From an optimization exercise on the open Yosys and OpenROAD flow, aimed at small area; shortcuts taken in it are not production practice. Where RTL was checked, it was by simulation tests only, not by an equivalence proof against the original. Some runs may be left out. An edit can pass the tests and still lose a function that they never use. No functional check of the RTL was part of runs 2, 3, 5, 6 and 9 to 12.

--- flow/constraint.sdc ---
create_clock -name core_clock -period 6.0 [get_ports {clk}]
set_input_delay 1.2000 -clock core_clock [delete_from_list [all_inputs] [get_ports {clk}]]
set_output_delay 1.2000 -clock core_clock [all_outputs]
set_load 0.01 [all_outputs]
--- flow/design.v ---
`timescale 1ns/1ps
module edge_det #( 
    parameter   FF_NUM = 2 
) ( 
    input clk,
    input rst_n,
    input din,
    output din_pos_edge,
    output din_neg_edge
    ); 
generate
if (FF_NUM == 1) begin
    reg               din_ff;
    always@(posedge clk or negedge rst_n) begin
        if(~rst_n) 
            din_ff <= 1'b1;
        else 
            din_ff <= din  ;
    end
    assign  din_pos_edge = din & ~din_ff; 
    reg  [FF_NUM-1:0] din_fall_ff;
    always@(posedge clk or negedge rst_n) begin
        if(~rst_n) 
            din_fall_ff <= 1'b0;
        else 
            din_fall_ff <= din  ;
    end
    assign  din_neg_edge = ~din & din_fall_ff; 
end
else begin
    reg  [FF_NUM-1:0] din_ff;
    always@(posedge clk or negedge rst_n) begin
        if(~rst_n) 
            din_ff <= {FF_NUM{1'b1}};
        else 
            din_ff <= { din_ff[FF_NUM-2:0],din } ;
    end
    assign  din_pos_edge = din_ff[FF_NUM-2] & ~din_ff[FF_NUM-1]; 
    reg  [FF_NUM-1:0] din_fall_ff;
    always@(posedge clk or negedge rst_n) begin
        if(~rst_n) 
            din_fall_ff <= {FF_NUM{1'b0}};
        else 
            din_fall_ff <= { din_fall_ff[FF_NUM-2:0],din } ;
    end
    assign  din_neg_edge = ~din_fall_ff[FF_NUM-2] & din_fall_ff[FF_NUM-1]; 
end
endgenerate 
endmodule 
module uart_tx 
#(
    parameter  CLK        =   26'd50000000    ,     
    parameter  BAUD        =   17'd115200            
)
(
    input   wire            clk         ,
    input   wire            rstn        ,   
    input   wire    [7 : 0] data_in     ,    
    input   wire            flag_in     ,    
    output  wire            tx_done     ,    
    output  reg             UART_tx          
);
    localparam Baud_Clk     =   CLK/BAUD       ;     
    reg             tx_en       ;    
    reg             flag_bit    ;    
    reg [8 : 0]     cnt_baud    ;    
    reg [3 : 0]     cnt_bit     ;    
    always @(posedge clk or negedge rstn) begin
        if(!rstn) begin
            tx_en <= 1'b0;
        end
        else if(cnt_bit == 4'd9 && flag_bit == 1'b1) begin
            tx_en <= 1'b0;
        end
        else if(flag_in == 1'b1) begin
            tx_en <= 1'b1;
        end
    end
    always @(posedge clk or negedge rstn) begin
        if(!rstn) begin
            cnt_baud <= 9'd0;
        end
        else if(cnt_baud == Baud_Clk - 1'b1 || tx_en == 1'b0) begin
            cnt_baud <= 9'd0;
        end
        else begin
            cnt_baud <= cnt_baud + 9'd1;
        end
    end
    always @(posedge clk or negedge rstn) begin
        if(!rstn) begin
            flag_bit <= 1'b0;
        end
        else if(cnt_baud == 9'd1) begin
            flag_bit <= 1'b1;
        end
        else begin
            flag_bit <= 1'b0;
        end
    end
    always @(posedge clk or negedge rstn) begin
        if(!rstn) begin
            cnt_bit <= 4'd0;
        end
        else if(cnt_bit == 4'd9 && flag_bit == 1'b1) begin
            cnt_bit <= 4'd0;
        end
        else if(flag_bit == 1'b1 && tx_en == 1'b1) begin
            cnt_bit <= cnt_bit + 4'd1;
        end
        else begin
            cnt_bit <= cnt_bit;
        end
    end
    always @(posedge clk or negedge rstn) begin
        if(!rstn) begin
            UART_tx <= 1'd1;
        end
        else if(flag_bit == 1'b1) begin
            case (cnt_bit)
                0:       UART_tx <= 1'd0        ;
                1:       UART_tx <= data_in[0]  ;
                2:       UART_tx <= data_in[1]  ;
                3:       UART_tx <= data_in[2]  ;
                4:       UART_tx <= data_in[3]  ;
                5:       UART_tx <= data_in[4]  ;
                6:       UART_tx <= data_in[5]  ;
                7:       UART_tx <= data_in[6]  ;
                8:       UART_tx <= data_in[7]  ;
                9:       UART_tx <= 1'd1        ;
                default: UART_tx <= 1'd1        ;
            endcase
        end
    end
edge_det #(.FF_NUM (2) ) U_TX_DONE (.clk (clk) , .rst_n (rstn),  .din (tx_en),  .din_pos_edge ( ) ,  .din_neg_edge( tx_done ) ); 
endmodule  
module tx8 #(
    parameter  CLKFREQ     =   26'd50000000 ,     
    parameter  BAUD        =   17'd115200   ,      
    parameter  INIT_PAHSE  =   8'd50
) (
    input   clk, rst_n,
    input      [7 : 0] d0,    
    input      [7 : 0] d1,    
    input      [7 : 0] d2,    
    input      [7 : 0] d3,    
    input      [7 : 0] d4,    
    input      [7 : 0] d5,    
    input      [7 : 0] d6,    
    input      [7 : 0] d7,    
    output     UART_tx
);
reg [7:0] tx_data;
wire tx_done ;
reg [2:0]  cnt_byte_index;
reg   pi_flag;
reg  [26:0]  cnt_wait ;
wire [25:0]  clk_freq = CLKFREQ;
always @(posedge clk or negedge rst_n) 
    if(!rst_n) 
        cnt_wait <= CLKFREQ;
    else if(cnt_wait == CLKFREQ + clk_freq[25:8] * INIT_PAHSE )
        cnt_wait <= clk_freq[25:8] * INIT_PAHSE; 
    else 
        cnt_wait <= cnt_wait + 1; 
reg tx_en;
always @(posedge clk or negedge rst_n) begin
    if(!rst_n) 
        tx_en  <= 1'b0; 
    else if(cnt_wait == CLKFREQ + clk_freq[25:8] * INIT_PAHSE )
        tx_en  <= 1'b1; 
    else if(tx_done && cnt_byte_index == 3'h7) 
        tx_en  <= 1'b0; 
    else;
end
localparam Baud_Clk     =   CLKFREQ/BAUD       ;     
reg [3:0]  cnt_flag;
reg [8:0]  cnt_baud;
always @(posedge clk or negedge rst_n) begin
    if(!rst_n) begin
        cnt_baud <= 9'd0;
    end
    else begin
        cnt_baud <= cnt_baud + 9'd1;
    end
end
wire baud_en = cnt_baud == 9'h00f;
always @(posedge clk or negedge rst_n) begin
    if(!rst_n) begin
        cnt_flag <= 4'd0;
    end
    else if(baud_en == 1'b1)
        cnt_flag <= cnt_flag + 4'd1;
end
always @(posedge clk or negedge rst_n) begin
    if(!rst_n) begin
        pi_flag  <= 1'b0;
    end
    else if(cnt_flag == 4'h1 && baud_en)
        pi_flag  <= 1'b1;
    else 
        pi_flag  <= 1'b0;
end
always @(posedge clk or negedge rst_n) 
    if(!rst_n) 
        cnt_byte_index <= 3'h0;
    else if (tx_done) 
            cnt_byte_index <= cnt_byte_index + 1;
    else if( tx_en == 1'b0) 
        cnt_byte_index <= 3'h0;
always@(*)
    case(cnt_byte_index)
    3'h0: tx_data = d0;
    3'h1: tx_data = d1;
    3'h2: tx_data = d2;
    3'h3: tx_data = d3;
    3'h4: tx_data = d4;
    3'h5: tx_data = d5;
    3'h6: tx_data = d6;
    3'h7: tx_data = d7;
    endcase;
uart_tx
#(
    .BAUD(BAUD     ) ,
    .CLK (CLKFREQ  )
)uart_tx_inst
(
    .clk     (clk  ),
    .rstn    (rst_n),
    .data_in     (tx_data ),
    .tx_done     (tx_done ),
    .flag_in     (pi_flag & tx_en  ),
    .UART_tx    (UART_tx)
);
endmodule
module fpga_top (
output tx_R19,
output tx_T11,
output tx_T10,
output tx_T12,
output tx_U12,
output tx_U13,
output tx_V13,
output tx_V12,
output tx_W13,
output tx_T14,
output tx_T15,
output tx_P14,
output tx_R14,
output tx_Y16,
output tx_Y17,
output tx_W14,
output tx_Y14,
output tx_T16,
output tx_U17,
output tx_V15,
output tx_W15,
output tx_U14,
output tx_U15,
output tx_U18,
output tx_U19,
output tx_P19,
output tx_N20,
output tx_P20,
output tx_T20,
output tx_U20,
output tx_V20,
output tx_W20,
output tx_Y18,
output tx_Y19,
output tx_V16,
output tx_W16,
output tx_R16,
output tx_R17,
output tx_T17,
output tx_R18,
output tx_V17,
output tx_V18,
output tx_W18,
output tx_W19,
output tx_N17,
output tx_P18,
output tx_P15,
output tx_P16,
output tx_T19,
output tx_G14,
output tx_C20,
output tx_B20,
output tx_B19,
output tx_A20,
output tx_E17,
output tx_D18,
output tx_D19,
output tx_D20,
output tx_E18,
output tx_E19,
output tx_F16,
output tx_F17,
output tx_M19,
output tx_M20,
output tx_M17,
output tx_M18,
output tx_L19,
output tx_L20,
output tx_K19,
output tx_J19,
output tx_L16,
output tx_L17,
output tx_K17,
output tx_K18,
output tx_H16,
output tx_H17,
output tx_J18,
output tx_H18,
output tx_F19,
output tx_F20,
output tx_G17,
output tx_G18,
output tx_J20,
output tx_H20,
output tx_G19,
output tx_G20,
output tx_H15,
output tx_G15,
output tx_K14,
output tx_J14,
output tx_N15,
output tx_N16,
output tx_L14,
output tx_L15,
output tx_M14,
output tx_M15,
output tx_K16,
output tx_J16,
output tx_J15,
input clk,
input rst_n );
tx8 #(.BAUD('d230 ), .INIT_PAHSE (8'd1), .CLKFREQ ('d100_000 )) U_R19(
    .clk     (clk), .rst_n   (rst_n),
    .d0(8'd82), 
    .d1(8'd49), 
    .d2(8'd57), 
    .d3(8'd32), 
    .d4(8'd32), 
    .d5(8'd32), 
    .d6(8'd32), 
    .d7(8'd32), 
    .UART_tx (tx_R19));
tx8 #(.BAUD('d230 ), .INIT_PAHSE (8'd2), .CLKFREQ ('d100_000 )) U_T11(
    .clk     (clk), .rst_n   (rst_n),
    .d0(8'd84), 
    .d1(8'd49), 
    .d2(8'd49), 
    .d3(8'd32), 
    .d4(8'd32), 
    .d5(8'd32), 
    .d6(8'd32), 
    .d7(8'd32), 
    .UART_tx (tx_T11));
tx8 #(.BAUD('d230 ), .INIT_PAHSE (8'd3), .CLKFREQ ('d100_000 )) U_T10(
    .clk     (clk), .rst_n   (rst_n),
    .d0(8'd84), 
    .d1(8'd49), 
    .d2(8'd48), 
    .d3(8'd32), 
    .d4(8'd32), 
    .d5(8'd32), 
    .d6(8'd32), 
    .d7(8'd32), 
    .UART_tx (tx_T10));
tx8 #(.BAUD('d230 ), .INIT_PAHSE (8'd4), .CLKFREQ ('d100_000 )) U_T12(
    .clk     (clk), .rst_n   (rst_n),
    .d0(8'd84), 
    .d1(8'd49), 
    .d2(8'd50), 
    .d3(8'd32), 
    .d4(8'd32), 
    .d5(8'd32), 
    .d6(8'd32), 
    .d7(8'd32), 
    .UART_tx (tx_T12));
tx8 #(.BAUD('d230 ), .INIT_PAHSE (8'd5), .CLKFREQ ('d100_000 )) U_U12(
    .clk     (clk), .rst_n   (rst_n),
    .d0(8'd85), 
    .d1(8'd49), 
    .d2(8'd50), 
    .d3(8'd32), 
    .d4(8'd32), 
    .d5(8'd32), 
    .d6(8'd32), 
    .d7(8'd32), 
    .UART_tx (tx_U12));
tx8 #(.BAUD('d230 ), .INIT_PAHSE (8'd6), .CLKFREQ ('d100_000 )) U_U13(
    .clk     (clk), .rst_n   (rst_n),
    .d0(8'd85), 
    .d1(8'd49), 
    .d2(8'd51), 
    .d3(8'd32), 
    .d4(8'd32), 
    .d5(8'd32), 
    .d6(8'd32), 
    .d7(8'd32), 
    .UART_tx (tx_U13));
tx8 #(.BAUD('d230 ), .INIT_PAHSE (8'd7), .CLKFREQ ('d100_000 )) U_V13(
    .clk     (clk), .rst_n   (rst_n),
    .d0(8'd86), 
    .d1(8'd49), 
    .d2(8'd51), 
    .d3(8'd32), 
    .d4(8'd32), 
    .d5(8'd32), 
    .d6(8'd32), 
    .d7(8'd32), 
    .UART_tx (tx_V13));
tx8 #(.BAUD('d230 ), .INIT_PAHSE (8'd8), .CLKFREQ ('d100_000 )) U_V12(
    .clk     (clk), .rst_n   (rst_n),
    .d0(8'd86), 
    .d1(8'd49), 
    .d2(8'd50), 
    .d3(8'd32), 
    .d4(8'd32), 
    .d5(8'd32), 
    .d6(8'd32), 
    .d7(8'd32), 
    .UART_tx (tx_V12));
tx8 #(.BAUD('d230 ), .INIT_PAHSE (8'd9), .CLKFREQ ('d100_000 )) U_W13(
    .clk     (clk), .rst_n   (rst_n),
    .d0(8'd87), 
    .d1(8'd49), 
    .d2(8'd51), 
    .d3(8'd32), 
    .d4(8'd32), 
    .d5(8'd32), 
    .d6(8'd32), 
    .d7(8'd32), 
    .UART_tx (tx_W13));
tx8 #(.BAUD('d230 ), .INIT_PAHSE (8'd10), .CLKFREQ ('d100_000 )) U_T14(
    .clk     (clk), .rst_n   (rst_n),
    .d0(8'd84), 
    .d1(8'd49), 
    .d2(8'd52), 
    .d3(8'd32), 
    .d4(8'd32), 
    .d5(8'd32), 
    .d6(8'd32), 
    .d7(8'd32), 
    .UART_tx (tx_T14));
tx8 #(.BAUD('d230 ), .INIT_PAHSE (8'd11), .CLKFREQ ('d100_000 )) U_T15(
    .clk     (clk), .rst_n   (rst_n),
    .d0(8'd84), 
    .d1(8'd49), 
    .d2(8'd53), 
    .d3(8'd32), 
    .d4(8'd32), 
    .d5(8'd32), 
    .d6(8'd32), 
    .d7(8'd32), 
    .UART_tx (tx_T15));
tx8 #(.BAUD('d230 ), .INIT_PAHSE (8'd12), .CLKFREQ ('d100_000 )) U_P14(
    .clk     (clk), .rst_n   (rst_n),
    .d0(8'd80), 
    .d1(8'd49), 
    .d2(8'd52), 
    .d3(8'd32), 
    .d4(8'd32), 
    .d5(8'd32), 
    .d6(8'd32), 
    .d7(8'd32), 
    .UART_tx (tx_P14));
tx8 #(.BAUD('d230 ), .INIT_PAHSE (8'd13), .CLKFREQ ('d100_000 )) U_R14(
    .clk     (clk), .rst_n   (rst_n),
    .d0(8'd82), 
    .d1(8'd49), 
    .d2(8'd52), 
    .d3(8'd32), 
    .d4(8'd32), 
    .d5(8'd32), 
    .d6(8'd32), 
    .d7(8'd32), 
    .UART_tx (tx_R14));
tx8 #(.BAUD('d230 ), .INIT_PAHSE (8'd14), .CLKFREQ ('d100_000 )) U_Y16(
    .clk     (clk), .rst_n   (rst_n),
    .d0(8'd89), 
    .d1(8'd49), 
    .d2(8'd54), 
    .d3(8'd32), 
    .d4(8'd32), 
    .d5(8'd32), 
    .d6(8'd32), 
    .d7(8'd32), 
    .UART_tx (tx_Y16));
tx8 #(.BAUD('d230 ), .INIT_PAHSE (8'd15), .CLKFREQ ('d100_000 )) U_Y17(
    .clk     (clk), .rst_n   (rst_n),
    .d0(8'd89), 
    .d1(8'd49), 
    .d2(8'd55), 
    .d3(8'd32), 
    .d4(8'd32), 
    .d5(8'd32), 
    .d6(8'd32), 
    .d7(8'd32), 
    .UART_tx (tx_Y17));
tx8 #(.BAUD('d230 ), .INIT_PAHSE (8'd16), .CLKFREQ ('d100_000 )) U_W14(
    .clk     (clk), .rst_n   (rst_n),
    .d0(8'd87), 
    .d1(8'd49), 
    .d2(8'd52), 
    .d3(8'd32), 
    .d4(8'd32), 
    .d5(8'd32), 
    .d6(8'd32), 
    .d7(8'd32), 
    .UART_tx (tx_W14));
tx8 #(.BAUD('d230 ), .INIT_PAHSE (8'd17), .CLKFREQ ('d100_000 )) U_Y14(
    .clk     (clk), .rst_n   (rst_n),
    .d0(8'd89), 
    .d1(8'd49), 
    .d2(8'd52), 
    .d3(8'd32), 
    .d4(8'd32), 
    .d5(8'd32), 
    .d6(8'd32), 
    .d7(8'd32), 
    .UART_tx (tx_Y14));
tx8 #(.BAUD('d230 ), .INIT_PAHSE (8'd18), .CLKFREQ ('d100_000 )) U_T16(
    .clk     (clk), .rst_n   (rst_n),
    .d0(8'd84), 
    .d1(8'd49), 
    .d2(8'd54), 
    .d3(8'd32), 
    .d4(8'd32), 
    .d5(8'd32), 
    .d6(8'd32), 
    .d7(8'd32), 
    .UART_tx (tx_T16));
tx8 #(.BAUD('d230 ), .INIT_PAHSE (8'd19), .CLKFREQ ('d100_000 )) U_U17(
    .clk     (clk), .rst_n   (rst_n),
    .d0(8'd85), 
    .d1(8'd49), 
    .d2(8'd55), 
    .d3(8'd32), 
    .d4(8'd32), 
    .d5(8'd32), 
    .d6(8'd32), 
    .d7(8'd32), 
    .UART_tx (tx_U17));
tx8 #(.BAUD('d230 ), .INIT_PAHSE (8'd20), .CLKFREQ ('d100_000 )) U_V15(
    .clk     (clk), .rst_n   (rst_n),
    .d0(8'd86), 
    .d1(8'd49), 
    .d2(8'd53), 
    .d3(8'd32), 
    .d4(8'd32), 
    .d5(8'd32), 
    .d6(8'd32), 
    .d7(8'd32), 
    .UART_tx (tx_V15));
tx8 #(.BAUD('d230 ), .INIT_PAHSE (8'd21), .CLKFREQ ('d100_000 )) U_W15(
    .clk     (clk), .rst_n   (rst_n),
    .d0(8'd87), 
    .d1(8'd49), 
    .d2(8'd53), 
    .d3(8'd32), 
    .d4(8'd32), 
    .d5(8'd32), 
    .d6(8'd32), 
    .d7(8'd32), 
    .UART_tx (tx_W15));
tx8 #(.BAUD('d230 ), .INIT_PAHSE (8'd22), .CLKFREQ ('d100_000 )) U_U14(
    .clk     (clk), .rst_n   (rst_n),
    .d0(8'd85), 
    .d1(8'd49), 
    .d2(8'd52), 
    .d3(8'd32), 
    .d4(8'd32), 
    .d5(8'd32), 
    .d6(8'd32), 
    .d7(8'd32), 
    .UART_tx (tx_U14));
tx8 #(.BAUD('d230 ), .INIT_PAHSE (8'd23), .CLKFREQ ('d100_000 )) U_U15(
    .clk     (clk), .rst_n   (rst_n),
    .d0(8'd85), 
    .d1(8'd49), 
    .d2(8'd53), 
    .d3(8'd32), 
    .d4(8'd32), 
    .d5(8'd32), 
    .d6(8'd32), 
    .d7(8'd32), 
    .UART_tx (tx_U15));
tx8 #(.BAUD('d230 ), .INIT_PAHSE (8'd24), .CLKFREQ ('d100_000 )) U_U18(
    .clk     (clk), .rst_n   (rst_n),
    .d0(8'd85), 
    .d1(8'd49), 
    .d2(8'd56), 
    .d3(8'd32), 
    .d4(8'd32), 
    .d5(8'd32), 
    .d6(8'd32), 
    .d7(8'd32), 
    .UART_tx (tx_U18));
tx8 #(.BAUD('d230 ), .INIT_PAHSE (8'd25), .CLKFREQ ('d100_000 )) U_U19(
    .clk     (clk), .rst_n   (rst_n),
    .d0(8'd85), 
    .d1(8'd49), 
    .d2(8'd57), 
    .d3(8'd32), 
    .d4(8'd32), 
    .d5(8'd32), 
    .d6(8'd32), 
    .d7(8'd32), 
    .UART_tx (tx_U19));
tx8 #(.BAUD('d230 ), .INIT_PAHSE (8'd26), .CLKFREQ ('d100_000 )) U_P19(
    .clk     (clk), .rst_n   (rst_n),
    .d0(8'd80), 
    .d1(8'd49), 
    .d2(8'd57), 
    .d3(8'd32), 
    .d4(8'd32), 
    .d5(8'd32), 
    .d6(8'd32), 
    .d7(8'd32), 
    .UART_tx (tx_P19));
tx8 #(.BAUD('d230 ), .INIT_PAHSE (8'd27), .CLKFREQ ('d100_000 )) U_N20(
    .clk     (clk), .rst_n   (rst_n),
    .d0(8'd78), 
    .d1(8'd50), 
    .d2(8'd48), 
    .d3(8'd32), 
    .d4(8'd32), 
    .d5(8'd32), 
    .d6(8'd32), 
    .d7(8'd32), 
    .UART_tx (tx_N20));
tx8 #(.BAUD('d230 ), .INIT_PAHSE (8'd28), .CLKFREQ ('d100_000 )) U_P20(
    .clk     (clk), .rst_n   (rst_n),
    .d0(8'd80), 
    .d1(8'd50), 
    .d2(8'd48), 
    .d3(8'd32), 
    .d4(8'd32), 
    .d5(8'd32), 
    .d6(8'd32), 
    .d7(8'd32), 
    .UART_tx (tx_P20));
tx8 #(.BAUD('d230 ), .INIT_PAHSE (8'd29), .CLKFREQ ('d100_000 )) U_T20(
    .clk     (clk), .rst_n   (rst_n),
    .d0(8'd84), 
    .d1(8'd50), 
    .d2(8'd48), 
    .d3(8'd32), 
    .d4(8'd32), 
    .d5(8'd32), 
    .d6(8'd32), 
    .d7(8'd32), 
    .UART_tx (tx_T20));
tx8 #(.BAUD('d230 ), .INIT_PAHSE (8'd30), .CLKFREQ ('d100_000 )) U_U20(
    .clk     (clk), .rst_n   (rst_n),
    .d0(8'd85), 
    .d1(8'd50), 
    .d2(8'd48), 
    .d3(8'd32), 
    .d4(8'd32), 
    .d5(8'd32), 
    .d6(8'd32), 
    .d7(8'd32), 
    .UART_tx (tx_U20));
tx8 #(.BAUD('d230 ), .INIT_PAHSE (8'd31), .CLKFREQ ('d100_000 )) U_V20(
    .clk     (clk), .rst_n   (rst_n),
    .d0(8'd86), 
    .d1(8'd50), 
    .d2(8'd48), 
    .d3(8'd32), 
    .d4(8'd32), 
    .d5(8'd32), 
    .d6(8'd32), 
    .d7(8'd32), 
    .UART_tx (tx_V20));
tx8 #(.BAUD('d230 ), .INIT_PAHSE (8'd32), .CLKFREQ ('d100_000 )) U_W20(
    .clk     (clk), .rst_n   (rst_n),
    .d0(8'd87), 
    .d1(8'd50), 
    .d2(8'd48), 
    .d3(8'd32), 
    .d4(8'd32), 
    .d5(8'd32), 
    .d6(8'd32), 
    .d7(8'd32), 
    .UART_tx (tx_W20));
tx8 #(.BAUD('d230 ), .INIT_PAHSE (8'd33), .CLKFREQ ('d100_000 )) U_Y18(
    .clk     (clk), .rst_n   (rst_n),
    .d0(8'd89), 
    .d1(8'd49), 
    .d2(8'd56), 
    .d3(8'd32), 
    .d4(8'd32), 
    .d5(8'd32), 
    .d6(8'd32), 
    .d7(8'd32), 
    .UART_tx (tx_Y18));
tx8 #(.BAUD('d230 ), .INIT_PAHSE (8'd34), .CLKFREQ ('d100_000 )) U_Y19(
    .clk     (clk), .rst_n   (rst_n),
    .d0(8'd89), 
    .d1(8'd49), 
    .d2(8'd57), 
    .d3(8'd32), 
    .d4(8'd32), 
    .d5(8'd32), 
    .d6(8'd32), 
    .d7(8'd32), 
    .UART_tx (tx_Y19));
tx8 #(.BAUD('d230 ), .INIT_PAHSE (8'd35), .CLKFREQ ('d100_000 )) U_V16(
    .clk     (clk), .rst_n   (rst_n),
    .d0(8'd86), 
    .d1(8'd49), 
    .d2(8'd54), 
    .d3(8'd32), 
    .d4(8'd32), 
    .d5(8'd32), 
    .d6(8'd32), 
    .d7(8'd32), 
    .UART_tx (tx_V16));
tx8 #(.BAUD('d230 ), .INIT_PAHSE (8'd36), .CLKFREQ ('d100_000 )) U_W16(
    .clk     (clk), .rst_n   (rst_n),
    .d0(8'd87), 
    .d1(8'd49), 
    .d2(8'd54), 
    .d3(8'd32), 
    .d4(8'd32), 
    .d5(8'd32), 
    .d6(8'd32), 
    .d7(8'd32), 
    .UART_tx (tx_W16));
tx8 #(.BAUD('d230 ), .INIT_PAHSE (8'd37), .CLKFREQ ('d100_000 )) U_R16(
    .clk     (clk), .rst_n   (rst_n),
    .d0(8'd82), 
    .d1(8'd49), 
    .d2(8'd54), 
    .d3(8'd32), 
    .d4(8'd32), 
    .d5(8'd32), 
    .d6(8'd32), 
    .d7(8'd32), 
    .UART_tx (tx_R16));
tx8 #(.BAUD('d230 ), .INIT_PAHSE (8'd38), .CLKFREQ ('d100_000 )) U_R17(
    .clk     (clk), .rst_n   (rst_n),
    .d0(8'd82), 
    .d1(8'd49), 
    .d2(8'd55), 
    .d3(8'd32), 
    .d4(8'd32), 
    .d5(8'd32), 
    .d6(8'd32), 
    .d7(8'd32), 
    .UART_tx (tx_R17));
tx8 #(.BAUD('d230 ), .INIT_PAHSE (8'd39), .CLKFREQ ('d100_000 )) U_T17(
    .clk     (clk), .rst_n   (rst_n),
    .d0(8'd84), 
    .d1(8'd49), 
    .d2(8'd55), 
    .d3(8'd32), 
    .d4(8'd32), 
    .d5(8'd32), 
    .d6(8'd32), 
    .d7(8'd32), 
    .UART_tx (tx_T17));
tx8 #(.BAUD('d230 ), .INIT_PAHSE (8'd40), .CLKFREQ ('d100_000 )) U_R18(
    .clk     (clk), .rst_n   (rst_n),
    .d0(8'd82), 
    .d1(8'd49), 
    .d2(8'd56), 
    .d3(8'd32), 
    .d4(8'd32), 
    .d5(8'd32), 
    .d6(8'd32), 
    .d7(8'd32), 
    .UART_tx (tx_R18));
tx8 #(.BAUD('d230 ), .INIT_PAHSE (8'd41), .CLKFREQ ('d100_000 )) U_V17(
    .clk     (clk), .rst_n   (rst_n),
    .d0(8'd86), 
    .d1(8'd49), 
    .d2(8'd55), 
    .d3(8'd32), 
    .d4(8'd32), 
    .d5(8'd32), 
    .d6(8'd32), 
    .d7(8'd32), 
    .UART_tx (tx_V17));
tx8 #(.BAUD('d230 ), .INIT_PAHSE (8'd42), .CLKFREQ ('d100_000 )) U_V18(
    .clk     (clk), .rst_n   (rst_n),
    .d0(8'd86), 
    .d1(8'd49), 
    .d2(8'd56), 
    .d3(8'd32), 
    .d4(8'd32), 
    .d5(8'd32), 
    .d6(8'd32), 
    .d7(8'd32), 
    .UART_tx (tx_V18));
tx8 #(.BAUD('d230 ), .INIT_PAHSE (8'd43), .CLKFREQ ('d100_000 )) U_W18(
    .clk     (clk), .rst_n   (rst_n),
    .d0(8'd87), 
    .d1(8'd49), 
    .d2(8'd56), 
    .d3(8'd32), 
    .d4(8'd32), 
    .d5(8'd32), 
    .d6(8'd32), 
    .d7(8'd32), 
    .UART_tx (tx_W18));
tx8 #(.BAUD('d230 ), .INIT_PAHSE (8'd44), .CLKFREQ ('d100_000 )) U_W19(
    .clk     (clk), .rst_n   (rst_n),
    .d0(8'd87), 
    .d1(8'd49), 
    .d2(8'd57), 
    .d3(8'd32), 
    .d4(8'd32), 
    .d5(8'd32), 
    .d6(8'd32), 
    .d7(8'd32), 
    .UART_tx (tx_W19));
tx8 #(.BAUD('d230 ), .INIT_PAHSE (8'd45), .CLKFREQ ('d100_000 )) U_N17(
    .clk     (clk), .rst_n   (rst_n),
    .d0(8'd78), 
    .d1(8'd49), 
    .d2(8'd55), 
    .d3(8'd32), 
    .d4(8'd32), 
    .d5(8'd32), 
    .d6(8'd32), 
    .d7(8'd32), 
    .UART_tx (tx_N17));
tx8 #(.BAUD('d230 ), .INIT_PAHSE (8'd46), .CLKFREQ ('d100_000 )) U_P18(
    .clk     (clk), .rst_n   (rst_n),
    .d0(8'd80), 
    .d1(8'd49), 
    .d2(8'd56), 
    .d3(8'd32), 
    .d4(8'd32), 
    .d5(8'd32), 
    .d6(8'd32), 
    .d7(8'd32), 
    .UART_tx (tx_P18));
tx8 #(.BAUD('d230 ), .INIT_PAHSE (8'd47), .CLKFREQ ('d100_000 )) U_P15(
    .clk     (clk), .rst_n   (rst_n),
    .d0(8'd80), 
    .d1(8'd49), 
    .d2(8'd53), 
    .d3(8'd32), 
    .d4(8'd32), 
    .d5(8'd32), 
    .d6(8'd32), 
    .d7(8'd32), 
    .UART_tx (tx_P15));
tx8 #(.BAUD('d230 ), .INIT_PAHSE (8'd48), .CLKFREQ ('d100_000 )) U_P16(
    .clk     (clk), .rst_n   (rst_n),
    .d0(8'd80), 
    .d1(8'd49), 
    .d2(8'd54), 
    .d3(8'd32), 
    .d4(8'd32), 
    .d5(8'd32), 
    .d6(8'd32), 
    .d7(8'd32), 
    .UART_tx (tx_P16));
tx8 #(.BAUD('d230 ), .INIT_PAHSE (8'd49), .CLKFREQ ('d100_000 )) U_T19(
    .clk     (clk), .rst_n   (rst_n),
    .d0(8'd84), 
    .d1(8'd49), 
    .d2(8'd57), 
    .d3(8'd32), 
    .d4(8'd32), 
    .d5(8'd32), 
    .d6(8'd32), 
    .d7(8'd32), 
    .UART_tx (tx_T19));
tx8 #(.BAUD('d230 ), .INIT_PAHSE (8'd50), .CLKFREQ ('d100_000 )) U_G14(
    .clk     (clk), .rst_n   (rst_n),
    .d0(8'd71), 
    .d1(8'd49), 
    .d2(8'd52), 
    .d3(8'd32), 
    .d4(8'd32), 
    .d5(8'd32), 
    .d6(8'd32), 
    .d7(8'd32), 
    .UART_tx (tx_G14));
tx8 #(.BAUD('d230 ), .INIT_PAHSE (8'd51), .CLKFREQ ('d100_000 )) U_C20(
    .clk     (clk), .rst_n   (rst_n),
    .d0(8'd67), 
    .d1(8'd50), 
    .d2(8'd48), 
    .d3(8'd32), 
    .d4(8'd32), 
    .d5(8'd32), 
    .d6(8'd32), 
    .d7(8'd32), 
    .UART_tx (tx_C20));
tx8 #(.BAUD('d230 ), .INIT_PAHSE (8'd52), .CLKFREQ ('d100_000 )) U_B20(
    .clk     (clk), .rst_n   (rst_n),
    .d0(8'd66), 
    .d1(8'd50), 
    .d2(8'd48), 
    .d3(8'd32), 
    .d4(8'd32), 
    .d5(8'd32), 
    .d6(8'd32), 
    .d7(8'd32), 
    .UART_tx (tx_B20));
tx8 #(.BAUD('d230 ), .INIT_PAHSE (8'd53), .CLKFREQ ('d100_000 )) U_B19(
    .clk     (clk), .rst_n   (rst_n),
    .d0(8'd66), 
    .d1(8'd49), 
    .d2(8'd57), 
    .d3(8'd32), 
    .d4(8'd32), 
    .d5(8'd32), 
    .d6(8'd32), 
    .d7(8'd32), 
    .UART_tx (tx_B19));
tx8 #(.BAUD('d230 ), .INIT_PAHSE (8'd54), .CLKFREQ ('d100_000 )) U_A20(
    .clk     (clk), .rst_n   (rst_n),
    .d0(8'd65), 
    .d1(8'd50), 
    .d2(8'd48), 
    .d3(8'd32), 
    .d4(8'd32), 
    .d5(8'd32), 
    .d6(8'd32), 
    .d7(8'd32), 
    .UART_tx (tx_A20));
tx8 #(.BAUD('d230 ), .INIT_PAHSE (8'd55), .CLKFREQ ('d100_000 )) U_E17(
    .clk     (clk), .rst_n   (rst_n),
    .d0(8'd69), 
    .d1(8'd49), 
    .d2(8'd55), 
    .d3(8'd32), 
    .d4(8'd32), 
    .d5(8'd32), 
    .d6(8'd32), 
    .d7(8'd32), 
    .UART_tx (tx_E17));
tx8 #(.BAUD('d230 ), .INIT_PAHSE (8'd56), .CLKFREQ ('d100_000 )) U_D18(
    .clk     (clk), .rst_n   (rst_n),
    .d0(8'd68), 
    .d1(8'd49), 
    .d2(8'd56), 
    .d3(8'd32), 
    .d4(8'd32), 
    .d5(8'd32), 
    .d6(8'd32), 
    .d7(8'd32), 
    .UART_tx (tx_D18));
tx8 #(.BAUD('d230 ), .INIT_PAHSE (8'd57), .CLKFREQ ('d100_000 )) U_D19(
    .clk     (clk), .rst_n   (rst_n),
    .d0(8'd68), 
    .d1(8'd49), 
    .d2(8'd57), 
    .d3(8'd32), 
    .d4(8'd32), 
    .d5(8'd32), 
    .d6(8'd32), 
    .d7(8'd32), 
    .UART_tx (tx_D19));
tx8 #(.BAUD('d230 ), .INIT_PAHSE (8'd58), .CLKFREQ ('d100_000 )) U_D20(
    .clk     (clk), .rst_n   (rst_n),
    .d0(8'd68), 
    .d1(8'd50), 
    .d2(8'd48), 
    .d3(8'd32), 
    .d4(8'd32), 
    .d5(8'd32), 
    .d6(8'd32), 
    .d7(8'd32), 
    .UART_tx (tx_D20));
tx8 #(.BAUD('d230 ), .INIT_PAHSE (8'd59), .CLKFREQ ('d100_000 )) U_E18(
    .clk     (clk), .rst_n   (rst_n),
    .d0(8'd69), 
    .d1(8'd49), 
    .d2(8'd56), 
    .d3(8'd32), 
    .d4(8'd32), 
    .d5(8'd32), 
    .d6(8'd32), 
    .d7(8'd32), 
    .UART_tx (tx_E18));
tx8 #(.BAUD('d230 ), .INIT_PAHSE (8'd60), .CLKFREQ ('d100_000 )) U_E19(
    .clk     (clk), .rst_n   (rst_n),
    .d0(8'd69), 
    .d1(8'd49), 
    .d2(8'd57), 
    .d3(8'd32), 
    .d4(8'd32), 
    .d5(8'd32), 
    .d6(8'd32), 
    .d7(8'd32), 
    .UART_tx (tx_E19));
tx8 #(.BAUD('d230 ), .INIT_PAHSE (8'd61), .CLKFREQ ('d100_000 )) U_F16(
    .clk     (clk), .rst_n   (rst_n),
    .d0(8'd70), 
    .d1(8'd49), 
    .d2(8'd54), 
    .d3(8'd32), 
    .d4(8'd32), 
    .d5(8'd32), 
    .d6(8'd32), 
    .d7(8'd32), 
    .UART_tx (tx_F16));
tx8 #(.BAUD('d230 ), .INIT_PAHSE (8'd62), .CLKFREQ ('d100_000 )) U_F17(
    .clk     (clk), .rst_n   (rst_n),
    .d0(8'd70), 
    .d1(8'd49), 
    .d2(8'd55), 
    .d3(8'd32), 
    .d4(8'd32), 
    .d5(8'd32), 
    .d6(8'd32), 
    .d7(8'd32), 
    .UART_tx (tx_F17));
tx8 #(.BAUD('d230 ), .INIT_PAHSE (8'd63), .CLKFREQ ('d100_000 )) U_M19(
    .clk     (clk), .rst_n   (rst_n),
    .d0(8'd77), 
    .d1(8'd49), 
    .d2(8'd57), 
    .d3(8'd32), 
    .d4(8'd32), 
    .d5(8'd32), 
    .d6(8'd32), 
    .d7(8'd32), 
    .UART_tx (tx_M19));
tx8 #(.BAUD('d230 ), .INIT_PAHSE (8'd64), .CLKFREQ ('d100_000 )) U_M20(
    .clk     (clk), .rst_n   (rst_n),
    .d0(8'd77), 
    .d1(8'd50), 
    .d2(8'd48), 
    .d3(8'd32), 
    .d4(8'd32), 
    .d5(8'd32), 
    .d6(8'd32), 
    .d7(8'd32), 
    .UART_tx (tx_M20));
tx8 #(.BAUD('d230 ), .INIT_PAHSE (8'd65), .CLKFREQ ('d100_000 )) U_M17(
    .clk     (clk), .rst_n   (rst_n),
    .d0(8'd77), 
    .d1(8'd49), 
    .d2(8'd55), 
    .d3(8'd32), 
    .d4(8'd32), 
    .d5(8'd32), 
    .d6(8'd32), 
    .d7(8'd32), 
    .UART_tx (tx_M17));
tx8 #(.BAUD('d230 ), .INIT_PAHSE (8'd66), .CLKFREQ ('d100_000 )) U_M18(
    .clk     (clk), .rst_n   (rst_n),
    .d0(8'd77), 
    .d1(8'd49), 
    .d2(8'd56), 
    .d3(8'd32), 
    .d4(8'd32), 
    .d5(8'd32), 
    .d6(8'd32), 
    .d7(8'd32), 
    .UART_tx (tx_M18));
tx8 #(.BAUD('d230 ), .INIT_PAHSE (8'd67), .CLKFREQ ('d100_000 )) U_L19(
    .clk     (clk), .rst_n   (rst_n),
    .d0(8'd76), 
    .d1(8'd49), 
    .d2(8'd57), 
    .d3(8'd32), 
    .d4(8'd32), 
    .d5(8'd32), 
    .d6(8'd32), 
    .d7(8'd32), 
    .UART_tx (tx_L19));
tx8 #(.BAUD('d230 ), .INIT_PAHSE (8'd68), .CLKFREQ ('d100_000 )) U_L20(
    .clk     (clk), .rst_n   (rst_n),
    .d0(8'd76), 
    .d1(8'd50), 
    .d2(8'd48), 
    .d3(8'd32), 
    .d4(8'd32), 
    .d5(8'd32), 
    .d6(8'd32), 
    .d7(8'd32), 
    .UART_tx (tx_L20));
tx8 #(.BAUD('d230 ), .INIT_PAHSE (8'd69), .CLKFREQ ('d100_000 )) U_K19(
    .clk     (clk), .rst_n   (rst_n),
    .d0(8'd75), 
    .d1(8'd49), 
    .d2(8'd57), 
    .d3(8'd32), 
    .d4(8'd32), 
    .d5(8'd32), 
    .d6(8'd32), 
    .d7(8'd32), 
    .UART_tx (tx_K19));
tx8 #(.BAUD('d230 ), .INIT_PAHSE (8'd70), .CLKFREQ ('d100_000 )) U_J19(
    .clk     (clk), .rst_n   (rst_n),
    .d0(8'd74), 
    .d1(8'd49), 
    .d2(8'd57), 
    .d3(8'd32), 
    .d4(8'd32), 
    .d5(8'd32), 
    .d6(8'd32), 
    .d7(8'd32), 
    .UART_tx (tx_J19));
tx8 #(.BAUD('d230 ), .INIT_PAHSE (8'd71), .CLKFREQ ('d100_000 )) U_L16(
    .clk     (clk), .rst_n   (rst_n),
    .d0(8'd76), 
    .d1(8'd49), 
    .d2(8'd54), 
    .d3(8'd32), 
    .d4(8'd32), 
    .d5(8'd32), 
    .d6(8'd32), 
    .d7(8'd32), 
    .UART_tx (tx_L16));
tx8 #(.BAUD('d230 ), .INIT_PAHSE (8'd72), .CLKFREQ ('d100_000 )) U_L17(
    .clk     (clk), .rst_n   (rst_n),
    .d0(8'd76), 
    .d1(8'd49), 
    .d2(8'd55), 
    .d3(8'd32), 
    .d4(8'd32), 
    .d5(8'd32), 
    .d6(8'd32), 
    .d7(8'd32), 
    .UART_tx (tx_L17));
tx8 #(.BAUD('d230 ), .INIT_PAHSE (8'd73), .CLKFREQ ('d100_000 )) U_K17(
    .clk     (clk), .rst_n   (rst_n),
    .d0(8'd75), 
    .d1(8'd49), 
    .d2(8'd55), 
    .d3(8'd32), 
    .d4(8'd32), 
    .d5(8'd32), 
    .d6(8'd32), 
    .d7(8'd32), 
    .UART_tx (tx_K17));
tx8 #(.BAUD('d230 ), .INIT_PAHSE (8'd74), .CLKFREQ ('d100_000 )) U_K18(
    .clk     (clk), .rst_n   (rst_n),
    .d0(8'd75), 
    .d1(8'd49), 
    .d2(8'd56), 
    .d3(8'd32), 
    .d4(8'd32), 
    .d5(8'd32), 
    .d6(8'd32), 
    .d7(8'd32), 
    .UART_tx (tx_K18));
tx8 #(.BAUD('d230 ), .INIT_PAHSE (8'd75), .CLKFREQ ('d100_000 )) U_H16(
    .clk     (clk), .rst_n   (rst_n),
    .d0(8'd72), 
    .d1(8'd49), 
    .d2(8'd54), 
    .d3(8'd32), 
    .d4(8'd32), 
    .d5(8'd32), 
    .d6(8'd32), 
    .d7(8'd32), 
    .UART_tx (tx_H16));
tx8 #(.BAUD('d230 ), .INIT_PAHSE (8'd76), .CLKFREQ ('d100_000 )) U_H17(
    .clk     (clk), .rst_n   (rst_n),
    .d0(8'd72), 
    .d1(8'd49), 
    .d2(8'd55), 
    .d3(8'd32), 
    .d4(8'd32), 
    .d5(8'd32), 
    .d6(8'd32), 
    .d7(8'd32), 
    .UART_tx (tx_H17));
tx8 #(.BAUD('d230 ), .INIT_PAHSE (8'd77), .CLKFREQ ('d100_000 )) U_J18(
    .clk     (clk), .rst_n   (rst_n),
    .d0(8'd74), 
    .d1(8'd49), 
    .d2(8'd56), 
    .d3(8'd32), 
    .d4(8'd32), 
    .d5(8'd32), 
    .d6(8'd32), 
    .d7(8'd32), 
    .UART_tx (tx_J18));
tx8 #(.BAUD('d230 ), .INIT_PAHSE (8'd78), .CLKFREQ ('d100_000 )) U_H18(
    .clk     (clk), .rst_n   (rst_n),
    .d0(8'd72), 
    .d1(8'd49), 
    .d2(8'd56), 
    .d3(8'd32), 
    .d4(8'd32), 
    .d5(8'd32), 
    .d6(8'd32), 
    .d7(8'd32), 
    .UART_tx (tx_H18));
tx8 #(.BAUD('d230 ), .INIT_PAHSE (8'd79), .CLKFREQ ('d100_000 )) U_F19(
    .clk     (clk), .rst_n   (rst_n),
    .d0(8'd70), 
    .d1(8'd49), 
    .d2(8'd57), 
    .d3(8'd32), 
    .d4(8'd32), 
    .d5(8'd32), 
    .d6(8'd32), 
    .d7(8'd32), 
    .UART_tx (tx_F19));
tx8 #(.BAUD('d230 ), .INIT_PAHSE (8'd80), .CLKFREQ ('d100_000 )) U_F20(
    .clk     (clk), .rst_n   (rst_n),
    .d0(8'd70), 
    .d1(8'd50), 
    .d2(8'd48), 
    .d3(8'd32), 
    .d4(8'd32), 
    .d5(8'd32), 
    .d6(8'd32), 
    .d7(8'd32), 
    .UART_tx (tx_F20));
tx8 #(.BAUD('d230 ), .INIT_PAHSE (8'd81), .CLKFREQ ('d100_000 )) U_G17(
    .clk     (clk), .rst_n   (rst_n),
    .d0(8'd71), 
    .d1(8'd49), 
    .d2(8'd55), 
    .d3(8'd32), 
    .d4(8'd32), 
    .d5(8'd32), 
    .d6(8'd32), 
    .d7(8'd32), 
    .UART_tx (tx_G17));
tx8 #(.BAUD('d230 ), .INIT_PAHSE (8'd82), .CLKFREQ ('d100_000 )) U_G18(
    .clk     (clk), .rst_n   (rst_n),
    .d0(8'd71), 
    .d1(8'd49), 
    .d2(8'd56), 
    .d3(8'd32), 
    .d4(8'd32), 
    .d5(8'd32), 
    .d6(8'd32), 
    .d7(8'd32), 
    .UART_tx (tx_G18));
tx8 #(.BAUD('d230 ), .INIT_PAHSE (8'd83), .CLKFREQ ('d100_000 )) U_J20(
    .clk     (clk), .rst_n   (rst_n),
    .d0(8'd74), 
    .d1(8'd50), 
    .d2(8'd48), 
    .d3(8'd32), 
    .d4(8'd32), 
    .d5(8'd32), 
    .d6(8'd32), 
    .d7(8'd32), 
    .UART_tx (tx_J20));
tx8 #(.BAUD('d230 ), .INIT_PAHSE (8'd84), .CLKFREQ ('d100_000 )) U_H20(
    .clk     (clk), .rst_n   (rst_n),
    .d0(8'd72), 
    .d1(8'd50), 
    .d2(8'd48), 
    .d3(8'd32), 
    .d4(8'd32), 
    .d5(8'd32), 
    .d6(8'd32), 
    .d7(8'd32), 
    .UART_tx (tx_H20));
tx8 #(.BAUD('d230 ), .INIT_PAHSE (8'd85), .CLKFREQ ('d100_000 )) U_G19(
    .clk     (clk), .rst_n   (rst_n),
    .d0(8'd71), 
    .d1(8'd49), 
    .d2(8'd57), 
    .d3(8'd32), 
    .d4(8'd32), 
    .d5(8'd32), 
    .d6(8'd32), 
    .d7(8'd32), 
    .UART_tx (tx_G19));
tx8 #(.BAUD('d230 ), .INIT_PAHSE (8'd86), .CLKFREQ ('d100_000 )) U_G20(
    .clk     (clk), .rst_n   (rst_n),
    .d0(8'd71), 
    .d1(8'd50), 
    .d2(8'd48), 
    .d3(8'd32), 
    .d4(8'd32), 
    .d5(8'd32), 
    .d6(8'd32), 
    .d7(8'd32), 
    .UART_tx (tx_G20));
tx8 #(.BAUD('d230 ), .INIT_PAHSE (8'd87), .CLKFREQ ('d100_000 )) U_H15(
    .clk     (clk), .rst_n   (rst_n),
    .d0(8'd72), 
    .d1(8'd49), 
    .d2(8'd53), 
    .d3(8'd32), 
    .d4(8'd32), 
    .d5(8'd32), 
    .d6(8'd32), 
    .d7(8'd32), 
    .UART_tx (tx_H15));
tx8 #(.BAUD('d230 ), .INIT_PAHSE (8'd88), .CLKFREQ ('d100_000 )) U_G15(
    .clk     (clk), .rst_n   (rst_n),
    .d0(8'd71), 
    .d1(8'd49), 
    .d2(8'd53), 
    .d3(8'd32), 
    .d4(8'd32), 
    .d5(8'd32), 
    .d6(8'd32), 
    .d7(8'd32), 
    .UART_tx (tx_G15));
tx8 #(.BAUD('d230 ), .INIT_PAHSE (8'd89), .CLKFREQ ('d100_000 )) U_K14(
    .clk     (clk), .rst_n   (rst_n),
    .d0(8'd75), 
    .d1(8'd49), 
    .d2(8'd52), 
    .d3(8'd32), 
    .d4(8'd32), 
    .d5(8'd32), 
    .d6(8'd32), 
    .d7(8'd32), 
    .UART_tx (tx_K14));
tx8 #(.BAUD('d230 ), .INIT_PAHSE (8'd90), .CLKFREQ ('d100_000 )) U_J14(
    .clk     (clk), .rst_n   (rst_n),
    .d0(8'd74), 
    .d1(8'd49), 
    .d2(8'd52), 
    .d3(8'd32), 
    .d4(8'd32), 
    .d5(8'd32), 
    .d6(8'd32), 
    .d7(8'd32), 
    .UART_tx (tx_J14));
tx8 #(.BAUD('d230 ), .INIT_PAHSE (8'd91), .CLKFREQ ('d100_000 )) U_N15(
    .clk     (clk), .rst_n   (rst_n),
    .d0(8'd78), 
    .d1(8'd49), 
    .d2(8'd53), 
    .d3(8'd32), 
    .d4(8'd32), 
    .d5(8'd32), 
    .d6(8'd32), 
    .d7(8'd32), 
    .UART_tx (tx_N15));
tx8 #(.BAUD('d230 ), .INIT_PAHSE (8'd92), .CLKFREQ ('d100_000 )) U_N16(
    .clk     (clk), .rst_n   (rst_n),
    .d0(8'd78), 
    .d1(8'd49), 
    .d2(8'd54), 
    .d3(8'd32), 
    .d4(8'd32), 
    .d5(8'd32), 
    .d6(8'd32), 
    .d7(8'd32), 
    .UART_tx (tx_N16));
tx8 #(.BAUD('d230 ), .INIT_PAHSE (8'd93), .CLKFREQ ('d100_000 )) U_L14(
    .clk     (clk), .rst_n   (rst_n),
    .d0(8'd76), 
    .d1(8'd49), 
    .d2(8'd52), 
    .d3(8'd32), 
    .d4(8'd32), 
    .d5(8'd32), 
    .d6(8'd32), 
    .d7(8'd32), 
    .UART_tx (tx_L14));
tx8 #(.BAUD('d230 ), .INIT_PAHSE (8'd94), .CLKFREQ ('d100_000 )) U_L15(
    .clk     (clk), .rst_n   (rst_n),
    .d0(8'd76), 
    .d1(8'd49), 
    .d2(8'd53), 
    .d3(8'd32), 
    .d4(8'd32), 
    .d5(8'd32), 
    .d6(8'd32), 
    .d7(8'd32), 
    .UART_tx (tx_L15));
tx8 #(.BAUD('d230 ), .INIT_PAHSE (8'd95), .CLKFREQ ('d100_000 )) U_M14(
    .clk     (clk), .rst_n   (rst_n),
    .d0(8'd77), 
    .d1(8'd49), 
    .d2(8'd52), 
    .d3(8'd32), 
    .d4(8'd32), 
    .d5(8'd32), 
    .d6(8'd32), 
    .d7(8'd32), 
    .UART_tx (tx_M14));
tx8 #(.BAUD('d230 ), .INIT_PAHSE (8'd96), .CLKFREQ ('d100_000 )) U_M15(
    .clk     (clk), .rst_n   (rst_n),
    .d0(8'd77), 
    .d1(8'd49), 
    .d2(8'd53), 
    .d3(8'd32), 
    .d4(8'd32), 
    .d5(8'd32), 
    .d6(8'd32), 
    .d7(8'd32), 
    .UART_tx (tx_M15));
tx8 #(.BAUD('d230 ), .INIT_PAHSE (8'd97), .CLKFREQ ('d100_000 )) U_K16(
    .clk     (clk), .rst_n   (rst_n),
    .d0(8'd75), 
    .d1(8'd49), 
    .d2(8'd54), 
    .d3(8'd32), 
    .d4(8'd32), 
    .d5(8'd32), 
    .d6(8'd32), 
    .d7(8'd32), 
    .UART_tx (tx_K16));
tx8 #(.BAUD('d230 ), .INIT_PAHSE (8'd98), .CLKFREQ ('d100_000 )) U_J16(
    .clk     (clk), .rst_n   (rst_n),
    .d0(8'd74), 
    .d1(8'd49), 
    .d2(8'd54), 
    .d3(8'd32), 
    .d4(8'd32), 
    .d5(8'd32), 
    .d6(8'd32), 
    .d7(8'd32), 
    .UART_tx (tx_J16));
tx8 #(.BAUD('d230 ), .INIT_PAHSE (8'd99), .CLKFREQ ('d100_000 )) U_J15(
    .clk     (clk), .rst_n   (rst_n),
    .d0(8'd74), 
    .d1(8'd49), 
    .d2(8'd53), 
    .d3(8'd32), 
    .d4(8'd32), 
    .d5(8'd32), 
    .d6(8'd32), 
    .d7(8'd32), 
    .UART_tx (tx_J15));
endmodule
--- flow/config.mk ---
export PLATFORM = sky130hd
export DESIGN_NAME = fpga_top
export DESIGN_NICKNAME = fpga_top
export VERILOG_FILES = /design/flow/design.v
export SDC_FILE = /design/flow/constraint.sdc
export NUM_CORES = 4
export LEC_CHECK = 0
export CAP_MARGIN = 20
export CORE_MARGIN = 2
export CORE_UTILIZATION = 40
export SLEW_MARGIN = 20
--- flow/run.sh ---
#!/bin/bash
# synth_recipe.tcl (not shown) runs the flow's synth.tcl, then flattens the netlist and writes it again
# the make line also repeats each setting of config.mk as NAME=value (left out here)
make -C /OpenROAD-flow-scripts/flow DESIGN_CONFIG=/design/flow/config.mk WORK_HOME=/design/flow/orfs CLKGATE_MAP_FILE= SYNTH_SCRIPT=/design/flow/synth_recipe.tcl finish
run_1/cell_classes.png
(1 px per micron)
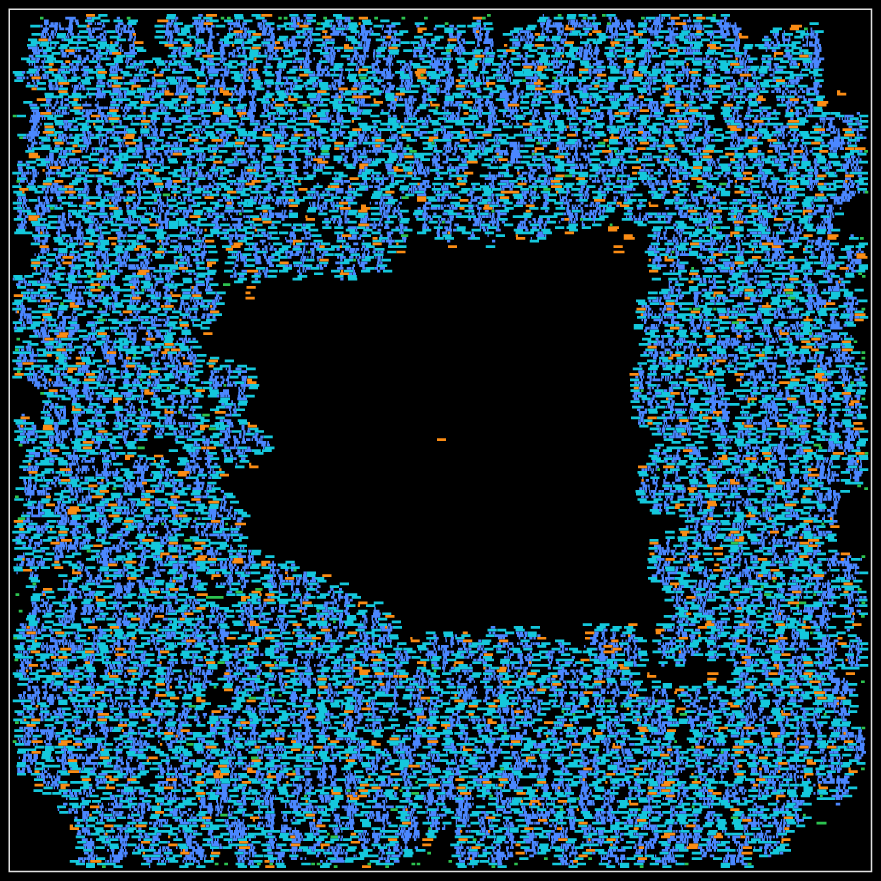
[other buffers and delay cells] green | cells: 247
[flip-flops] cyan | cells: 6237
[all other logic] blue | cells: 21299
[clock drivers and dummy loads] orange | cells: 1287

run_1/final_placement.png
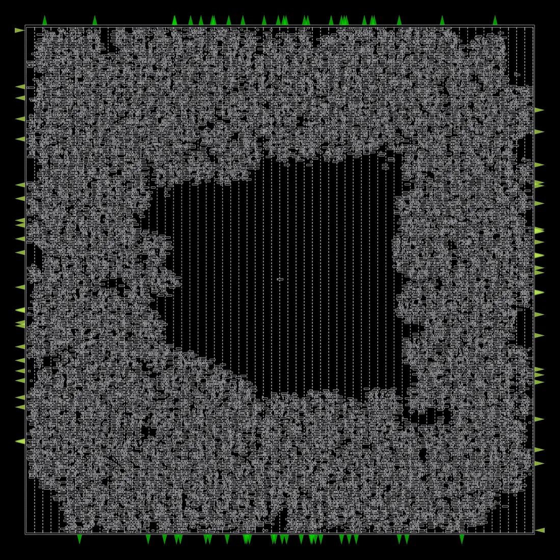
sequential share of cell area: 0.4727
non-filler instance count after layout: 38870
num sequential: 6237
filler instances: 67460
final core utilization: 0.4541

==> impl_metrics.json, run 1 <==
{
  "clkTransAtPathRegs_ns": 0.06,
  "routed-wl-met2_microns": 233700,
  "clkbuf_count": 998,
  "cts_max_path_buffers": 4,
  "cts_hold_repair.buffers": 0,
  "grt-ovfl-total": 0,
  "netlist_instances": 27760,
  "fin_hold_ws_ns": 0.1732,
  "worst_setup_path_end_kind": "output port",
  "layout_commonest_cell": "sky130_fd_sc_hd__dfrtp_1",
  "synthesis.yosys.warnings": 101,
  "synth.area.top_cells": "sky130_fd_sc_hd__dfrtp_1 (47%), sky130_fd_sc_hd__xnor2_1 (7.1%), sky130_fd_sc_hd__ha_1 (6.6%), sky130_fd_sc_hd__dfstp_2 (6.2%), sky130_fd_sc_hd__xor2_1 (5.2%)",
  "final.period_utilization": 0.5771,
  "final_net_count": 30030,
  "n_all_buffers": 247,
  "timing.reg2reg.setup_slack_ns": 3.50,
  "finalSetupViolations": 0,
  "syn_area_sq_mm": 0.2936,
  "worst_clock_skew_ns": 0.04640,
  "outcome": "complete, no violations",
  "vias": 193300,
  "nMultiInputCombCells": 20110,
  "final_non_clock_buffer_share": 0.008087,
  "cpPeakStageDelay_ns": 0.64,
  "die-height_microns": 860.8,
  "post_synth_num_cell_types": 93,
  "floorplan.initialDensity": 0.4016,
  "place.gp.congestion": 0.7805,
  "area_share_of_xor_xnor_cells_in_the_synthesized_design": 0.1232,
  "post_drt_via_cell_ratio": 4.974,
  "placed_area_sq_mm": 0.3079,
  "critical_path.n_buffers_inverters": 1,
  "groute.layer.met2.usage": 0.2265,
  "synth_sequential_area_ratio": 0.5345,
  "drt-wirelength-per-cell_microns": 13.08,
  "grt_pass1_wl_microns": 910100,
  "crit_path_max_fanout": 2,
  "report.final.hold_viol_count": 0,
  "detailed_router_s_first_iteration_violation_count": 10190,
  "floorplan_core_area_sq_mm": 0.7311,
  "ant_nets": 0,
  "storage_element_area_sq_mm": 0.1569
}
run_1/zoom.png
Window x 203 to 228, y 203 to 228 microns. Cells in grey, sequential cells in the stronger grey; small squares are vias.
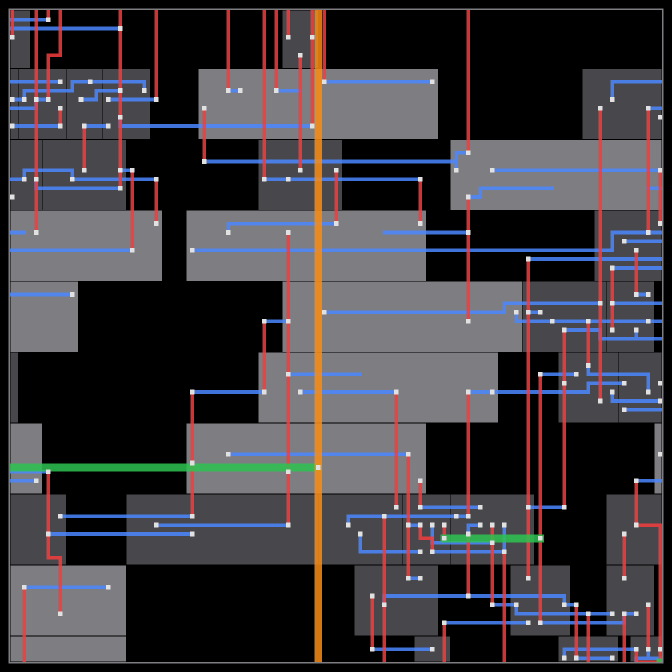
[met3] green
[met4] orange
[met1] blue
[met2] red
netlist names of flops here include: `U_R18.cnt_wait` (4), `U_G18.cnt_wait` (3)
most frequent: dfrtp_1 (7), xnor2_1 (5), nand3_1 (4)
sequential cells in the window: 7
cells with their middle in the window: 28

-- run 1: synth_stat cells (200+ instances only) --
cell type / n
sky130_fd_sc_hd__ha_1: 1560
sky130_fd_sc_hd__or4_1: 285
sky130_fd_sc_hd__xnor2_1: 2395
sky130_fd_sc_hd__o21ai_0: 671
sky130_fd_sc_hd__nor4b_1: 216
sky130_fd_sc_hd__nor3_1: 556
sky130_fd_sc_hd__nand2_1: 2508
sky130_fd_sc_hd__and4_1: 215
sky130_fd_sc_hd__a21oi_1: 526
sky130_fd_sc_hd__and3_1: 858
sky130_fd_sc_hd__clkbuf_1: 217
sky130_fd_sc_hd__dfstp_2: 693
sky130_fd_sc_hd__inv_1: 1192
sky130_fd_sc_hd__nand3_1: 2160
sky130_fd_sc_hd__xor2_1: 1736
sky130_fd_sc_hd__nor2_1: 3153
sky130_fd_sc_hd__dfrtp_1: 5544
sky130_fd_sc_hd__nand4_1: 756
sky130_fd_sc_hd__nor4_1: 487
sky130_fd_sc_hd__mux2i_1: 200
## Run 2: files that changed since run 1, shown whole
==> flow/design.v <==
module fpga_top (
output tx_R19,
output tx_T11,
output tx_T10,
output tx_T12,
output tx_U12,
output tx_U13,
output tx_V13,
output tx_V12,
output tx_W13,
output tx_T14,
output tx_T15,
output tx_P14,
output tx_R14,
output tx_Y16,
output tx_Y17,
output tx_W14,
output tx_Y14,
output tx_T16,
output tx_U17,
output tx_V15,
output tx_W15,
output tx_U14,
output tx_U15,
output tx_U18,
output tx_U19,
output tx_P19,
output tx_N20,
output tx_P20,
output tx_T20,
output tx_U20,
output tx_V20,
output tx_W20,
output tx_Y18,
output tx_Y19,
output tx_V16,
output tx_W16,
output tx_R16,
output tx_R17,
output tx_T17,
output tx_R18,
output tx_V17,
output tx_V18,
output tx_W18,
output tx_W19,
output tx_N17,
output tx_P18,
output tx_P15,
output tx_P16,
output tx_T19,
output tx_G14,
output tx_C20,
output tx_B20,
output tx_B19,
output tx_A20,
output tx_E17,
output tx_D18,
output tx_D19,
output tx_D20,
output tx_E18,
output tx_E19,
output tx_F16,
output tx_F17,
output tx_M19,
output tx_M20,
output tx_M17,
output tx_M18,
output tx_L19,
output tx_L20,
output tx_K19,
output tx_J19,
output tx_L16,
output tx_L17,
output tx_K17,
output tx_K18,
output tx_H16,
output tx_H17,
output tx_J18,
output tx_H18,
output tx_F19,
output tx_F20,
output tx_G17,
output tx_G18,
output tx_J20,
output tx_H20,
output tx_G19,
output tx_G20,
output tx_H15,
output tx_G15,
output tx_K14,
output tx_J14,
output tx_N15,
output tx_N16,
output tx_L14,
output tx_L15,
output tx_M14,
output tx_M15,
output tx_K16,
output tx_J16,
output tx_J15,
input clk,
input rst_n );
reg  [8:0] w;               
reg  [4:0] j;               
reg  signed [17:0] e;       
reg        first;           
reg        en;              
reg  [99:1] sh;
reg  [99:1] p;
wire tick = (w == 9'd0);
wire sweep = ~w[8] & ~w[7] & (w[6:0] != 7'd0) & (w[6:0] <= 7'd99);
wire adv = tick & (j == 5'd9);
wire wrap = e >= 18'sd91809;
reg signed [17:0] op;
always @(*) begin
  if (sweep) op = 18'sd390;
  else if (adv) op = wrap ? (18'sd8192 - 18'sd38610 - 18'sd100001) : (18'sd8192 - 18'sd38610);
  else if (tick) op = -18'sd38610;
  else op = 18'sd0;
end
always @(posedge clk or negedge rst_n)
  if (!rst_n) begin
    w <= 9'd151; j <= 5'd18; e <= -18'sd38083; first <= 1'b1; en <= 1'b0;
  end else begin
    if (tick) begin
      w <= (j == 5'd18) ? 9'd379 : 9'd433;
      j <= (j == 5'd18) ? 5'd0 : j + 5'd1;
    end else
      w <= w - 9'd1;
    e <= e + op;
    if (adv && wrap) first <= 1'b0;
    if (tick) en <= 1'b1;
  end
reg [4:0] let_r; reg d1_r; reg [3:0] d2_r;
always @(*) begin
  case (w[6:0])
    7'd1: begin let_r = 5'd18; d1_r = 1'b0; d2_r = 4'd9; end
    7'd2: begin let_r = 5'd20; d1_r = 1'b0; d2_r = 4'd1; end
    7'd3: begin let_r = 5'd20; d1_r = 1'b0; d2_r = 4'd0; end
    7'd4: begin let_r = 5'd20; d1_r = 1'b0; d2_r = 4'd2; end
    7'd5: begin let_r = 5'd21; d1_r = 1'b0; d2_r = 4'd2; end
    7'd6: begin let_r = 5'd21; d1_r = 1'b0; d2_r = 4'd3; end
    7'd7: begin let_r = 5'd22; d1_r = 1'b0; d2_r = 4'd3; end
    7'd8: begin let_r = 5'd22; d1_r = 1'b0; d2_r = 4'd2; end
    7'd9: begin let_r = 5'd23; d1_r = 1'b0; d2_r = 4'd3; end
    7'd10: begin let_r = 5'd20; d1_r = 1'b0; d2_r = 4'd4; end
    7'd11: begin let_r = 5'd20; d1_r = 1'b0; d2_r = 4'd5; end
    7'd12: begin let_r = 5'd16; d1_r = 1'b0; d2_r = 4'd4; end
    7'd13: begin let_r = 5'd18; d1_r = 1'b0; d2_r = 4'd4; end
    7'd14: begin let_r = 5'd25; d1_r = 1'b0; d2_r = 4'd6; end
    7'd15: begin let_r = 5'd25; d1_r = 1'b0; d2_r = 4'd7; end
    7'd16: begin let_r = 5'd23; d1_r = 1'b0; d2_r = 4'd4; end
    7'd17: begin let_r = 5'd25; d1_r = 1'b0; d2_r = 4'd4; end
    7'd18: begin let_r = 5'd20; d1_r = 1'b0; d2_r = 4'd6; end
    7'd19: begin let_r = 5'd21; d1_r = 1'b0; d2_r = 4'd7; end
    7'd20: begin let_r = 5'd22; d1_r = 1'b0; d2_r = 4'd5; end
    7'd21: begin let_r = 5'd23; d1_r = 1'b0; d2_r = 4'd5; end
    7'd22: begin let_r = 5'd21; d1_r = 1'b0; d2_r = 4'd4; end
    7'd23: begin let_r = 5'd21; d1_r = 1'b0; d2_r = 4'd5; end
    7'd24: begin let_r = 5'd21; d1_r = 1'b0; d2_r = 4'd8; end
    7'd25: begin let_r = 5'd21; d1_r = 1'b0; d2_r = 4'd9; end
    7'd26: begin let_r = 5'd16; d1_r = 1'b0; d2_r = 4'd9; end
    7'd27: begin let_r = 5'd14; d1_r = 1'b1; d2_r = 4'd0; end
    7'd28: begin let_r = 5'd16; d1_r = 1'b1; d2_r = 4'd0; end
    7'd29: begin let_r = 5'd20; d1_r = 1'b1; d2_r = 4'd0; end
    7'd30: begin let_r = 5'd21; d1_r = 1'b1; d2_r = 4'd0; end
    7'd31: begin let_r = 5'd22; d1_r = 1'b1; d2_r = 4'd0; end
    7'd32: begin let_r = 5'd23; d1_r = 1'b1; d2_r = 4'd0; end
    7'd33: begin let_r = 5'd25; d1_r = 1'b0; d2_r = 4'd8; end
    7'd34: begin let_r = 5'd25; d1_r = 1'b0; d2_r = 4'd9; end
    7'd35: begin let_r = 5'd22; d1_r = 1'b0; d2_r = 4'd6; end
    7'd36: begin let_r = 5'd23; d1_r = 1'b0; d2_r = 4'd6; end
    7'd37: begin let_r = 5'd18; d1_r = 1'b0; d2_r = 4'd6; end
    7'd38: begin let_r = 5'd18; d1_r = 1'b0; d2_r = 4'd7; end
    7'd39: begin let_r = 5'd20; d1_r = 1'b0; d2_r = 4'd7; end
    7'd40: begin let_r = 5'd18; d1_r = 1'b0; d2_r = 4'd8; end
    7'd41: begin let_r = 5'd22; d1_r = 1'b0; d2_r = 4'd7; end
    7'd42: begin let_r = 5'd22; d1_r = 1'b0; d2_r = 4'd8; end
    7'd43: begin let_r = 5'd23; d1_r = 1'b0; d2_r = 4'd8; end
    7'd44: begin let_r = 5'd23; d1_r = 1'b0; d2_r = 4'd9; end
    7'd45: begin let_r = 5'd14; d1_r = 1'b0; d2_r = 4'd7; end
    7'd46: begin let_r = 5'd16; d1_r = 1'b0; d2_r = 4'd8; end
    7'd47: begin let_r = 5'd16; d1_r = 1'b0; d2_r = 4'd5; end
    7'd48: begin let_r = 5'd16; d1_r = 1'b0; d2_r = 4'd6; end
    7'd49: begin let_r = 5'd20; d1_r = 1'b0; d2_r = 4'd9; end
    7'd50: begin let_r = 5'd7; d1_r = 1'b0; d2_r = 4'd4; end
    7'd51: begin let_r = 5'd3; d1_r = 1'b1; d2_r = 4'd0; end
    7'd52: begin let_r = 5'd2; d1_r = 1'b1; d2_r = 4'd0; end
    7'd53: begin let_r = 5'd2; d1_r = 1'b0; d2_r = 4'd9; end
    7'd54: begin let_r = 5'd1; d1_r = 1'b1; d2_r = 4'd0; end
    7'd55: begin let_r = 5'd5; d1_r = 1'b0; d2_r = 4'd7; end
    7'd56: begin let_r = 5'd4; d1_r = 1'b0; d2_r = 4'd8; end
    7'd57: begin let_r = 5'd4; d1_r = 1'b0; d2_r = 4'd9; end
    7'd58: begin let_r = 5'd4; d1_r = 1'b1; d2_r = 4'd0; end
    7'd59: begin let_r = 5'd5; d1_r = 1'b0; d2_r = 4'd8; end
    7'd60: begin let_r = 5'd5; d1_r = 1'b0; d2_r = 4'd9; end
    7'd61: begin let_r = 5'd6; d1_r = 1'b0; d2_r = 4'd6; end
    7'd62: begin let_r = 5'd6; d1_r = 1'b0; d2_r = 4'd7; end
    7'd63: begin let_r = 5'd13; d1_r = 1'b0; d2_r = 4'd9; end
    7'd64: begin let_r = 5'd13; d1_r = 1'b1; d2_r = 4'd0; end
    7'd65: begin let_r = 5'd13; d1_r = 1'b0; d2_r = 4'd7; end
    7'd66: begin let_r = 5'd13; d1_r = 1'b0; d2_r = 4'd8; end
    7'd67: begin let_r = 5'd12; d1_r = 1'b0; d2_r = 4'd9; end
    7'd68: begin let_r = 5'd12; d1_r = 1'b1; d2_r = 4'd0; end
    7'd69: begin let_r = 5'd11; d1_r = 1'b0; d2_r = 4'd9; end
    7'd70: begin let_r = 5'd10; d1_r = 1'b0; d2_r = 4'd9; end
    7'd71: begin let_r = 5'd12; d1_r = 1'b0; d2_r = 4'd6; end
    7'd72: begin let_r = 5'd12; d1_r = 1'b0; d2_r = 4'd7; end
    7'd73: begin let_r = 5'd11; d1_r = 1'b0; d2_r = 4'd7; end
    7'd74: begin let_r = 5'd11; d1_r = 1'b0; d2_r = 4'd8; end
    7'd75: begin let_r = 5'd8; d1_r = 1'b0; d2_r = 4'd6; end
    7'd76: begin let_r = 5'd8; d1_r = 1'b0; d2_r = 4'd7; end
    7'd77: begin let_r = 5'd10; d1_r = 1'b0; d2_r = 4'd8; end
    7'd78: begin let_r = 5'd8; d1_r = 1'b0; d2_r = 4'd8; end
    7'd79: begin let_r = 5'd6; d1_r = 1'b0; d2_r = 4'd9; end
    7'd80: begin let_r = 5'd6; d1_r = 1'b1; d2_r = 4'd0; end
    7'd81: begin let_r = 5'd7; d1_r = 1'b0; d2_r = 4'd7; end
    7'd82: begin let_r = 5'd7; d1_r = 1'b0; d2_r = 4'd8; end
    7'd83: begin let_r = 5'd10; d1_r = 1'b1; d2_r = 4'd0; end
    7'd84: begin let_r = 5'd8; d1_r = 1'b1; d2_r = 4'd0; end
    7'd85: begin let_r = 5'd7; d1_r = 1'b0; d2_r = 4'd9; end
    7'd86: begin let_r = 5'd7; d1_r = 1'b1; d2_r = 4'd0; end
    7'd87: begin let_r = 5'd8; d1_r = 1'b0; d2_r = 4'd5; end
    7'd88: begin let_r = 5'd7; d1_r = 1'b0; d2_r = 4'd5; end
    7'd89: begin let_r = 5'd11; d1_r = 1'b0; d2_r = 4'd4; end
    7'd90: begin let_r = 5'd10; d1_r = 1'b0; d2_r = 4'd4; end
    7'd91: begin let_r = 5'd14; d1_r = 1'b0; d2_r = 4'd5; end
    7'd92: begin let_r = 5'd14; d1_r = 1'b0; d2_r = 4'd6; end
    7'd93: begin let_r = 5'd12; d1_r = 1'b0; d2_r = 4'd4; end
    7'd94: begin let_r = 5'd12; d1_r = 1'b0; d2_r = 4'd5; end
    7'd95: begin let_r = 5'd13; d1_r = 1'b0; d2_r = 4'd4; end
    7'd96: begin let_r = 5'd13; d1_r = 1'b0; d2_r = 4'd5; end
    7'd97: begin let_r = 5'd11; d1_r = 1'b0; d2_r = 4'd6; end
    7'd98: begin let_r = 5'd10; d1_r = 1'b0; d2_r = 4'd6; end
    7'd99: begin let_r = 5'd10; d1_r = 1'b0; d2_r = 4'd5; end
    default: begin let_r = 5'bx; d1_r = 1'bx; d2_r = 4'bx; end
  endcase
end
wire lt64k = ~e[17] & ~e[16];
wire wrapact = ~first & e[17] & (e < -18'sd34465);
wire act = lt64k | wrapact;
wire [2:0] b = e[15:13];
reg [7:0] ch;
always @(*) begin
  if (wrapact || b >= 3'd3) ch = 8'h20;
  else if (b == 3'd0) ch = {3'b010, let_r};
  else if (b == 3'd1) ch = {6'b001100, d1_r, ~d1_r};
  else ch = {4'b0011, d2_r};
end
reg feed;
always @(*) begin
  if (!act) feed = 1'b1;
  else if (j == 5'd0) feed = 1'b0;
  else if (j <= 5'd8) feed = ch[j[2:0]-3'd1];
  else feed = 1'b1;
end
always @(posedge clk) sh <= {sh[98:1], ~feed};
reg ld, hold;
always @(posedge clk or negedge rst_n)
  if (!rst_n) begin ld <= 1'b0; hold <= 1'b1; end
  else begin ld <= (w == 9'd1); hold <= (w != 9'd1); end
always @(posedge clk) p <= (sh & {99{ld}}) | (p & {99{hold}});
assign tx_R19 = ~(p[1] & en);
assign tx_T11 = ~(p[2] & en);
assign tx_T10 = ~(p[3] & en);
assign tx_T12 = ~(p[4] & en);
assign tx_U12 = ~(p[5] & en);
assign tx_U13 = ~(p[6] & en);
assign tx_V13 = ~(p[7] & en);
assign tx_V12 = ~(p[8] & en);
assign tx_W13 = ~(p[9] & en);
assign tx_T14 = ~(p[10] & en);
assign tx_T15 = ~(p[11] & en);
assign tx_P14 = ~(p[12] & en);
assign tx_R14 = ~(p[13] & en);
assign tx_Y16 = ~(p[14] & en);
assign tx_Y17 = ~(p[15] & en);
assign tx_W14 = ~(p[16] & en);
assign tx_Y14 = ~(p[17] & en);
assign tx_T16 = ~(p[18] & en);
assign tx_U17 = ~(p[19] & en);
assign tx_V15 = ~(p[20] & en);
assign tx_W15 = ~(p[21] & en);
assign tx_U14 = ~(p[22] & en);
assign tx_U15 = ~(p[23] & en);
assign tx_U18 = ~(p[24] & en);
assign tx_U19 = ~(p[25] & en);
assign tx_P19 = ~(p[26] & en);
assign tx_N20 = ~(p[27] & en);
assign tx_P20 = ~(p[28] & en);
assign tx_T20 = ~(p[29] & en);
assign tx_U20 = ~(p[30] & en);
assign tx_V20 = ~(p[31] & en);
assign tx_W20 = ~(p[32] & en);
assign tx_Y18 = ~(p[33] & en);
assign tx_Y19 = ~(p[34] & en);
assign tx_V16 = ~(p[35] & en);
assign tx_W16 = ~(p[36] & en);
assign tx_R16 = ~(p[37] & en);
assign tx_R17 = ~(p[38] & en);
assign tx_T17 = ~(p[39] & en);
assign tx_R18 = ~(p[40] & en);
assign tx_V17 = ~(p[41] & en);
assign tx_V18 = ~(p[42] & en);
assign tx_W18 = ~(p[43] & en);
assign tx_W19 = ~(p[44] & en);
assign tx_N17 = ~(p[45] & en);
assign tx_P18 = ~(p[46] & en);
assign tx_P15 = ~(p[47] & en);
assign tx_P16 = ~(p[48] & en);
assign tx_T19 = ~(p[49] & en);
assign tx_G14 = ~(p[50] & en);
assign tx_C20 = ~(p[51] & en);
assign tx_B20 = ~(p[52] & en);
assign tx_B19 = ~(p[53] & en);
assign tx_A20 = ~(p[54] & en);
assign tx_E17 = ~(p[55] & en);
assign tx_D18 = ~(p[56] & en);
assign tx_D19 = ~(p[57] & en);
assign tx_D20 = ~(p[58] & en);
assign tx_E18 = ~(p[59] & en);
assign tx_E19 = ~(p[60] & en);
assign tx_F16 = ~(p[61] & en);
assign tx_F17 = ~(p[62] & en);
assign tx_M19 = ~(p[63] & en);
assign tx_M20 = ~(p[64] & en);
assign tx_M17 = ~(p[65] & en);
assign tx_M18 = ~(p[66] & en);
assign tx_L19 = ~(p[67] & en);
assign tx_L20 = ~(p[68] & en);
assign tx_K19 = ~(p[69] & en);
assign tx_J19 = ~(p[70] & en);
assign tx_L16 = ~(p[71] & en);
assign tx_L17 = ~(p[72] & en);
assign tx_K17 = ~(p[73] & en);
assign tx_K18 = ~(p[74] & en);
assign tx_H16 = ~(p[75] & en);
assign tx_H17 = ~(p[76] & en);
assign tx_J18 = ~(p[77] & en);
assign tx_H18 = ~(p[78] & en);
assign tx_F19 = ~(p[79] & en);
assign tx_F20 = ~(p[80] & en);
assign tx_G17 = ~(p[81] & en);
assign tx_G18 = ~(p[82] & en);
assign tx_J20 = ~(p[83] & en);
assign tx_H20 = ~(p[84] & en);
assign tx_G19 = ~(p[85] & en);
assign tx_G20 = ~(p[86] & en);
assign tx_H15 = ~(p[87] & en);
assign tx_G15 = ~(p[88] & en);
assign tx_K14 = ~(p[89] & en);
assign tx_J14 = ~(p[90] & en);
assign tx_N15 = ~(p[91] & en);
assign tx_N16 = ~(p[92] & en);
assign tx_L14 = ~(p[93] & en);
assign tx_L15 = ~(p[94] & en);
assign tx_M14 = ~(p[95] & en);
assign tx_M15 = ~(p[96] & en);
assign tx_K16 = ~(p[97] & en);
assign tx_J16 = ~(p[98] & en);
assign tx_J15 = ~(p[99] & en);
endmodule
==> flow/config.mk <==
export PLATFORM = sky130hd
export DESIGN_NAME = fpga_top
export DESIGN_NICKNAME = fpga_top
export VERILOG_FILES = /design/flow/design.v
export SDC_FILE = /design/flow/constraint.sdc
export NUM_CORES = 4
export LEC_CHECK = 0
export ABC_AREA = 1
export CAP_MARGIN = 20
export CORE_MARGIN = 2
export CORE_UTILIZATION = 40
export SLEW_MARGIN = 20
run_2/gate_families.png
(3 px per micron)
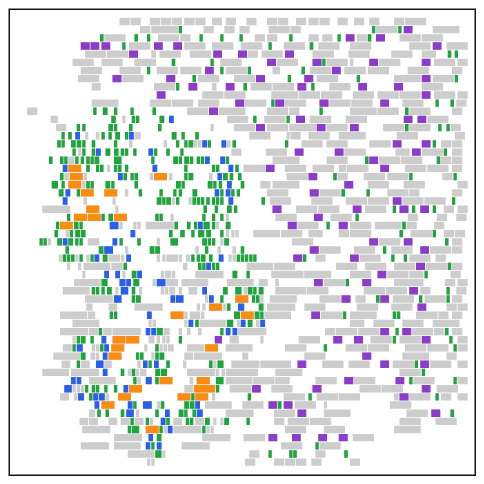
[AND-OR and OR-AND gates] purple | cells: 100
[NAND gates] green | cells: 374 | where: all over the die
[adder and majority cells] orange | cells: 29
[inverting AOI/OAI gates] blue | cells: 79
most frequent standard cell in the layout excluding fill and tap cells: sky130_fd_sc_hd__nand2_1
multi-input gate share of total cell area: 0.3366
non-filler instance count after layout: 1403

==> run 2 against run 1 <==
  * Fmax down 17%
  * Global-route usage grew 5.2 points
  * Synthesized area fell by 97%
  * Sequential share of layout area shrank 3.1 points
==> impl_metrics.json, run 2 <==
{
  "clkbuf_count": 35,
  "final.min_clock_period_ns": 4.186,
  "areaGrowthSynthToFinish_pct": 21.98,
  "groute.layer.met2.usage": 0.2700,
  "area_share_of_xor_xnor_cells_in_the_synthesized_design": 0.02008,
  "route.met3.wl_microns": 1261,
  "seq_cells": 234,
  "critical_path.reg2reg.endpoint": "e[14]$_DFF_PN1_",
  "report.final.hold_viol_count": 0,
  "m1WireLength_microns": 11680,
  "post-place-ws_ns": 1.841,
  "holdPathStages": 0,
  "timing.reg2reg.setup_slack_ns": 1.81,
  "die-height_microns": 154.8,
  "fin_hold_ws_ns": 0.3507,
  "insertion_delay_ns": 0.50,
  "grt-ovfl-total": 0,
  "detail_route.wirelength_microns": 22830,
  "synth_sequential_area_ratio": 0.5377,
  "crit_path_max_fanout": 13,
  "ant_nets": 0,
  "vias": 7199,
  "path_depth": 20,
  "fraction_of_the_mapped_netlist_area_in_adder_cells": 0.04072,
  "outcome": "complete, no violations",
  "cap_violations": 0,
  "floorplan.initialDensity": 0.4042,
  "seq_share": 0.4418,
  "worst_clock_skew_ns": 0.008299,
  "cts_hold_repair.buffers": 0,
  "netlist_instances": 1022,
  "synth.area.top_cells": "sky130_fd_sc_hd__dfxtp_1 (44%), sky130_fd_sc_hd__nand2_1 (12%), sky130_fd_sc_hd__a22o_1 (9.5%), sky130_fd_sc_hd__dfstp_2 (6.1%), sky130_fd_sc_hd__dfrtp_1 (4.1%)",
  "final.period_utilization": 0.6977,
  "cts.sink_count": 234,
  "critical-path-slowest-cell": "sky130_fd_sc_hd__dfstp_2",
  "final_net_count": 1131,
  "post_synth_num_cell_types": 40,
  "final_non_clock_buffer_share": 0.09405,
  "finalSetupViolations": 0,
  "clkTransAtPathRegs_ns": 0.07,
  "finalInstanceArea_sq_mm": 0.01110,
  "postSynth.asyncResetShare": 0.1538,
  "synth_edf_count": 0,
  "num_rows": 55,
  "maxUsedRoutingLayer": "met4",
  "place.gp.congestion": 0.9389,
  "synthTopCellsByCount": "sky130_fd_sc_hd__nand2_1 (298), sky130_fd_sc_hd__dfxtp_1 (198), sky130_fd_sc_hd__a22o_1 (99), sky130_fd_sc_hd__nand3_1 (60), sky130_fd_sc_hd__nor2_1 (53)",
  "critPathMostFrequentCell": "sky130_fd_sc_hd__inv_1",
  "arrival_ns": 4.61,
  "critical_path.n_buffers_inverters": 4,
  "n_all_buffers": 103,
  "synthesis.yosys.warnings": 1,
  "cts_made_buffers": 24,
  "critical_path_startpoint_category": "flop",
  "top_cell_category": "sequential cells",
  "hold_path_end": "sh[8]$_DFF_P_",
  "clockRootBuffer": "sky130_fd_sc_hd__clkbuf_16",
  "fillerInstances": 2115,
  "final_critical_path_setup_slack_ns": 1.814,
  "clock_cell_area_share": 0.07443,
  "storage_element_area_sq_mm": 0.004902,
  "cts_max_path_buffers": 3,
  "fin_util": 0.4931,
  "combinational_family_with_the_most_area_after_synthesis": "simple AND/OR/NAND/NOR gates",
  "mostFrequentLayoutCells": "sky130_fd_sc_hd__nand2_1 (298), sky130_fd_sc_hd__dfxtp_1 (198), sky130_fd_sc_hd__clkdlybuf4s50_1 (100)",
  "grt_pass1_wl_microns": 36710,
  "largest_registers": "p x99, sh x99, e x18",
  "grt.met1_usage": 0.2906,
  "grt_usage": 0.1883,
  "synth_most_common_cell": "sky130_fd_sc_hd__nand2_1",
  "slew_violations": 0,
  "nMultiInputCombCells": 675,
  "placed_area_sq_mm": 0.01024,
  "cpPeakStageDelay_ns": 0.43,
  "syn_area_sq_mm": 0.009096,
  "place_hpwl_microns": 15240,
  "post_drt_via_cell_ratio": 5.131,
  "worst_setup_path_end_kind": "flop",
  "detailed_router_s_first_iteration_violation_count": 634,
  "routed-wl-met2_microns": 9497,
  "type_of_the_tightest_min_delay_check": "flop to flop",
  "floorplan_core_area_sq_mm": 0.02250,
  "drt-wirelength-per-cell_microns": 16.27
}
run_2/zoom.png
Window x 26 to 51, y 26 to 51 microns. Cells in grey, sequential cells in the stronger grey; small squares are vias.
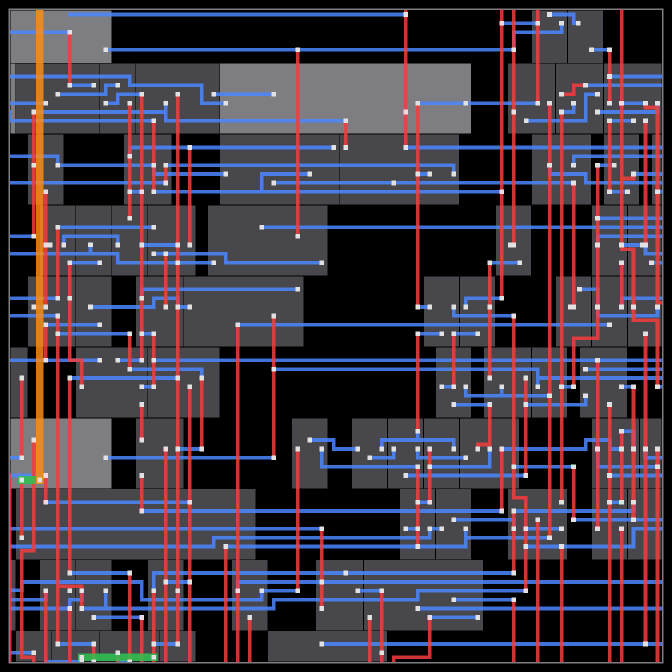
[met3] green
[met1] blue
[met4] orange
[met2] red
netlist names of flops here include: `e` (1)
sequential cells in the window: 1
cells with their middle in the window: 56
most frequent: nand2_1 (16), inv_1 (8), a21oi_1 (7)

[run 2: cell count changes after synthesis, moves of 494 or more]
cell / change
sky130_fd_sc_hd__ha_1: -1532
sky130_fd_sc_hd__xnor2_1: -2391
sky130_fd_sc_hd__xor2_1: -1721
sky130_fd_sc_hd__a21oi_1: -494
sky130_fd_sc_hd__dfstp_2: -672
sky130_fd_sc_hd__and3_1: -858
sky130_fd_sc_hd__nand3_1: -2100
sky130_fd_sc_hd__o21ai_0: -646
sky130_fd_sc_hd__dfrtp_1: -5529
sky130_fd_sc_hd__nor2_1: -3100
sky130_fd_sc_hd__nor3_1: -552
sky130_fd_sc_hd__inv_1: -1141
sky130_fd_sc_hd__nand4_1: -744
sky130_fd_sc_hd__nand2_1: -2210
--- run 3 (diff from run 2) ---
==> flow/flow/run.sh (new file) <==
#!/bin/bash
# Standard ORFS layout with smaller port buffers and a clock tree of small
# buffers without dummy loads. All tool output goes to flow.log (and ORFS's
# own per-step logs under orfs/logs).
set -o pipefail
bash standard.sh \
  ABC_AREA=1 \
  BUFFER_PORTS_ARGS="-buffer_cell sky130_fd_sc_hd__buf_1" \
  CTS_ARGS="-sink_clustering_enable -repair_clock_nets -dont_use_dummy_load -buf_list {sky130_fd_sc_hd__clkbuf_2 sky130_fd_sc_hd__clkbuf_4 sky130_fd_sc_hd__clkbuf_8}" \
  finish > flow.log 2>&1
==> flow/standard.sh (new file) <==
#!/bin/bash
# synth_recipe.tcl (not shown) runs the flow's synth.tcl, then flattens the netlist and writes it again
# the make line also repeats each setting of config.mk as NAME=value (left out here)
make -C /OpenROAD-flow-scripts/flow DESIGN_CONFIG=/design/flow/config.mk WORK_HOME=/design/flow/orfs CLKGATE_MAP_FILE= SYNTH_SCRIPT=/design/flow/synth_recipe.tcl "${@:-finish}"
--- a/flow/config.mk
+++ b/flow/config.mk
@@ -5,7 +5,6 @@
 export SDC_FILE = /design/flow/constraint.sdc
 export NUM_CORES = 4
 export LEC_CHECK = 0
-export ABC_AREA = 1
 export CAP_MARGIN = 20
 export CORE_MARGIN = 2
 export CORE_UTILIZATION = 40
removed: flow/run.sh
run_3/gate_families.png
(3 px per micron)
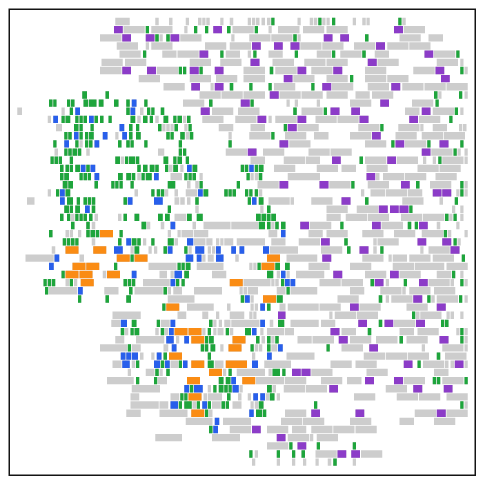
[AND-OR and OR-AND gates] purple | cells: 100
[adder and majority cells] orange | cells: 29
[inverting AOI/OAI gates] blue | cells: 79
[NAND gates] green | cells: 374

==> run 3 against run 2 <==
  * Synthesized area did not move
  * Non-clock buffer count is the same
  * Fmax up 0.75%
  * Largest cell class unchanged
  * Final area decreased by 8.4%
  * Highest routed layer unchanged
  * Clock skew increased by 0.039 ns
  * Die area unchanged
==> impl_metrics.json, run 3 <==
{
  "critical_path_startpoint_category": "flop",
  "insertion_delay_ns": 0.52,
  "netlist_instances": 1022,
  "finalInstanceArea_sq_mm": 0.01017,
  "postSynth.asyncResetShare": 0.1538,
  "synth_sequential_area_ratio": 0.5377,
  "synthesis.yosys.warnings": 1,
  "grt_usage": 0.1881,
  "report.final.hold_viol_count": 0,
  "critPathMostFrequentCell": "sky130_fd_sc_hd__inv_1",
  "final.min_clock_period_ns": 4.155,
  "drt-wirelength-per-cell_microns": 16.16,
  "largest_registers": "p x99, sh x99, e x18",
  "critical_path.n_buffers_inverters": 4,
  "timing.reg2reg.setup_slack_ns": 1.85,
  "post_drt_via_cell_ratio": 5.168,
  "synth_edf_count": 0,
  "arrival_ns": 4.57,
  "synthTopCellsByCount": "sky130_fd_sc_hd__nand2_1 (298), sky130_fd_sc_hd__dfxtp_1 (198), sky130_fd_sc_hd__a22o_1 (99), sky130_fd_sc_hd__nand3_1 (60), sky130_fd_sc_hd__nor2_1 (53)",
  "place.gp.congestion": 0.9886,
  "vias": 7219,
  "layout_commonest_cell": "sky130_fd_sc_hd__nand2_1",
  "synth.area.top_cells": "sky130_fd_sc_hd__dfxtp_1 (44%), sky130_fd_sc_hd__nand2_1 (12%), sky130_fd_sc_hd__a22o_1 (9.5%), sky130_fd_sc_hd__dfstp_2 (6.1%), sky130_fd_sc_hd__dfrtp_1 (4.1%)",
  "detail_route.wirelength_microns": 22580,
  "crit_path_max_fanout": 13,
  "areaGrowthSynthToFinish_pct": 11.79,
  "slew_violations": 0,
  "type_of_the_tightest_min_delay_check": "flop to flop",
  "ant_nets": 0,
  "floorplan_core_area_sq_mm": 0.02250,
  "grt_pass1_wl_microns": 36570,
  "worst_setup_path_end_kind": "flop",
  "placed_area_sq_mm": 0.009618,
  "cpPeakStageDelay_ns": 0.42,
  "final.period_utilization": 0.6925,
  "syn_area_sq_mm": 0.009096,
  "mostFrequentLayoutCells": "sky130_fd_sc_hd__nand2_1 (298), sky130_fd_sc_hd__dfxtp_1 (198), sky130_fd_sc_hd__a22o_1 (99), sky130_fd_sc_hd__buf_1 (99), sky130_fd_sc_hd__nand3_1 (60)",
  "clockRootBuffer": "sky130_fd_sc_hd__clkbuf_8",
  "final_critical_path_setup_slack_ns": 1.845,
  "cts_max_path_buffers": 3,
  "outcome": "complete, no violations",
  "fillerInstances": 2191,
  "finalSetupViolations": 0,
  "critical-path-slowest-cell": "sky130_fd_sc_hd__dfstp_2",
  "final_net_count": 1145,
  "cap_violations": 0,
  "path_depth": 20
}
run_3/cell_classes.png
(4 px per micron)
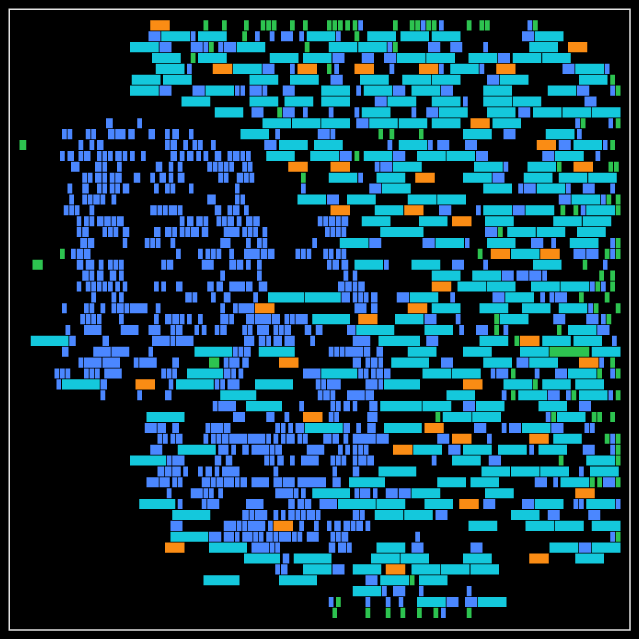
[all other logic] blue | cells: 737
[cells driving clock nets] orange | cells: 38
[other buffers and delay cells] green | cells: 103
[flip-flops] cyan | cells: 234

run 3: cell counts after synthesis:
No cell type changed its count.
run 3: routing by layer:
metal | GRT usage | up-vias | part of all wire
met2 | 0.2800 | 215 | 0.43
met3 | 0.03923 | 42 | 0.056
met1 | 0.2743 | 3378 | 0.50
met5 | 0 | - | 0
met4 | 0.05688 | 0 | 0.018
li1 | - | 3584 | -
run 3: cell families after synthesis:
logic type | count (synthesis) | share of synthesized area
buffers and inverters | 113 | 0.05172
and+or+nand+nor | 447 | 0.2059
AOI/OAI and AO/OA | 179 | 0.1439
DFF | 234 | 0.5377
xor gates and xnor gates | 20 | 0.02008
adders and majority gates | 29 | 0.04072
run 3: metrics by stage:
stage	hold WS [ns]	cells
finish	0.3080	1397
CTS	0.3080	1396
global placement	0.3366	1358
global route	0.3185	1397
detailed placement	0.3368	1358
floorplan	0.3319	1022
run 3: area by class of cell:
cell class	count	area (sq um)	share of cell area
Inverter	62	232.7	0.02289
Multi-Input combinational cell	675	3735	0.3673
Tap cell	285	356.6	0.03507
Timing Repair Buffer	103	419.2	0.04122
Sequential cell	234	4902	0.4821
Clock buffer	38	523.0	0.05143
## Run 4: files that changed since run 3, shown whole
removed: flow/flow/run.sh
removed: flow/standard.sh
==> flow/design.v <==
module fpga_top (
output tx_R19,
output tx_T11,
output tx_T10,
output tx_T12,
output tx_U12,
output tx_U13,
output tx_V13,
output tx_V12,
output tx_W13,
output tx_T14,
output tx_T15,
output tx_P14,
output tx_R14,
output tx_Y16,
output tx_Y17,
output tx_W14,
output tx_Y14,
output tx_T16,
output tx_U17,
output tx_V15,
output tx_W15,
output tx_U14,
output tx_U15,
output tx_U18,
output tx_U19,
output tx_P19,
output tx_N20,
output tx_P20,
output tx_T20,
output tx_U20,
output tx_V20,
output tx_W20,
output tx_Y18,
output tx_Y19,
output tx_V16,
output tx_W16,
output tx_R16,
output tx_R17,
output tx_T17,
output tx_R18,
output tx_V17,
output tx_V18,
output tx_W18,
output tx_W19,
output tx_N17,
output tx_P18,
output tx_P15,
output tx_P16,
output tx_T19,
output tx_G14,
output tx_C20,
output tx_B20,
output tx_B19,
output tx_A20,
output tx_E17,
output tx_D18,
output tx_D19,
output tx_D20,
output tx_E18,
output tx_E19,
output tx_F16,
output tx_F17,
output tx_M19,
output tx_M20,
output tx_M17,
output tx_M18,
output tx_L19,
output tx_L20,
output tx_K19,
output tx_J19,
output tx_L16,
output tx_L17,
output tx_K17,
output tx_K18,
output tx_H16,
output tx_H17,
output tx_J18,
output tx_H18,
output tx_F19,
output tx_F20,
output tx_G17,
output tx_G18,
output tx_J20,
output tx_H20,
output tx_G19,
output tx_G20,
output tx_H15,
output tx_G15,
output tx_K14,
output tx_J14,
output tx_N15,
output tx_N16,
output tx_L14,
output tx_L15,
output tx_M14,
output tx_M15,
output tx_K16,
output tx_J16,
output tx_J15,
input clk,
input rst_n );
reg  [8:0] w;               
reg  [4:0] j;               
reg  signed [17:0] e;       
reg        first;           
reg  [99:1] sh;             
reg  [99:1] q;              
wire tick = (w == 9'd0);
wire sweep = (w != 9'd0) && (w <= 9'd99);
wire adv = tick && (j == 5'd9);
wire signed [17:0] e_rest = e - 18'sd38610;
wire signed [17:0] e_adv  = e_rest + 18'sd8192;
wire wrap = e_adv >= 18'sd61391;
always @(posedge clk or negedge rst_n)
  if (!rst_n) begin
    w <= 9'd151; j <= 5'd18; e <= -18'sd38083; first <= 1'b1;
  end else begin
    if (tick) begin
      w <= (j == 5'd18) ? 9'd379 : 9'd433;
      j <= (j == 5'd18) ? 5'd0 : j + 5'd1;
    end else
      w <= w - 9'd1;
    if (sweep) e <= e + 18'sd390;
    else if (adv) e <= wrap ? e_adv - 18'sd100001 : e_adv;
    else if (tick) e <= e_rest;
    if (adv && wrap) first <= 1'b0;
  end
reg [4:0] let_r; reg d1_r; reg [3:0] d2_r;
always @(*) begin
  case (w[6:0])
    7'd1: begin let_r = 5'd18; d1_r = 1'b0; d2_r = 4'd9; end
    7'd2: begin let_r = 5'd20; d1_r = 1'b0; d2_r = 4'd1; end
    7'd3: begin let_r = 5'd20; d1_r = 1'b0; d2_r = 4'd0; end
    7'd4: begin let_r = 5'd20; d1_r = 1'b0; d2_r = 4'd2; end
    7'd5: begin let_r = 5'd21; d1_r = 1'b0; d2_r = 4'd2; end
    7'd6: begin let_r = 5'd21; d1_r = 1'b0; d2_r = 4'd3; end
    7'd7: begin let_r = 5'd22; d1_r = 1'b0; d2_r = 4'd3; end
    7'd8: begin let_r = 5'd22; d1_r = 1'b0; d2_r = 4'd2; end
    7'd9: begin let_r = 5'd23; d1_r = 1'b0; d2_r = 4'd3; end
    7'd10: begin let_r = 5'd20; d1_r = 1'b0; d2_r = 4'd4; end
    7'd11: begin let_r = 5'd20; d1_r = 1'b0; d2_r = 4'd5; end
    7'd12: begin let_r = 5'd16; d1_r = 1'b0; d2_r = 4'd4; end
    7'd13: begin let_r = 5'd18; d1_r = 1'b0; d2_r = 4'd4; end
    7'd14: begin let_r = 5'd25; d1_r = 1'b0; d2_r = 4'd6; end
    7'd15: begin let_r = 5'd25; d1_r = 1'b0; d2_r = 4'd7; end
    7'd16: begin let_r = 5'd23; d1_r = 1'b0; d2_r = 4'd4; end
    7'd17: begin let_r = 5'd25; d1_r = 1'b0; d2_r = 4'd4; end
    7'd18: begin let_r = 5'd20; d1_r = 1'b0; d2_r = 4'd6; end
    7'd19: begin let_r = 5'd21; d1_r = 1'b0; d2_r = 4'd7; end
    7'd20: begin let_r = 5'd22; d1_r = 1'b0; d2_r = 4'd5; end
    7'd21: begin let_r = 5'd23; d1_r = 1'b0; d2_r = 4'd5; end
    7'd22: begin let_r = 5'd21; d1_r = 1'b0; d2_r = 4'd4; end
    7'd23: begin let_r = 5'd21; d1_r = 1'b0; d2_r = 4'd5; end
    7'd24: begin let_r = 5'd21; d1_r = 1'b0; d2_r = 4'd8; end
    7'd25: begin let_r = 5'd21; d1_r = 1'b0; d2_r = 4'd9; end
    7'd26: begin let_r = 5'd16; d1_r = 1'b0; d2_r = 4'd9; end
    7'd27: begin let_r = 5'd14; d1_r = 1'b1; d2_r = 4'd0; end
    7'd28: begin let_r = 5'd16; d1_r = 1'b1; d2_r = 4'd0; end
    7'd29: begin let_r = 5'd20; d1_r = 1'b1; d2_r = 4'd0; end
    7'd30: begin let_r = 5'd21; d1_r = 1'b1; d2_r = 4'd0; end
    7'd31: begin let_r = 5'd22; d1_r = 1'b1; d2_r = 4'd0; end
    7'd32: begin let_r = 5'd23; d1_r = 1'b1; d2_r = 4'd0; end
    7'd33: begin let_r = 5'd25; d1_r = 1'b0; d2_r = 4'd8; end
    7'd34: begin let_r = 5'd25; d1_r = 1'b0; d2_r = 4'd9; end
    7'd35: begin let_r = 5'd22; d1_r = 1'b0; d2_r = 4'd6; end
    7'd36: begin let_r = 5'd23; d1_r = 1'b0; d2_r = 4'd6; end
    7'd37: begin let_r = 5'd18; d1_r = 1'b0; d2_r = 4'd6; end
    7'd38: begin let_r = 5'd18; d1_r = 1'b0; d2_r = 4'd7; end
    7'd39: begin let_r = 5'd20; d1_r = 1'b0; d2_r = 4'd7; end
    7'd40: begin let_r = 5'd18; d1_r = 1'b0; d2_r = 4'd8; end
    7'd41: begin let_r = 5'd22; d1_r = 1'b0; d2_r = 4'd7; end
    7'd42: begin let_r = 5'd22; d1_r = 1'b0; d2_r = 4'd8; end
    7'd43: begin let_r = 5'd23; d1_r = 1'b0; d2_r = 4'd8; end
    7'd44: begin let_r = 5'd23; d1_r = 1'b0; d2_r = 4'd9; end
    7'd45: begin let_r = 5'd14; d1_r = 1'b0; d2_r = 4'd7; end
    7'd46: begin let_r = 5'd16; d1_r = 1'b0; d2_r = 4'd8; end
    7'd47: begin let_r = 5'd16; d1_r = 1'b0; d2_r = 4'd5; end
    7'd48: begin let_r = 5'd16; d1_r = 1'b0; d2_r = 4'd6; end
    7'd49: begin let_r = 5'd20; d1_r = 1'b0; d2_r = 4'd9; end
    7'd50: begin let_r = 5'd7; d1_r = 1'b0; d2_r = 4'd4; end
    7'd51: begin let_r = 5'd3; d1_r = 1'b1; d2_r = 4'd0; end
    7'd52: begin let_r = 5'd2; d1_r = 1'b1; d2_r = 4'd0; end
    7'd53: begin let_r = 5'd2; d1_r = 1'b0; d2_r = 4'd9; end
    7'd54: begin let_r = 5'd1; d1_r = 1'b1; d2_r = 4'd0; end
    7'd55: begin let_r = 5'd5; d1_r = 1'b0; d2_r = 4'd7; end
    7'd56: begin let_r = 5'd4; d1_r = 1'b0; d2_r = 4'd8; end
    7'd57: begin let_r = 5'd4; d1_r = 1'b0; d2_r = 4'd9; end
    7'd58: begin let_r = 5'd4; d1_r = 1'b1; d2_r = 4'd0; end
    7'd59: begin let_r = 5'd5; d1_r = 1'b0; d2_r = 4'd8; end
    7'd60: begin let_r = 5'd5; d1_r = 1'b0; d2_r = 4'd9; end
    7'd61: begin let_r = 5'd6; d1_r = 1'b0; d2_r = 4'd6; end
    7'd62: begin let_r = 5'd6; d1_r = 1'b0; d2_r = 4'd7; end
    7'd63: begin let_r = 5'd13; d1_r = 1'b0; d2_r = 4'd9; end
    7'd64: begin let_r = 5'd13; d1_r = 1'b1; d2_r = 4'd0; end
    7'd65: begin let_r = 5'd13; d1_r = 1'b0; d2_r = 4'd7; end
    7'd66: begin let_r = 5'd13; d1_r = 1'b0; d2_r = 4'd8; end
    7'd67: begin let_r = 5'd12; d1_r = 1'b0; d2_r = 4'd9; end
    7'd68: begin let_r = 5'd12; d1_r = 1'b1; d2_r = 4'd0; end
    7'd69: begin let_r = 5'd11; d1_r = 1'b0; d2_r = 4'd9; end
    7'd70: begin let_r = 5'd10; d1_r = 1'b0; d2_r = 4'd9; end
    7'd71: begin let_r = 5'd12; d1_r = 1'b0; d2_r = 4'd6; end
    7'd72: begin let_r = 5'd12; d1_r = 1'b0; d2_r = 4'd7; end
    7'd73: begin let_r = 5'd11; d1_r = 1'b0; d2_r = 4'd7; end
    7'd74: begin let_r = 5'd11; d1_r = 1'b0; d2_r = 4'd8; end
    7'd75: begin let_r = 5'd8; d1_r = 1'b0; d2_r = 4'd6; end
    7'd76: begin let_r = 5'd8; d1_r = 1'b0; d2_r = 4'd7; end
    7'd77: begin let_r = 5'd10; d1_r = 1'b0; d2_r = 4'd8; end
    7'd78: begin let_r = 5'd8; d1_r = 1'b0; d2_r = 4'd8; end
    7'd79: begin let_r = 5'd6; d1_r = 1'b0; d2_r = 4'd9; end
    7'd80: begin let_r = 5'd6; d1_r = 1'b1; d2_r = 4'd0; end
    7'd81: begin let_r = 5'd7; d1_r = 1'b0; d2_r = 4'd7; end
    7'd82: begin let_r = 5'd7; d1_r = 1'b0; d2_r = 4'd8; end
    7'd83: begin let_r = 5'd10; d1_r = 1'b1; d2_r = 4'd0; end
    7'd84: begin let_r = 5'd8; d1_r = 1'b1; d2_r = 4'd0; end
    7'd85: begin let_r = 5'd7; d1_r = 1'b0; d2_r = 4'd9; end
    7'd86: begin let_r = 5'd7; d1_r = 1'b1; d2_r = 4'd0; end
    7'd87: begin let_r = 5'd8; d1_r = 1'b0; d2_r = 4'd5; end
    7'd88: begin let_r = 5'd7; d1_r = 1'b0; d2_r = 4'd5; end
    7'd89: begin let_r = 5'd11; d1_r = 1'b0; d2_r = 4'd4; end
    7'd90: begin let_r = 5'd10; d1_r = 1'b0; d2_r = 4'd4; end
    7'd91: begin let_r = 5'd14; d1_r = 1'b0; d2_r = 4'd5; end
    7'd92: begin let_r = 5'd14; d1_r = 1'b0; d2_r = 4'd6; end
    7'd93: begin let_r = 5'd12; d1_r = 1'b0; d2_r = 4'd4; end
    7'd94: begin let_r = 5'd12; d1_r = 1'b0; d2_r = 4'd5; end
    7'd95: begin let_r = 5'd13; d1_r = 1'b0; d2_r = 4'd4; end
    7'd96: begin let_r = 5'd13; d1_r = 1'b0; d2_r = 4'd5; end
    7'd97: begin let_r = 5'd11; d1_r = 1'b0; d2_r = 4'd6; end
    7'd98: begin let_r = 5'd10; d1_r = 1'b0; d2_r = 4'd6; end
    7'd99: begin let_r = 5'd10; d1_r = 1'b0; d2_r = 4'd5; end
    default: begin let_r = 5'bx; d1_r = 1'bx; d2_r = 4'bx; end
  endcase
end
wire lt64k = ~e[17] & ~e[16];
wire wrapact = ~first & e[17] & (e < -18'sd34465);
wire act = lt64k | wrapact;
wire [2:0] b = e[15:13];
reg [7:0] ch;
always @(*) begin
  if (wrapact || b >= 3'd3) ch = 8'h20;
  else if (b == 3'd0) ch = {3'b010, let_r};
  else if (b == 3'd1) ch = {6'b001100, d1_r, ~d1_r};
  else ch = {4'b0011, d2_r};
end
reg feed;
always @(*) begin
  if (!act) feed = 1'b1;
  else if (j == 5'd0) feed = 1'b0;
  else if (j <= 5'd8) feed = ch[j[2:0]-3'd1];
  else feed = 1'b1;
end
always @(posedge clk) sh <= {sh[98:1], feed};
always @(posedge clk or negedge rst_n)
  if (!rst_n) q <= {99{1'b1}};
  else if (tick) q <= sh;
assign tx_R19 = q[1];
assign tx_T11 = q[2];
assign tx_T10 = q[3];
assign tx_T12 = q[4];
assign tx_U12 = q[5];
assign tx_U13 = q[6];
assign tx_V13 = q[7];
assign tx_V12 = q[8];
assign tx_W13 = q[9];
assign tx_T14 = q[10];
assign tx_T15 = q[11];
assign tx_P14 = q[12];
assign tx_R14 = q[13];
assign tx_Y16 = q[14];
assign tx_Y17 = q[15];
assign tx_W14 = q[16];
assign tx_Y14 = q[17];
assign tx_T16 = q[18];
assign tx_U17 = q[19];
assign tx_V15 = q[20];
assign tx_W15 = q[21];
assign tx_U14 = q[22];
assign tx_U15 = q[23];
assign tx_U18 = q[24];
assign tx_U19 = q[25];
assign tx_P19 = q[26];
assign tx_N20 = q[27];
assign tx_P20 = q[28];
assign tx_T20 = q[29];
assign tx_U20 = q[30];
assign tx_V20 = q[31];
assign tx_W20 = q[32];
assign tx_Y18 = q[33];
assign tx_Y19 = q[34];
assign tx_V16 = q[35];
assign tx_W16 = q[36];
assign tx_R16 = q[37];
assign tx_R17 = q[38];
assign tx_T17 = q[39];
assign tx_R18 = q[40];
assign tx_V17 = q[41];
assign tx_V18 = q[42];
assign tx_W18 = q[43];
assign tx_W19 = q[44];
assign tx_N17 = q[45];
assign tx_P18 = q[46];
assign tx_P15 = q[47];
assign tx_P16 = q[48];
assign tx_T19 = q[49];
assign tx_G14 = q[50];
assign tx_C20 = q[51];
assign tx_B20 = q[52];
assign tx_B19 = q[53];
assign tx_A20 = q[54];
assign tx_E17 = q[55];
assign tx_D18 = q[56];
assign tx_D19 = q[57];
assign tx_D20 = q[58];
assign tx_E18 = q[59];
assign tx_E19 = q[60];
assign tx_F16 = q[61];
assign tx_F17 = q[62];
assign tx_M19 = q[63];
assign tx_M20 = q[64];
assign tx_M17 = q[65];
assign tx_M18 = q[66];
assign tx_L19 = q[67];
assign tx_L20 = q[68];
assign tx_K19 = q[69];
assign tx_J19 = q[70];
assign tx_L16 = q[71];
assign tx_L17 = q[72];
assign tx_K17 = q[73];
assign tx_K18 = q[74];
assign tx_H16 = q[75];
assign tx_H17 = q[76];
assign tx_J18 = q[77];
assign tx_H18 = q[78];
assign tx_F19 = q[79];
assign tx_F20 = q[80];
assign tx_G17 = q[81];
assign tx_G18 = q[82];
assign tx_J20 = q[83];
assign tx_H20 = q[84];
assign tx_G19 = q[85];
assign tx_G20 = q[86];
assign tx_H15 = q[87];
assign tx_G15 = q[88];
assign tx_K14 = q[89];
assign tx_J14 = q[90];
assign tx_N15 = q[91];
assign tx_N16 = q[92];
assign tx_L14 = q[93];
assign tx_L15 = q[94];
assign tx_M14 = q[95];
assign tx_M15 = q[96];
assign tx_K16 = q[97];
assign tx_J16 = q[98];
assign tx_J15 = q[99];
endmodule
==> flow/run.sh <==
#!/bin/bash
# synth_recipe.tcl (not shown) runs the flow's synth.tcl, then flattens the netlist and writes it again
# the make line also repeats each setting of config.mk as NAME=value (left out here)
make -C /OpenROAD-flow-scripts/flow DESIGN_CONFIG=/design/flow/config.mk WORK_HOME=/design/flow/orfs CLKGATE_MAP_FILE= SYNTH_SCRIPT=/design/flow/synth_recipe.tcl finish
run_4/gate_families.png
(3 px per micron)
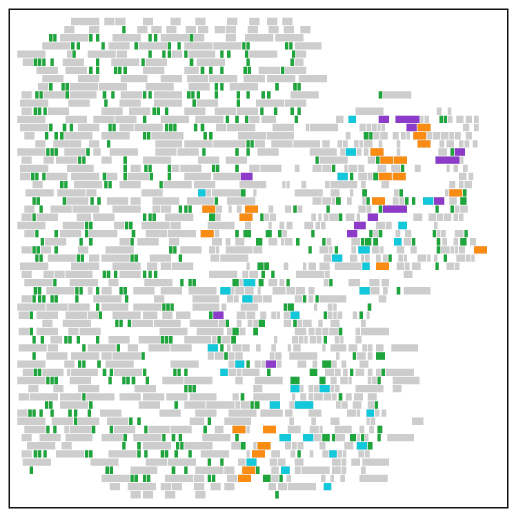
multi-input gate share of total cell area: 0.3695
non-filler instance count after layout: 1568

==> run 4 against run 3 <==
  * Final area is 23% higher
  * Count of clock-buffer cells in the layout is 5 lower
  * Still clean on timing, DRC and antenna
  * Critical endpoint is now j[4]$_DFFE_PN1P_
  * Critical path type unchanged
  * Fmax is 6.1% higher
  * Die area is 15% higher
  * Global-route usage hardly changed
  * Worst hold slack better by 0.039 ns
==> impl_metrics.json, run 4 <==
{
  "cts_hold_repair.buffers": 0,
  "synth_most_common_cell": "sky130_fd_sc_hd__nand2_1",
  "postSynth.asyncResetShare": 0.5714,
  "critical_path.n_buffers_inverters": 3,
  "syn_area_sq_mm": 0.01045,
  "insertion_delay_ns": 0.51,
  "drt-wirelength-per-cell_microns": 16.56,
  "critical-path-slowest-cell": "sky130_fd_sc_hd__buf_4",
  "groute.layer.met2.usage": 0.2879,
  "combinational_family_with_the_most_area_after_synthesis": "simple AND/OR/NAND/NOR gates",
  "floorplan_core_area_sq_mm": 0.02584,
  "cts.sink_count": 231,
  "vias": 8377,
  "worst_clock_skew_ns": 0.009910,
  "cpPeakStageDelay_ns": 0.76,
  "cts-resized-gates": 0,
  "fin_hold_ws_ns": 0.3468,
  "mostFrequentLayoutCells": "sky130_fd_sc_hd__nand2_1 (375), sky130_fd_sc_hd__dfstp_2 (119), sky130_fd_sc_hd__clkdlybuf4s50_1 (99), sky130_fd_sc_hd__dfxtp_1 (99), sky130_fd_sc_hd__o21ai_0 (59)",
  "synth_edf_count": 0,
  "crit_path_max_fanout": 86,
  "grt.busiest_layer": "met2",
  "finalSetupViolations": 0,
  "grt.met1_usage": 0.2619,
  "layout_commonest_cell": "sky130_fd_sc_hd__nand2_1",
  "gr-usage-met3": 0.05639,
  "yosysTopAreaCell": "sky130_fd_sc_hd__dfstp_2",
  "post-synth-top-area-fraction": 0.2991,
  "final_net_count": 1239,
  "ant_nets": 0,
  "cts_made_buffers": 24,
  "timing.reg2reg.setup_slack_ns": 2.09,
  "antenna_found_initial": 0,
  "fraction_of_the_mapped_netlist_area_in_adder_cells": 0.02633,
  "number_of_global_route_vias_before_repair": 8266,
  "maxUsedRoutingLayer": "met4",
  "drt_first_pass_iters": 5,
  "final.period_utilization": 0.6524,
  "final_critical_path_setup_slack_ns": 2.086,
  "critical_path_startpoint_category": "flop",
  "post_drt_via_cell_ratio": 5.342,
  "num_rows": 59,
  "arrival_ns": 4.33,
  "route.met3.wl_microns": 2243,
  "synth.area.top_cells": "sky130_fd_sc_hd__dfstp_2 (30%), sky130_fd_sc_hd__dfxtp_1 (19%), sky130_fd_sc_hd__nand2_1 (13%), sky130_fd_sc_hd__dfrtp_1 (3.1%), sky130_fd_sc_hd__o21ai_0 (2.8%)",
  "routed-wl-met2_microns": 11420,
  "netlist_instances": 1162,
  "type_of_the_tightest_min_delay_check": "flop to flop",
  "area_share_of_xor_xnor_cells_in_the_synthesized_design": 0.02418,
  "placed_area_sq_mm": 0.01161,
  "largest_registers": "q x99, sh x99, e x18",
  "clockRootBuffer": "sky130_fd_sc_hd__clkbuf_16",
  "final.min_clock_period_ns": 3.914,
  "critPathMostFrequentCell": "sky130_fd_sc_hd__buf_4",
  "detail_route.wirelength_microns": 25960,
  "setup_bufs_post_cts": 0,
  "synth_sequential_area_ratio": 0.5198,
  "synthesis.yosys.warnings": 1,
  "m1WireLength_microns": 11820,
  "cts_max_path_buffers": 3,
  "synthTopCellsByCount": "sky130_fd_sc_hd__nand2_1 (375), sky130_fd_sc_hd__dfstp_2 (119), sky130_fd_sc_hd__dfxtp_1 (99), sky130_fd_sc_hd__clkbuf_1 (59), sky130_fd_sc_hd__o21ai_0 (59)",
  "areaGrowthSynthToFinish_pct": 19.20,
  "critical_path.reg2reg.endpoint": "j[4]$_DFFE_PN1P_",
  "cap_violations": 0,
  "post_synthesis_compound_gate_area_fraction": 0.1525,
  "grt_usage": 0.1879,
  "die-area_sq_mm": 0.02744,
  "report.final.hold_viol_count": 0,
  "detailed_router_s_first_iteration_violation_count": 832,
  "outcome": "complete, no violations",
  "worst_setup_path_end_kind": "flop",
  "mux_share_of_post_synthesis_cell_area": 0.01628,
  "final_total_negative_setup_slack_ns": 0,
  "placed_cells_incl_taps": 1524,
  "launch_instance_of_the_worst_register_to_register_path": "w[3]$_DFF_PN0_",
  "synth.avg_cell_area_sq_um": 8.996,
  "path_depth": 9,
  "timing_worst_setup_path_type": "flop to flop",
  "simple_logic_cell_fraction_of_the_synthesized_area": 0.2197,
  "slew_violations": 0,
  "num_io_pins": 101,
  "place.gp.congestion": 0.8913,
  "grt_pass1_wl_microns": 43640,
  "finalInstanceArea_sq_mm": 0.01246
}
run_4/cell_classes.png
(3 px per micron)
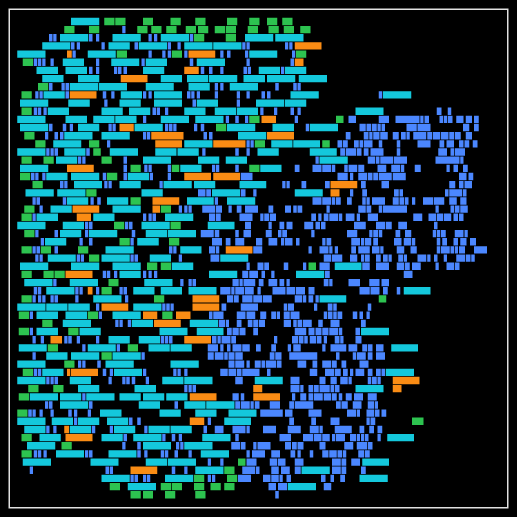
[other buffers and delay cells] green | cells: 107
[all other logic] blue | cells: 851
[flip-flops] cyan | cells: 231
[clock drivers and dummy loads] orange | cells: 44

[run 4: changes by cell type after synthesis, moves of 26 or more]
| cell | before | now |
|---|---|---|
| sky130_fd_sc_hd__o21ai_0 | 25 | 59 |
| sky130_fd_sc_hd__dfstp_2 | 21 | 119 |
| sky130_fd_sc_hd__inv_1 | 51 | 24 |
| sky130_fd_sc_hd__nand2_1 | 298 | 375 |
| sky130_fd_sc_hd__nor3_1 | 4 | 30 |
| sky130_fd_sc_hd__dfxtp_1 | 198 | 99 |
| sky130_fd_sc_hd__nand3_1 | 60 | 14 |
| sky130_fd_sc_hd__a22o_1 | 99 | 0 |
[run 4: layout make-up]
type / instances / area, sq um
clock buffers: 33 / 725.7
clock inverters: 11 / 128.9
fillers: 2450 / 13380
inverters: 25 / 93.84
multi-input cells: 826 / 4604
flip-flops and latches: 231 / 5434
well taps: 335 / 419.2
repair buffers: 107 / 1055
==> run 5: a larger rewrite; changed files in full <==
removed: flow/run.sh
==> flow/design.v <==
module beacon_chars(k, j, e, first, nfeed);
  input [6:0] k;
  wire [6:0] k;
  input [4:0] j;
  wire [4:0] j;
  input [17:0] e;
  wire [17:0] e;
  input first;
  wire first;
  output nfeed;
  wire nfeed;
  wire _000_;
  wire _001_;
  wire _002_;
  wire _003_;
  wire _004_;
  wire _005_;
  wire _006_;
  wire _007_;
  wire _008_;
  wire _009_;
  wire _010_;
  wire _011_;
  wire _012_;
  wire _013_;
  wire _014_;
  wire _015_;
  wire _016_;
  wire _017_;
  wire _018_;
  wire _019_;
  wire _020_;
  wire _021_;
  wire _022_;
  wire _023_;
  wire _024_;
  wire _025_;
  wire _026_;
  wire _027_;
  wire _028_;
  wire _029_;
  wire _030_;
  wire _031_;
  wire _032_;
  wire _033_;
  wire _034_;
  wire _035_;
  wire _036_;
  wire _037_;
  wire _038_;
  wire _039_;
  wire _040_;
  wire _041_;
  wire _042_;
  wire _043_;
  wire _044_;
  wire _045_;
  wire _046_;
  wire _047_;
  wire _048_;
  wire _049_;
  wire _050_;
  wire _051_;
  wire _052_;
  wire _053_;
  wire _054_;
  wire _055_;
  wire _056_;
  wire _057_;
  wire _058_;
  wire _059_;
  wire _060_;
  wire _061_;
  wire _062_;
  wire _063_;
  wire _064_;
  wire _065_;
  wire _066_;
  wire _067_;
  wire _068_;
  wire _069_;
  wire _070_;
  wire _071_;
  wire _072_;
  wire _073_;
  wire _074_;
  wire _075_;
  wire _076_;
  wire _077_;
  wire _078_;
  wire _079_;
  wire _080_;
  wire _081_;
  wire _082_;
  wire _083_;
  wire _084_;
  wire _085_;
  wire _086_;
  wire _087_;
  wire _088_;
  wire _089_;
  wire _090_;
  wire _091_;
  wire _092_;
  wire _093_;
  wire _094_;
  wire _095_;
  wire _096_;
  wire _097_;
  wire _098_;
  wire _099_;
  wire _100_;
  wire _101_;
  wire _102_;
  wire _103_;
  wire _104_;
  wire _105_;
  wire _106_;
  wire _107_;
  wire _108_;
  wire _109_;
  wire _110_;
  wire _111_;
  wire _112_;
  wire _113_;
  wire _114_;
  wire _115_;
  wire _116_;
  wire _117_;
  wire _118_;
  wire _119_;
  wire _120_;
  wire _121_;
  wire _122_;
  wire _123_;
  wire _124_;
  wire _125_;
  wire _126_;
  wire _127_;
  wire _128_;
  wire _129_;
  wire _130_;
  wire _131_;
  wire _132_;
  wire _133_;
  wire _134_;
  wire _135_;
  wire _136_;
  wire _137_;
  wire _138_;
  wire _139_;
  wire _140_;
  wire _141_;
  wire _142_;
  wire _143_;
  wire _144_;
  wire _145_;
  wire _146_;
  wire _147_;
  wire _148_;
  wire _149_;
  wire _150_;
  wire _151_;
  wire _152_;
  wire _153_;
  wire _154_;
  wire _155_;
  wire _156_;
  wire _157_;
  wire _158_;
  wire _159_;
  wire _160_;
  wire _161_;
  wire _162_;
  wire _163_;
  wire _164_;
  wire _165_;
  wire _166_;
  wire _167_;
  wire _168_;
  wire _169_;
  wire _170_;
  wire _171_;
  wire _172_;
  wire _173_;
  wire _174_;
  wire _175_;
  wire _176_;
  wire _177_;
  wire _178_;
  wire _179_;
  wire _180_;
  wire _181_;
  wire _182_;
  wire _183_;
  wire _184_;
  wire _185_;
  wire _186_;
  wire _187_;
  wire _188_;
  wire _189_;
  wire _190_;
  wire _191_;
  wire _192_;
  wire _193_;
  wire _194_;
  wire _195_;
  wire _196_;
  wire _197_;
  wire _198_;
  wire _199_;
  wire _200_;
  wire _201_;
  wire _202_;
  wire _203_;
  wire _204_;
  wire _205_;
  wire _206_;
  wire _207_;
  wire _208_;
  wire _209_;
  wire _210_;
  wire _211_;
  wire _212_;
  wire _213_;
  wire _214_;
  wire _215_;
  wire _216_;
  wire _217_;
  wire _218_;
  wire _219_;
  wire _220_;
  wire _221_;
  wire _222_;
  wire _223_;
  wire _224_;
  wire _225_;
  wire _226_;
  wire _227_;
  wire _228_;
  wire _229_;
  wire _230_;
  wire _231_;
  wire _232_;
  wire _233_;
  wire _234_;
  wire _235_;
  wire _236_;
  wire _237_;
  wire _238_;
  wire _239_;
  wire _240_;
  wire _241_;
  wire _242_;
  wire _243_;
  wire _244_;
  wire _245_;
  wire _246_;
  wire _247_;
  wire _248_;
  wire _249_;
  wire _250_;
  wire _251_;
  wire _252_;
  wire _253_;
  wire _254_;
  wire _255_;
  wire _256_;
  wire _257_;
  wire _258_;
  wire _259_;
  wire _260_;
  wire _261_;
  wire _262_;
  wire _263_;
  wire _264_;
  wire _265_;
  wire _266_;
  wire _267_;
  wire _268_;
  wire _269_;
  wire _270_;
  wire _271_;
  wire _272_;
  wire _273_;
  wire _274_;
  wire _275_;
  wire _276_;
  wire _277_;
  wire _278_;
  wire _279_;
  wire _280_;
  wire _281_;
  wire _282_;
  wire _283_;
  wire _284_;
  wire _285_;
  wire _286_;
  wire _287_;
  wire _288_;
  wire _289_;
  wire _290_;
  wire _291_;
  wire _292_;
  wire _293_;
  wire _294_;
  wire _295_;
  wire _296_;
  wire _297_;
  wire _298_;
  wire _299_;
  wire _300_;
  wire _301_;
  wire _302_;
  wire _303_;
  wire _304_;
  wire _305_;
  wire _306_;
  wire _307_;
  wire _308_;
  wire _309_;
  wire _310_;
  wire _311_;
  wire _312_;
  wire _313_;
  wire _314_;
  assign _230_ = 4'h2 >> { k[0], k[1] };
  assign _241_ = 4'h8 >> { _230_, k[3] };
  assign _250_ = 4'h2 >> { k[2], k[4] };
  assign _251_ = 4'h8 >> { _250_, _241_ };
  assign _252_ = 4'h8 >> { k[0], k[1] };
  assign _253_ = 4'h4 >> { _252_, k[3] };
  assign _254_ = 4'h1 >> { k[2], k[4] };
  assign _255_ = 4'h2 >> { _254_, _253_ };
  assign _256_ = 4'h1 >> { _255_, _251_ };
  assign _257_ = 4'h2 >> { k[3], k[4] };
  assign _258_ = 4'h8 >> { _257_, k[2] };
  assign _259_ = 4'h2 >> { _258_, _256_ };
  assign _260_ = 4'h4 >> { _252_, k[2] };
  assign _261_ = 4'h2 >> { _260_, k[0] };
  assign _262_ = 4'h2 >> { _261_, k[5] };
  assign _263_ = 4'h4 >> { _262_, _259_ };
  assign _264_ = 4'h1 >> { k[0], k[1] };
  assign _265_ = 4'h1 >> { k[3], k[4] };
  assign _266_ = 4'h4 >> { _265_, k[2] };
  assign _267_ = 4'h8 >> { _266_, _264_ };
  assign _268_ = 4'h8 >> { _267_, k[5] };
  assign _269_ = 4'h2 >> { k[5], k[0] };
  assign _270_ = 4'h8 >> { k[3], k[4] };
  assign _271_ = 4'h8 >> { _270_, k[1] };
  assign _272_ = 4'h8 >> { _271_, _269_ };
  assign _273_ = 4'h8 >> { _270_, k[2] };
  assign _274_ = 4'h4 >> { _273_, k[5] };
  assign _275_ = 4'h1 >> { _274_, _272_ };
  assign _276_ = 4'h4 >> { _275_, _268_ };
  assign _277_ = 4'h4 >> { _276_, _263_ };
  assign _278_ = 4'h1 >> { _277_, k[6] };
  assign _279_ = 4'h1 >> { k[5], k[3] };
  assign _280_ = 4'h8 >> { k[2], k[4] };
  assign _281_ = 4'h4 >> { _280_, k[0] };
  assign _282_ = 4'h8 >> { _260_, k[4] };
  assign _283_ = 4'h1 >> { _282_, _264_ };
  assign _284_ = 4'h4 >> { _283_, _281_ };
  assign _285_ = 4'h2 >> { _284_, k[6] };
  assign _286_ = 4'h8 >> { _285_, _279_ };
  assign _287_ = 4'h2 >> { _286_, e[13] };
  assign _288_ = 4'h4 >> { _287_, _278_ };
  assign _289_ = 4'h2 >> { k[5], k[6] };
  assign _290_ = 4'h8 >> { _266_, k[6] };
  assign _291_ = 4'h1 >> { _290_, _289_ };
  assign _292_ = 4'h8 >> { k[0], k[3] };
  assign _293_ = 4'h8 >> { _292_, k[2] };
  assign _294_ = 4'h1 >> { _293_, _241_ };
  assign _295_ = 4'h4 >> { _294_, _291_ };
  assign _296_ = 4'h4 >> { _292_, k[1] };
  assign _297_ = 4'h1 >> { _296_, _253_ };
  assign _298_ = 4'h1 >> { _297_, _250_ };
  assign _299_ = 4'h8 >> { _280_, _241_ };
  assign _300_ = 4'h1 >> { _299_, _298_ };
  assign _301_ = 4'h4 >> { k[2], k[4] };
  assign _302_ = 4'h4 >> { _250_, k[0] };
  assign _303_ = 4'h1 >> { _302_, _301_ };
  assign _304_ = 4'h2 >> { k[0], k[3] };
  assign _305_ = 4'h1 >> { _304_, _303_ };
  assign _306_ = 4'h2 >> { _305_, _300_ };
  assign _307_ = 4'h4 >> { _266_, _264_ };
  assign _308_ = 4'h1 >> { _307_, _293_ };
  assign _309_ = 4'h2 >> { _308_, k[5] };
  assign _310_ = 4'h8 >> { _309_, _306_ };
  assign _311_ = 4'h1 >> { _310_, k[3] };
  assign _312_ = 4'h1 >> { _311_, _250_ };
  assign _313_ = 4'h4 >> { k[0], k[1] };
  assign _314_ = 4'h4 >> { _313_, k[3] };
  assign _000_ = 4'h4 >> { _314_, k[2] };
  assign _001_ = 4'h8 >> { _301_, k[1] };
  assign _002_ = 4'h8 >> { _001_, k[0] };
  assign _003_ = 4'h1 >> { _002_, _000_ };
  assign _004_ = 4'h4 >> { _003_, _312_ };
  assign _005_ = 4'h2 >> { _004_, _295_ };
  assign _006_ = 4'h4 >> { _302_, k[1] };
  assign _007_ = 4'h8 >> { _006_, k[5] };
  assign _008_ = 4'h1 >> { _007_, _301_ };
  assign _009_ = 4'h1 >> { _008_, k[3] };
  assign _010_ = 4'h8 >> { _300_, k[5] };
  assign _011_ = 4'h2 >> { k[2], k[3] };
  assign _012_ = 4'h1 >> { _011_, _257_ };
  assign _013_ = 4'h1 >> { _012_, k[1] };
  assign _014_ = 4'h4 >> { _013_, _250_ };
  assign _015_ = 4'h8 >> { _014_, k[3] };
  assign _016_ = 4'h4 >> { k[2], k[3] };
  assign _017_ = 4'h1 >> { _016_, _011_ };
  assign _018_ = 4'h8 >> { _017_, k[1] };
  assign _019_ = 4'h8 >> { _018_, _250_ };
  assign _020_ = 4'h1 >> { _001_, k[5] };
  assign _021_ = 4'h4 >> { _020_, _019_ };
  assign _022_ = 4'h4 >> { _021_, _015_ };
  assign _023_ = 4'h1 >> { _022_, _010_ };
  assign _024_ = 4'h1 >> { _023_, _009_ };
  assign _025_ = 4'h1 >> { _024_, k[6] };
  assign _026_ = 4'h1 >> { _025_, e[13] };
  assign _027_ = 4'h4 >> { _026_, _005_ };
  assign _028_ = 4'h1 >> { _027_, _288_ };
  assign _029_ = 4'h2 >> { _028_, j[0] };
  assign _030_ = 4'h8 >> { _265_, _230_ };
  assign _031_ = 4'h8 >> { _292_, _254_ };
  assign _032_ = 4'h1 >> { _031_, k[6] };
  assign _033_ = 4'h4 >> { _032_, _030_ };
  assign _034_ = 4'h8 >> { _033_, _256_ };
  assign _035_ = 4'h2 >> { _280_, k[3] };
  assign _036_ = 4'h4 >> { _035_, _283_ };
  assign _037_ = 4'h2 >> { _314_, k[6] };
  assign _038_ = 4'h4 >> { _037_, _299_ };
  assign _039_ = 4'h4 >> { _038_, _036_ };
  assign _040_ = 4'h1 >> { _039_, _034_ };
  assign _041_ = 4'h4 >> { _258_, _230_ };
  assign _042_ = 4'h4 >> { _041_, _285_ };
  assign _043_ = 4'h1 >> { _264_, _252_ };
  assign _044_ = 4'h4 >> { _043_, _017_ };
  assign _045_ = 4'h8 >> { _270_, _264_ };
  assign _046_ = 4'h8 >> { _301_, _292_ };
  assign _047_ = 4'h1 >> { _046_, _250_ };
  assign _048_ = 4'h4 >> { _047_, _045_ };
  assign _049_ = 4'h4 >> { _048_, _044_ };
  assign _050_ = 4'h2 >> { _049_, _001_ };
  assign _051_ = 4'h4 >> { _011_, k[6] };
  assign _052_ = 4'h1 >> { _051_, _254_ };
  assign _053_ = 4'h2 >> { _052_, _313_ };
  assign _054_ = 4'h1 >> { _053_, _050_ };
  assign _055_ = 4'h4 >> { _054_, _042_ };
  assign _056_ = 4'h4 >> { _055_, _040_ };
  assign _057_ = 4'h1 >> { _056_, k[5] };
  assign _058_ = 4'h2 >> { _273_, k[0] };
  assign _059_ = 4'h4 >> { _012_, _313_ };
  assign _060_ = 4'h1 >> { _059_, _058_ };
  assign _061_ = 4'h1 >> { k[1], k[3] };
  assign _062_ = 4'h1 >> { _061_, _241_ };
  assign _063_ = 4'h1 >> { _062_, k[4] };
  assign _064_ = 4'h4 >> { k[5], k[6] };
  assign _065_ = 4'h4 >> { _064_, _260_ };
  assign _066_ = 4'h4 >> { _065_, _063_ };
  assign _067_ = 4'h4 >> { _066_, _060_ };
  assign _068_ = 4'h4 >> { _264_, k[5] };
  assign _069_ = 4'h1 >> { _068_, _043_ };
  assign _070_ = 4'h8 >> { _069_, _290_ };
  assign _071_ = 4'h1 >> { _070_, j[0] };
  assign _072_ = 4'h4 >> { _071_, _067_ };
  assign _073_ = 4'h4 >> { _072_, _288_ };
  assign _074_ = 4'h4 >> { _073_, _057_ };
  assign _075_ = 4'h1 >> { _074_, _029_ };
  assign _076_ = 4'h1 >> { _075_, j[2] };
  assign _077_ = 4'h1 >> { _076_, j[1] };
  assign _078_ = 4'h1 >> { _270_, _265_ };
  assign _079_ = 4'h1 >> { k[0], k[4] };
  assign _080_ = 4'h1 >> { _079_, _078_ };
  assign _081_ = 4'h1 >> { _080_, k[5] };
  assign _082_ = 4'h1 >> { _081_, k[6] };
  assign _083_ = 4'h8 >> { _082_, _306_ };
  assign _084_ = 4'h8 >> { _083_, _277_ };
  assign _085_ = 4'h8 >> { _289_, k[4] };
  assign _086_ = 4'h1 >> { _085_, _295_ };
  assign _087_ = 4'h2 >> { _044_, _261_ };
  assign _088_ = 4'h2 >> { _087_, _279_ };
  assign _089_ = 4'h1 >> { _088_, _086_ };
  assign _090_ = 4'h4 >> { _289_, _286_ };
  assign _091_ = 4'h4 >> { _090_, _089_ };
  assign _092_ = 4'h1 >> { _091_, _084_ };
  assign _093_ = 4'h2 >> { _092_, j[0] };
  assign _094_ = 4'h4 >> { _064_, _306_ };
  assign _095_ = 4'h1 >> { k[5], k[6] };
  assign _096_ = 4'h8 >> { _095_, _078_ };
  assign _097_ = 4'h4 >> { _096_, _015_ };
  assign _098_ = 4'h1 >> { _097_, _089_ };
  assign _099_ = 4'h4 >> { _098_, _094_ };
  assign _100_ = 4'h1 >> { _099_, j[0] };
  assign _101_ = 4'h1 >> { _100_, _093_ };
  assign _102_ = 4'h2 >> j[2:1];
  assign _103_ = 4'h4 >> { _102_, _101_ };
  assign _104_ = 4'h2 >> { _103_, e[14] };
  assign _105_ = 4'h1 >> { _104_, e[13] };
  assign _106_ = 4'h1 >> { _105_, _077_ };
  assign _107_ = 4'h1 >> { e[15], e[17] };
  assign _108_ = 4'h8 >> { e[13], e[14] };
  assign _109_ = 4'h2 >> { _108_, _107_ };
  assign _110_ = 4'h8 >> { j[2], j[0] };
  assign _111_ = 4'h4 >> { _110_, j[1] };
  assign _112_ = 4'h1 >> { _111_, _109_ };
  assign _113_ = 4'h8 >> { _301_, k[3] };
  assign _114_ = 4'h8 >> { _113_, _023_ };
  assign _115_ = 4'h8 >> { _269_, _250_ };
  assign _116_ = 4'h8 >> { _115_, _297_ };
  assign _117_ = 4'h1 >> { _116_, _310_ };
  assign _118_ = 4'h4 >> { _117_, _114_ };
  assign _119_ = 4'h1 >> { _118_, k[6] };
  assign _120_ = 4'h8 >> { _043_, _257_ };
  assign _121_ = 4'h8 >> { _001_, _292_ };
  assign _122_ = 4'h1 >> { _121_, _006_ };
  assign _123_ = 4'h4 >> { _122_, _120_ };
  assign _124_ = 4'h4 >> { _123_, _291_ };
  assign _125_ = 4'h2 >> { _124_, j[1] };
  assign _126_ = 4'h4 >> { _125_, _119_ };
  assign _127_ = 4'h1 >> { _019_, _299_ };
  assign _128_ = 4'h2 >> { _127_, k[5] };
  assign _129_ = 4'h8 >> { _068_, _257_ };
  assign _130_ = 4'h1 >> { _016_, k[5] };
  assign _131_ = 4'h4 >> { _313_, k[4] };
  assign _132_ = 4'h8 >> { _131_, _130_ };
  assign _133_ = 4'h1 >> { _132_, _129_ };
  assign _134_ = 4'h4 >> { _133_, _014_ };
  assign _135_ = 4'h8 >> { k[5], k[2] };
  assign _136_ = 4'h4 >> { _252_, k[4] };
  assign _137_ = 4'h4 >> { _136_, _135_ };
  assign _138_ = 4'h4 >> { _137_, _130_ };
  assign _139_ = 4'h8 >> { _135_, _313_ };
  assign _140_ = 4'h1 >> { _139_, k[6] };
  assign _141_ = 4'h4 >> { _140_, _272_ };
  assign _142_ = 4'h8 >> { _079_, k[5] };
  assign _143_ = 4'h4 >> { _142_, _018_ };
  assign _144_ = 4'h2 >> { _143_, _141_ };
  assign _145_ = 4'h4 >> { _144_, _138_ };
  assign _146_ = 4'h8 >> { _145_, _134_ };
  assign _147_ = 4'h4 >> { _146_, _128_ };
  assign _148_ = 4'h1 >> { _049_, k[5] };
  assign _149_ = 4'h8 >> { _307_, k[5] };
  assign _150_ = 4'h2 >> { _149_, k[6] };
  assign _151_ = 4'h4 >> { _150_, _148_ };
  assign _152_ = 4'h1 >> { _151_, _147_ };
  assign _153_ = 4'h1 >> { _152_, j[1] };
  assign _154_ = 4'h2 >> { _153_, j[0] };
  assign _155_ = 4'h4 >> { _154_, _126_ };
  assign _156_ = 4'h4 >> { _012_, k[1] };
  assign _157_ = 4'h8 >> { _156_, _306_ };
  assign _158_ = 4'h2 >> { _113_, _095_ };
  assign _159_ = 4'h4 >> { _158_, _251_ };
  assign _160_ = 4'h4 >> { _159_, _000_ };
  assign _161_ = 4'h4 >> { _160_, _157_ };
  assign _162_ = 4'h1 >> { _264_, k[2] };
  assign _163_ = 4'h4 >> { _162_, _265_ };
  assign _164_ = 4'h4 >> { _163_, _253_ };
  assign _165_ = 4'h4 >> { _156_, _314_ };
  assign _166_ = 4'h1 >> { _270_, _253_ };
  assign _167_ = 4'h1 >> { _166_, _163_ };
  assign _168_ = 4'h1 >> { _167_, _165_ };
  assign _169_ = 4'h4 >> { _168_, _164_ };
  assign _170_ = 4'h2 >> { _169_, _064_ };
  assign _171_ = 4'h1 >> { _113_, _257_ };
  assign _172_ = 4'h4 >> { _171_, _044_ };
  assign _173_ = 4'h2 >> { _172_, _123_ };
  assign _174_ = 4'h2 >> { _031_, _289_ };
  assign _175_ = 4'h4 >> { _174_, _173_ };
  assign _176_ = 4'h2 >> { _268_, j[1] };
  assign _177_ = 4'h4 >> { _176_, _175_ };
  assign _178_ = 4'h4 >> { _177_, _170_ };
  assign _179_ = 4'h4 >> { _178_, _161_ };
  assign _180_ = 4'h1 >> { _254_, k[0] };
  assign _181_ = 4'h4 >> { _180_, _257_ };
  assign _182_ = 4'h2 >> { _058_, _289_ };
  assign _183_ = 4'h4 >> { _182_, _181_ };
  assign _184_ = 4'h2 >> { _017_, k[0] };
  assign _185_ = 4'h1 >> { _184_, _250_ };
  assign _186_ = 4'h1 >> { _185_, k[5] };
  assign _187_ = 4'h4 >> { _186_, _183_ };
  assign _188_ = 4'h1 >> { _187_, _290_ };
  assign _189_ = 4'h1 >> { _188_, k[1] };
  assign _190_ = 4'h2 >> { _013_, k[5] };
  assign _191_ = 4'h2 >> { _254_, k[1] };
  assign _192_ = 4'h4 >> { _191_, _302_ };
  assign _193_ = 4'h1 >> { _192_, _190_ };
  assign _194_ = 4'h4 >> { _253_, k[4] };
  assign _195_ = 4'h1 >> { _001_, _241_ };
  assign _196_ = 4'h2 >> { _195_, k[5] };
  assign _197_ = 4'h1 >> { _196_, _194_ };
  assign _198_ = 4'h8 >> { _197_, _141_ };
  assign _199_ = 4'h4 >> { _198_, _193_ };
  assign _200_ = 4'h8 >> { _183_, k[1] };
  assign _201_ = 4'h1 >> { _200_, j[1] };
  assign _202_ = 4'h4 >> { _201_, _199_ };
  assign _203_ = 4'h4 >> { _202_, _189_ };
  assign _204_ = 4'h1 >> { _203_, j[0] };
  assign _205_ = 4'h4 >> { _204_, _179_ };
  assign _206_ = 4'h1 >> { _205_, j[2] };
  assign _207_ = 4'h4 >> { _206_, _155_ };
  assign _208_ = 4'h4 >> { _095_, _267_ };
  assign _209_ = 4'h1 >> { _296_, k[4] };
  assign _210_ = 4'h2 >> { _209_, k[2] };
  assign _211_ = 4'h4 >> { _064_, _270_ };
  assign _212_ = 4'h4 >> { _211_, _019_ };
  assign _213_ = 4'h4 >> { _212_, _210_ };
  assign _214_ = 4'h1 >> { _213_, _208_ };
  assign _215_ = 4'h8 >> { _282_, k[3] };
  assign _216_ = 4'h1 >> { _215_, _214_ };
  assign _217_ = 4'h1 >> { _216_, j[1] };
  assign _218_ = 4'h1 >> { _217_, j[0] };
  assign _219_ = 4'h8 >> { _107_, j[2] };
  assign _220_ = 4'h4 >> { _219_, _218_ };
  assign _221_ = 4'h1 >> { _220_, _207_ };
  assign _222_ = 4'h1 >> { e[13], e[14] };
  assign _223_ = 4'h4 >> { _222_, _221_ };
  assign _224_ = 4'h1 >> { _223_, _112_ };
  assign _225_ = 4'h4 >> { _224_, _106_ };
  assign _226_ = 4'h8 >> { e[2], e[4] };
  assign _227_ = 4'h8 >> { e[0], e[3] };
  assign _228_ = 4'h8 >> { _227_, e[1] };
  assign _229_ = 4'h8 >> { _228_, _226_ };
  assign _231_ = 4'h1 >> { _229_, e[5] };
  assign _232_ = 4'h2 >> { _231_, e[6] };
  assign _233_ = 4'h1 >> { _232_, e[7] };
  assign _234_ = 4'h2 >> { _233_, e[8] };
  assign _235_ = 4'h1 >> e[10:9];
  assign _236_ = 4'h4 >> { _235_, _234_ };
  assign _237_ = 4'h8 >> e[12:11];
  assign _238_ = 4'h8 >> { _237_, _108_ };
  assign _239_ = 4'h4 >> { _238_, _236_ };
  assign _240_ = 4'h2 >> { e[15], e[17] };
  assign _242_ = 4'h4 >> { _240_, _239_ };
  assign _243_ = 4'h2 >> { _242_, e[16] };
  assign _244_ = 4'h8 >> { _110_, j[1] };
  assign _245_ = 4'h1 >> { _244_, j[3] };
  assign _246_ = 4'h8 >> { first, e[17] };
  assign _247_ = 4'h1 >> { _246_, j[4] };
  assign _248_ = 4'h4 >> { _247_, _245_ };
  assign _249_ = 4'h4 >> { _248_, _243_ };
  assign nfeed = 4'h4 >> { _249_, _225_ };
endmodule
module beacon_engine (
    input  clk,
    input  rst_n,
    output nfeed,      
    output reg ld,     
    output reg hold,   
    output reg en      
);
reg  [8:0] w;               
reg  [4:0] j;               
reg  [17:0] e;              
reg        first;           
wire tick = (w == 9'd0);
wire sweep = ~w[8] & ~w[7] & (w[6:0] != 7'd0) & (w[6:0] <= 7'd99);
wire adv = tick & (j == 5'd16);
wire wrap = ~e[17] & (e[16:0] >= 17'd91809);
reg  [17:0] op;
always @(*) begin
  if (sweep) op = 18'd390;
  else if (adv) op = wrap ? 18'h2_028D : 18'h3_892E;
  else if (tick) op = 18'h3_692E;
  else op = 18'd0;
end
wire [18:0] c;
wire [17:0] e_n;
assign c[0] = 1'b0;
genvar i;
generate for (i = 0; i < 18; i = i + 1) begin : g_add
  assign e_n[i] = e[i] ^ op[i] ^ c[i];
  assign c[i+1] = (e[i] & op[i]) | (c[i] & (e[i] ^ op[i]));
end endgenerate
always @(posedge clk or negedge rst_n)
  if (!rst_n) begin
    w <= 9'd151; j <= 5'd25; e <= 18'h3_6B3D; first <= 1'b1; en <= 1'b0;
    ld <= 1'b0; hold <= 1'b1;
  end else begin
    if (tick) begin
      w <= (j == 5'd25) ? 9'd379 : 9'd433;
      j <= (j == 5'd25) ? 5'd7 : j + 5'd1;
    end else
      w <= w - 9'd1;
    e <= e_n;
    if (adv && wrap) first <= 1'b0;
    if (tick) en <= 1'b1;
    ld <= (w == 9'd1);
    hold <= (w != 9'd1);
  end
beacon_chars u_chars (.k(w[6:0]), .j(j), .e(e), .first(first), .nfeed(nfeed));
endmodule
module fpga_top (
output tx_R19,
output tx_T11,
output tx_T10,
output tx_T12,
output tx_U12,
output tx_U13,
output tx_V13,
output tx_V12,
output tx_W13,
output tx_T14,
output tx_T15,
output tx_P14,
output tx_R14,
output tx_Y16,
output tx_Y17,
output tx_W14,
output tx_Y14,
output tx_T16,
output tx_U17,
output tx_V15,
output tx_W15,
output tx_U14,
output tx_U15,
output tx_U18,
output tx_U19,
output tx_P19,
output tx_N20,
output tx_P20,
output tx_T20,
output tx_U20,
output tx_V20,
output tx_W20,
output tx_Y18,
output tx_Y19,
output tx_V16,
output tx_W16,
output tx_R16,
output tx_R17,
output tx_T17,
output tx_R18,
output tx_V17,
output tx_V18,
output tx_W18,
output tx_W19,
output tx_N17,
output tx_P18,
output tx_P15,
output tx_P16,
output tx_T19,
output tx_G14,
output tx_C20,
output tx_B20,
output tx_B19,
output tx_A20,
output tx_E17,
output tx_D18,
output tx_D19,
output tx_D20,
output tx_E18,
output tx_E19,
output tx_F16,
output tx_F17,
output tx_M19,
output tx_M20,
output tx_M17,
output tx_M18,
output tx_L19,
output tx_L20,
output tx_K19,
output tx_J19,
output tx_L16,
output tx_L17,
output tx_K17,
output tx_K18,
output tx_H16,
output tx_H17,
output tx_J18,
output tx_H18,
output tx_F19,
output tx_F20,
output tx_G17,
output tx_G18,
output tx_J20,
output tx_H20,
output tx_G19,
output tx_G20,
output tx_H15,
output tx_G15,
output tx_K14,
output tx_J14,
output tx_N15,
output tx_N16,
output tx_L14,
output tx_L15,
output tx_M14,
output tx_M15,
output tx_K16,
output tx_J16,
output tx_J15,
input clk,
input rst_n );
wire nfeed, ld, hold, en;
beacon_engine u_eng (.clk(clk), .rst_n(rst_n), .nfeed(nfeed), .ld(ld), .hold(hold), .en(en));
reg [99:1] sh;
reg [99:1] p;
always @(posedge clk) sh <= {sh[98:1], nfeed};
always @(posedge clk) p <= (sh & {99{ld}}) | (p & {99{hold}});
assign tx_R19 = ~(p[1] & en);
assign tx_T11 = ~(p[2] & en);
assign tx_T10 = ~(p[3] & en);
assign tx_T12 = ~(p[4] & en);
assign tx_U12 = ~(p[5] & en);
assign tx_U13 = ~(p[6] & en);
assign tx_V13 = ~(p[7] & en);
assign tx_V12 = ~(p[8] & en);
assign tx_W13 = ~(p[9] & en);
assign tx_T14 = ~(p[10] & en);
assign tx_T15 = ~(p[11] & en);
assign tx_P14 = ~(p[12] & en);
assign tx_R14 = ~(p[13] & en);
assign tx_Y16 = ~(p[14] & en);
assign tx_Y17 = ~(p[15] & en);
assign tx_W14 = ~(p[16] & en);
assign tx_Y14 = ~(p[17] & en);
assign tx_T16 = ~(p[18] & en);
assign tx_U17 = ~(p[19] & en);
assign tx_V15 = ~(p[20] & en);
assign tx_W15 = ~(p[21] & en);
assign tx_U14 = ~(p[22] & en);
assign tx_U15 = ~(p[23] & en);
assign tx_U18 = ~(p[24] & en);
assign tx_U19 = ~(p[25] & en);
assign tx_P19 = ~(p[26] & en);
assign tx_N20 = ~(p[27] & en);
assign tx_P20 = ~(p[28] & en);
assign tx_T20 = ~(p[29] & en);
assign tx_U20 = ~(p[30] & en);
assign tx_V20 = ~(p[31] & en);
assign tx_W20 = ~(p[32] & en);
assign tx_Y18 = ~(p[33] & en);
assign tx_Y19 = ~(p[34] & en);
assign tx_V16 = ~(p[35] & en);
assign tx_W16 = ~(p[36] & en);
assign tx_R16 = ~(p[37] & en);
assign tx_R17 = ~(p[38] & en);
assign tx_T17 = ~(p[39] & en);
assign tx_R18 = ~(p[40] & en);
assign tx_V17 = ~(p[41] & en);
assign tx_V18 = ~(p[42] & en);
assign tx_W18 = ~(p[43] & en);
assign tx_W19 = ~(p[44] & en);
assign tx_N17 = ~(p[45] & en);
assign tx_P18 = ~(p[46] & en);
assign tx_P15 = ~(p[47] & en);
assign tx_P16 = ~(p[48] & en);
assign tx_T19 = ~(p[49] & en);
assign tx_G14 = ~(p[50] & en);
assign tx_C20 = ~(p[51] & en);
assign tx_B20 = ~(p[52] & en);
assign tx_B19 = ~(p[53] & en);
assign tx_A20 = ~(p[54] & en);
assign tx_E17 = ~(p[55] & en);
assign tx_D18 = ~(p[56] & en);
assign tx_D19 = ~(p[57] & en);
assign tx_D20 = ~(p[58] & en);
assign tx_E18 = ~(p[59] & en);
assign tx_E19 = ~(p[60] & en);
assign tx_F16 = ~(p[61] & en);
assign tx_F17 = ~(p[62] & en);
assign tx_M19 = ~(p[63] & en);
assign tx_M20 = ~(p[64] & en);
assign tx_M17 = ~(p[65] & en);
assign tx_M18 = ~(p[66] & en);
assign tx_L19 = ~(p[67] & en);
assign tx_L20 = ~(p[68] & en);
assign tx_K19 = ~(p[69] & en);
assign tx_J19 = ~(p[70] & en);
assign tx_L16 = ~(p[71] & en);
assign tx_L17 = ~(p[72] & en);
assign tx_K17 = ~(p[73] & en);
assign tx_K18 = ~(p[74] & en);
assign tx_H16 = ~(p[75] & en);
assign tx_H17 = ~(p[76] & en);
assign tx_J18 = ~(p[77] & en);
assign tx_H18 = ~(p[78] & en);
assign tx_F19 = ~(p[79] & en);
assign tx_F20 = ~(p[80] & en);
assign tx_G17 = ~(p[81] & en);
assign tx_G18 = ~(p[82] & en);
assign tx_J20 = ~(p[83] & en);
assign tx_H20 = ~(p[84] & en);
assign tx_G19 = ~(p[85] & en);
assign tx_G20 = ~(p[86] & en);
assign tx_H15 = ~(p[87] & en);
assign tx_G15 = ~(p[88] & en);
assign tx_K14 = ~(p[89] & en);
assign tx_J14 = ~(p[90] & en);
assign tx_N15 = ~(p[91] & en);
assign tx_N16 = ~(p[92] & en);
assign tx_L14 = ~(p[93] & en);
assign tx_L15 = ~(p[94] & en);
assign tx_M14 = ~(p[95] & en);
assign tx_M15 = ~(p[96] & en);
assign tx_K16 = ~(p[97] & en);
assign tx_J16 = ~(p[98] & en);
assign tx_J15 = ~(p[99] & en);
endmodule
==> flow/flow/run.sh <==
#!/bin/bash
# Standard ORFS layout with small port buffers and a small clock tree.
set -o pipefail
bash standard.sh \
  ABC_AREA=1 \
  BUFFER_PORTS_ARGS="-buffer_cell sky130_fd_sc_hd__buf_1" \
  CTS_ARGS="-sink_clustering_enable -repair_clock_nets -dont_use_dummy_load -sink_clustering_size 16 -sink_clustering_max_diameter 60 -buf_list {sky130_fd_sc_hd__clkbuf_8}" \
  finish > flow.log 2>&1
==> flow/standard.sh <==
#!/bin/bash
# synth_recipe.tcl (not shown) runs the flow's synth.tcl, then flattens the netlist and writes it again
# the make line also repeats each setting of config.mk as NAME=value (left out here)
make -C /OpenROAD-flow-scripts/flow DESIGN_CONFIG=/design/flow/config.mk WORK_HOME=/design/flow/orfs CLKGATE_MAP_FILE= SYNTH_SCRIPT=/design/flow/synth_recipe.tcl "${@:-finish}"
run_5/drive_strength.png
(3 px per micron)
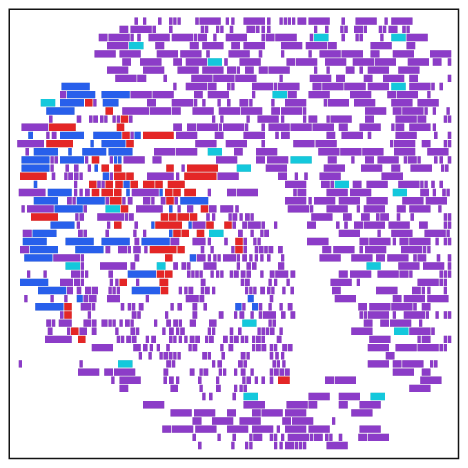
[drive 6 and up] cyan | cells: 22
[drive 1 or less] purple | cells: 862
[drive 3 to 4] red | cells: 62
[drive 2] blue | cells: 55
post-route design area: 0.009784 sq mm
final setup slack of the worst path: -0.1728 ns
layout buffer count excluding clock buffers: 145
growth of design area from synthesis to finish: 15.94%

==> run 5 against run 4 <==
  * Now fails the layout checks on negative setup slack
  * Utilization shrank 1.4 points
  * Cell count fell by 19%
  * First-iteration DRC count down 60%
  * Count of clock-buffer cells in the layout down 13
  * Synthesized area fell by 19%
  * Global-route usage down 0.60 points
  * Clock skew rose by 0.058 ns
==> impl_metrics.json, run 5 <==
{
  "outcome": "finished with violations",
  "checkFailReasons": "negative setup slack",
  "clockRootBuffer": "sky130_fd_sc_hd__clkbuf_8",
  "final_critical_path_setup_slack_ns": -0.1728,
  "holdCritStartpoint": "sh[3]$_DFF_P_",
  "route.met3.wl_microns": 1180,
  "detail_route.wirelength_microns": 20300,
  "crit_path_max_fanout": 3,
  "number_of_global_route_vias_before_repair": 6138,
  "synthTopCellsByCount": "sky130_fd_sc_hd__nand2_1 (233), sky130_fd_sc_hd__dfxtp_1 (198), sky130_fd_sc_hd__a22o_1 (99), sky130_fd_sc_hd__inv_1 (60), sky130_fd_sc_hd__nand3_1 (53)",
  "netlist_instances": 879,
  "cts.sink_count": 234,
  "synth.area.top_cells": "sky130_fd_sc_hd__dfxtp_1 (47%), sky130_fd_sc_hd__nand2_1 (10%), sky130_fd_sc_hd__a22o_1 (10%), sky130_fd_sc_hd__dfstp_2 (6.8%), sky130_fd_sc_hd__dfrtp_1 (4.2%)",
  "maxUsedRoutingLayer": "met4",
  "synthesis.yosys.warnings": 2,
  "launch_instance_of_the_worst_register_to_register_path": "u_eng.w[3]$_DFF_PN0_",
  "post_synthesis_compound_gate_area_fraction": 0.1374,
  "die-height_microns": 149.3,
  "finalSetupViolations": 1,
  "m1WireLength_microns": 9809,
  "post_synth_num_cell_types": 37,
  "cts_hold_repair.buffers": 0,
  "ant_nets": 0,
  "die_width_microns": 149.3,
  "yosysTopAreaCell": "sky130_fd_sc_hd__dfxtp_1",
  "postSynth.asyncResetShare": 0.1538,
  "synth.avg_cell_area_sq_um": 9.601,
  "groute.layer.met2.usage": 0.2733,
  "final_net_count": 1036,
  "slew_violations": 0,
  "worst_clock_skew_ns": 0.06777,
  "critical_path.reg2reg.endpoint": "u_eng.e[17]$_DFF_PN1_",
  "syn-num-nets": 912,
  "placed_area_sq_mm": 0.009413,
  "worst_setup_path_end_kind": "flop",
  "area_share_of_xor_xnor_cells_in_the_synthesized_design": 0.004151,
  "path_depth": 35,
  "gr-usage-met3": 0.02844,
  "timing.reg2reg.setup_slack_ns": -0.17,
  "final.period_utilization": 1.029,
  "drt-wirelength-per-cell_microns": 15.91,
  "syn_area_sq_mm": 0.008439,
  "fraction_of_the_mapped_netlist_area_in_adder_cells": 0.05663,
  "vias": 6380,
  "post-synth-top-area-fraction": 0.4697,
  "grt.met1_usage": 0.2687,
  "report.final.hold_viol_count": 0,
  "floorplan.initialDensity": 0.4040,
  "fin_hold_ws_ns": 0.3112,
  "critPathLaunch": "u_eng.w[3]$_DFF_PN0_",
  "grt_pass1_wl_microns": 32610,
  "mostFrequentLayoutCells": "sky130_fd_sc_hd__nand2_1 (231), sky130_fd_sc_hd__dfxtp_1 (198), sky130_fd_sc_hd__a22o_1 (99), sky130_fd_sc_hd__buf_1 (99), sky130_fd_sc_hd__nand3_1 (53)",
  "antenna_found_initial": 0,
  "detailed_router_s_first_iteration_violation_count": 335,
  "simple_logic_cell_fraction_of_the_synthesized_area": 0.1709,
  "cpLargestDelayFamily": "adder cells",
  "mux_share_of_post_synthesis_cell_area": 0,
  "post_drt_via_cell_ratio": 5.000,
  "drt_first_pass_iters": 4,
  "critical_path.n_buffers_inverters": 8,
  "arrival_ns": 6.61,
  "grt.busiest_layer": "met2",
  "fillerInstances": 2088,
  "cts_max_path_buffers": 3,
  "largest_registers": "p x99, sh x99, u_eng.e x18",
  "die-area_sq_mm": 0.02228,
  "critPathMostFrequentCell": "sky130_fd_sc_hd__fa_2",
  "num_io_pins": 101,
  "hold_path_end": "sh[4]$_DFF_P_",
  "final.min_clock_period_ns": 6.173,
  "layout_commonest_cell": "sky130_fd_sc_hd__nand2_1",
  "cts_made_buffers": 20,
  "synth_most_common_cell": "sky130_fd_sc_hd__nand2_1",
  "cpPeakStageDelay_ns": 0.40,
  "insertion_delay_ns": 0.54,
  "synth_edf_count": 0,
  "critical_path_startpoint_category": "flop",
  "timing_worst_setup_path_type": "flop to flop",
  "place.gp.congestion": 0.9764,
  "cap_violations": 0,
  "type_of_the_tightest_min_delay_check": "flop to flop",
  "combinational_family_with_the_most_area_after_synthesis": "simple AND/OR/NAND/NOR gates",
  "synth_sequential_area_ratio": 0.5797,
  "critical-path-slowest-cell": "sky130_fd_sc_hd__dfrtp_1",
  "routed-wl-met2_microns": 8796,
  "clkTransAtPathRegs_ns": 0.09,
  "grt_usage": 0.1819
}
run_5/cell_classes.png
(4 px per micron)
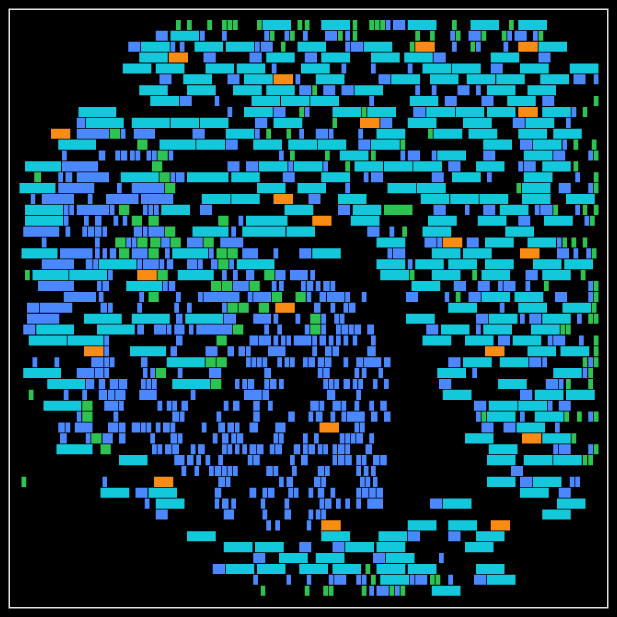
Floorplan Core Area: 0.02089 sq mm
final core utilization: 0.4684
standard-cell rows: 53
sequential share of cell area: 0.5012

-- run 5: timing repair --
action	in CTS	in global routing
endpoints found under the hold margin	0	0
endpoints found under the setup margin	2	3
setup buffers	3	4
cloned	0	0
pin swaps	2	0
gates resized for setup	2	6
-- run 5: through the flow --
step / setup TNS [ns] / std cells
6_report: -0.1728 / 1276
3_5_place_dp: -0.3259 / 1248
4_1_cts: -0.2258 / 1271
3_3_place_gp: -0.08530 / 1248
2_1_floorplan: -0.5358 / 879
5_1_grt: -0.7459 / 1276
-- run 5: final cells by class --
type	instances	area [sq um]	share of cell area
Sequential cell	234	4903	0.5012
Tap cell	275	344.1	0.03517
Clock buffer	20	275.3	0.02813
Inverter	68	265.3	0.02711
Timing Repair Buffer	145	726.9	0.07430
Multi-Input combinational cell	534	3269	0.3341
-- run 5: kinds of logic after synthesis --
group                    Yosys count
AND/OR/NAND/NOR                  348
buffers and inverters            111
AO/OA/AOI/OAI                    151
flip-flops                       234
adder cells (fa/ha/maj)           31
XOR/XNOR                           4
--- run 6 (diff from run 5) ---
==> flow/flow/run.sh (replaced) <==
#!/bin/bash
# Standard ORFS layout with small port buffers and a small clock tree.
set -o pipefail
bash standard.sh \
  ABC_AREA=1 \
  BUFFER_PORTS_ARGS="-buffer_cell sky130_fd_sc_hd__buf_1" \
  CTS_ARGS="-sink_clustering_enable -repair_clock_nets -dont_use_dummy_load -sink_clustering_size 10 -sink_clustering_max_diameter 40 -buf_list {sky130_fd_sc_hd__clkbuf_4}" \
  finish > flow.log 2>&1
run_6/drive_strength.png
(3 px per micron)
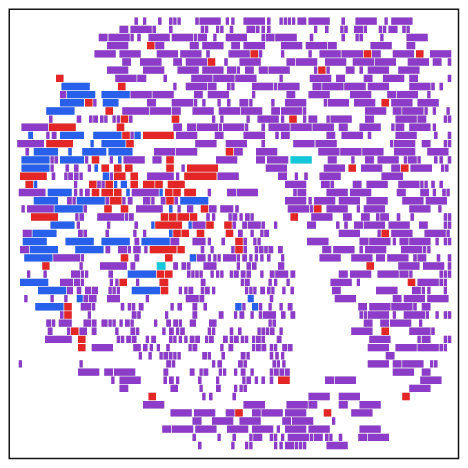
[drive 3 to 4] red | cells: 92
[drive 6 and up] cyan | cells: 2
[drive 1 or less] purple | cells: 862
[drive 2] blue | cells: 55

==> run 6 against run 5 <==
  * The layout still fails its checks (negative setup slack)
  * Utilization decreased by 0.23 points
  * Critical path depth unchanged
  * Final area decreased by 0.49%
  * Worst setup slack gained 0.035 ns
  * Critical path type unchanged
==> impl_metrics.json, run 6 <==
{
  "final_critical_path_setup_slack_ns": -0.1379,
  "fin_hold_ws_ns": 0.2408,
  "clockRootBuffer": "sky130_fd_sc_hd__clkbuf_4",
  "place.gp.congestion": 0.9764,
  "die-area_sq_mm": 0.02228,
  "checkFailReasons": "negative setup slack",
  "hold_path_end": "sh[5]$_DFF_P_",
  "post-synth-top-area-fraction": 0.4697,
  "num_io_pins": 101,
  "layout_commonest_cell": "sky130_fd_sc_hd__nand2_1",
  "type_of_the_tightest_min_delay_check": "flop to flop",
  "critical_path.reg2reg.endpoint": "u_eng.e[17]$_DFF_PN1_",
  "fraction_of_the_mapped_netlist_area_in_adder_cells": 0.05663,
  "cts_made_buffers": 31,
  "post_synthesis_compound_gate_area_fraction": 0.1374,
  "slew_violations": 0,
  "ant_nets": 0,
  "timing_worst_setup_path_type": "flop to flop",
  "die-height_microns": 149.3,
  "cts_hold_repair.buffers": 0,
  "m1WireLength_microns": 9739,
  "areaGrowthSynthToFinish_pct": 15.37,
  "cap_violations": 0,
  "die_width_microns": 149.3,
  "top_cell_category": "sequential cells",
  "mux_share_of_post_synthesis_cell_area": 0,
  "maxUsedRoutingLayer": "met4",
  "crit_path_max_fanout": 3,
  "drt_first_pass_iters": 4,
  "fillerInstances": 2100,
  "post_drt_via_cell_ratio": 5.005,
  "detail_route.wirelength_microns": 20440,
  "clkbuf_count": 31,
  "cpPeakStageDelay_ns": 0.40,
  "syn-num-nets": 912,
  "clkTransAtPathRegs_ns": 0.09,
  "critical_path.n_buffers_inverters": 8,
  "combinational_family_with_the_most_area_after_synthesis": "simple AND/OR/NAND/NOR gates",
  "arrival_ns": 6.68,
  "report.final.hold_viol_count": 0,
  "placed_area_sq_mm": 0.009413,
  "finalSetupViolations": 1,
  "outcome": "finished with violations"
}
run_6/cell_classes.png
(4 px per micron)
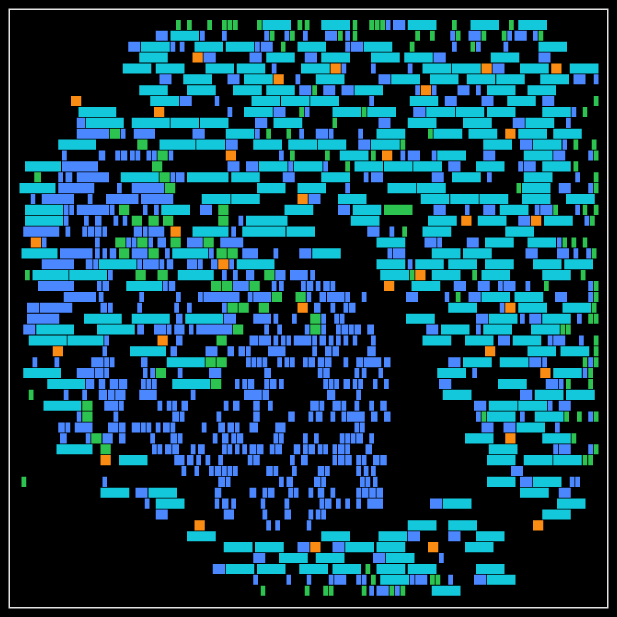
sequential share of cell area: 0.5036
post-route design area: 0.009737 sq mm
final core utilization: 0.4661

[run 6: layer usage]
| metal | up-vias | GRT usage |
|---|---|---|
| met4 | 0 | 0.05810 |
| met3 | 43 | 0.03425 |
| met2 | 171 | 0.2751 |
| met5 | - | 0 |
| met1 | 3043 | 0.2654 |
| li1 | 3184 | - |
[run 6: timing repair]
item                                    CTS  global route
buffers inserted                          1             5
endpoints found under the setup margin    2             3
pin swaps                                 3             0
cloned                                    0             0
gates resized for setup                   2             6
[run 6: how the worst max path moves through the flow]
stage	endpoint	start	slack [ns]
finish	u_eng.e[17]$_DFF_PN1_	u_eng.w[3]$_DFF_PN0_	-0.14
CTS	u_eng.e[17]$_DFF_PN1_	u_eng.w[3]$_DFF_PN0_	-0.18
global placement	u_eng.e[17]$_DFF_PN1_	u_eng.w[3]$_DFF_PN0_	-0.09
floorplan	u_eng.e[17]$_DFF_PN1_	u_eng.w[3]$_DFF_PN0_	-0.35
global route	u_eng.e[17]$_DFF_PN1_	u_eng.w[3]$_DFF_PN0_	-0.43
detailed placement	u_eng.e[17]$_DFF_PN1_	u_eng.w[3]$_DFF_PN0_	-0.26
--- run 7 (diff from run 6) ---
--- a/flow/design.v
+++ b/flow/design.v
@@ -651,42 +651,55 @@
 );
 reg  [8:0] w;               
 reg  [4:0] j;               
-reg  [17:0] e;              
+reg  [12:0] lo;
+reg  [4:0] hi;
+reg        cy;
 reg        first;           
-wire tick = (w == 9'd0);
-wire sweep = ~w[8] & ~w[7] & (w[6:0] != 7'd0) & (w[6:0] <= 7'd99);
-wire adv = tick & (j == 5'd16);
-wire wrap = ~e[17] & (e[16:0] >= 17'd91809);
+reg        sw;              
+reg        tk;              
+reg        adv;             
+reg        wrap;            
+wire [4:0] ht = hi + {4'd0, cy};
+wire [17:0] e = {ht, lo};
 reg  [17:0] op;
 always @(*) begin
-  if (sweep) op = 18'd390;
+  if (sw) op = 18'd390;
   else if (adv) op = wrap ? 18'h2_028D : 18'h3_892E;
-  else if (tick) op = 18'h3_692E;
+  else if (tk) op = 18'h3_692E;
   else op = 18'd0;
 end
-wire [18:0] c;
-wire [17:0] e_n;
+wire [13:0] c;
+wire [12:0] lo_n;
 assign c[0] = 1'b0;
 genvar i;
-generate for (i = 0; i < 18; i = i + 1) begin : g_add
-  assign e_n[i] = e[i] ^ op[i] ^ c[i];
-  assign c[i+1] = (e[i] & op[i]) | (c[i] & (e[i] ^ op[i]));
+generate for (i = 0; i < 13; i = i + 1) begin : g_add
+  assign lo_n[i] = lo[i] ^ op[i] ^ c[i];
+  assign c[i+1] = (lo[i] & op[i]) | (c[i] & (lo[i] ^ op[i]));
 end endgenerate
+wire last = (w == 9'd1);
 always @(posedge clk or negedge rst_n)
   if (!rst_n) begin
-    w <= 9'd151; j <= 5'd25; e <= 18'h3_6B3D; first <= 1'b1; en <= 1'b0;
+    w <= 9'd151; j <= 5'd25; lo <= 13'h0B3D; hi <= 5'h1B; cy <= 1'b0;
+    first <= 1'b1; en <= 1'b0; sw <= 1'b0; tk <= 1'b0; adv <= 1'b0; wrap <= 1'b0;
     ld <= 1'b0; hold <= 1'b1;
   end else begin
-    if (tick) begin
+    if (tk) begin
       w <= (j == 5'd25) ? 9'd379 : 9'd433;
       j <= (j == 5'd25) ? 5'd7 : j + 5'd1;
     end else
       w <= w - 9'd1;
-    e <= e_n;
+    lo <= lo_n;
+    hi <= hi + op[17:13] + {4'd0, cy};
+    cy <= c[13];
+    if (w == 9'd100) sw <= 1'b1;
+    else if (last) sw <= 1'b0;
+    tk <= last;
+    adv <= last & (j == 5'd16);
+    wrap <= ~e[17] & (e[16:0] >= 17'd91419);
     if (adv && wrap) first <= 1'b0;
-    if (tick) en <= 1'b1;
-    ld <= (w == 9'd1);
-    hold <= (w != 9'd1);
+    if (tk) en <= 1'b1;
+    ld <= last;
+    hold <= ~last;
   end
 beacon_chars u_chars (.k(w[6:0]), .j(j), .e(e), .first(first), .nfeed(nfeed));
 endmodule
==> flow/flow/run.sh (replaced) <==
#!/bin/bash
# Standard ORFS layout with small port buffers and a small clock tree.
set -o pipefail
bash standard.sh \
  ABC_AREA=1 RECOVER_POWER=100 \
  BUFFER_PORTS_ARGS="-buffer_cell sky130_fd_sc_hd__buf_1" \
  CTS_ARGS="-sink_clustering_enable -repair_clock_nets -dont_use_dummy_load -sink_clustering_size 10 -sink_clustering_max_diameter 40 -buf_list {sky130_fd_sc_hd__clkbuf_4}" \
  finish > flow.log 2>&1
run_7/cell_classes.png
(4 px per micron)
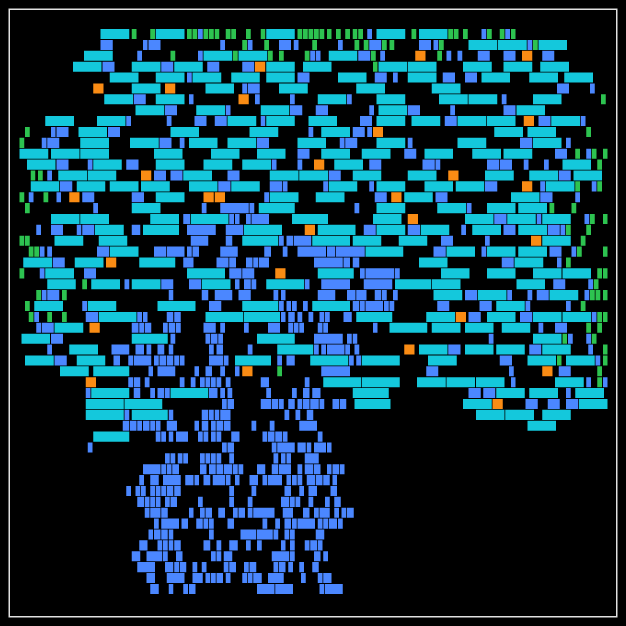
[all other logic] blue | cells: 606
[flip-flops] cyan | cells: 238
[cells driving clock nets] orange | cells: 28
[other buffers and delay cells] green | cells: 101
sequential share of cell area: 0.5294
final core utilization: 0.4444
post-route design area: 0.009430 sq mm
Floorplan Core Area: 0.02122 sq mm

==> run 7 against run 6 <==
  * Fails layout checks on max-capacitance violations, max-slew violations
  * Fmax grew 19%
  * Critical path type unchanged
  * Via count shrank 0.93%
  * Sequential share of layout area up 2.6 points
  * Synthesized area up 3.2%
  * First-iteration DRC count is 5.5% higher
  * Register-to-register slack improved by 0.98 ns
  * Worst setup slack gained 0.98 ns
  * Final area down 3.1%
  * Wire length down 6.0%
==> impl_metrics.json, run 7 <==
{
  "grt_usage": 0.1660,
  "path_depth": 22,
  "drive_above_1_share": 0.07811,
  "cap_violations": 4,
  "antennaDiodeCount": 0,
  "finalSetupViolations": 0,
  "critical_path.n_buffers_inverters": 7,
  "storage_element_area_sq_mm": 0.004992,
  "synth.avg_cell_area_sq_um": 9.804,
  "clkTransAtPathRegs_ns": 0.10,
  "num_io_pins": 101,
  "timing_worst_setup_path_type": "flop to flop",
  "drt-wirelength-per-cell_microns": 15.39,
  "critical_path.reg2reg.endpoint": "u_eng.lo[12]$_DFF_PN0_",
  "place.gp.congestion": 0.9331,
  "m1WireLength_microns": 9582,
  "worst_clock_skew_ns": 0.05600,
  "clockRootBuffer": "sky130_fd_sc_hd__clkbuf_4",
  "checkFailReasons": "max-capacitance violations, max-slew violations",
  "netlist_instances": 888,
  "cpPeakStageDelay_ns": 0.80,
  "setup_bufs_post_cts": 0,
  "cts_hold_repair.buffers": 0,
  "nMultiInputCombCells": 534,
  "post-synth-top-area-fraction": 0.4553,
  "synth_most_common_cell": "sky130_fd_sc_hd__nand2_1",
  "clkbuf_count": 28,
  "drcViolationCount": 0,
  "mostFrequentLayoutCells": "sky130_fd_sc_hd__nand2_1 (203), sky130_fd_sc_hd__dfxtp_1 (198), sky130_fd_sc_hd__a22o_1 (99), sky130_fd_sc_hd__buf_1 (99), sky130_fd_sc_hd__inv_1 (60)",
  "holdCritStartpoint": "sh[77]$_DFF_P_",
  "number_of_global_route_vias_before_repair": 6083,
  "n_all_buffers": 101,
  "maxUsedRoutingLayer": "met4",
  "fillerInstances": 2068,
  "fin_hold_ws_ns": 0.3391,
  "critPathMostFrequentCell": "sky130_fd_sc_hd__fa_1",
  "post_drt_via_cell_ratio": 5.113,
  "cts_made_buffers": 28,
  "grt.met1_usage": 0.2546,
  "r2r_cells": 22,
  "clock_cell_area_share": 0.02229,
  "syn_area_sq_mm": 0.008706,
  "final.min_clock_period_ns": 5.158,
  "crit_path_max_fanout": 33,
  "gr-usage-met3": 0.02784,
  "grt.busiest_layer": "met1",
  "grt_max_degree": 101,
  "cts-resized-gates": 0,
  "timing.reg2reg.setup_slack_ns": 0.84,
  "final_cell_count_no_fill": 1248,
  "top_cell_category": "sequential cells",
  "worst_setup_path_end_kind": "flop",
  "arrival_ns": 5.65,
  "critical_path.cell_chain": "nor2_1 > inv_1 > nor2_1 > nor2_1 > fa_1 > inv_1 > fa_1 > fa_1 > inv_1 > ha_1 > inv_1 > fa_1 > inv_1 > ha_1 > inv_1 > fa_1 > inv_1 > fa_1 > fa_1 > ha_1 > fa_1 > ha_1",
  "detail_route.wirelength_microns": 19210,
  "hold_path_end": "sh[78]$_DFF_P_",
  "grt-ovfl-total": 0,
  "outcome": "finished with violations",
  "areaGrowthSynthToFinish_pct": 8.321,
  "die_width_microns": 151.5,
  "layout_commonest_cell": "sky130_fd_sc_hd__nand2_1",
  "synthesis.yosys.warnings": 2,
  "die-area_sq_mm": 0.02296,
  "cpLargestDelayFamily": "adder cells",
  "largest_registers": "p x99, sh x99, u_eng.lo x13",
  "groute.layer.met2.usage": 0.2432,
  "postSynth.asyncResetShare": 0.1681,
  "die-height_microns": 151.5,
  "synth_edf_count": 0,
  "grt_pass1_wl_microns": 30940,
  "type_of_the_tightest_min_delay_check": "flop to flop",
  "placed_area_sq_mm": 0.009240,
  "drt_first_pass_iters": 6,
  "report.final.hold_viol_count": 0,
  "n_tap_cell": 275,
  "ant_nets": 0,
  "slew_violations": 323,
  "nNonClkInverters": 72,
  "final_critical_path_setup_slack_ns": 0.8420,
  "syn-num-nets": 924,
  "holdPathStages": 0
}
run_7/zoom.png
Window x 25 to 50, y 25 to 50 microns. Cells in grey, sequential cells in the stronger grey; small squares are vias.
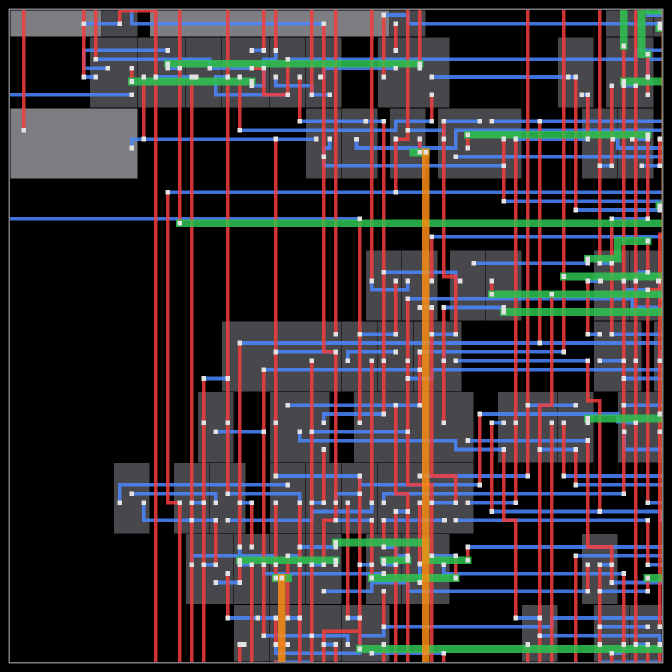
[met3] green
[met1] blue
[met4] orange
[met2] red
cells with their middle in the window: 54
netlist names of flops here include: `u_eng.w` (1)
sequential cells in the window: 1
most frequent: nand2_1 (19), inv_1 (8)

-- run 7: worst max path at each step --
stage	slack [ns]	end	startpoint
after floorplan	1.62	u_eng.lo[12]$_DFF_PN0_	u_eng.ld$_DFF_PN0_
after global placement	1.14	u_eng.lo[12]$_DFF_PN0_	u_eng.ld$_DFF_PN0_
after detailed placement	1.03	u_eng.lo[12]$_DFF_PN0_	u_eng.ld$_DFF_PN0_
after CTS	1.02	u_eng.lo[12]$_DFF_PN0_	u_eng.ld$_DFF_PN0_
after global routing	0.45	u_eng.lo[12]$_DFF_PN0_	u_eng.ld$_DFF_PN0_
final	0.84	u_eng.lo[12]$_DFF_PN0_	u_eng.ld$_DFF_PN0_
-- run 7: kinds of logic (layout without fill, tap and decap cells) --
group | after synthesis | after routing | share of synthesized area
AOI/OAI and AO/OA | 165 | 165 | 0.1465
xor gates and xnor gates | 7 | 7 | 0.007042
adders and majority gates | 34 | 34 | 0.05749
buffers and inverters | 116 | 201 | 0.05548
DFF | 238 | 238 | 0.5734
and+or+nand+nor | 328 | 328 | 0.1601
--- run 8 (diff from run 7) ---
==> flow/flow/run.sh (replaced) <==
#!/bin/bash
# Standard ORFS layout with small port buffers and a small clock tree.
set -o pipefail
bash standard.sh \
  ABC_AREA=1 \
  BUFFER_PORTS_ARGS="-buffer_cell sky130_fd_sc_hd__buf_1" \
  CTS_ARGS="-sink_clustering_enable -repair_clock_nets -dont_use_dummy_load -sink_clustering_size 10 -sink_clustering_max_diameter 40 -buf_list {sky130_fd_sc_hd__clkbuf_4}" \
  finish > flow.log 2>&1
run_8/final_placement.png
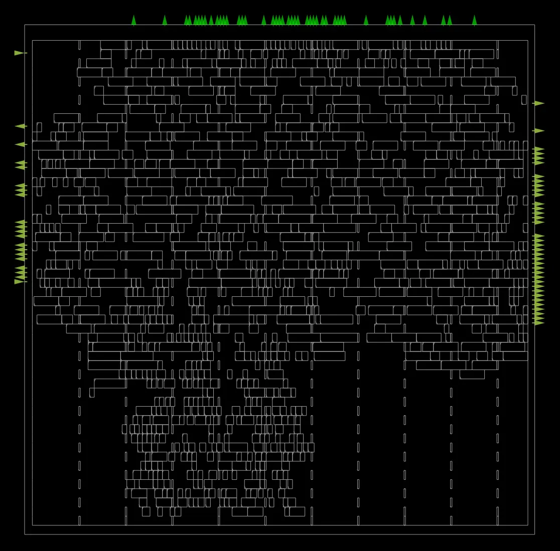
num sequential: 238
sequential share of cell area: 0.5295
num tapcells: 275
final core utilization: 0.4453
filler instances: 2062

==> run 8 against run 7 <==
  * Sequential share of layout area hardly changed
  * Critical path type unchanged
  * Register-to-register slack better by 0.26 ns
  * Synthesized cell count unchanged
  * First-iteration DRC count grew 7.9%
  * The run now finishes clean
  * Flip-flop and latch count did not move
  * Clock skew fell by 0.0023 ns
  * Critical endpoint unchanged
  * Fmax increased by 5.2%
  * Wire length down 0.10%
  * Global-route usage unchanged
  * Via count increased by 0.36%
  * Die area did not move
==> impl_metrics.json, run 8 <==
{
  "drt-wirelength-per-cell_microns": 15.37,
  "critPathLaunch": "u_eng.ld$_DFF_PN0_",
  "r2r_cells": 22,
  "grt_pass1_wl_microns": 30940,
  "finalInstanceArea_sq_mm": 0.009450,
  "postSynth.asyncResetShare": 0.1681,
  "final.min_clock_period_ns": 4.902,
  "syn_area_sq_mm": 0.008706,
  "placed_area_sq_mm": 0.009240,
  "type_of_the_tightest_min_delay_check": "flop to flop",
  "cpPeakStageDelay_ns": 0.64,
  "outcome": "complete, no violations",
  "grt_usage": 0.1660,
  "synth_edf_count": 0,
  "area_share_of_xor_xnor_cells_in_the_synthesized_design": 0.007042,
  "combinational_family_with_the_most_area_after_synthesis": "simple AND/OR/NAND/NOR gates",
  "drcViolationCount": 0,
  "drt_first_pass_iters": 5,
  "post_synthesis_compound_gate_area_fraction": 0.1465,
  "worst_clock_skew_ns": 0.05373,
  "cpLargestDelayFamily": "adder cells",
  "finalSetupViolations": 0,
  "layout_commonest_cell": "sky130_fd_sc_hd__nand2_1",
  "cts_hold_repair.buffers": 0,
  "num_io_pins": 101,
  "synthesis.yosys.warnings": 2,
  "timing.reg2reg.setup_slack_ns": 1.10,
  "path_depth": 22,
  "largest_registers": "p x99, sh x99, u_eng.lo x13",
  "synth.avg_cell_area_sq_um": 9.804,
  "number_of_global_route_vias_before_repair": 6083,
  "post_drt_via_cell_ratio": 5.131,
  "critical_path.reg2reg.endpoint": "u_eng.lo[12]$_DFF_PN0_",
  "cts_made_buffers": 28,
  "critical_path.cell_chain": "nor2_1 > inv_1 > nor2_1 > nor2_1 > fa_1 > inv_1 > fa_1 > fa_1 > inv_1 > ha_1 > inv_1 > fa_1 > inv_1 > ha_1 > inv_1 > fa_1 > inv_1 > fa_1 > fa_1 > ha_1 > fa_1 > ha_1",
  "crit_end": "u_eng.lo[12]$_DFF_PN0_",
  "cap_violations": 0,
  "report.final.hold_viol_count": 0,
  "detail_route.wirelength_microns": 19190,
  "arrival_ns": 5.40,
  "antennaDiodeCount": 0,
  "fraction_of_the_mapped_netlist_area_in_adder_cells": 0.05749,
  "netlist_instances": 888,
  "grt-ovfl-total": 0,
  "crit_path_max_fanout": 33,
  "clockRootBuffer": "sky130_fd_sc_hd__clkbuf_4",
  "die_width_microns": 151.5,
  "slew_violations": 0,
  "hold_path_end": "sh[78]$_DFF_P_",
  "place.gp.congestion": 0.9331
}
run_8/gate_families.png
(3 px per micron)
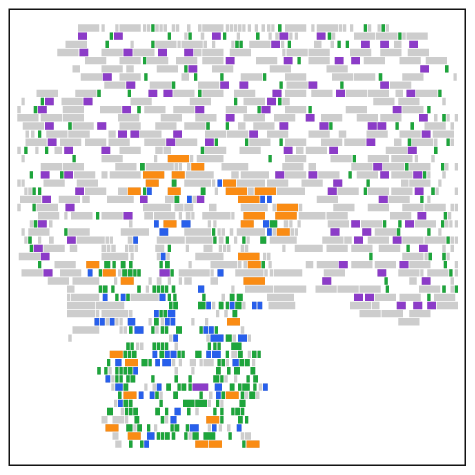
[inverting AOI/OAI gates] blue | cells: 62
[adder and majority cells] orange | cells: 34
[NAND gates] green | cells: 264 | where: all over the die
[AND-OR and OR-AND gates] purple | cells: 103

## run 8: metal layers
layer  vias up  wire length, microns  track usage  part of all wire
li1       3136                     -            -                 -
met1      2990                  9501       0.2546              0.50
met2       231                  8060       0.2432              0.42
met3        47                  1218      0.02784             0.063
met4         0                   407      0.04028             0.021
met5         -                     0            0                 0
## run 8: per-stage QoR
step,utilization,hold WS (ns),worst slack [ns]
2_1_floorplan,-,0.3319,1.625
3_3_place_gp,0.4354,0.3349,1.140
3_5_place_dp,0.4354,0.3375,1.028
4_1_cts,0.4453,0.3414,1.015
5_1_grt,0.4453,0.3451,0.7984
6_report,0.4453,0.3391,1.098
## run 8: area by class of cell
cell class | instances | area [sq um]
well taps | 275 | 344.1
fillers | 2062 | 11770
multi-input cells | 534 | 3231
inverters | 72 | 277.8
repair buffers | 101 | 384.1
flip-flops and latches | 238 | 5004
clock buffers | 28 | 210.2
## run 8: logic make-up after synthesis
group / after synthesis
and+or+nand+nor: 328
xor gates and xnor gates: 7
AOI/OAI and AO/OA: 165
adders and majority gates: 34
DFF: 238
buffers and inverters: 116
## Run 9: files that changed since run 8, shown whole
==> flow/design.v <==
module beacon_chars(k, j, e, first, nfeed);
  input [6:0] k;
  wire [6:0] k;
  input [4:0] j;
  wire [4:0] j;
  input [17:0] e;
  wire [17:0] e;
  input first;
  wire first;
  output nfeed;
  wire nfeed;
  wire _000_;
  wire _001_;
  wire _002_;
  wire _003_;
  wire _004_;
  wire _005_;
  wire _006_;
  wire _007_;
  wire _008_;
  wire _009_;
  wire _010_;
  wire _011_;
  wire _012_;
  wire _013_;
  wire _014_;
  wire _015_;
  wire _016_;
  wire _017_;
  wire _018_;
  wire _019_;
  wire _020_;
  wire _021_;
  wire _022_;
  wire _023_;
  wire _024_;
  wire _025_;
  wire _026_;
  wire _027_;
  wire _028_;
  wire _029_;
  wire _030_;
  wire _031_;
  wire _032_;
  wire _033_;
  wire _034_;
  wire _035_;
  wire _036_;
  wire _037_;
  wire _038_;
  wire _039_;
  wire _040_;
  wire _041_;
  wire _042_;
  wire _043_;
  wire _044_;
  wire _045_;
  wire _046_;
  wire _047_;
  wire _048_;
  wire _049_;
  wire _050_;
  wire _051_;
  wire _052_;
  wire _053_;
  wire _054_;
  wire _055_;
  wire _056_;
  wire _057_;
  wire _058_;
  wire _059_;
  wire _060_;
  wire _061_;
  wire _062_;
  wire _063_;
  wire _064_;
  wire _065_;
  wire _066_;
  wire _067_;
  wire _068_;
  wire _069_;
  wire _070_;
  wire _071_;
  wire _072_;
  wire _073_;
  wire _074_;
  wire _075_;
  wire _076_;
  wire _077_;
  wire _078_;
  wire _079_;
  wire _080_;
  wire _081_;
  wire _082_;
  wire _083_;
  wire _084_;
  wire _085_;
  wire _086_;
  wire _087_;
  wire _088_;
  wire _089_;
  wire _090_;
  wire _091_;
  wire _092_;
  wire _093_;
  wire _094_;
  wire _095_;
  wire _096_;
  wire _097_;
  wire _098_;
  wire _099_;
  wire _100_;
  wire _101_;
  wire _102_;
  wire _103_;
  wire _104_;
  wire _105_;
  wire _106_;
  wire _107_;
  wire _108_;
  wire _109_;
  wire _110_;
  wire _111_;
  wire _112_;
  wire _113_;
  wire _114_;
  wire _115_;
  wire _116_;
  wire _117_;
  wire _118_;
  wire _119_;
  wire _120_;
  wire _121_;
  wire _122_;
  wire _123_;
  wire _124_;
  wire _125_;
  wire _126_;
  wire _127_;
  wire _128_;
  wire _129_;
  wire _130_;
  wire _131_;
  wire _132_;
  wire _133_;
  wire _134_;
  wire _135_;
  wire _136_;
  wire _137_;
  wire _138_;
  wire _139_;
  wire _140_;
  wire _141_;
  wire _142_;
  wire _143_;
  wire _144_;
  wire _145_;
  wire _146_;
  wire _147_;
  wire _148_;
  wire _149_;
  wire _150_;
  wire _151_;
  wire _152_;
  wire _153_;
  wire _154_;
  wire _155_;
  wire _156_;
  wire _157_;
  wire _158_;
  wire _159_;
  wire _160_;
  wire _161_;
  wire _162_;
  wire _163_;
  wire _164_;
  wire _165_;
  wire _166_;
  wire _167_;
  wire _168_;
  wire _169_;
  wire _170_;
  wire _171_;
  wire _172_;
  wire _173_;
  wire _174_;
  wire _175_;
  wire _176_;
  wire _177_;
  wire _178_;
  wire _179_;
  wire _180_;
  wire _181_;
  wire _182_;
  wire _183_;
  wire _184_;
  wire _185_;
  wire _186_;
  wire _187_;
  wire _188_;
  wire _189_;
  wire _190_;
  wire _191_;
  wire _192_;
  wire _193_;
  wire _194_;
  wire _195_;
  wire _196_;
  wire _197_;
  wire _198_;
  wire _199_;
  wire _200_;
  wire _201_;
  wire _202_;
  wire _203_;
  wire _204_;
  wire _205_;
  wire _206_;
  wire _207_;
  wire _208_;
  wire _209_;
  wire _210_;
  wire _211_;
  wire _212_;
  wire _213_;
  wire _214_;
  wire _215_;
  wire _216_;
  wire _217_;
  wire _218_;
  wire _219_;
  wire _220_;
  wire _221_;
  wire _222_;
  wire _223_;
  wire _224_;
  wire _225_;
  wire _226_;
  wire _227_;
  wire _228_;
  wire _229_;
  wire _230_;
  wire _231_;
  wire _232_;
  wire _233_;
  wire _234_;
  wire _235_;
  wire _236_;
  wire _237_;
  wire _238_;
  wire _239_;
  wire _240_;
  wire _241_;
  wire _242_;
  wire _243_;
  wire _244_;
  wire _245_;
  wire _246_;
  wire _247_;
  wire _248_;
  wire _249_;
  wire _250_;
  wire _251_;
  wire _252_;
  wire _253_;
  wire _254_;
  wire _255_;
  wire _256_;
  wire _257_;
  wire _258_;
  wire _259_;
  wire _260_;
  wire _261_;
  wire _262_;
  wire _263_;
  wire _264_;
  wire _265_;
  wire _266_;
  wire _267_;
  wire _268_;
  wire _269_;
  wire _270_;
  wire _271_;
  wire _272_;
  wire _273_;
  wire _274_;
  wire _275_;
  wire _276_;
  wire _277_;
  wire _278_;
  wire _279_;
  wire _280_;
  wire _281_;
  wire _282_;
  wire _283_;
  wire _284_;
  wire _285_;
  wire _286_;
  wire _287_;
  wire _288_;
  wire _289_;
  wire _290_;
  wire _291_;
  wire _292_;
  wire _293_;
  wire _294_;
  wire _295_;
  wire _296_;
  wire _297_;
  wire _298_;
  wire _299_;
  wire _300_;
  wire _301_;
  wire _302_;
  wire _303_;
  wire _304_;
  wire _305_;
  assign _230_ = 4'h8 >> e[14:13];
  assign _240_ = 4'h1 >> { _230_, e[15] };
  assign _241_ = 4'h1 >> { k[0], k[1] };
  assign _242_ = 4'h8 >> { k[0], k[1] };
  assign _243_ = 4'h1 >> { _242_, _241_ };
  assign _244_ = 4'h4 >> { _243_, k[2] };
  assign _245_ = 4'h8 >> { _244_, k[3] };
  assign _246_ = 4'h2 >> { _245_, k[4] };
  assign _247_ = 4'h1 >> k[2:1];
  assign _248_ = 4'h8 >> { k[2], k[0] };
  assign _249_ = 4'h8 >> { _248_, k[1] };
  assign _250_ = 4'h1 >> { _249_, _247_ };
  assign _251_ = 4'h2 >> { _250_, k[3] };
  assign _252_ = 4'h1 >> { _242_, k[2] };
  assign _253_ = 4'h2 >> { _243_, k[3] };
  assign _254_ = 4'h4 >> { _253_, _252_ };
  assign _255_ = 4'h1 >> { _254_, _251_ };
  assign _256_ = 4'h8 >> { _255_, _246_ };
  assign _257_ = 4'h8 >> k[2:1];
  assign _258_ = 4'h1 >> { _257_, _247_ };
  assign _259_ = 4'h1 >> { _258_, k[3] };
  assign _260_ = 4'h2 >> { _259_, _256_ };
  assign _261_ = 4'h8 >> { _257_, k[3] };
  assign _262_ = 4'h1 >> { _261_, k[4] };
  assign _263_ = 4'h1 >> { _244_, k[3] };
  assign _264_ = 4'h4 >> { _263_, _249_ };
  assign _265_ = 4'h1 >> { _264_, k[3] };
  assign _266_ = 4'h2 >> { _265_, _262_ };
  assign _267_ = 4'h1 >> { _266_, _260_ };
  assign _268_ = 4'h2 >> { _267_, k[5] };
  assign _269_ = 4'h2 >> { k[2], k[0] };
  assign _270_ = 4'h4 >> { _269_, k[1] };
  assign _271_ = 4'h4 >> { k[1], k[3] };
  assign _272_ = 4'h1 >> { _271_, _270_ };
  assign _273_ = 4'h8 >> { _272_, k[4] };
  assign _274_ = 4'h2 >> { _269_, k[3] };
  assign _275_ = 4'h4 >> { _274_, _249_ };
  assign _276_ = 4'h2 >> { _275_, _273_ };
  assign _277_ = 4'h1 >> { _249_, k[3] };
  assign _278_ = 4'h4 >> { _277_, _270_ };
  assign _279_ = 4'h8 >> { _258_, k[3] };
  assign _280_ = 4'h2 >> { _279_, _262_ };
  assign _281_ = 4'h4 >> { k[0], k[1] };
  assign _282_ = 4'h2 >> { _281_, k[3] };
  assign _283_ = 4'h1 >> { _282_, k[4] };
  assign _284_ = 4'h1 >> { _283_, _280_ };
  assign _285_ = 4'h1 >> { _284_, _278_ };
  assign _286_ = 4'h1 >> { _285_, _276_ };
  assign _287_ = 4'h1 >> { _286_, k[5] };
  assign _288_ = 4'h1 >> { _287_, k[6] };
  assign _289_ = 4'h4 >> { _288_, _268_ };
  assign _290_ = 4'h1 >> e[14:13];
  assign _291_ = 4'h4 >> { _290_, e[15] };
  assign _292_ = 4'h1 >> { k[3], k[4] };
  assign _293_ = 4'h4 >> { _292_, k[2] };
  assign _294_ = 4'h8 >> { _293_, k[5] };
  assign _295_ = 4'h2 >> { _294_, k[6] };
  assign _296_ = 4'h8 >> { _293_, _241_ };
  assign _297_ = 4'h2 >> { _296_, k[5] };
  assign _298_ = 4'h2 >> { _297_, k[6] };
  assign _299_ = 4'h1 >> { _298_, _295_ };
  assign _300_ = 4'h4 >> { _243_, k[3] };
  assign _301_ = 4'h1 >> { _300_, k[4] };
  assign _302_ = 4'h1 >> { _301_, _293_ };
  assign _303_ = 4'h1 >> { _302_, _245_ };
  assign _304_ = 4'h1 >> { _281_, _248_ };
  assign _305_ = 4'h2 >> { _304_, k[3] };
  assign _000_ = 4'h2 >> { _305_, _303_ };
  assign _001_ = 4'h2 >> { _300_, k[4] };
  assign _002_ = 4'h8 >> { k[3], k[4] };
  assign _003_ = 4'h4 >> { _258_, k[0] };
  assign _004_ = 4'h8 >> { _003_, _002_ };
  assign _005_ = 4'h2 >> { _004_, k[2] };
  assign _006_ = 4'h8 >> { _005_, _001_ };
  assign _007_ = 4'h1 >> { _006_, k[5] };
  assign _008_ = 4'h4 >> { _007_, _000_ };
  assign _009_ = 4'h1 >> { _008_, _299_ };
  assign _010_ = 4'h2 >> { _009_, _291_ };
  assign _011_ = 4'h4 >> { _010_, _289_ };
  assign _012_ = 4'h1 >> { k[2], k[0] };
  assign _013_ = 4'h2 >> { _012_, _277_ };
  assign _014_ = 4'h2 >> { _013_, _256_ };
  assign _015_ = 4'h1 >> { _252_, k[3] };
  assign _016_ = 4'h1 >> { _015_, _305_ };
  assign _017_ = 4'h1 >> { _016_, k[4] };
  assign _018_ = 4'h1 >> { _017_, _014_ };
  assign _019_ = 4'h2 >> { _018_, k[5] };
  assign _020_ = 4'h2 >> { _001_, _284_ };
  assign _021_ = 4'h2 >> { _020_, _019_ };
  assign _022_ = 4'h2 >> k[2:1];
  assign _023_ = 4'h2 >> { _022_, k[4] };
  assign _024_ = 4'h1 >> { _293_, k[5] };
  assign _025_ = 4'h4 >> { _024_, _023_ };
  assign _026_ = 4'h4 >> { _025_, _279_ };
  assign _027_ = 4'h1 >> { _026_, k[6] };
  assign _028_ = 4'h4 >> { _027_, _021_ };
  assign _029_ = 4'h8 >> { k[2], k[3] };
  assign _030_ = 4'h4 >> { _247_, k[3] };
  assign _031_ = 4'h2 >> { _030_, k[4] };
  assign _032_ = 4'h1 >> { _031_, _276_ };
  assign _033_ = 4'h1 >> { _032_, _029_ };
  assign _034_ = 4'h1 >> { _278_, k[5] };
  assign _035_ = 4'h4 >> { _274_, _241_ };
  assign _036_ = 4'h2 >> { _035_, _034_ };
  assign _037_ = 4'h4 >> { _036_, _033_ };
  assign _038_ = 4'h8 >> { _294_, _243_ };
  assign _039_ = 4'h2 >> { _038_, k[6] };
  assign _040_ = 4'h4 >> { _039_, _037_ };
  assign _041_ = 4'h1 >> { _040_, _028_ };
  assign _042_ = 4'h2 >> { _041_, e[14] };
  assign _043_ = 4'h4 >> { _281_, k[3] };
  assign _044_ = 4'h2 >> { _043_, k[4] };
  assign _045_ = 4'h8 >> { _044_, _255_ };
  assign _046_ = 4'h4 >> { _045_, _014_ };
  assign _047_ = 4'h2 >> { _046_, _297_ };
  assign _048_ = 4'h1 >> { _043_, k[4] };
  assign _049_ = 4'h4 >> { _252_, k[5] };
  assign _050_ = 4'h4 >> { _049_, _048_ };
  assign _051_ = 4'h4 >> { _050_, _256_ };
  assign _052_ = 4'h1 >> { _051_, k[6] };
  assign _053_ = 4'h1 >> { _002_, k[5] };
  assign _054_ = 4'h2 >> { _053_, _052_ };
  assign _055_ = 4'h4 >> { _054_, _047_ };
  assign _056_ = 4'h4 >> { _035_, k[4] };
  assign _057_ = 4'h2 >> { _056_, _034_ };
  assign _058_ = 4'h2 >> { _057_, _295_ };
  assign _059_ = 4'h2 >> { _248_, k[4] };
  assign _060_ = 4'h4 >> { _059_, _252_ };
  assign _061_ = 4'h1 >> { _060_, _241_ };
  assign _062_ = 4'h1 >> { _061_, k[5] };
  assign _063_ = 4'h8 >> { _062_, _058_ };
  assign _064_ = 4'h1 >> { _063_, e[14] };
  assign _065_ = 4'h4 >> { _064_, _055_ };
  assign _066_ = 4'h1 >> { _065_, _291_ };
  assign _067_ = 4'h4 >> { _066_, _042_ };
  assign _068_ = 4'h1 >> { _067_, _011_ };
  assign _069_ = 4'h2 >> { _068_, j[0] };
  assign _070_ = 4'h1 >> { _258_, _242_ };
  assign _071_ = 4'h2 >> { _070_, _263_ };
  assign _072_ = 4'h2 >> { _071_, _246_ };
  assign _073_ = 4'h4 >> { _272_, _242_ };
  assign _074_ = 4'h8 >> { _271_, _269_ };
  assign _075_ = 4'h1 >> { _074_, _073_ };
  assign _076_ = 4'h1 >> { _075_, k[4] };
  assign _077_ = 4'h1 >> { _076_, k[5] };
  assign _078_ = 4'h4 >> { _077_, _072_ };
  assign _079_ = 4'h2 >> { _012_, k[3] };
  assign _080_ = 4'h8 >> { _304_, k[3] };
  assign _081_ = 4'h4 >> { _080_, _003_ };
  assign _082_ = 4'h2 >> { _081_, _079_ };
  assign _083_ = 4'h4 >> { _082_, _248_ };
  assign _084_ = 4'h4 >> { k[0], k[3] };
  assign _085_ = 4'h2 >> { _084_, k[4] };
  assign _086_ = 4'h1 >> { _085_, _060_ };
  assign _087_ = 4'h1 >> { _086_, _261_ };
  assign _088_ = 4'h4 >> { _087_, _083_ };
  assign _089_ = 4'h4 >> { _271_, _269_ };
  assign _090_ = 4'h1 >> { _089_, k[4] };
  assign _091_ = 4'h4 >> { _090_, _082_ };
  assign _092_ = 4'h2 >> { _091_, k[5] };
  assign _093_ = 4'h4 >> { _092_, _088_ };
  assign _094_ = 4'h1 >> { _093_, _078_ };
  assign _095_ = 4'h1 >> { _094_, k[6] };
  assign _096_ = 4'h4 >> { _294_, _243_ };
  assign _097_ = 4'h8 >> { _241_, k[3] };
  assign _098_ = 4'h4 >> { _084_, k[2] };
  assign _099_ = 4'h1 >> { _098_, _097_ };
  assign _100_ = 4'h4 >> { _099_, _251_ };
  assign _101_ = 4'h4 >> { _100_, _302_ };
  assign _102_ = 4'h1 >> { _086_, _081_ };
  assign _103_ = 4'h1 >> { _102_, k[5] };
  assign _104_ = 4'h4 >> { _103_, _101_ };
  assign _105_ = 4'h1 >> { _104_, _096_ };
  assign _106_ = 4'h2 >> { _105_, k[6] };
  assign _107_ = 4'h1 >> { _106_, _095_ };
  assign _108_ = 4'h8 >> { _107_, _066_ };
  assign _109_ = 4'h4 >> { _274_, _258_ };
  assign _110_ = 4'h1 >> { _074_, _248_ };
  assign _111_ = 4'h4 >> { _110_, _109_ };
  assign _112_ = 4'h8 >> { _111_, _000_ };
  assign _113_ = 4'h1 >> { _271_, _254_ };
  assign _114_ = 4'h2 >> { _113_, k[4] };
  assign _115_ = 4'h2 >> { _114_, k[5] };
  assign _116_ = 4'h4 >> { _115_, _112_ };
  assign _117_ = 4'h4 >> { _085_, _070_ };
  assign _118_ = 4'h4 >> { _079_, _258_ };
  assign _119_ = 4'h1 >> { _118_, _302_ };
  assign _120_ = 4'h1 >> { _119_, _117_ };
  assign _121_ = 4'h1 >> { _120_, k[5] };
  assign _122_ = 4'h1 >> { _121_, k[6] };
  assign _123_ = 4'h4 >> { _122_, _116_ };
  assign _124_ = 4'h4 >> { _294_, k[1] };
  assign _125_ = 4'h4 >> { _001_, _251_ };
  assign _126_ = 4'h2 >> { _097_, _252_ };
  assign _127_ = 4'h2 >> { _126_, _048_ };
  assign _128_ = 4'h1 >> { _127_, k[5] };
  assign _129_ = 4'h4 >> { _128_, _125_ };
  assign _130_ = 4'h1 >> { _129_, _124_ };
  assign _131_ = 4'h2 >> { _130_, k[6] };
  assign _132_ = 4'h2 >> { _131_, _291_ };
  assign _133_ = 4'h4 >> { _132_, _123_ };
  assign _134_ = 4'h1 >> { _133_, j[0] };
  assign _135_ = 4'h4 >> { _134_, _108_ };
  assign _136_ = 4'h1 >> { _135_, _069_ };
  assign _137_ = 4'h1 >> { _136_, j[1] };
  assign _138_ = 4'h1 >> { _030_, _029_ };
  assign _139_ = 4'h2 >> { _138_, _032_ };
  assign _140_ = 4'h1 >> { _139_, _004_ };
  assign _141_ = 4'h1 >> { _140_, k[5] };
  assign _142_ = 4'h2 >> { _264_, k[4] };
  assign _143_ = 4'h2 >> { _109_, _301_ };
  assign _144_ = 4'h2 >> { _143_, k[5] };
  assign _145_ = 4'h4 >> { _144_, _142_ };
  assign _146_ = 4'h1 >> { _145_, k[6] };
  assign _147_ = 4'h4 >> { _146_, _141_ };
  assign _148_ = 4'h8 >> { _250_, k[3] };
  assign _149_ = 4'h2 >> { _148_, _303_ };
  assign _150_ = 4'h8 >> { _273_, k[0] };
  assign _151_ = 4'h1 >> { _150_, _072_ };
  assign _152_ = 4'h4 >> { _151_, _149_ };
  assign _153_ = 4'h2 >> { _152_, _298_ };
  assign _154_ = 4'h1 >> { _153_, _147_ };
  assign _155_ = 4'h2 >> { _154_, _291_ };
  assign _156_ = 4'h4 >> { _053_, _280_ };
  assign _157_ = 4'h1 >> { _156_, k[6] };
  assign _158_ = 4'h4 >> { _157_, _019_ };
  assign _159_ = 4'h2 >> { _291_, e[14] };
  assign _160_ = 4'h4 >> { _159_, _058_ };
  assign _161_ = 4'h4 >> { _160_, _158_ };
  assign _162_ = 4'h1 >> { _161_, j[0] };
  assign _163_ = 4'h4 >> { _162_, _155_ };
  assign _164_ = 4'h8 >> { _117_, _269_ };
  assign _165_ = 4'h1 >> { _164_, k[5] };
  assign _166_ = 4'h4 >> { _032_, _262_ };
  assign _167_ = 4'h2 >> { _166_, _165_ };
  assign _168_ = 4'h2 >> { _118_, _283_ };
  assign _169_ = 4'h4 >> { _168_, _263_ };
  assign _170_ = 4'h8 >> { _002_, _249_ };
  assign _171_ = 4'h2 >> { _170_, k[5] };
  assign _172_ = 4'h4 >> { _171_, _169_ };
  assign _173_ = 4'h1 >> { _172_, _167_ };
  assign _174_ = 4'h1 >> { _173_, k[6] };
  assign _175_ = 4'h4 >> { _247_, k[0] };
  assign _176_ = 4'h2 >> { _175_, _001_ };
  assign _177_ = 4'h1 >> { _176_, _262_ };
  assign _178_ = 4'h4 >> { _177_, _091_ };
  assign _179_ = 4'h1 >> { _178_, k[5] };
  assign _180_ = 4'h2 >> { _179_, _295_ };
  assign _181_ = 4'h2 >> { _180_, _291_ };
  assign _182_ = 4'h4 >> { _181_, _174_ };
  assign _183_ = 4'h2 >> { _017_, _297_ };
  assign _184_ = 4'h4 >> { _183_, _045_ };
  assign _185_ = 4'h2 >> { _184_, _052_ };
  assign _186_ = 4'h4 >> { _061_, k[5] };
  assign _187_ = 4'h4 >> { _186_, _057_ };
  assign _188_ = 4'h2 >> { _187_, k[6] };
  assign _189_ = 4'h2 >> { _188_, e[14] };
  assign _190_ = 4'h4 >> { _189_, _185_ };
  assign _191_ = 4'h2 >> { _190_, j[0] };
  assign _192_ = 4'h4 >> { _191_, _182_ };
  assign _193_ = 4'h2 >> { _192_, j[1] };
  assign _194_ = 4'h4 >> { _193_, _163_ };
  assign _195_ = 4'h1 >> { _194_, _137_ };
  assign _196_ = 4'h2 >> { _195_, _240_ };
  assign _197_ = 4'h1 >> { _196_, j[2] };
  assign _198_ = 4'h1 >> { _240_, j[0] };
  assign _199_ = 4'h1 >> { _198_, _291_ };
  assign _200_ = 4'h4 >> { _165_, _296_ };
  assign _201_ = 4'h8 >> { _029_, _281_ };
  assign _202_ = 4'h2 >> { _201_, k[5] };
  assign _203_ = 4'h4 >> { _202_, _031_ };
  assign _204_ = 4'h1 >> { _203_, _200_ };
  assign _205_ = 4'h1 >> { k[6], j[0] };
  assign _206_ = 4'h8 >> { _205_, _240_ };
  assign _207_ = 4'h4 >> { _206_, _204_ };
  assign _208_ = 4'h1 >> { _207_, _199_ };
  assign _209_ = 4'h1 >> { _208_, j[1] };
  assign _210_ = 4'h4 >> j[1:0];
  assign _211_ = 4'h8 >> { _210_, _291_ };
  assign _212_ = 4'h2 >> { _211_, j[2] };
  assign _213_ = 4'h4 >> { _212_, _209_ };
  assign _214_ = 4'h1 >> { _213_, _197_ };
  assign _215_ = 4'h8 >> { e[2], e[4] };
  assign _216_ = 4'h8 >> { e[0], e[3] };
  assign _217_ = 4'h8 >> { _216_, e[1] };
  assign _218_ = 4'h8 >> { _217_, _215_ };
  assign _219_ = 4'h1 >> { _218_, e[5] };
  assign _220_ = 4'h2 >> { _219_, e[6] };
  assign _221_ = 4'h1 >> { _220_, e[7] };
  assign _222_ = 4'h2 >> { _221_, e[8] };
  assign _223_ = 4'h1 >> e[10:9];
  assign _224_ = 4'h4 >> { _223_, _222_ };
  assign _225_ = 4'h8 >> { e[11], e[12] };
  assign _226_ = 4'h4 >> { _225_, _224_ };
  assign _227_ = 4'h2 >> { e[15], e[17] };
  assign _228_ = 4'h4 >> { _227_, first };
  assign _229_ = 4'h8 >> { _228_, _230_ };
  assign _231_ = 4'h4 >> { _229_, _226_ };
  assign _232_ = 4'h2 >> { _231_, e[16] };
  assign _233_ = 4'h8 >> j[1:0];
  assign _234_ = 4'h8 >> { _233_, j[2] };
  assign _235_ = 4'h1 >> { _234_, j[3] };
  assign _236_ = 4'h2 >> { e[16], e[17] };
  assign _237_ = 4'h1 >> { _236_, j[4] };
  assign _238_ = 4'h4 >> { _237_, _235_ };
  assign _239_ = 4'h4 >> { _238_, _232_ };
  assign nfeed = 4'h4 >> { _239_, _214_ };
endmodule
module beacon_engine (
    input  clk,
    input  rst_n,
    output nfeed,      
    output reg ld,     
    output reg hold,   
    output reg en      
);
reg  [8:0] w;               
reg  [4:0] j;               
reg  [12:0] lo;
reg  [4:0] hi;
reg        cy;
reg        first;           
reg        wrap;            
wire tk = ld;               
wire sw = ~w[8] & ~w[7] & (w[6:0] != 7'd0) & (w[6:0] <= 7'd99);    
wire adv = tk & (j == 5'd16);    
wire [4:0] ht = hi + {4'd0, cy};
wire [17:0] e = {ht, lo};
reg  [17:0] op;
always @(*) begin
  if (sw) op = 18'd390;
  else if (adv) op = wrap ? 18'h2_028D : 18'h3_892E;
  else if (tk) op = 18'h3_692E;
  else op = 18'd0;
end
wire [13:0] c;
wire [12:0] lo_n;
assign c[0] = 1'b0;
genvar i;
generate for (i = 0; i < 13; i = i + 1) begin : g_add
  assign lo_n[i] = lo[i] ^ op[i] ^ c[i];
  assign c[i+1] = (lo[i] & op[i]) | (c[i] & (lo[i] ^ op[i]));
end endgenerate
wire last = (w == 9'd1);
always @(posedge clk or negedge rst_n)
  if (!rst_n) begin
    w <= 9'd151; j <= 5'd25; lo <= 13'h0B3D; hi <= 5'h1B; cy <= 1'b0;
    first <= 1'b1; en <= 1'b0; wrap <= 1'b0;
    ld <= 1'b0; hold <= 1'b1;
  end else begin
    if (tk) begin
      w <= (j == 5'd25) ? 9'd379 : 9'd433;
      j <= (j == 5'd25) ? 5'd7 : j + 5'd1;
    end else
      w <= w - 9'd1;
    lo <= lo_n;
    hi <= hi + op[17:13] + {4'd0, cy};
    cy <= c[13];
    wrap <= ~ht[4] & ((ht[3] & ht[2]) | ((ht[3:0] == 4'd11) & (lo >= 13'h51B)));
    if (adv && wrap) first <= 1'b0;
    if (tk) en <= 1'b1;
    ld <= last;
    hold <= ~last;
  end
beacon_chars u_chars (.k(w[6:0]), .j(j), .e(e), .first(first), .nfeed(nfeed));
endmodule
module fpga_top (
output tx_R19,
output tx_T11,
output tx_T10,
output tx_T12,
output tx_U12,
output tx_U13,
output tx_V13,
output tx_V12,
output tx_W13,
output tx_T14,
output tx_T15,
output tx_P14,
output tx_R14,
output tx_Y16,
output tx_Y17,
output tx_W14,
output tx_Y14,
output tx_T16,
output tx_U17,
output tx_V15,
output tx_W15,
output tx_U14,
output tx_U15,
output tx_U18,
output tx_U19,
output tx_P19,
output tx_N20,
output tx_P20,
output tx_T20,
output tx_U20,
output tx_V20,
output tx_W20,
output tx_Y18,
output tx_Y19,
output tx_V16,
output tx_W16,
output tx_R16,
output tx_R17,
output tx_T17,
output tx_R18,
output tx_V17,
output tx_V18,
output tx_W18,
output tx_W19,
output tx_N17,
output tx_P18,
output tx_P15,
output tx_P16,
output tx_T19,
output tx_G14,
output tx_C20,
output tx_B20,
output tx_B19,
output tx_A20,
output tx_E17,
output tx_D18,
output tx_D19,
output tx_D20,
output tx_E18,
output tx_E19,
output tx_F16,
output tx_F17,
output tx_M19,
output tx_M20,
output tx_M17,
output tx_M18,
output tx_L19,
output tx_L20,
output tx_K19,
output tx_J19,
output tx_L16,
output tx_L17,
output tx_K17,
output tx_K18,
output tx_H16,
output tx_H17,
output tx_J18,
output tx_H18,
output tx_F19,
output tx_F20,
output tx_G17,
output tx_G18,
output tx_J20,
output tx_H20,
output tx_G19,
output tx_G20,
output tx_H15,
output tx_G15,
output tx_K14,
output tx_J14,
output tx_N15,
output tx_N16,
output tx_L14,
output tx_L15,
output tx_M14,
output tx_M15,
output tx_K16,
output tx_J16,
output tx_J15,
input clk,
input rst_n );
wire nfeed, ld, hold, en;
beacon_engine u_eng (.clk(clk), .rst_n(rst_n), .nfeed(nfeed), .ld(ld), .hold(hold), .en(en));
reg [99:1] sh;
reg [99:1] p;
always @(posedge clk) sh <= {sh[98:1], nfeed};
always @(posedge clk) p <= (sh & {99{ld}}) | (p & {99{hold}});
assign tx_R19 = ~(p[1] & en);
assign tx_T11 = ~(p[2] & en);
assign tx_T10 = ~(p[3] & en);
assign tx_T12 = ~(p[4] & en);
assign tx_U12 = ~(p[5] & en);
assign tx_U13 = ~(p[6] & en);
assign tx_V13 = ~(p[7] & en);
assign tx_V12 = ~(p[8] & en);
assign tx_W13 = ~(p[9] & en);
assign tx_T14 = ~(p[10] & en);
assign tx_T15 = ~(p[11] & en);
assign tx_P14 = ~(p[12] & en);
assign tx_R14 = ~(p[13] & en);
assign tx_Y16 = ~(p[14] & en);
assign tx_Y17 = ~(p[15] & en);
assign tx_W14 = ~(p[16] & en);
assign tx_Y14 = ~(p[17] & en);
assign tx_T16 = ~(p[18] & en);
assign tx_U17 = ~(p[19] & en);
assign tx_V15 = ~(p[20] & en);
assign tx_W15 = ~(p[21] & en);
assign tx_U14 = ~(p[22] & en);
assign tx_U15 = ~(p[23] & en);
assign tx_U18 = ~(p[24] & en);
assign tx_U19 = ~(p[25] & en);
assign tx_P19 = ~(p[26] & en);
assign tx_N20 = ~(p[27] & en);
assign tx_P20 = ~(p[28] & en);
assign tx_T20 = ~(p[29] & en);
assign tx_U20 = ~(p[30] & en);
assign tx_V20 = ~(p[31] & en);
assign tx_W20 = ~(p[32] & en);
assign tx_Y18 = ~(p[33] & en);
assign tx_Y19 = ~(p[34] & en);
assign tx_V16 = ~(p[35] & en);
assign tx_W16 = ~(p[36] & en);
assign tx_R16 = ~(p[37] & en);
assign tx_R17 = ~(p[38] & en);
assign tx_T17 = ~(p[39] & en);
assign tx_R18 = ~(p[40] & en);
assign tx_V17 = ~(p[41] & en);
assign tx_V18 = ~(p[42] & en);
assign tx_W18 = ~(p[43] & en);
assign tx_W19 = ~(p[44] & en);
assign tx_N17 = ~(p[45] & en);
assign tx_P18 = ~(p[46] & en);
assign tx_P15 = ~(p[47] & en);
assign tx_P16 = ~(p[48] & en);
assign tx_T19 = ~(p[49] & en);
assign tx_G14 = ~(p[50] & en);
assign tx_C20 = ~(p[51] & en);
assign tx_B20 = ~(p[52] & en);
assign tx_B19 = ~(p[53] & en);
assign tx_A20 = ~(p[54] & en);
assign tx_E17 = ~(p[55] & en);
assign tx_D18 = ~(p[56] & en);
assign tx_D19 = ~(p[57] & en);
assign tx_D20 = ~(p[58] & en);
assign tx_E18 = ~(p[59] & en);
assign tx_E19 = ~(p[60] & en);
assign tx_F16 = ~(p[61] & en);
assign tx_F17 = ~(p[62] & en);
assign tx_M19 = ~(p[63] & en);
assign tx_M20 = ~(p[64] & en);
assign tx_M17 = ~(p[65] & en);
assign tx_M18 = ~(p[66] & en);
assign tx_L19 = ~(p[67] & en);
assign tx_L20 = ~(p[68] & en);
assign tx_K19 = ~(p[69] & en);
assign tx_J19 = ~(p[70] & en);
assign tx_L16 = ~(p[71] & en);
assign tx_L17 = ~(p[72] & en);
assign tx_K17 = ~(p[73] & en);
assign tx_K18 = ~(p[74] & en);
assign tx_H16 = ~(p[75] & en);
assign tx_H17 = ~(p[76] & en);
assign tx_J18 = ~(p[77] & en);
assign tx_H18 = ~(p[78] & en);
assign tx_F19 = ~(p[79] & en);
assign tx_F20 = ~(p[80] & en);
assign tx_G17 = ~(p[81] & en);
assign tx_G18 = ~(p[82] & en);
assign tx_J20 = ~(p[83] & en);
assign tx_H20 = ~(p[84] & en);
assign tx_G19 = ~(p[85] & en);
assign tx_G20 = ~(p[86] & en);
assign tx_H15 = ~(p[87] & en);
assign tx_G15 = ~(p[88] & en);
assign tx_K14 = ~(p[89] & en);
assign tx_J14 = ~(p[90] & en);
assign tx_N15 = ~(p[91] & en);
assign tx_N16 = ~(p[92] & en);
assign tx_L14 = ~(p[93] & en);
assign tx_L15 = ~(p[94] & en);
assign tx_M14 = ~(p[95] & en);
assign tx_M15 = ~(p[96] & en);
assign tx_K16 = ~(p[97] & en);
assign tx_J16 = ~(p[98] & en);
assign tx_J15 = ~(p[99] & en);
endmodule
run_9/cell_classes.png
(4 px per micron)
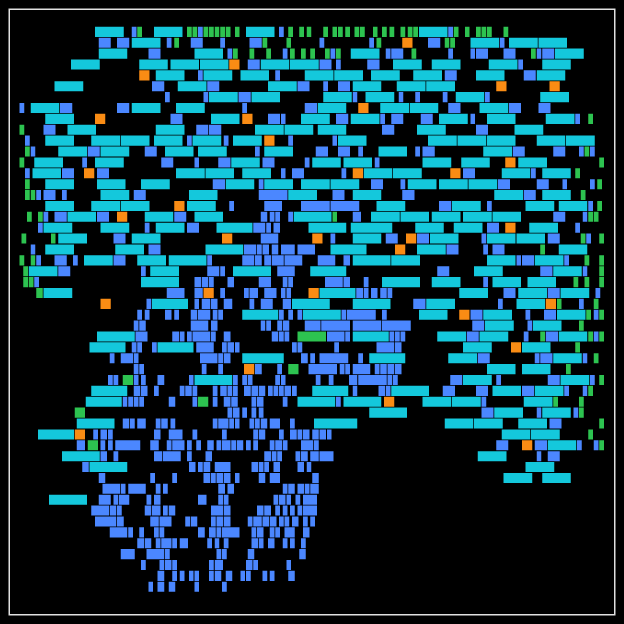
[all other logic] blue | cells: 603
[other buffers and delay cells] green | cells: 106
[flip-flops] cyan | cells: 236
[cells driving clock nets] orange | cells: 30

==> run 9 against run 8 <==
  * Cell count up 0.16%
  * Critical path depth up 3
  * Sequential share of layout area down 0.48 points
  * Fmax down 13%
  * Clock skew up 0.027 ns
  * Utilization up 0.24 points
==> impl_metrics.json, run 9 <==
{
  "num_io_pins": 101,
  "holdCritStartpoint": "sh[10]$_DFF_P_",
  "place.gp.congestion": 0.9665,
  "critical_path_required_ns": 6.48,
  "cpLargestDelayFamily": "adder cells",
  "drcViolationCount": 0,
  "post-synth-top-area-fraction": 0.4587,
  "slew_violations": 0,
  "synth_sequential_area_ratio": 0.5719,
  "synthesis.yosys.warnings": 2,
  "detailed_router_s_first_iteration_violation_count": 361,
  "final_total_negative_setup_slack_ns": 0,
  "r2r_cells": 25,
  "cts.sink_count": 236,
  "synth_flop_cell": "sky130_fd_sc_hd__dfxtp_1",
  "cap_violations": 0,
  "areaGrowthSynthToFinish_pct": 9.252,
  "critPathLaunch": "u_eng.w[0]$_DFF_PN1_",
  "fin_hold_ws_ns": 0.2975,
  "grt_max_degree": 101,
  "postSynth.asyncResetShare": 0.1610,
  "post_drt_via_cell_ratio": 5.068,
  "cpPeakStageDelay_ns": 0.69,
  "finalSetupViolations": 0,
  "clockRootBuffer": "sky130_fd_sc_hd__clkbuf_4",
  "place_hpwl_microns": 12510,
  "critical_path.reg2reg.endpoint": "u_eng.lo[12]$_DFF_PN0_",
  "clkTransAtPathRegs_ns": 0.10,
  "worst_setup_path_end_kind": "flop",
  "synth.area.top_cells": "sky130_fd_sc_hd__dfxtp_1 (46%), sky130_fd_sc_hd__a22o_1 (10%), sky130_fd_sc_hd__nand2_1 (8.8%), sky130_fd_sc_hd__dfstp_2 (6.7%), sky130_fd_sc_hd__dfrtp_1 (4.6%)",
  "netlist_instances": 885,
  "synth_edf_count": 0,
  "holdPathStages": 0,
  "arrival_ns": 6.08,
  "grt_pass1_wl_microns": 30470,
  "cts_made_buffers": 30,
  "drt-wirelength-per-cell_microns": 15.21,
  "cts-resized-gates": 0,
  "syn_area_sq_mm": 0.008642,
  "worst_clock_skew_ns": 0.08106,
  "die_width_microns": 151.0,
  "placed_cells_incl_taps": 1220,
  "cts_max_path_buffers": 3,
  "cts_hold_repair.buffers": 0,
  "crit_path_max_fanout": 12,
  "die-area_sq_mm": 0.02280,
  "post_synth_num_cell_types": 43,
  "timing.reg2reg.setup_slack_ns": 0.40,
  "synth_most_common_cell": "sky130_fd_sc_hd__nand2_1",
  "crit_end": "u_eng.lo[12]$_DFF_PN0_",
  "grt-ovfl-total": 0,
  "final_net_count": 1011,
  "timing_worst_setup_path_type": "flop to flop",
  "path_depth": 25,
  "mostFrequentLayoutCells": "sky130_fd_sc_hd__nand2_1 (203), sky130_fd_sc_hd__dfxtp_1 (198), sky130_fd_sc_hd__a22o_1 (99), sky130_fd_sc_hd__buf_1 (99), sky130_fd_sc_hd__inv_1 (61)",
  "drt_first_pass_iters": 5,
  "largest_registers": "p x99, sh x99, u_eng.lo x13",
  "insertion_delay_ns": 0.65,
  "multi_input_comb_area_sq_mm": 0.003203,
  "final.min_clock_period_ns": 5.605,
  "antennaDiodeCount": 0,
  "number_of_global_route_vias_before_repair": 6098,
  "type_of_the_tightest_min_delay_check": "flop to flop",
  "storage_element_area_sq_mm": 0.004954,
  "report.final.hold_viol_count": 0,
  "outcome": "complete, no violations",
  "critical_path_startpoint_category": "flop",
  "grt_usage": 0.1645,
  "antenna_found_initial": 0,
  "detail_route.wirelength_microns": 19010,
  "ant_nets": 0,
  "hold_path_end": "sh[11]$_DFF_P_",
  "yosysTopAreaCell": "sky130_fd_sc_hd__dfxtp_1",
  "launch_instance_of_the_worst_register_to_register_path": "u_eng.w[0]$_DFF_PN1_",
  "synthTopCellsByCount": "sky130_fd_sc_hd__nand2_1 (203), sky130_fd_sc_hd__dfxtp_1 (198), sky130_fd_sc_hd__a22o_1 (99), sky130_fd_sc_hd__inv_1 (62), sky130_fd_sc_hd__nand3_1 (41)",
  "num_rows": 53,
  "die-height_microns": 151.0,
  "floorplan_core_area_sq_mm": 0.02109,
  "fillerInstances": 2083,
  "synth.avg_cell_area_sq_um": 9.765,
  "maxClockFrequency_mhz": 178.4,
  "layout_commonest_cell": "sky130_fd_sc_hd__nand2_1",
  "setup_bufs_post_cts": 0,
  "htree_levels": 1,
  "cts_tree": "built",
  "relSlewSlack": 0.3208,
  "synth-seq-cells": 236
}
run_9/gate_families.png
(3 px per micron)
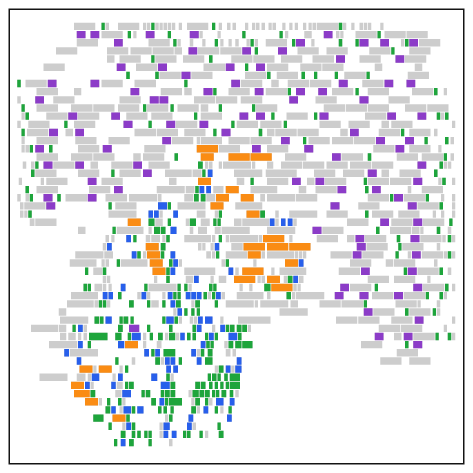
multi-input gate share of total cell area: 0.3393
non-filler instance count after layout: 1250

==> run 9: cell families (layout without fill, tap and decap cells) <==
kind of cell	Yosys count	count (layout)	share of synthesized area
flops	236	236	0.5719
simple gates	306	306	0.1507
compound gates	182	182	0.1536
fa+ha+maj	32	32	0.05502
xor+xnor	10	10	0.01014
buf+inv	119	209	0.05863
==> run 9: per-stage QoR <==
stage | utilization | instance area, sq um | setup slack (ns)
after global placement | 0.4355 | 9184 | 0.3667
after floorplan | - | 8642 | 0.6083
after CTS | 0.4471 | 9429 | 0.1999
final | 0.4477 | 9442 | 0.3952
after global routing | 0.4477 | 9442 | 0.009789
after detailed placement | 0.4365 | 9204 | 0.2267
==> run 9: cell type report <==
type,count,area share
flip-flops and latches,236,0.5246
multi-input cells,530,0.3393
repair buffers,106,0.04598
well taps,275,0.03644
inverters,73,0.02982
clock buffers,30,0.02385
==> run 9: per-layer routing <==
layer	global-route usage	vias up	part of all wire
met5	0	-	0
met4	0.04533	0	0.022
met3	0.03223	37	0.052
met2	0.2493	183	0.43
met1	0.2395	2959	0.50
li1	-	3156	-
## Run 10: large edit since run 9, in outline
flow/design.v: 891 -> 863 lines; modules unchanged: 2
  beacon_chars: edited, 625 -> 597 lines
==> flow/flow/run.sh (replaced) <==
#!/bin/bash
# Standard ORFS layout with small port buffers and a small clock tree.
set -o pipefail
bash standard.sh \
  ABC_AREA=1 \
  BUFFER_PORTS_ARGS="-buffer_cell sky130_fd_sc_hd__buf_1" \
  CTS_ARGS="-sink_clustering_enable -repair_clock_nets -dont_use_dummy_load -sink_clustering_size 12 -sink_clustering_max_diameter 40 -buf_list {sky130_fd_sc_hd__clkbuf_4}" \
  finish > flow.log 2>&1
run_10/gate_families.png
(3 px per micron)
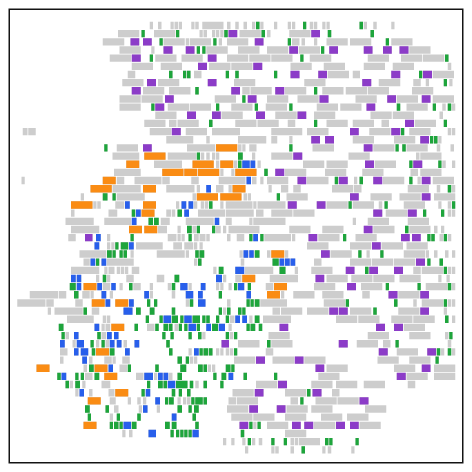
multi-input gate share of total cell area: 0.3342
non-filler instance count after layout: 1267

==> run 10 against run 9 <==
  * Via count increased by 0.52%
  * Worst setup slack improved by 0.032 ns
  * Critical path type unchanged
  * Still clean on timing, DRC and antenna
  * Critical path depth increased by 3
  * Sequential share of layout area decreased by 0.33 points
  * Final area increased by 0.64%
  * Clock skew increased by 0.053 ns
==> impl_metrics.json, run 10 <==
{
  "htree_levels": 1,
  "fraction_of_the_mapped_netlist_area_in_adder_cells": 0.05960,
  "setup_bufs_post_cts": 0,
  "largest_registers": "p x99, sh x99, u_eng.lo x13",
  "antenna_found_initial": 1,
  "syn_area_sq_mm": 0.008607,
  "crit_end": "u_eng.lo[12]$_DFF_PN0_",
  "drt-wirelength-per-cell_microns": 15.70,
  "floorplan_core_area_sq_mm": 0.02109,
  "detailed_router_s_first_iteration_violation_count": 441,
  "synth.avg_cell_area_sq_um": 9.714,
  "die-height_microns": 150.7,
  "crit_path_max_fanout": 9,
  "cpLargestDelayFamily": "adder cells",
  "grt_pass1_wl_microns": 31490,
  "grt-ovfl-total": 0,
  "worst_clock_skew_ns": 0.1337,
  "grt_usage": 0.1723,
  "combinational_family_with_the_most_area_after_synthesis": "compound AO/OA/AOI/OAI gates",
  "fin_util": 0.4506,
  "critical_path_required_ns": 6.53,
  "mostFrequentLayoutCells": "sky130_fd_sc_hd__nand2_1 (201), sky130_fd_sc_hd__dfxtp_1 (198), sky130_fd_sc_hd__a22o_1 (99), sky130_fd_sc_hd__buf_1 (99), sky130_fd_sc_hd__inv_1 (70)",
  "area_share_of_xor_xnor_cells_in_the_synthesized_design": 0.008141,
  "outcome": "complete, no violations",
  "synth_sequential_area_ratio": 0.5742,
  "synthesis.yosys.warnings": 2,
  "synth-seq-cells": 236,
  "launch_instance_of_the_worst_register_to_register_path": "u_eng.w[0]$_DFF_PN1_",
  "path_depth": 28,
  "type_of_the_tightest_min_delay_check": "flop to flop",
  "cpPeakStageDelay_ns": 0.43,
  "drt_first_pass_iters": 5,
  "drcViolationCount": 0,
  "cap_violations": 0,
  "post_synth_num_cell_types": 38,
  "mux_share_of_post_synthesis_cell_area": 0,
  "yosysTopAreaCell": "sky130_fd_sc_hd__dfxtp_1",
  "timing.reg2reg.setup_slack_ns": 0.43,
  "areaGrowthSynthToFinish_pct": 10.39,
  "post_drt_via_cell_ratio": 5.026,
  "relSlewSlack": 0.3159,
  "synth_edf_count": 0,
  "detail_route.wirelength_microns": 19890,
  "placed_cells_incl_taps": 1235,
  "final_critical_path_setup_slack_ns": 0.4274,
  "num_rows": 53,
  "synth_flop_cell": "sky130_fd_sc_hd__dfxtp_1",
  "fillerInstances": 2115,
  "cts.sink_count": 236,
  "placed_area_sq_mm": 0.009266,
  "post-place-ws_ns": 0.3152,
  "clkTransAtPathRegs_ns": 0.12,
  "synthTopCellsByCount": "sky130_fd_sc_hd__nand2_1 (201), sky130_fd_sc_hd__dfxtp_1 (198), sky130_fd_sc_hd__a22o_1 (99), sky130_fd_sc_hd__inv_1 (71), sky130_fd_sc_hd__nor2_1 (46)",
  "hold_path_end": "sh[4]$_DFF_P_",
  "cts-resized-gates": 0,
  "final_total_negative_setup_slack_ns": 0,
  "post_synthesis_compound_gate_area_fraction": 0.1526,
  "post-synth-top-area-fraction": 0.4605,
  "die-area_sq_mm": 0.02271,
  "cts_made_buffers": 31,
  "slew_violations": 0,
  "worst_setup_path_end_kind": "flop",
  "final_net_count": 1030,
  "critical_path_startpoint_category": "flop",
  "r2r_cells": 28,
  "postSynth.asyncResetShare": 0.1610,
  "final.min_clock_period_ns": 5.573,
  "finalInstanceArea_sq_mm": 0.009502
}
run_10/zoom.png
Window x 25 to 50, y 25 to 50 microns. Cells in grey, sequential cells in the stronger grey; small squares are vias.
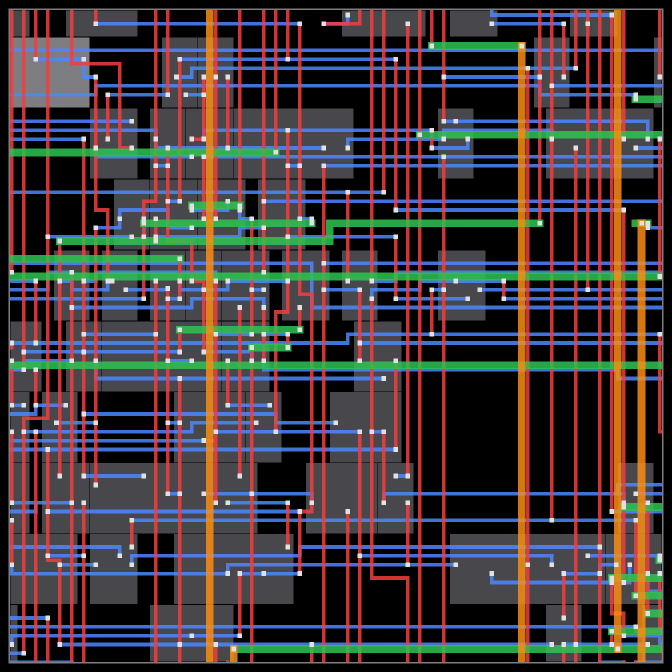
[met4] orange
[met1] blue
[met3] green
[met2] red
cells with their middle in the window: 45
sequential cells in the window: 0
most frequent: nand2_1 (10), buf_4 (6), inv_1 (5)

-- run 10: cell types whose count changed in the layout (fill, tap and decap cells not counted), sizes merged, moves of 2 or more --
cell / delta
a21oi: -15
o21ai: +4
nand3b: +2
or2: +2
clkbuf: +2
nand4: -4
nand3: -8
a21boi: +5
nor2: +12
ha: +3
buf: +12
a31oi: -2
xor2: -2
o21a: +2
-- run 10: cell type report --
type	instances	area, sq um	share of cell area
Antenna cell	1	2.502	0.0002634
Clock buffer	31	232.7	0.02449
Inverter	73	274.0	0.02884
Multi-Input combinational cell	532	3176	0.3342
Sequential cell	236	4954	0.5213
Tap cell	275	344.1	0.03621
Timing Repair Buffer	119	519.2	0.05465
-- run 10: layer usage --
metal	track usage	vias up	part of all wire
met5	0	-	0
met4	0.05607	0	0.021
met3	0.03455	39	0.056
met2	0.2502	177	0.42
met1	0.2558	2990	0.50
li1	-	3162	-
--- run 11 (diff from run 10) ---
==> flow/flow/run.sh (replaced) <==
#!/bin/bash
# Standard ORFS layout with small port buffers and a small clock tree.
set -o pipefail
bash standard.sh \
  ABC_AREA=1 \
  BUFFER_PORTS_ARGS="-buffer_cell sky130_fd_sc_hd__buf_1" \
  CTS_ARGS="-sink_clustering_enable -repair_clock_nets -dont_use_dummy_load -sink_clustering_size 10 -sink_clustering_max_diameter 40 -buf_list {sky130_fd_sc_hd__clkbuf_4}" \
  finish > flow.log 2>&1
run_11/final_placement.png
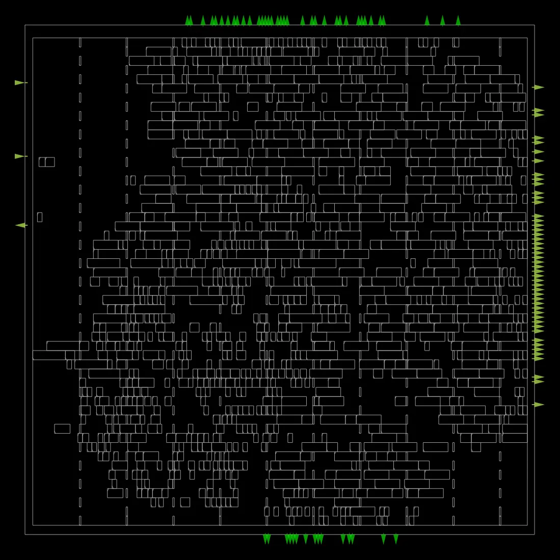
filler instances: 2109
num sequential: 236
non-filler instance count after layout: 1271
sequential share of cell area: 0.5197

==> run 11 against run 10 <==
  * Critical path depth did not move
  * Register-to-register slack lost 0.02 ns
  * Synthesized cell count did not move
  * Count of clock-buffer cells in the layout grew 4
  * Cell count increased by 0.32%
  * Still clean on timing, DRC and antenna
  * First-iteration DRC count grew 5.9%
  * Synthesized area unchanged
  * Die area is the same
==> impl_metrics.json, run 11 <==
{
  "final_total_negative_setup_slack_ns": 0,
  "cts.sink_count": 236,
  "placed_area_sq_mm": 0.009266,
  "areaGrowthSynthToFinish_pct": 10.74,
  "cts_made_buffers": 35,
  "detailed_router_s_first_iteration_violation_count": 467,
  "route.met3.wl_microns": 1125,
  "cpPeakStageDelay_ns": 0.44,
  "m1WireLength_microns": 10070,
  "launch_instance_of_the_worst_register_to_register_path": "u_eng.w[0]$_DFF_PN1_",
  "critPathMostFrequentCell": "sky130_fd_sc_hd__fa_1",
  "cap_violations": 0,
  "drt_first_pass_iters": 5,
  "drcViolationCount": 0,
  "postSynth.asyncResetShare": 0.1610,
  "syn_area_sq_mm": 0.008607,
  "finalInstanceArea_sq_mm": 0.009532,
  "critical_path_startpoint_category": "flop",
  "relSlewSlack": 0.3141,
  "rsz0062_at_grt": "false",
  "die-height_microns": 150.7,
  "mostFrequentLayoutCells": "sky130_fd_sc_hd__nand2_1 (201), sky130_fd_sc_hd__dfxtp_1 (198), sky130_fd_sc_hd__a22o_1 (99), sky130_fd_sc_hd__buf_1 (99), sky130_fd_sc_hd__inv_1 (70)",
  "worst_clock_skew_ns": 0.1004,
  "post-synth-top-area-fraction": 0.4605,
  "synth_flop_cell": "sky130_fd_sc_hd__dfxtp_1",
  "grt.met1_usage": 0.2580,
  "insertion_delay_ns": 0.61,
  "synthTopCellsByCount": "sky130_fd_sc_hd__nand2_1 (201), sky130_fd_sc_hd__dfxtp_1 (198), sky130_fd_sc_hd__a22o_1 (99), sky130_fd_sc_hd__inv_1 (71), sky130_fd_sc_hd__nor2_1 (46)",
  "post-place-ws_ns": 0.3152,
  "largest_registers": "p x99, sh x99, u_eng.lo x13",
  "outcome": "complete, no violations",
  "final.min_clock_period_ns": 5.592,
  "timing.reg2reg.setup_slack_ns": 0.41,
  "type_of_the_tightest_min_delay_check": "flop to flop",
  "synth_edf_count": 0,
  "final_critical_path_setup_slack_ns": 0.4078,
  "final_net_count": 1034,
  "gr-usage-met3": 0.04121,
  "clkTransAtPathRegs_ns": 0.09,
  "crit_end": "u_eng.lo[12]$_DFF_PN0_",
  "routed-wl-met2_microns": 8483,
  "setup_bufs_post_cts": 0,
  "synth.avg_cell_area_sq_um": 9.714,
  "synth-seq-cells": 236,
  "yosysTopAreaCell": "sky130_fd_sc_hd__dfxtp_1",
  "drt-wirelength-per-cell_microns": 15.79,
  "placed_cells_incl_taps": 1235,
  "synthesis.yosys.warnings": 2,
  "htree_levels": 2,
  "num_rows": 53,
  "cpLargestDelayFamily": "adder cells",
  "antenna_found_initial": 1,
  "maxUsedRoutingLayer": "met4",
  "post_drt_via_cell_ratio": 5.010,
  "maxClockFrequency_mhz": 178.8,
  "post_synth_num_cell_types": 38,
  "grt_usage": 0.1756,
  "r2r_cells": 28,
  "crit_path_max_fanout": 9,
  "grt-ovfl-total": 0,
  "grt.busiest_layer": "met1",
  "fin_util": 0.4520,
  "hold_path_end": "sh[33]$_DFF_P_",
  "detail_route.wirelength_microns": 20070,
  "slew_violations": 0,
  "grt_pass1_wl_microns": 31770,
  "synth_sequential_area_ratio": 0.5742,
  "critical_path_required_ns": 6.46
}
run_11/cell_classes.png
(4 px per micron)
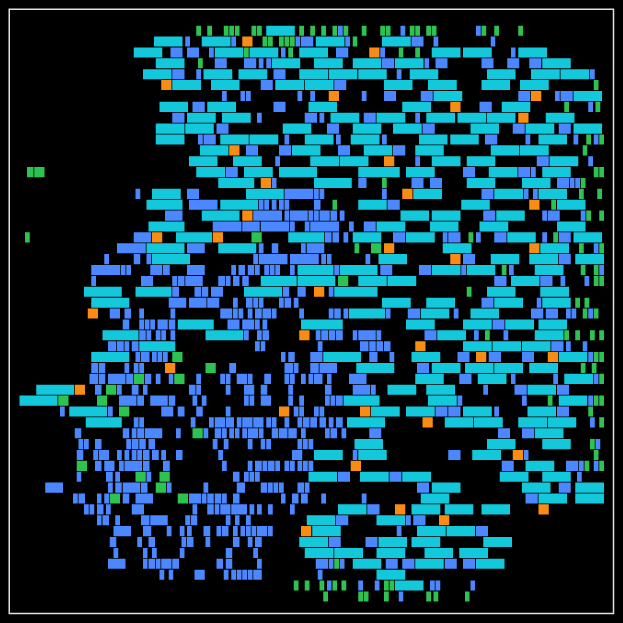
[flip-flops] cyan | cells: 236
[other buffers and delay cells] green | cells: 119
[all other logic] blue | cells: 605
[cells driving clock nets] orange | cells: 35

==> run 11: cell counts after synthesis <==
Identical to the previous run, type by type.
==> run 11: kinds of logic (layout without fill, tap and decap cells) <==
family                   Yosys count  in the layout  share of synthesized area
AND/OR/NAND/NOR                  311            311                     0.1486
buffers and inverters            118            227                    0.05684
AO/OA/AOI/OAI                    178            178                     0.1526
other                              0              1                          0
XOR/XNOR                           8              8                   0.008141
adder cells (fa/ha/maj)           35             35                    0.05960
flip-flops                       236            236                     0.5742
==> run 11: final cells by class <==
class	count	area, sq um
antenna	1	2.502
clock buffer	35	262.8
fill	2109	11560
inverter	73	274.0
multi-input combinational	532	3176
sequential	236	4954
tap	275	344.1
timing repair buffer	119	519.2
==> run 11: timing repair <==
item,in CTS,in global routing
hold endpoints to repair,0,0
setup endpoints to repair,0,2
hold buffers,0,0
gates resized for setup,0,2
--- run 12 (diff from run 11) ---
==> flow/flow/run.sh (replaced) <==
#!/bin/bash
# Standard ORFS layout with small port buffers and a small clock tree.
set -o pipefail
bash standard.sh \
  ABC_AREA=1 CORE_UTILIZATION=65 PLACE_DENSITY=0.75 \
  BUFFER_PORTS_ARGS="-buffer_cell sky130_fd_sc_hd__buf_1" \
  CTS_ARGS="-sink_clustering_enable -repair_clock_nets -dont_use_dummy_load -sink_clustering_size 10 -sink_clustering_max_diameter 40 -buf_list {sky130_fd_sc_hd__clkbuf_4}" \
  finish > flow.log 2>&1
run_12/zoom.png
Window x 17 to 42, y 17 to 42 microns. Cells in grey, sequential cells in the stronger grey; small squares are vias.
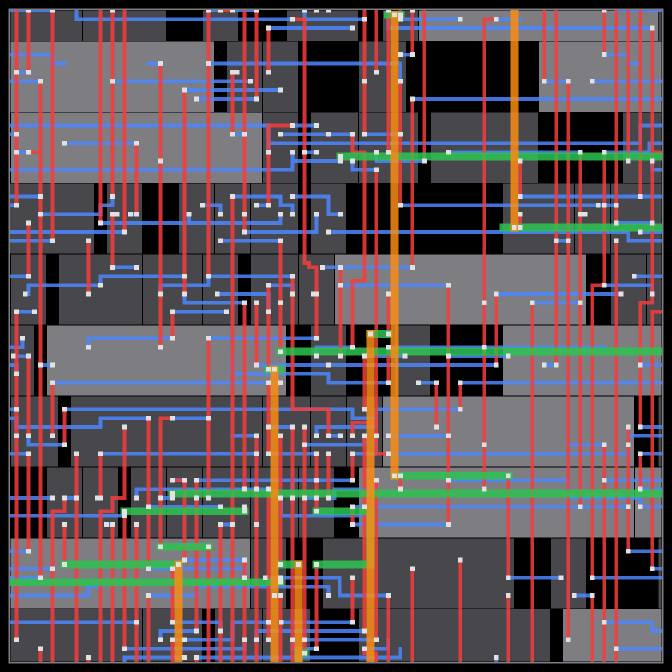
[met4] orange
[met2] red
[met1] blue
[met3] green
cells with their middle in the window: 55
most frequent: inv_1 (13), nand2_1 (7), dfstp_2 (5)
sequential cells in the window: 8
netlist names of flops here include: `u_eng.lo` (2)

==> run 12 against run 11 <==
  * Via count grew 4.8%
  * First-iteration DRC count grew 35%
  * Die area shrank 38%
  * Global-route usage grew 11 points
  * Register-to-register slack lost 0.11 ns
  * Worst hold slack lost 0.0077 ns
  * Critical path depth shrank 4
  * Worst setup slack lost 0.11 ns
  * Utilization grew 26 points
  * Count of clock-buffer cells in the layout shrank 6
  * Critical endpoint unchanged
==> impl_metrics.json, run 12 <==
{
  "postSynth.asyncResetShare": 0.1610,
  "maxClockFrequency_mhz": 175.5,
  "finalInstanceArea_sq_mm": 0.009369,
  "placed_cells_incl_taps": 1129,
  "type_of_the_tightest_min_delay_check": "flop to flop",
  "detailed_router_s_first_iteration_violation_count": 629,
  "syn_area_sq_mm": 0.008607,
  "rsz0062_at_grt": "false",
  "cpPeakStageDelay_ns": 0.56,
  "largest_registers": "p x99, sh x99, u_eng.lo x13",
  "outcome": "complete, no violations",
  "cpLargestDelayFamily": "adder cells",
  "seq_cells": 236,
  "synthTopCellsByCount": "sky130_fd_sc_hd__nand2_1 (201), sky130_fd_sc_hd__dfxtp_1 (198), sky130_fd_sc_hd__a22o_1 (99), sky130_fd_sc_hd__inv_1 (71), sky130_fd_sc_hd__nor2_1 (46)",
  "cts.sink_count": 236,
  "synth_sequential_area_ratio": 0.5742,
  "m1WireLength_microns": 8960,
  "htree_levels": 1,
  "cap_violations": 0,
  "synth_edf_count": 0,
  "detail_route.wirelength_microns": 20420,
  "insertion_delay_ns": 0.66,
  "synth_flop_cell": "sky130_fd_sc_hd__dfxtp_1",
  "areaGrowthSynthToFinish_pct": 8.853,
  "maxUsedRoutingLayer": "met4",
  "antennaDiodeCount": 1,
  "multi_input_comb_area_sq_mm": 0.003196,
  "post_drt_via_cell_ratio": 5.735,
  "post-place-ws_ns": 0.09645,
  "routed-wl-met2_microns": 9792,
  "final_critical_path_setup_slack_ns": 0.3014,
  "grt.met1_usage": 0.3914,
  "clock_cell_area_share": 0.02324,
  "drcViolationCount": 0,
  "drt_first_pass_iters": 5,
  "final_cell_count_no_fill": 1164
}
run_12/gate_families.png
(4 px per micron)
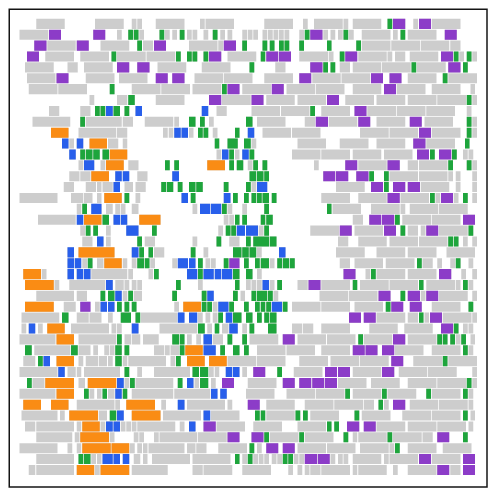
[NAND gates] green | cells: 249 | where: all over the die
[adder and majority cells] orange | cells: 35
[inverting AOI/OAI gates] blue | cells: 77
[AND-OR and OR-AND gates] purple | cells: 101

## run 12: cell counts after synthesis
No cell type changed its count.
## run 12: worst min path at each step
stage,startpoint,to,cells past startpoint
after floorplan,sh[9]$_DFF_P_,sh[10]$_DFF_P_,0
after global placement,sh[89]$_DFF_P_,sh[90]$_DFF_P_,0
after detailed placement,sh[91]$_DFF_P_,sh[92]$_DFF_P_,0
after CTS,sh[9]$_DFF_P_,sh[10]$_DFF_P_,0
after global routing,sh[9]$_DFF_P_,sh[10]$_DFF_P_,0
final,sh[9]$_DFF_P_,sh[10]$_DFF_P_,0
## run 12: cell families after synthesis
group,share of synthesized area
AND/OR/NAND/NOR,0.1486
XOR/XNOR,0.008141
adder cells (fa/ha/maj),0.05960
AO/OA/AOI/OAI,0.1526
flip-flops,0.5742
buffers and inverters,0.05684
## run 12: what timing repair did
item                                   4_1_cts  5_1_grt
setup buffers                                0        5
resized for setup                            0        8
setup endpoints to repair                    0        3
endpoints found under the hold margin        0        0
hold buffers                                 0        0
--- run 13 (diff from run 12) ---
--- a/flow/design.v
+++ b/flow/design.v
@@ -609,10 +609,11 @@
 reg  [4:0] hi;
 reg        cy;
 reg        first;           
+reg        sw;              
+reg        adv;             
 reg        wrap;            
+wire last = (w == 9'd1);
 wire tk = ld;               
-wire sw = ~w[8] & ~w[7] & (w[6:0] != 7'd0) & (w[6:0] <= 7'd99);    
-wire adv = tk & (j == 5'd16);    
 wire [4:0] ht = hi + {4'd0, cy};
 wire [17:0] e = {ht, lo};
 reg  [17:0] op;
@@ -630,11 +631,10 @@
   assign lo_n[i] = lo[i] ^ op[i] ^ c[i];
   assign c[i+1] = (lo[i] & op[i]) | (c[i] & (lo[i] ^ op[i]));
 end endgenerate
-wire last = (w == 9'd1);
 always @(posedge clk or negedge rst_n)
   if (!rst_n) begin
     w <= 9'd151; j <= 5'd25; lo <= 13'h0B3D; hi <= 5'h1B; cy <= 1'b0;
-    first <= 1'b1; en <= 1'b0; wrap <= 1'b0;
+    first <= 1'b1; en <= 1'b0; sw <= 1'b0; adv <= 1'b0; wrap <= 1'b0;
     ld <= 1'b0; hold <= 1'b1;
   end else begin
     if (tk) begin
@@ -645,6 +645,9 @@
     lo <= lo_n;
     hi <= hi + op[17:13] + {4'd0, cy};
     cy <= c[13];
+    if (w == 9'd100) sw <= 1'b1;
+    else if (last) sw <= 1'b0;
+    adv <= last & (j == 5'd16);
     wrap <= ~ht[4] & ((ht[3] & ht[2]) | ((ht[3:0] == 4'd11) & (lo >= 13'h51B)));
     if (adv && wrap) first <= 1'b0;
     if (tk) en <= 1'b1;
==> flow/flow/run.sh (replaced) <==
#!/bin/bash
# Standard ORFS layout with small port buffers and a small clock tree.
set -o pipefail
bash standard.sh \
  ABC_AREA=1 GPL_TIMING_DRIVEN=0 \
  BUFFER_PORTS_ARGS="-buffer_cell sky130_fd_sc_hd__buf_1" \
  CTS_ARGS="-sink_clustering_enable -repair_clock_nets -dont_use_dummy_load -sink_clustering_size 10 -sink_clustering_max_diameter 40 -buf_list {sky130_fd_sc_hd__clkbuf_4}" \
  finish > flow.log 2>&1
run_13/final_placement.png
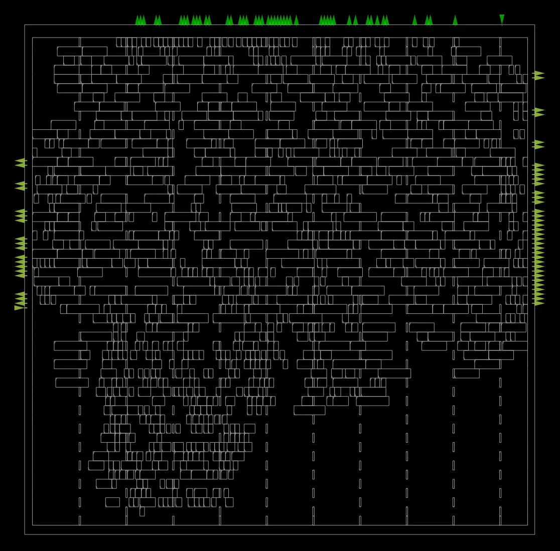
final core utilization: 0.4534
Floorplan Core Area: 0.02109 sq mm

==> run 13 against run 12 <==
  * Still clean
  * Critical path depth shrank 3
  * Cell count grew 10%
  * Synthesized area stayed put
  * Worst setup slack better by 0.69 ns
  * Final area up 2.0%
  * Utilization is 26 points lower
  * Global-route usage is 12 points lower
  * Sequential share of layout area shrank 0.59 points
  * Non-clock buffer count is 28 higher
  * Synthesized cell count decreased by 0.56%
==> impl_metrics.json, run 13 <==
{
  "grt_max_degree": 32,
  "combinational_family_with_the_most_area_after_synthesis": "simple AND/OR/NAND/NOR gates",
  "die_width_microns": 150.7,
  "synth_edf_count": 0,
  "synth_sequential_area_ratio": 0.5800,
  "cts_made_buffers": 28,
  "critical_path.reg2reg.endpoint": "u_eng.lo[12]$_DFF_PN0_",
  "critical_path_startpoint_category": "flop",
  "critical_path.cell_chain": "clkbuf_1 > nor3_1 > nor2_1 > fa_1 > inv_1 > fa_1 > fa_1 > inv_1 > ha_1 > inv_1 > fa_1 > inv_1 > ha_1 > inv_1 > fa_1 > inv_1 > fa_1 > fa_1 > ha_1 > fa_1 > ha_1",
  "synthTopCellsByCount": "sky130_fd_sc_hd__nand2_1 (209), sky130_fd_sc_hd__dfxtp_1 (198), sky130_fd_sc_hd__a22o_1 (99), sky130_fd_sc_hd__inv_1 (67), sky130_fd_sc_hd__nor2_1 (51)",
  "cpPeakStageDelay_ns": 0.44,
  "place.gp.congestion": 0.9511,
  "netlist_instances": 881,
  "post-synth-top-area-fraction": 0.4605,
  "slew_violations": 0,
  "htree_levels": 1,
  "clkTransAtPathRegs_ns": 0.11,
  "path_depth": 21,
  "outcome": "complete, no violations",
  "final_critical_path_setup_slack_ns": 0.9960,
  "r2r_cells": 21,
  "multi_input_comb_area_sq_mm": 0.003149,
  "synth.area.top_cells": "sky130_fd_sc_hd__dfxtp_1 (46%), sky130_fd_sc_hd__a22o_1 (10%), sky130_fd_sc_hd__nand2_1 (9.1%), sky130_fd_sc_hd__dfstp_2 (6.7%), sky130_fd_sc_hd__dfrtp_1 (5.2%)",
  "cts_hold_repair.buffers": 0,
  "critical-path-slowest-cell": "sky130_fd_sc_hd__fa_1",
  "post_synth_num_cell_types": 45,
  "areaGrowthSynthToFinish_pct": 11.08,
  "holdPathStages": 0,
  "rsz0062_at_grt": "false",
  "worst_clock_skew_ns": 0.04123,
  "cpLargestDelayFamily": "adder cells",
  "holdCritStartpoint": "sh[14]$_DFF_P_",
  "worst_pin_slew_ns": 0.6938,
  "grt_pass1_wl_microns": 30940,
  "drive_above_1_share": 0.07426,
  "postSynth.asyncResetShare": 0.1681,
  "final_total_negative_setup_slack_ns": 0,
  "finalInstanceArea_sq_mm": 0.009560,
  "detail_route.wirelength_microns": 19040,
  "report.final.hold_viol_count": 0,
  "num_rows": 53,
  "synth-seq-cells": 238,
  "cts.sink_count": 238,
  "cap_violations": 0,
  "hold_path_end": "sh[15]$_DFF_P_",
  "mux_share_of_post_synthesis_cell_area": 0,
  "area_share_of_xor_xnor_cells_in_the_synthesized_design": 0.008141,
  "post_synthesis_compound_gate_area_fraction": 0.1403,
  "post-place-ws_ns": 0.9617,
  "synth_most_common_cell": "sky130_fd_sc_hd__nand2_1",
  "type_of_the_tightest_min_delay_check": "flop to flop",
  "drcViolationCount": 0,
  "final_net_count": 1047,
  "simple_logic_cell_fraction_of_the_synthesized_area": 0.1608,
  "fraction_of_the_mapped_netlist_area_in_adder_cells": 0.05669,
  "setup_bufs_post_cts": 0,
  "drt_first_pass_iters": 6,
  "number_of_global_route_vias_before_repair": 6086,
  "maxClockFrequency_mhz": 199.8,
  "numPortBuffers": 100,
  "placed_cells_incl_taps": 1257,
  "synth.avg_cell_area_sq_um": 9.770,
  "post_drt_via_cell_ratio": 4.899,
  "drt-wirelength-per-cell_microns": 14.80,
  "cts-resized-gates": 0,
  "detailed_router_s_first_iteration_violation_count": 403,
  "largest_registers": "p x99, sh x99, u_eng.lo x13",
  "final_cell_count_no_fill": 1286,
  "storage_element_area_sq_mm": 0.004992,
  "syn_area_sq_mm": 0.008607,
  "synth_flop_cell": "sky130_fd_sc_hd__dfxtp_1",
  "insertion_delay_ns": 0.63,
  "antenna_found_initial": 1,
  "cts_tree": "built",
  "final.min_clock_period_ns": 5.004,
  "critical_path.n_buffers_inverters": 7
}
run_13/drive_strength.png
(3 px per micron)
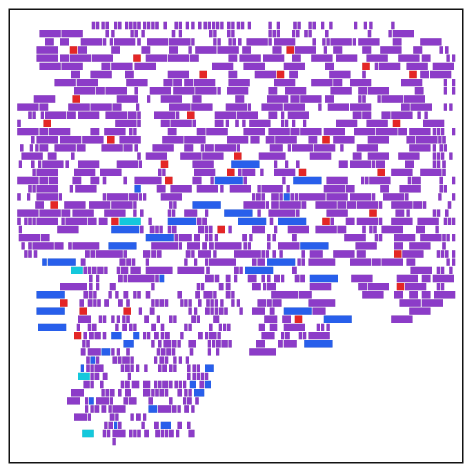
[drive 6 and up] cyan | cells: 4
[drive 3 to 4] red | cells: 31
[drive 2] blue | cells: 40
[drive 1 or less] purple | cells: 935

## run 13: layout make-up
cell class,count,share of cell area
flip-flops and latches,238,0.5222
multi-input cells,529,0.3294
repair buffers,101,0.04149
well taps,275,0.03599
inverters,70,0.02748
clock buffers,28,0.02199
plain buffers,44,0.02120
diodes,1,0.0002617
## run 13: cell families after synthesis
kind of cell             Yosys count
XOR/XNOR                           8
AND/OR/NAND/NOR                  332
adder cells (fa/ha/maj)           33
flip-flops                       238
buffers and inverters            114
AO/OA/AOI/OAI                    156
## run 13: routing by layer
metal / part of all wire / track usage / vias up / wire (microns)
li1: - / - / 3197 / -
met1: 0.51 / 0.2488 / 2904 / 9634
met2: 0.42 / 0.2484 / 164 / 8022
met3: 0.051 / 0.03121 / 35 / 976
met4: 0.021 / 0.05047 / 0 / 402
met5: 0 / 0 / - / 0
--- run 14 (diff from run 13) ---
--- a/flow/design.v
+++ b/flow/design.v
@@ -612,8 +612,6 @@
 reg        sw;              
 reg        adv;             
 reg        wrap;            
-wire last = (w == 9'd1);
-wire tk = ld;               
 wire [4:0] ht = hi + {4'd0, cy};
 wire [17:0] e = {ht, lo};
 reg  [17:0] op;
@@ -631,6 +629,8 @@
   assign lo_n[i] = lo[i] ^ op[i] ^ c[i];
   assign c[i+1] = (lo[i] & op[i]) | (c[i] & (lo[i] ^ op[i]));
 end endgenerate
+wire last = (w == 9'd1);
+wire tk = ld;               
 always @(posedge clk or negedge rst_n)
   if (!rst_n) begin
     w <= 9'd151; j <= 5'd25; lo <= 13'h0B3D; hi <= 5'h1B; cy <= 1'b0;
==> flow/flow/run.sh (replaced) <==
#!/bin/bash
# Standard ORFS layout with small port buffers and a small clock tree.
set -o pipefail
bash standard.sh \
  ABC_AREA=1 \
  BUFFER_PORTS_ARGS="-buffer_cell sky130_fd_sc_hd__buf_1" \
  CTS_ARGS="-sink_clustering_enable -repair_clock_nets -dont_use_dummy_load -sink_clustering_size 10 -sink_clustering_max_diameter 40 -buf_list {sky130_fd_sc_hd__clkbuf_4}" \
  finish > flow.log 2>&1
run_14/drive_strength.png
(3 px per micron)
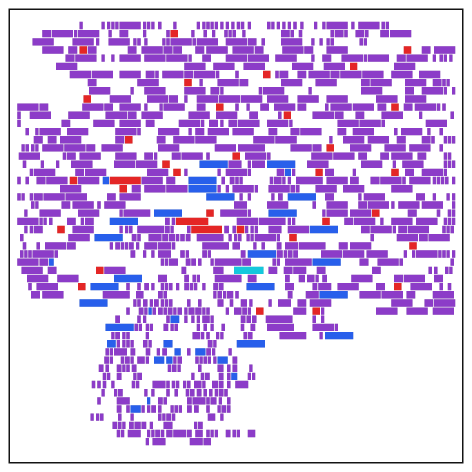
[drive 2] blue | cells: 36
[drive 3 to 4] red | cells: 34
[drive 1 or less] purple | cells: 898
[drive 6 and up] cyan | cells: 1
growth of design area from synthesis to finish: 9.202%
final setup slack of the worst path: 1.309 ns
post-route design area: 0.009399 sq mm
layout buffer count excluding clock buffers: 102

==> run 14 against run 13 <==
  * Die area is the same
  * Worst setup slack gained 0.31 ns
  * Cell count shrank 3.2%
  * Highest routed layer unchanged
==> impl_metrics.json, run 14 <==
{
  "routed-wl-met2_microns": 7808,
  "holdPathStages": 0,
  "hold_path_end": "sh[22]$_DFF_P_",
  "detail_route.wirelength_microns": 18530,
  "number_of_global_route_vias_before_repair": 5694,
  "maxClockFrequency_mhz": 213.2,
  "holdCritStartpoint": "sh[21]$_DFF_P_",
  "insertion_delay_ns": 0.61,
  "final_total_negative_setup_slack_ns": 0,
  "cts_made_buffers": 30,
  "placed_cells_incl_taps": 1214,
  "path_depth": 20,
  "route.met3.wl_microns": 1101,
  "cts.sink_count": 238,
  "drt-wirelength-per-cell_microns": 14.88,
  "m1WireLength_microns": 9330,
  "antenna_found_initial": 1,
  "final_cell_count_no_fill": 1245,
  "synth_edf_count": 0,
  "num_rows": 53,
  "relSlewSlack": 0.3190,
  "clkTransAtPathRegs_ns": 0.10,
  "outcome": "complete, no violations",
  "worst_clock_skew_ns": 0.05936,
  "worst_pin_slew_ns": 1.021,
  "setup_bufs_post_cts": 0,
  "synth.area.top_cells": "sky130_fd_sc_hd__dfxtp_1 (46%), sky130_fd_sc_hd__a22o_1 (10%), sky130_fd_sc_hd__nand2_1 (9.1%), sky130_fd_sc_hd__dfstp_2 (6.7%), sky130_fd_sc_hd__dfrtp_1 (5.2%)",
  "maxUsedRoutingLayer": "met4",
  "drive_above_1_share": 0.07327,
  "grt.met1_usage": 0.2437,
  "rsz0062_at_grt": "false",
  "report.final.hold_viol_count": 0,
  "grt.busiest_layer": "met1",
  "groute.layer.met2.usage": 0.2311,
  "die_width_microns": 150.7,
  "post_synth_num_cell_types": 45,
  "synth_most_common_cell": "sky130_fd_sc_hd__nand2_1",
  "drcViolationCount": 0,
  "postSynth.asyncResetShare": 0.1681,
  "synth_flop_cell": "sky130_fd_sc_hd__dfxtp_1",
  "numPortBuffers": 100,
  "floorplan_core_area_sq_mm": 0.02109,
  "cts_tree": "built",
  "netlist_instances": 881,
  "synth_sequential_area_ratio": 0.5800,
  "cpLargestDelayFamily": "adder cells",
  "cap_violations": 0,
  "type_of_the_tightest_min_delay_check": "flop to flop",
  "fin_util": 0.4457,
  "critical-path-slowest-cell": "sky130_fd_sc_hd__dfrtp_4",
  "gr-usage-met3": 0.03000,
  "final_net_count": 1006,
  "critical_path_startpoint_category": "flop",
  "critical_path.reg2reg.endpoint": "u_eng.lo[12]$_DFF_PN0_",
  "critical_path.n_buffers_inverters": 6,
  "cpPeakStageDelay_ns": 0.49,
  "r2r_cells": 20,
  "drt_first_pass_iters": 5,
  "final.min_clock_period_ns": 4.691,
  "post-place-ws_ns": 1.196,
  "post-synth-top-area-fraction": 0.4605,
  "post_drt_via_cell_ratio": 4.997,
  "synth.avg_cell_area_sq_um": 9.770
}
run_14/gate_families.png
(3 px per micron)
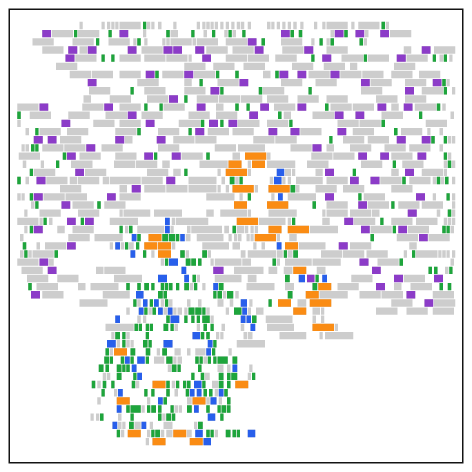
[AND-OR and OR-AND gates] purple | cells: 101
[inverting AOI/OAI gates] blue | cells: 55
[NAND gates] green | cells: 258 | where: all over the die
[adder and majority cells] orange | cells: 33

## run 14: changes by cell type in the layout (fill, tap and decap cells not counted), moves of 2 or more
cell,before,now
sky130_fd_sc_hd__buf_2,4,1
sky130_fd_sc_hd__dfrtp_1,18,16
sky130_fd_sc_hd__buf_4,3,1
sky130_fd_sc_hd__clkbuf_4,28,30
sky130_fd_sc_hd__buf_1,101,99
sky130_fd_sc_hd__dfrtp_4,0,2
sky130_fd_sc_hd__buf_6,3,0
sky130_fd_sc_hd__clkbuf_1,33,0
## run 14: cells by family after synthesis
| family | after synthesis | share of synthesized area |
|---|---|---|
| and+or+nand+nor | 332 | 0.1608 |
| DFF | 238 | 0.5800 |
| AOI/OAI and AO/OA | 156 | 0.1403 |
| buffers and inverters | 114 | 0.05408 |
| adders and majority gates | 33 | 0.05669 |
| xor gates and xnor gates | 8 | 0.008141 |
## run 14: layout make-up
type	instances	area (sq um)
Antenna cell	1	2.502
Sequential cell	238	5004
Fill cell	2102	11690
Clock buffer	30	225.2
Tap cell	275	344.1
Multi-Input combinational cell	529	3149
Timing Repair Buffer	102	411.6
Inverter	70	262.8

==> layout pictures side by side <==
Placement view.
picture 1
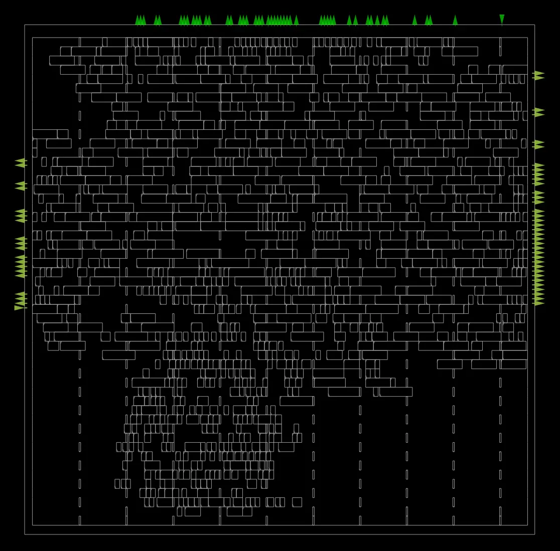
picture 2
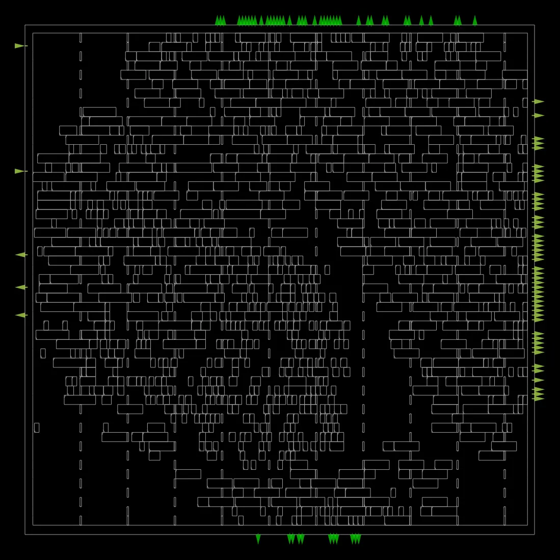
picture 3
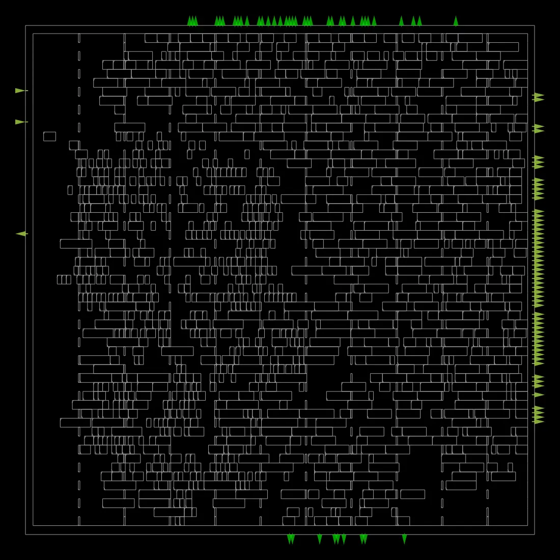
picture 4
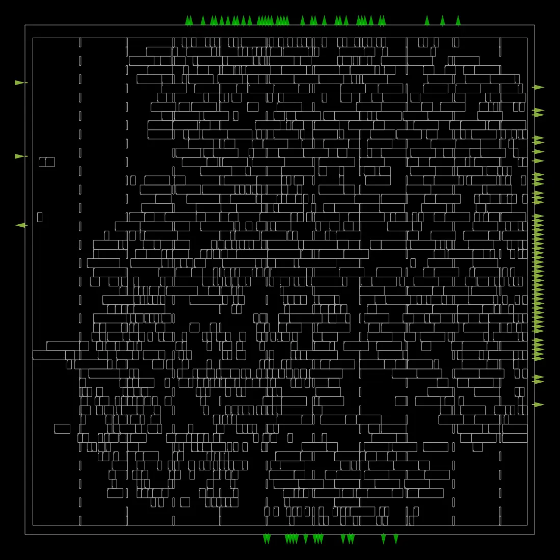
picture 5
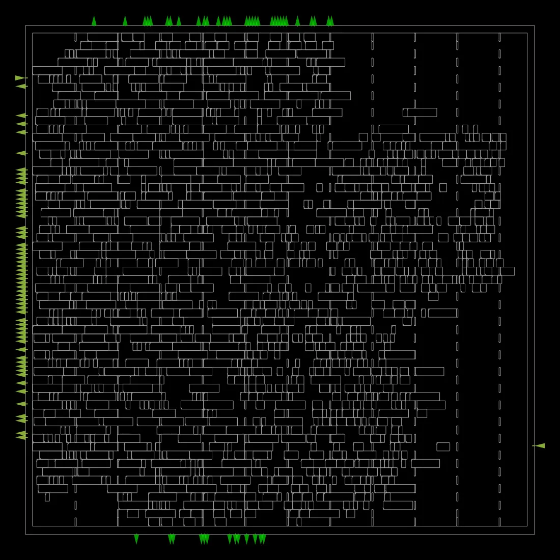
Run 14 is picture 1.
Run 4 is picture 5.
Run 5 is picture 2.
Run 10 is picture 4.
Run 2 is picture 3.

[afterwards: timing with drivers on the ports]
In the flow no input, the clock included, has a driving cell. The finished layouts below were timed again as built, in two steps. Step 1: set_driving_cell puts a clkbuf_16 on clk and a buf_2 on each other input, an assumption about the parent block. Step 2 also shifts input and output timing later by t, the mid clock arrival at the registers, as if the neighbouring blocks saw the same clock. Three values: ideal ports, drivers, drivers and shift; two values: the first two.
run | shift t [ns] | setup slack, ns | hold WS [ns]
run 1 | 1.204 | 2.537 / 2.413 / 2.837 | 0.173 / 0.172 / 0.360
run 2 | 0.540 | 1.814 / 1.814 / 1.814 | 0.351 / 0.351 / 0.351
run 3 | 0.532 | 1.845 / 1.845 / 1.845 | 0.308 / 0.308 / 0.308
run 4 | 0.549 | 2.086 / 2.086 / 2.086 | 0.347 / 0.347 / 0.347
run 5 | 0.551 | -0.173 / -0.173 / -0.173 | 0.311 / 0.311 / 0.311
run 6 | 0.680 | -0.138 / -0.138 / -0.138 | 0.241 / 0.241 / 0.241
run 7 | 0.625 | 0.842 / 0.842 / 0.842 | 0.339 / 0.339 / 0.339
run 8 | 0.627 | 1.098 / 1.098 / 1.098 | 0.339 / 0.339 / 0.339
run 9 | 0.646 | 0.395 / 0.395 / 0.395 | 0.298 / 0.298 / 0.298
run 10 | 0.656 | 0.427 / 0.427 / 0.427 | 0.280 / 0.280 / 0.280
run 11 | 0.599 | 0.408 / 0.408 / 0.408 | 0.312 / 0.312 / 0.312
run 12 | 0.673 | 0.301 / 0.301 / 0.301 | 0.304 / 0.304 / 0.304
run 13 | 0.649 | 0.996 / 0.996 / 0.996 | 0.340 / 0.340 / 0.340
run 14 | 0.627 | 1.309 / 1.309 / 1.309 | 0.320 / 0.320 / 0.320
The worst setup slack also covers recovery checks on asynchronous resets.
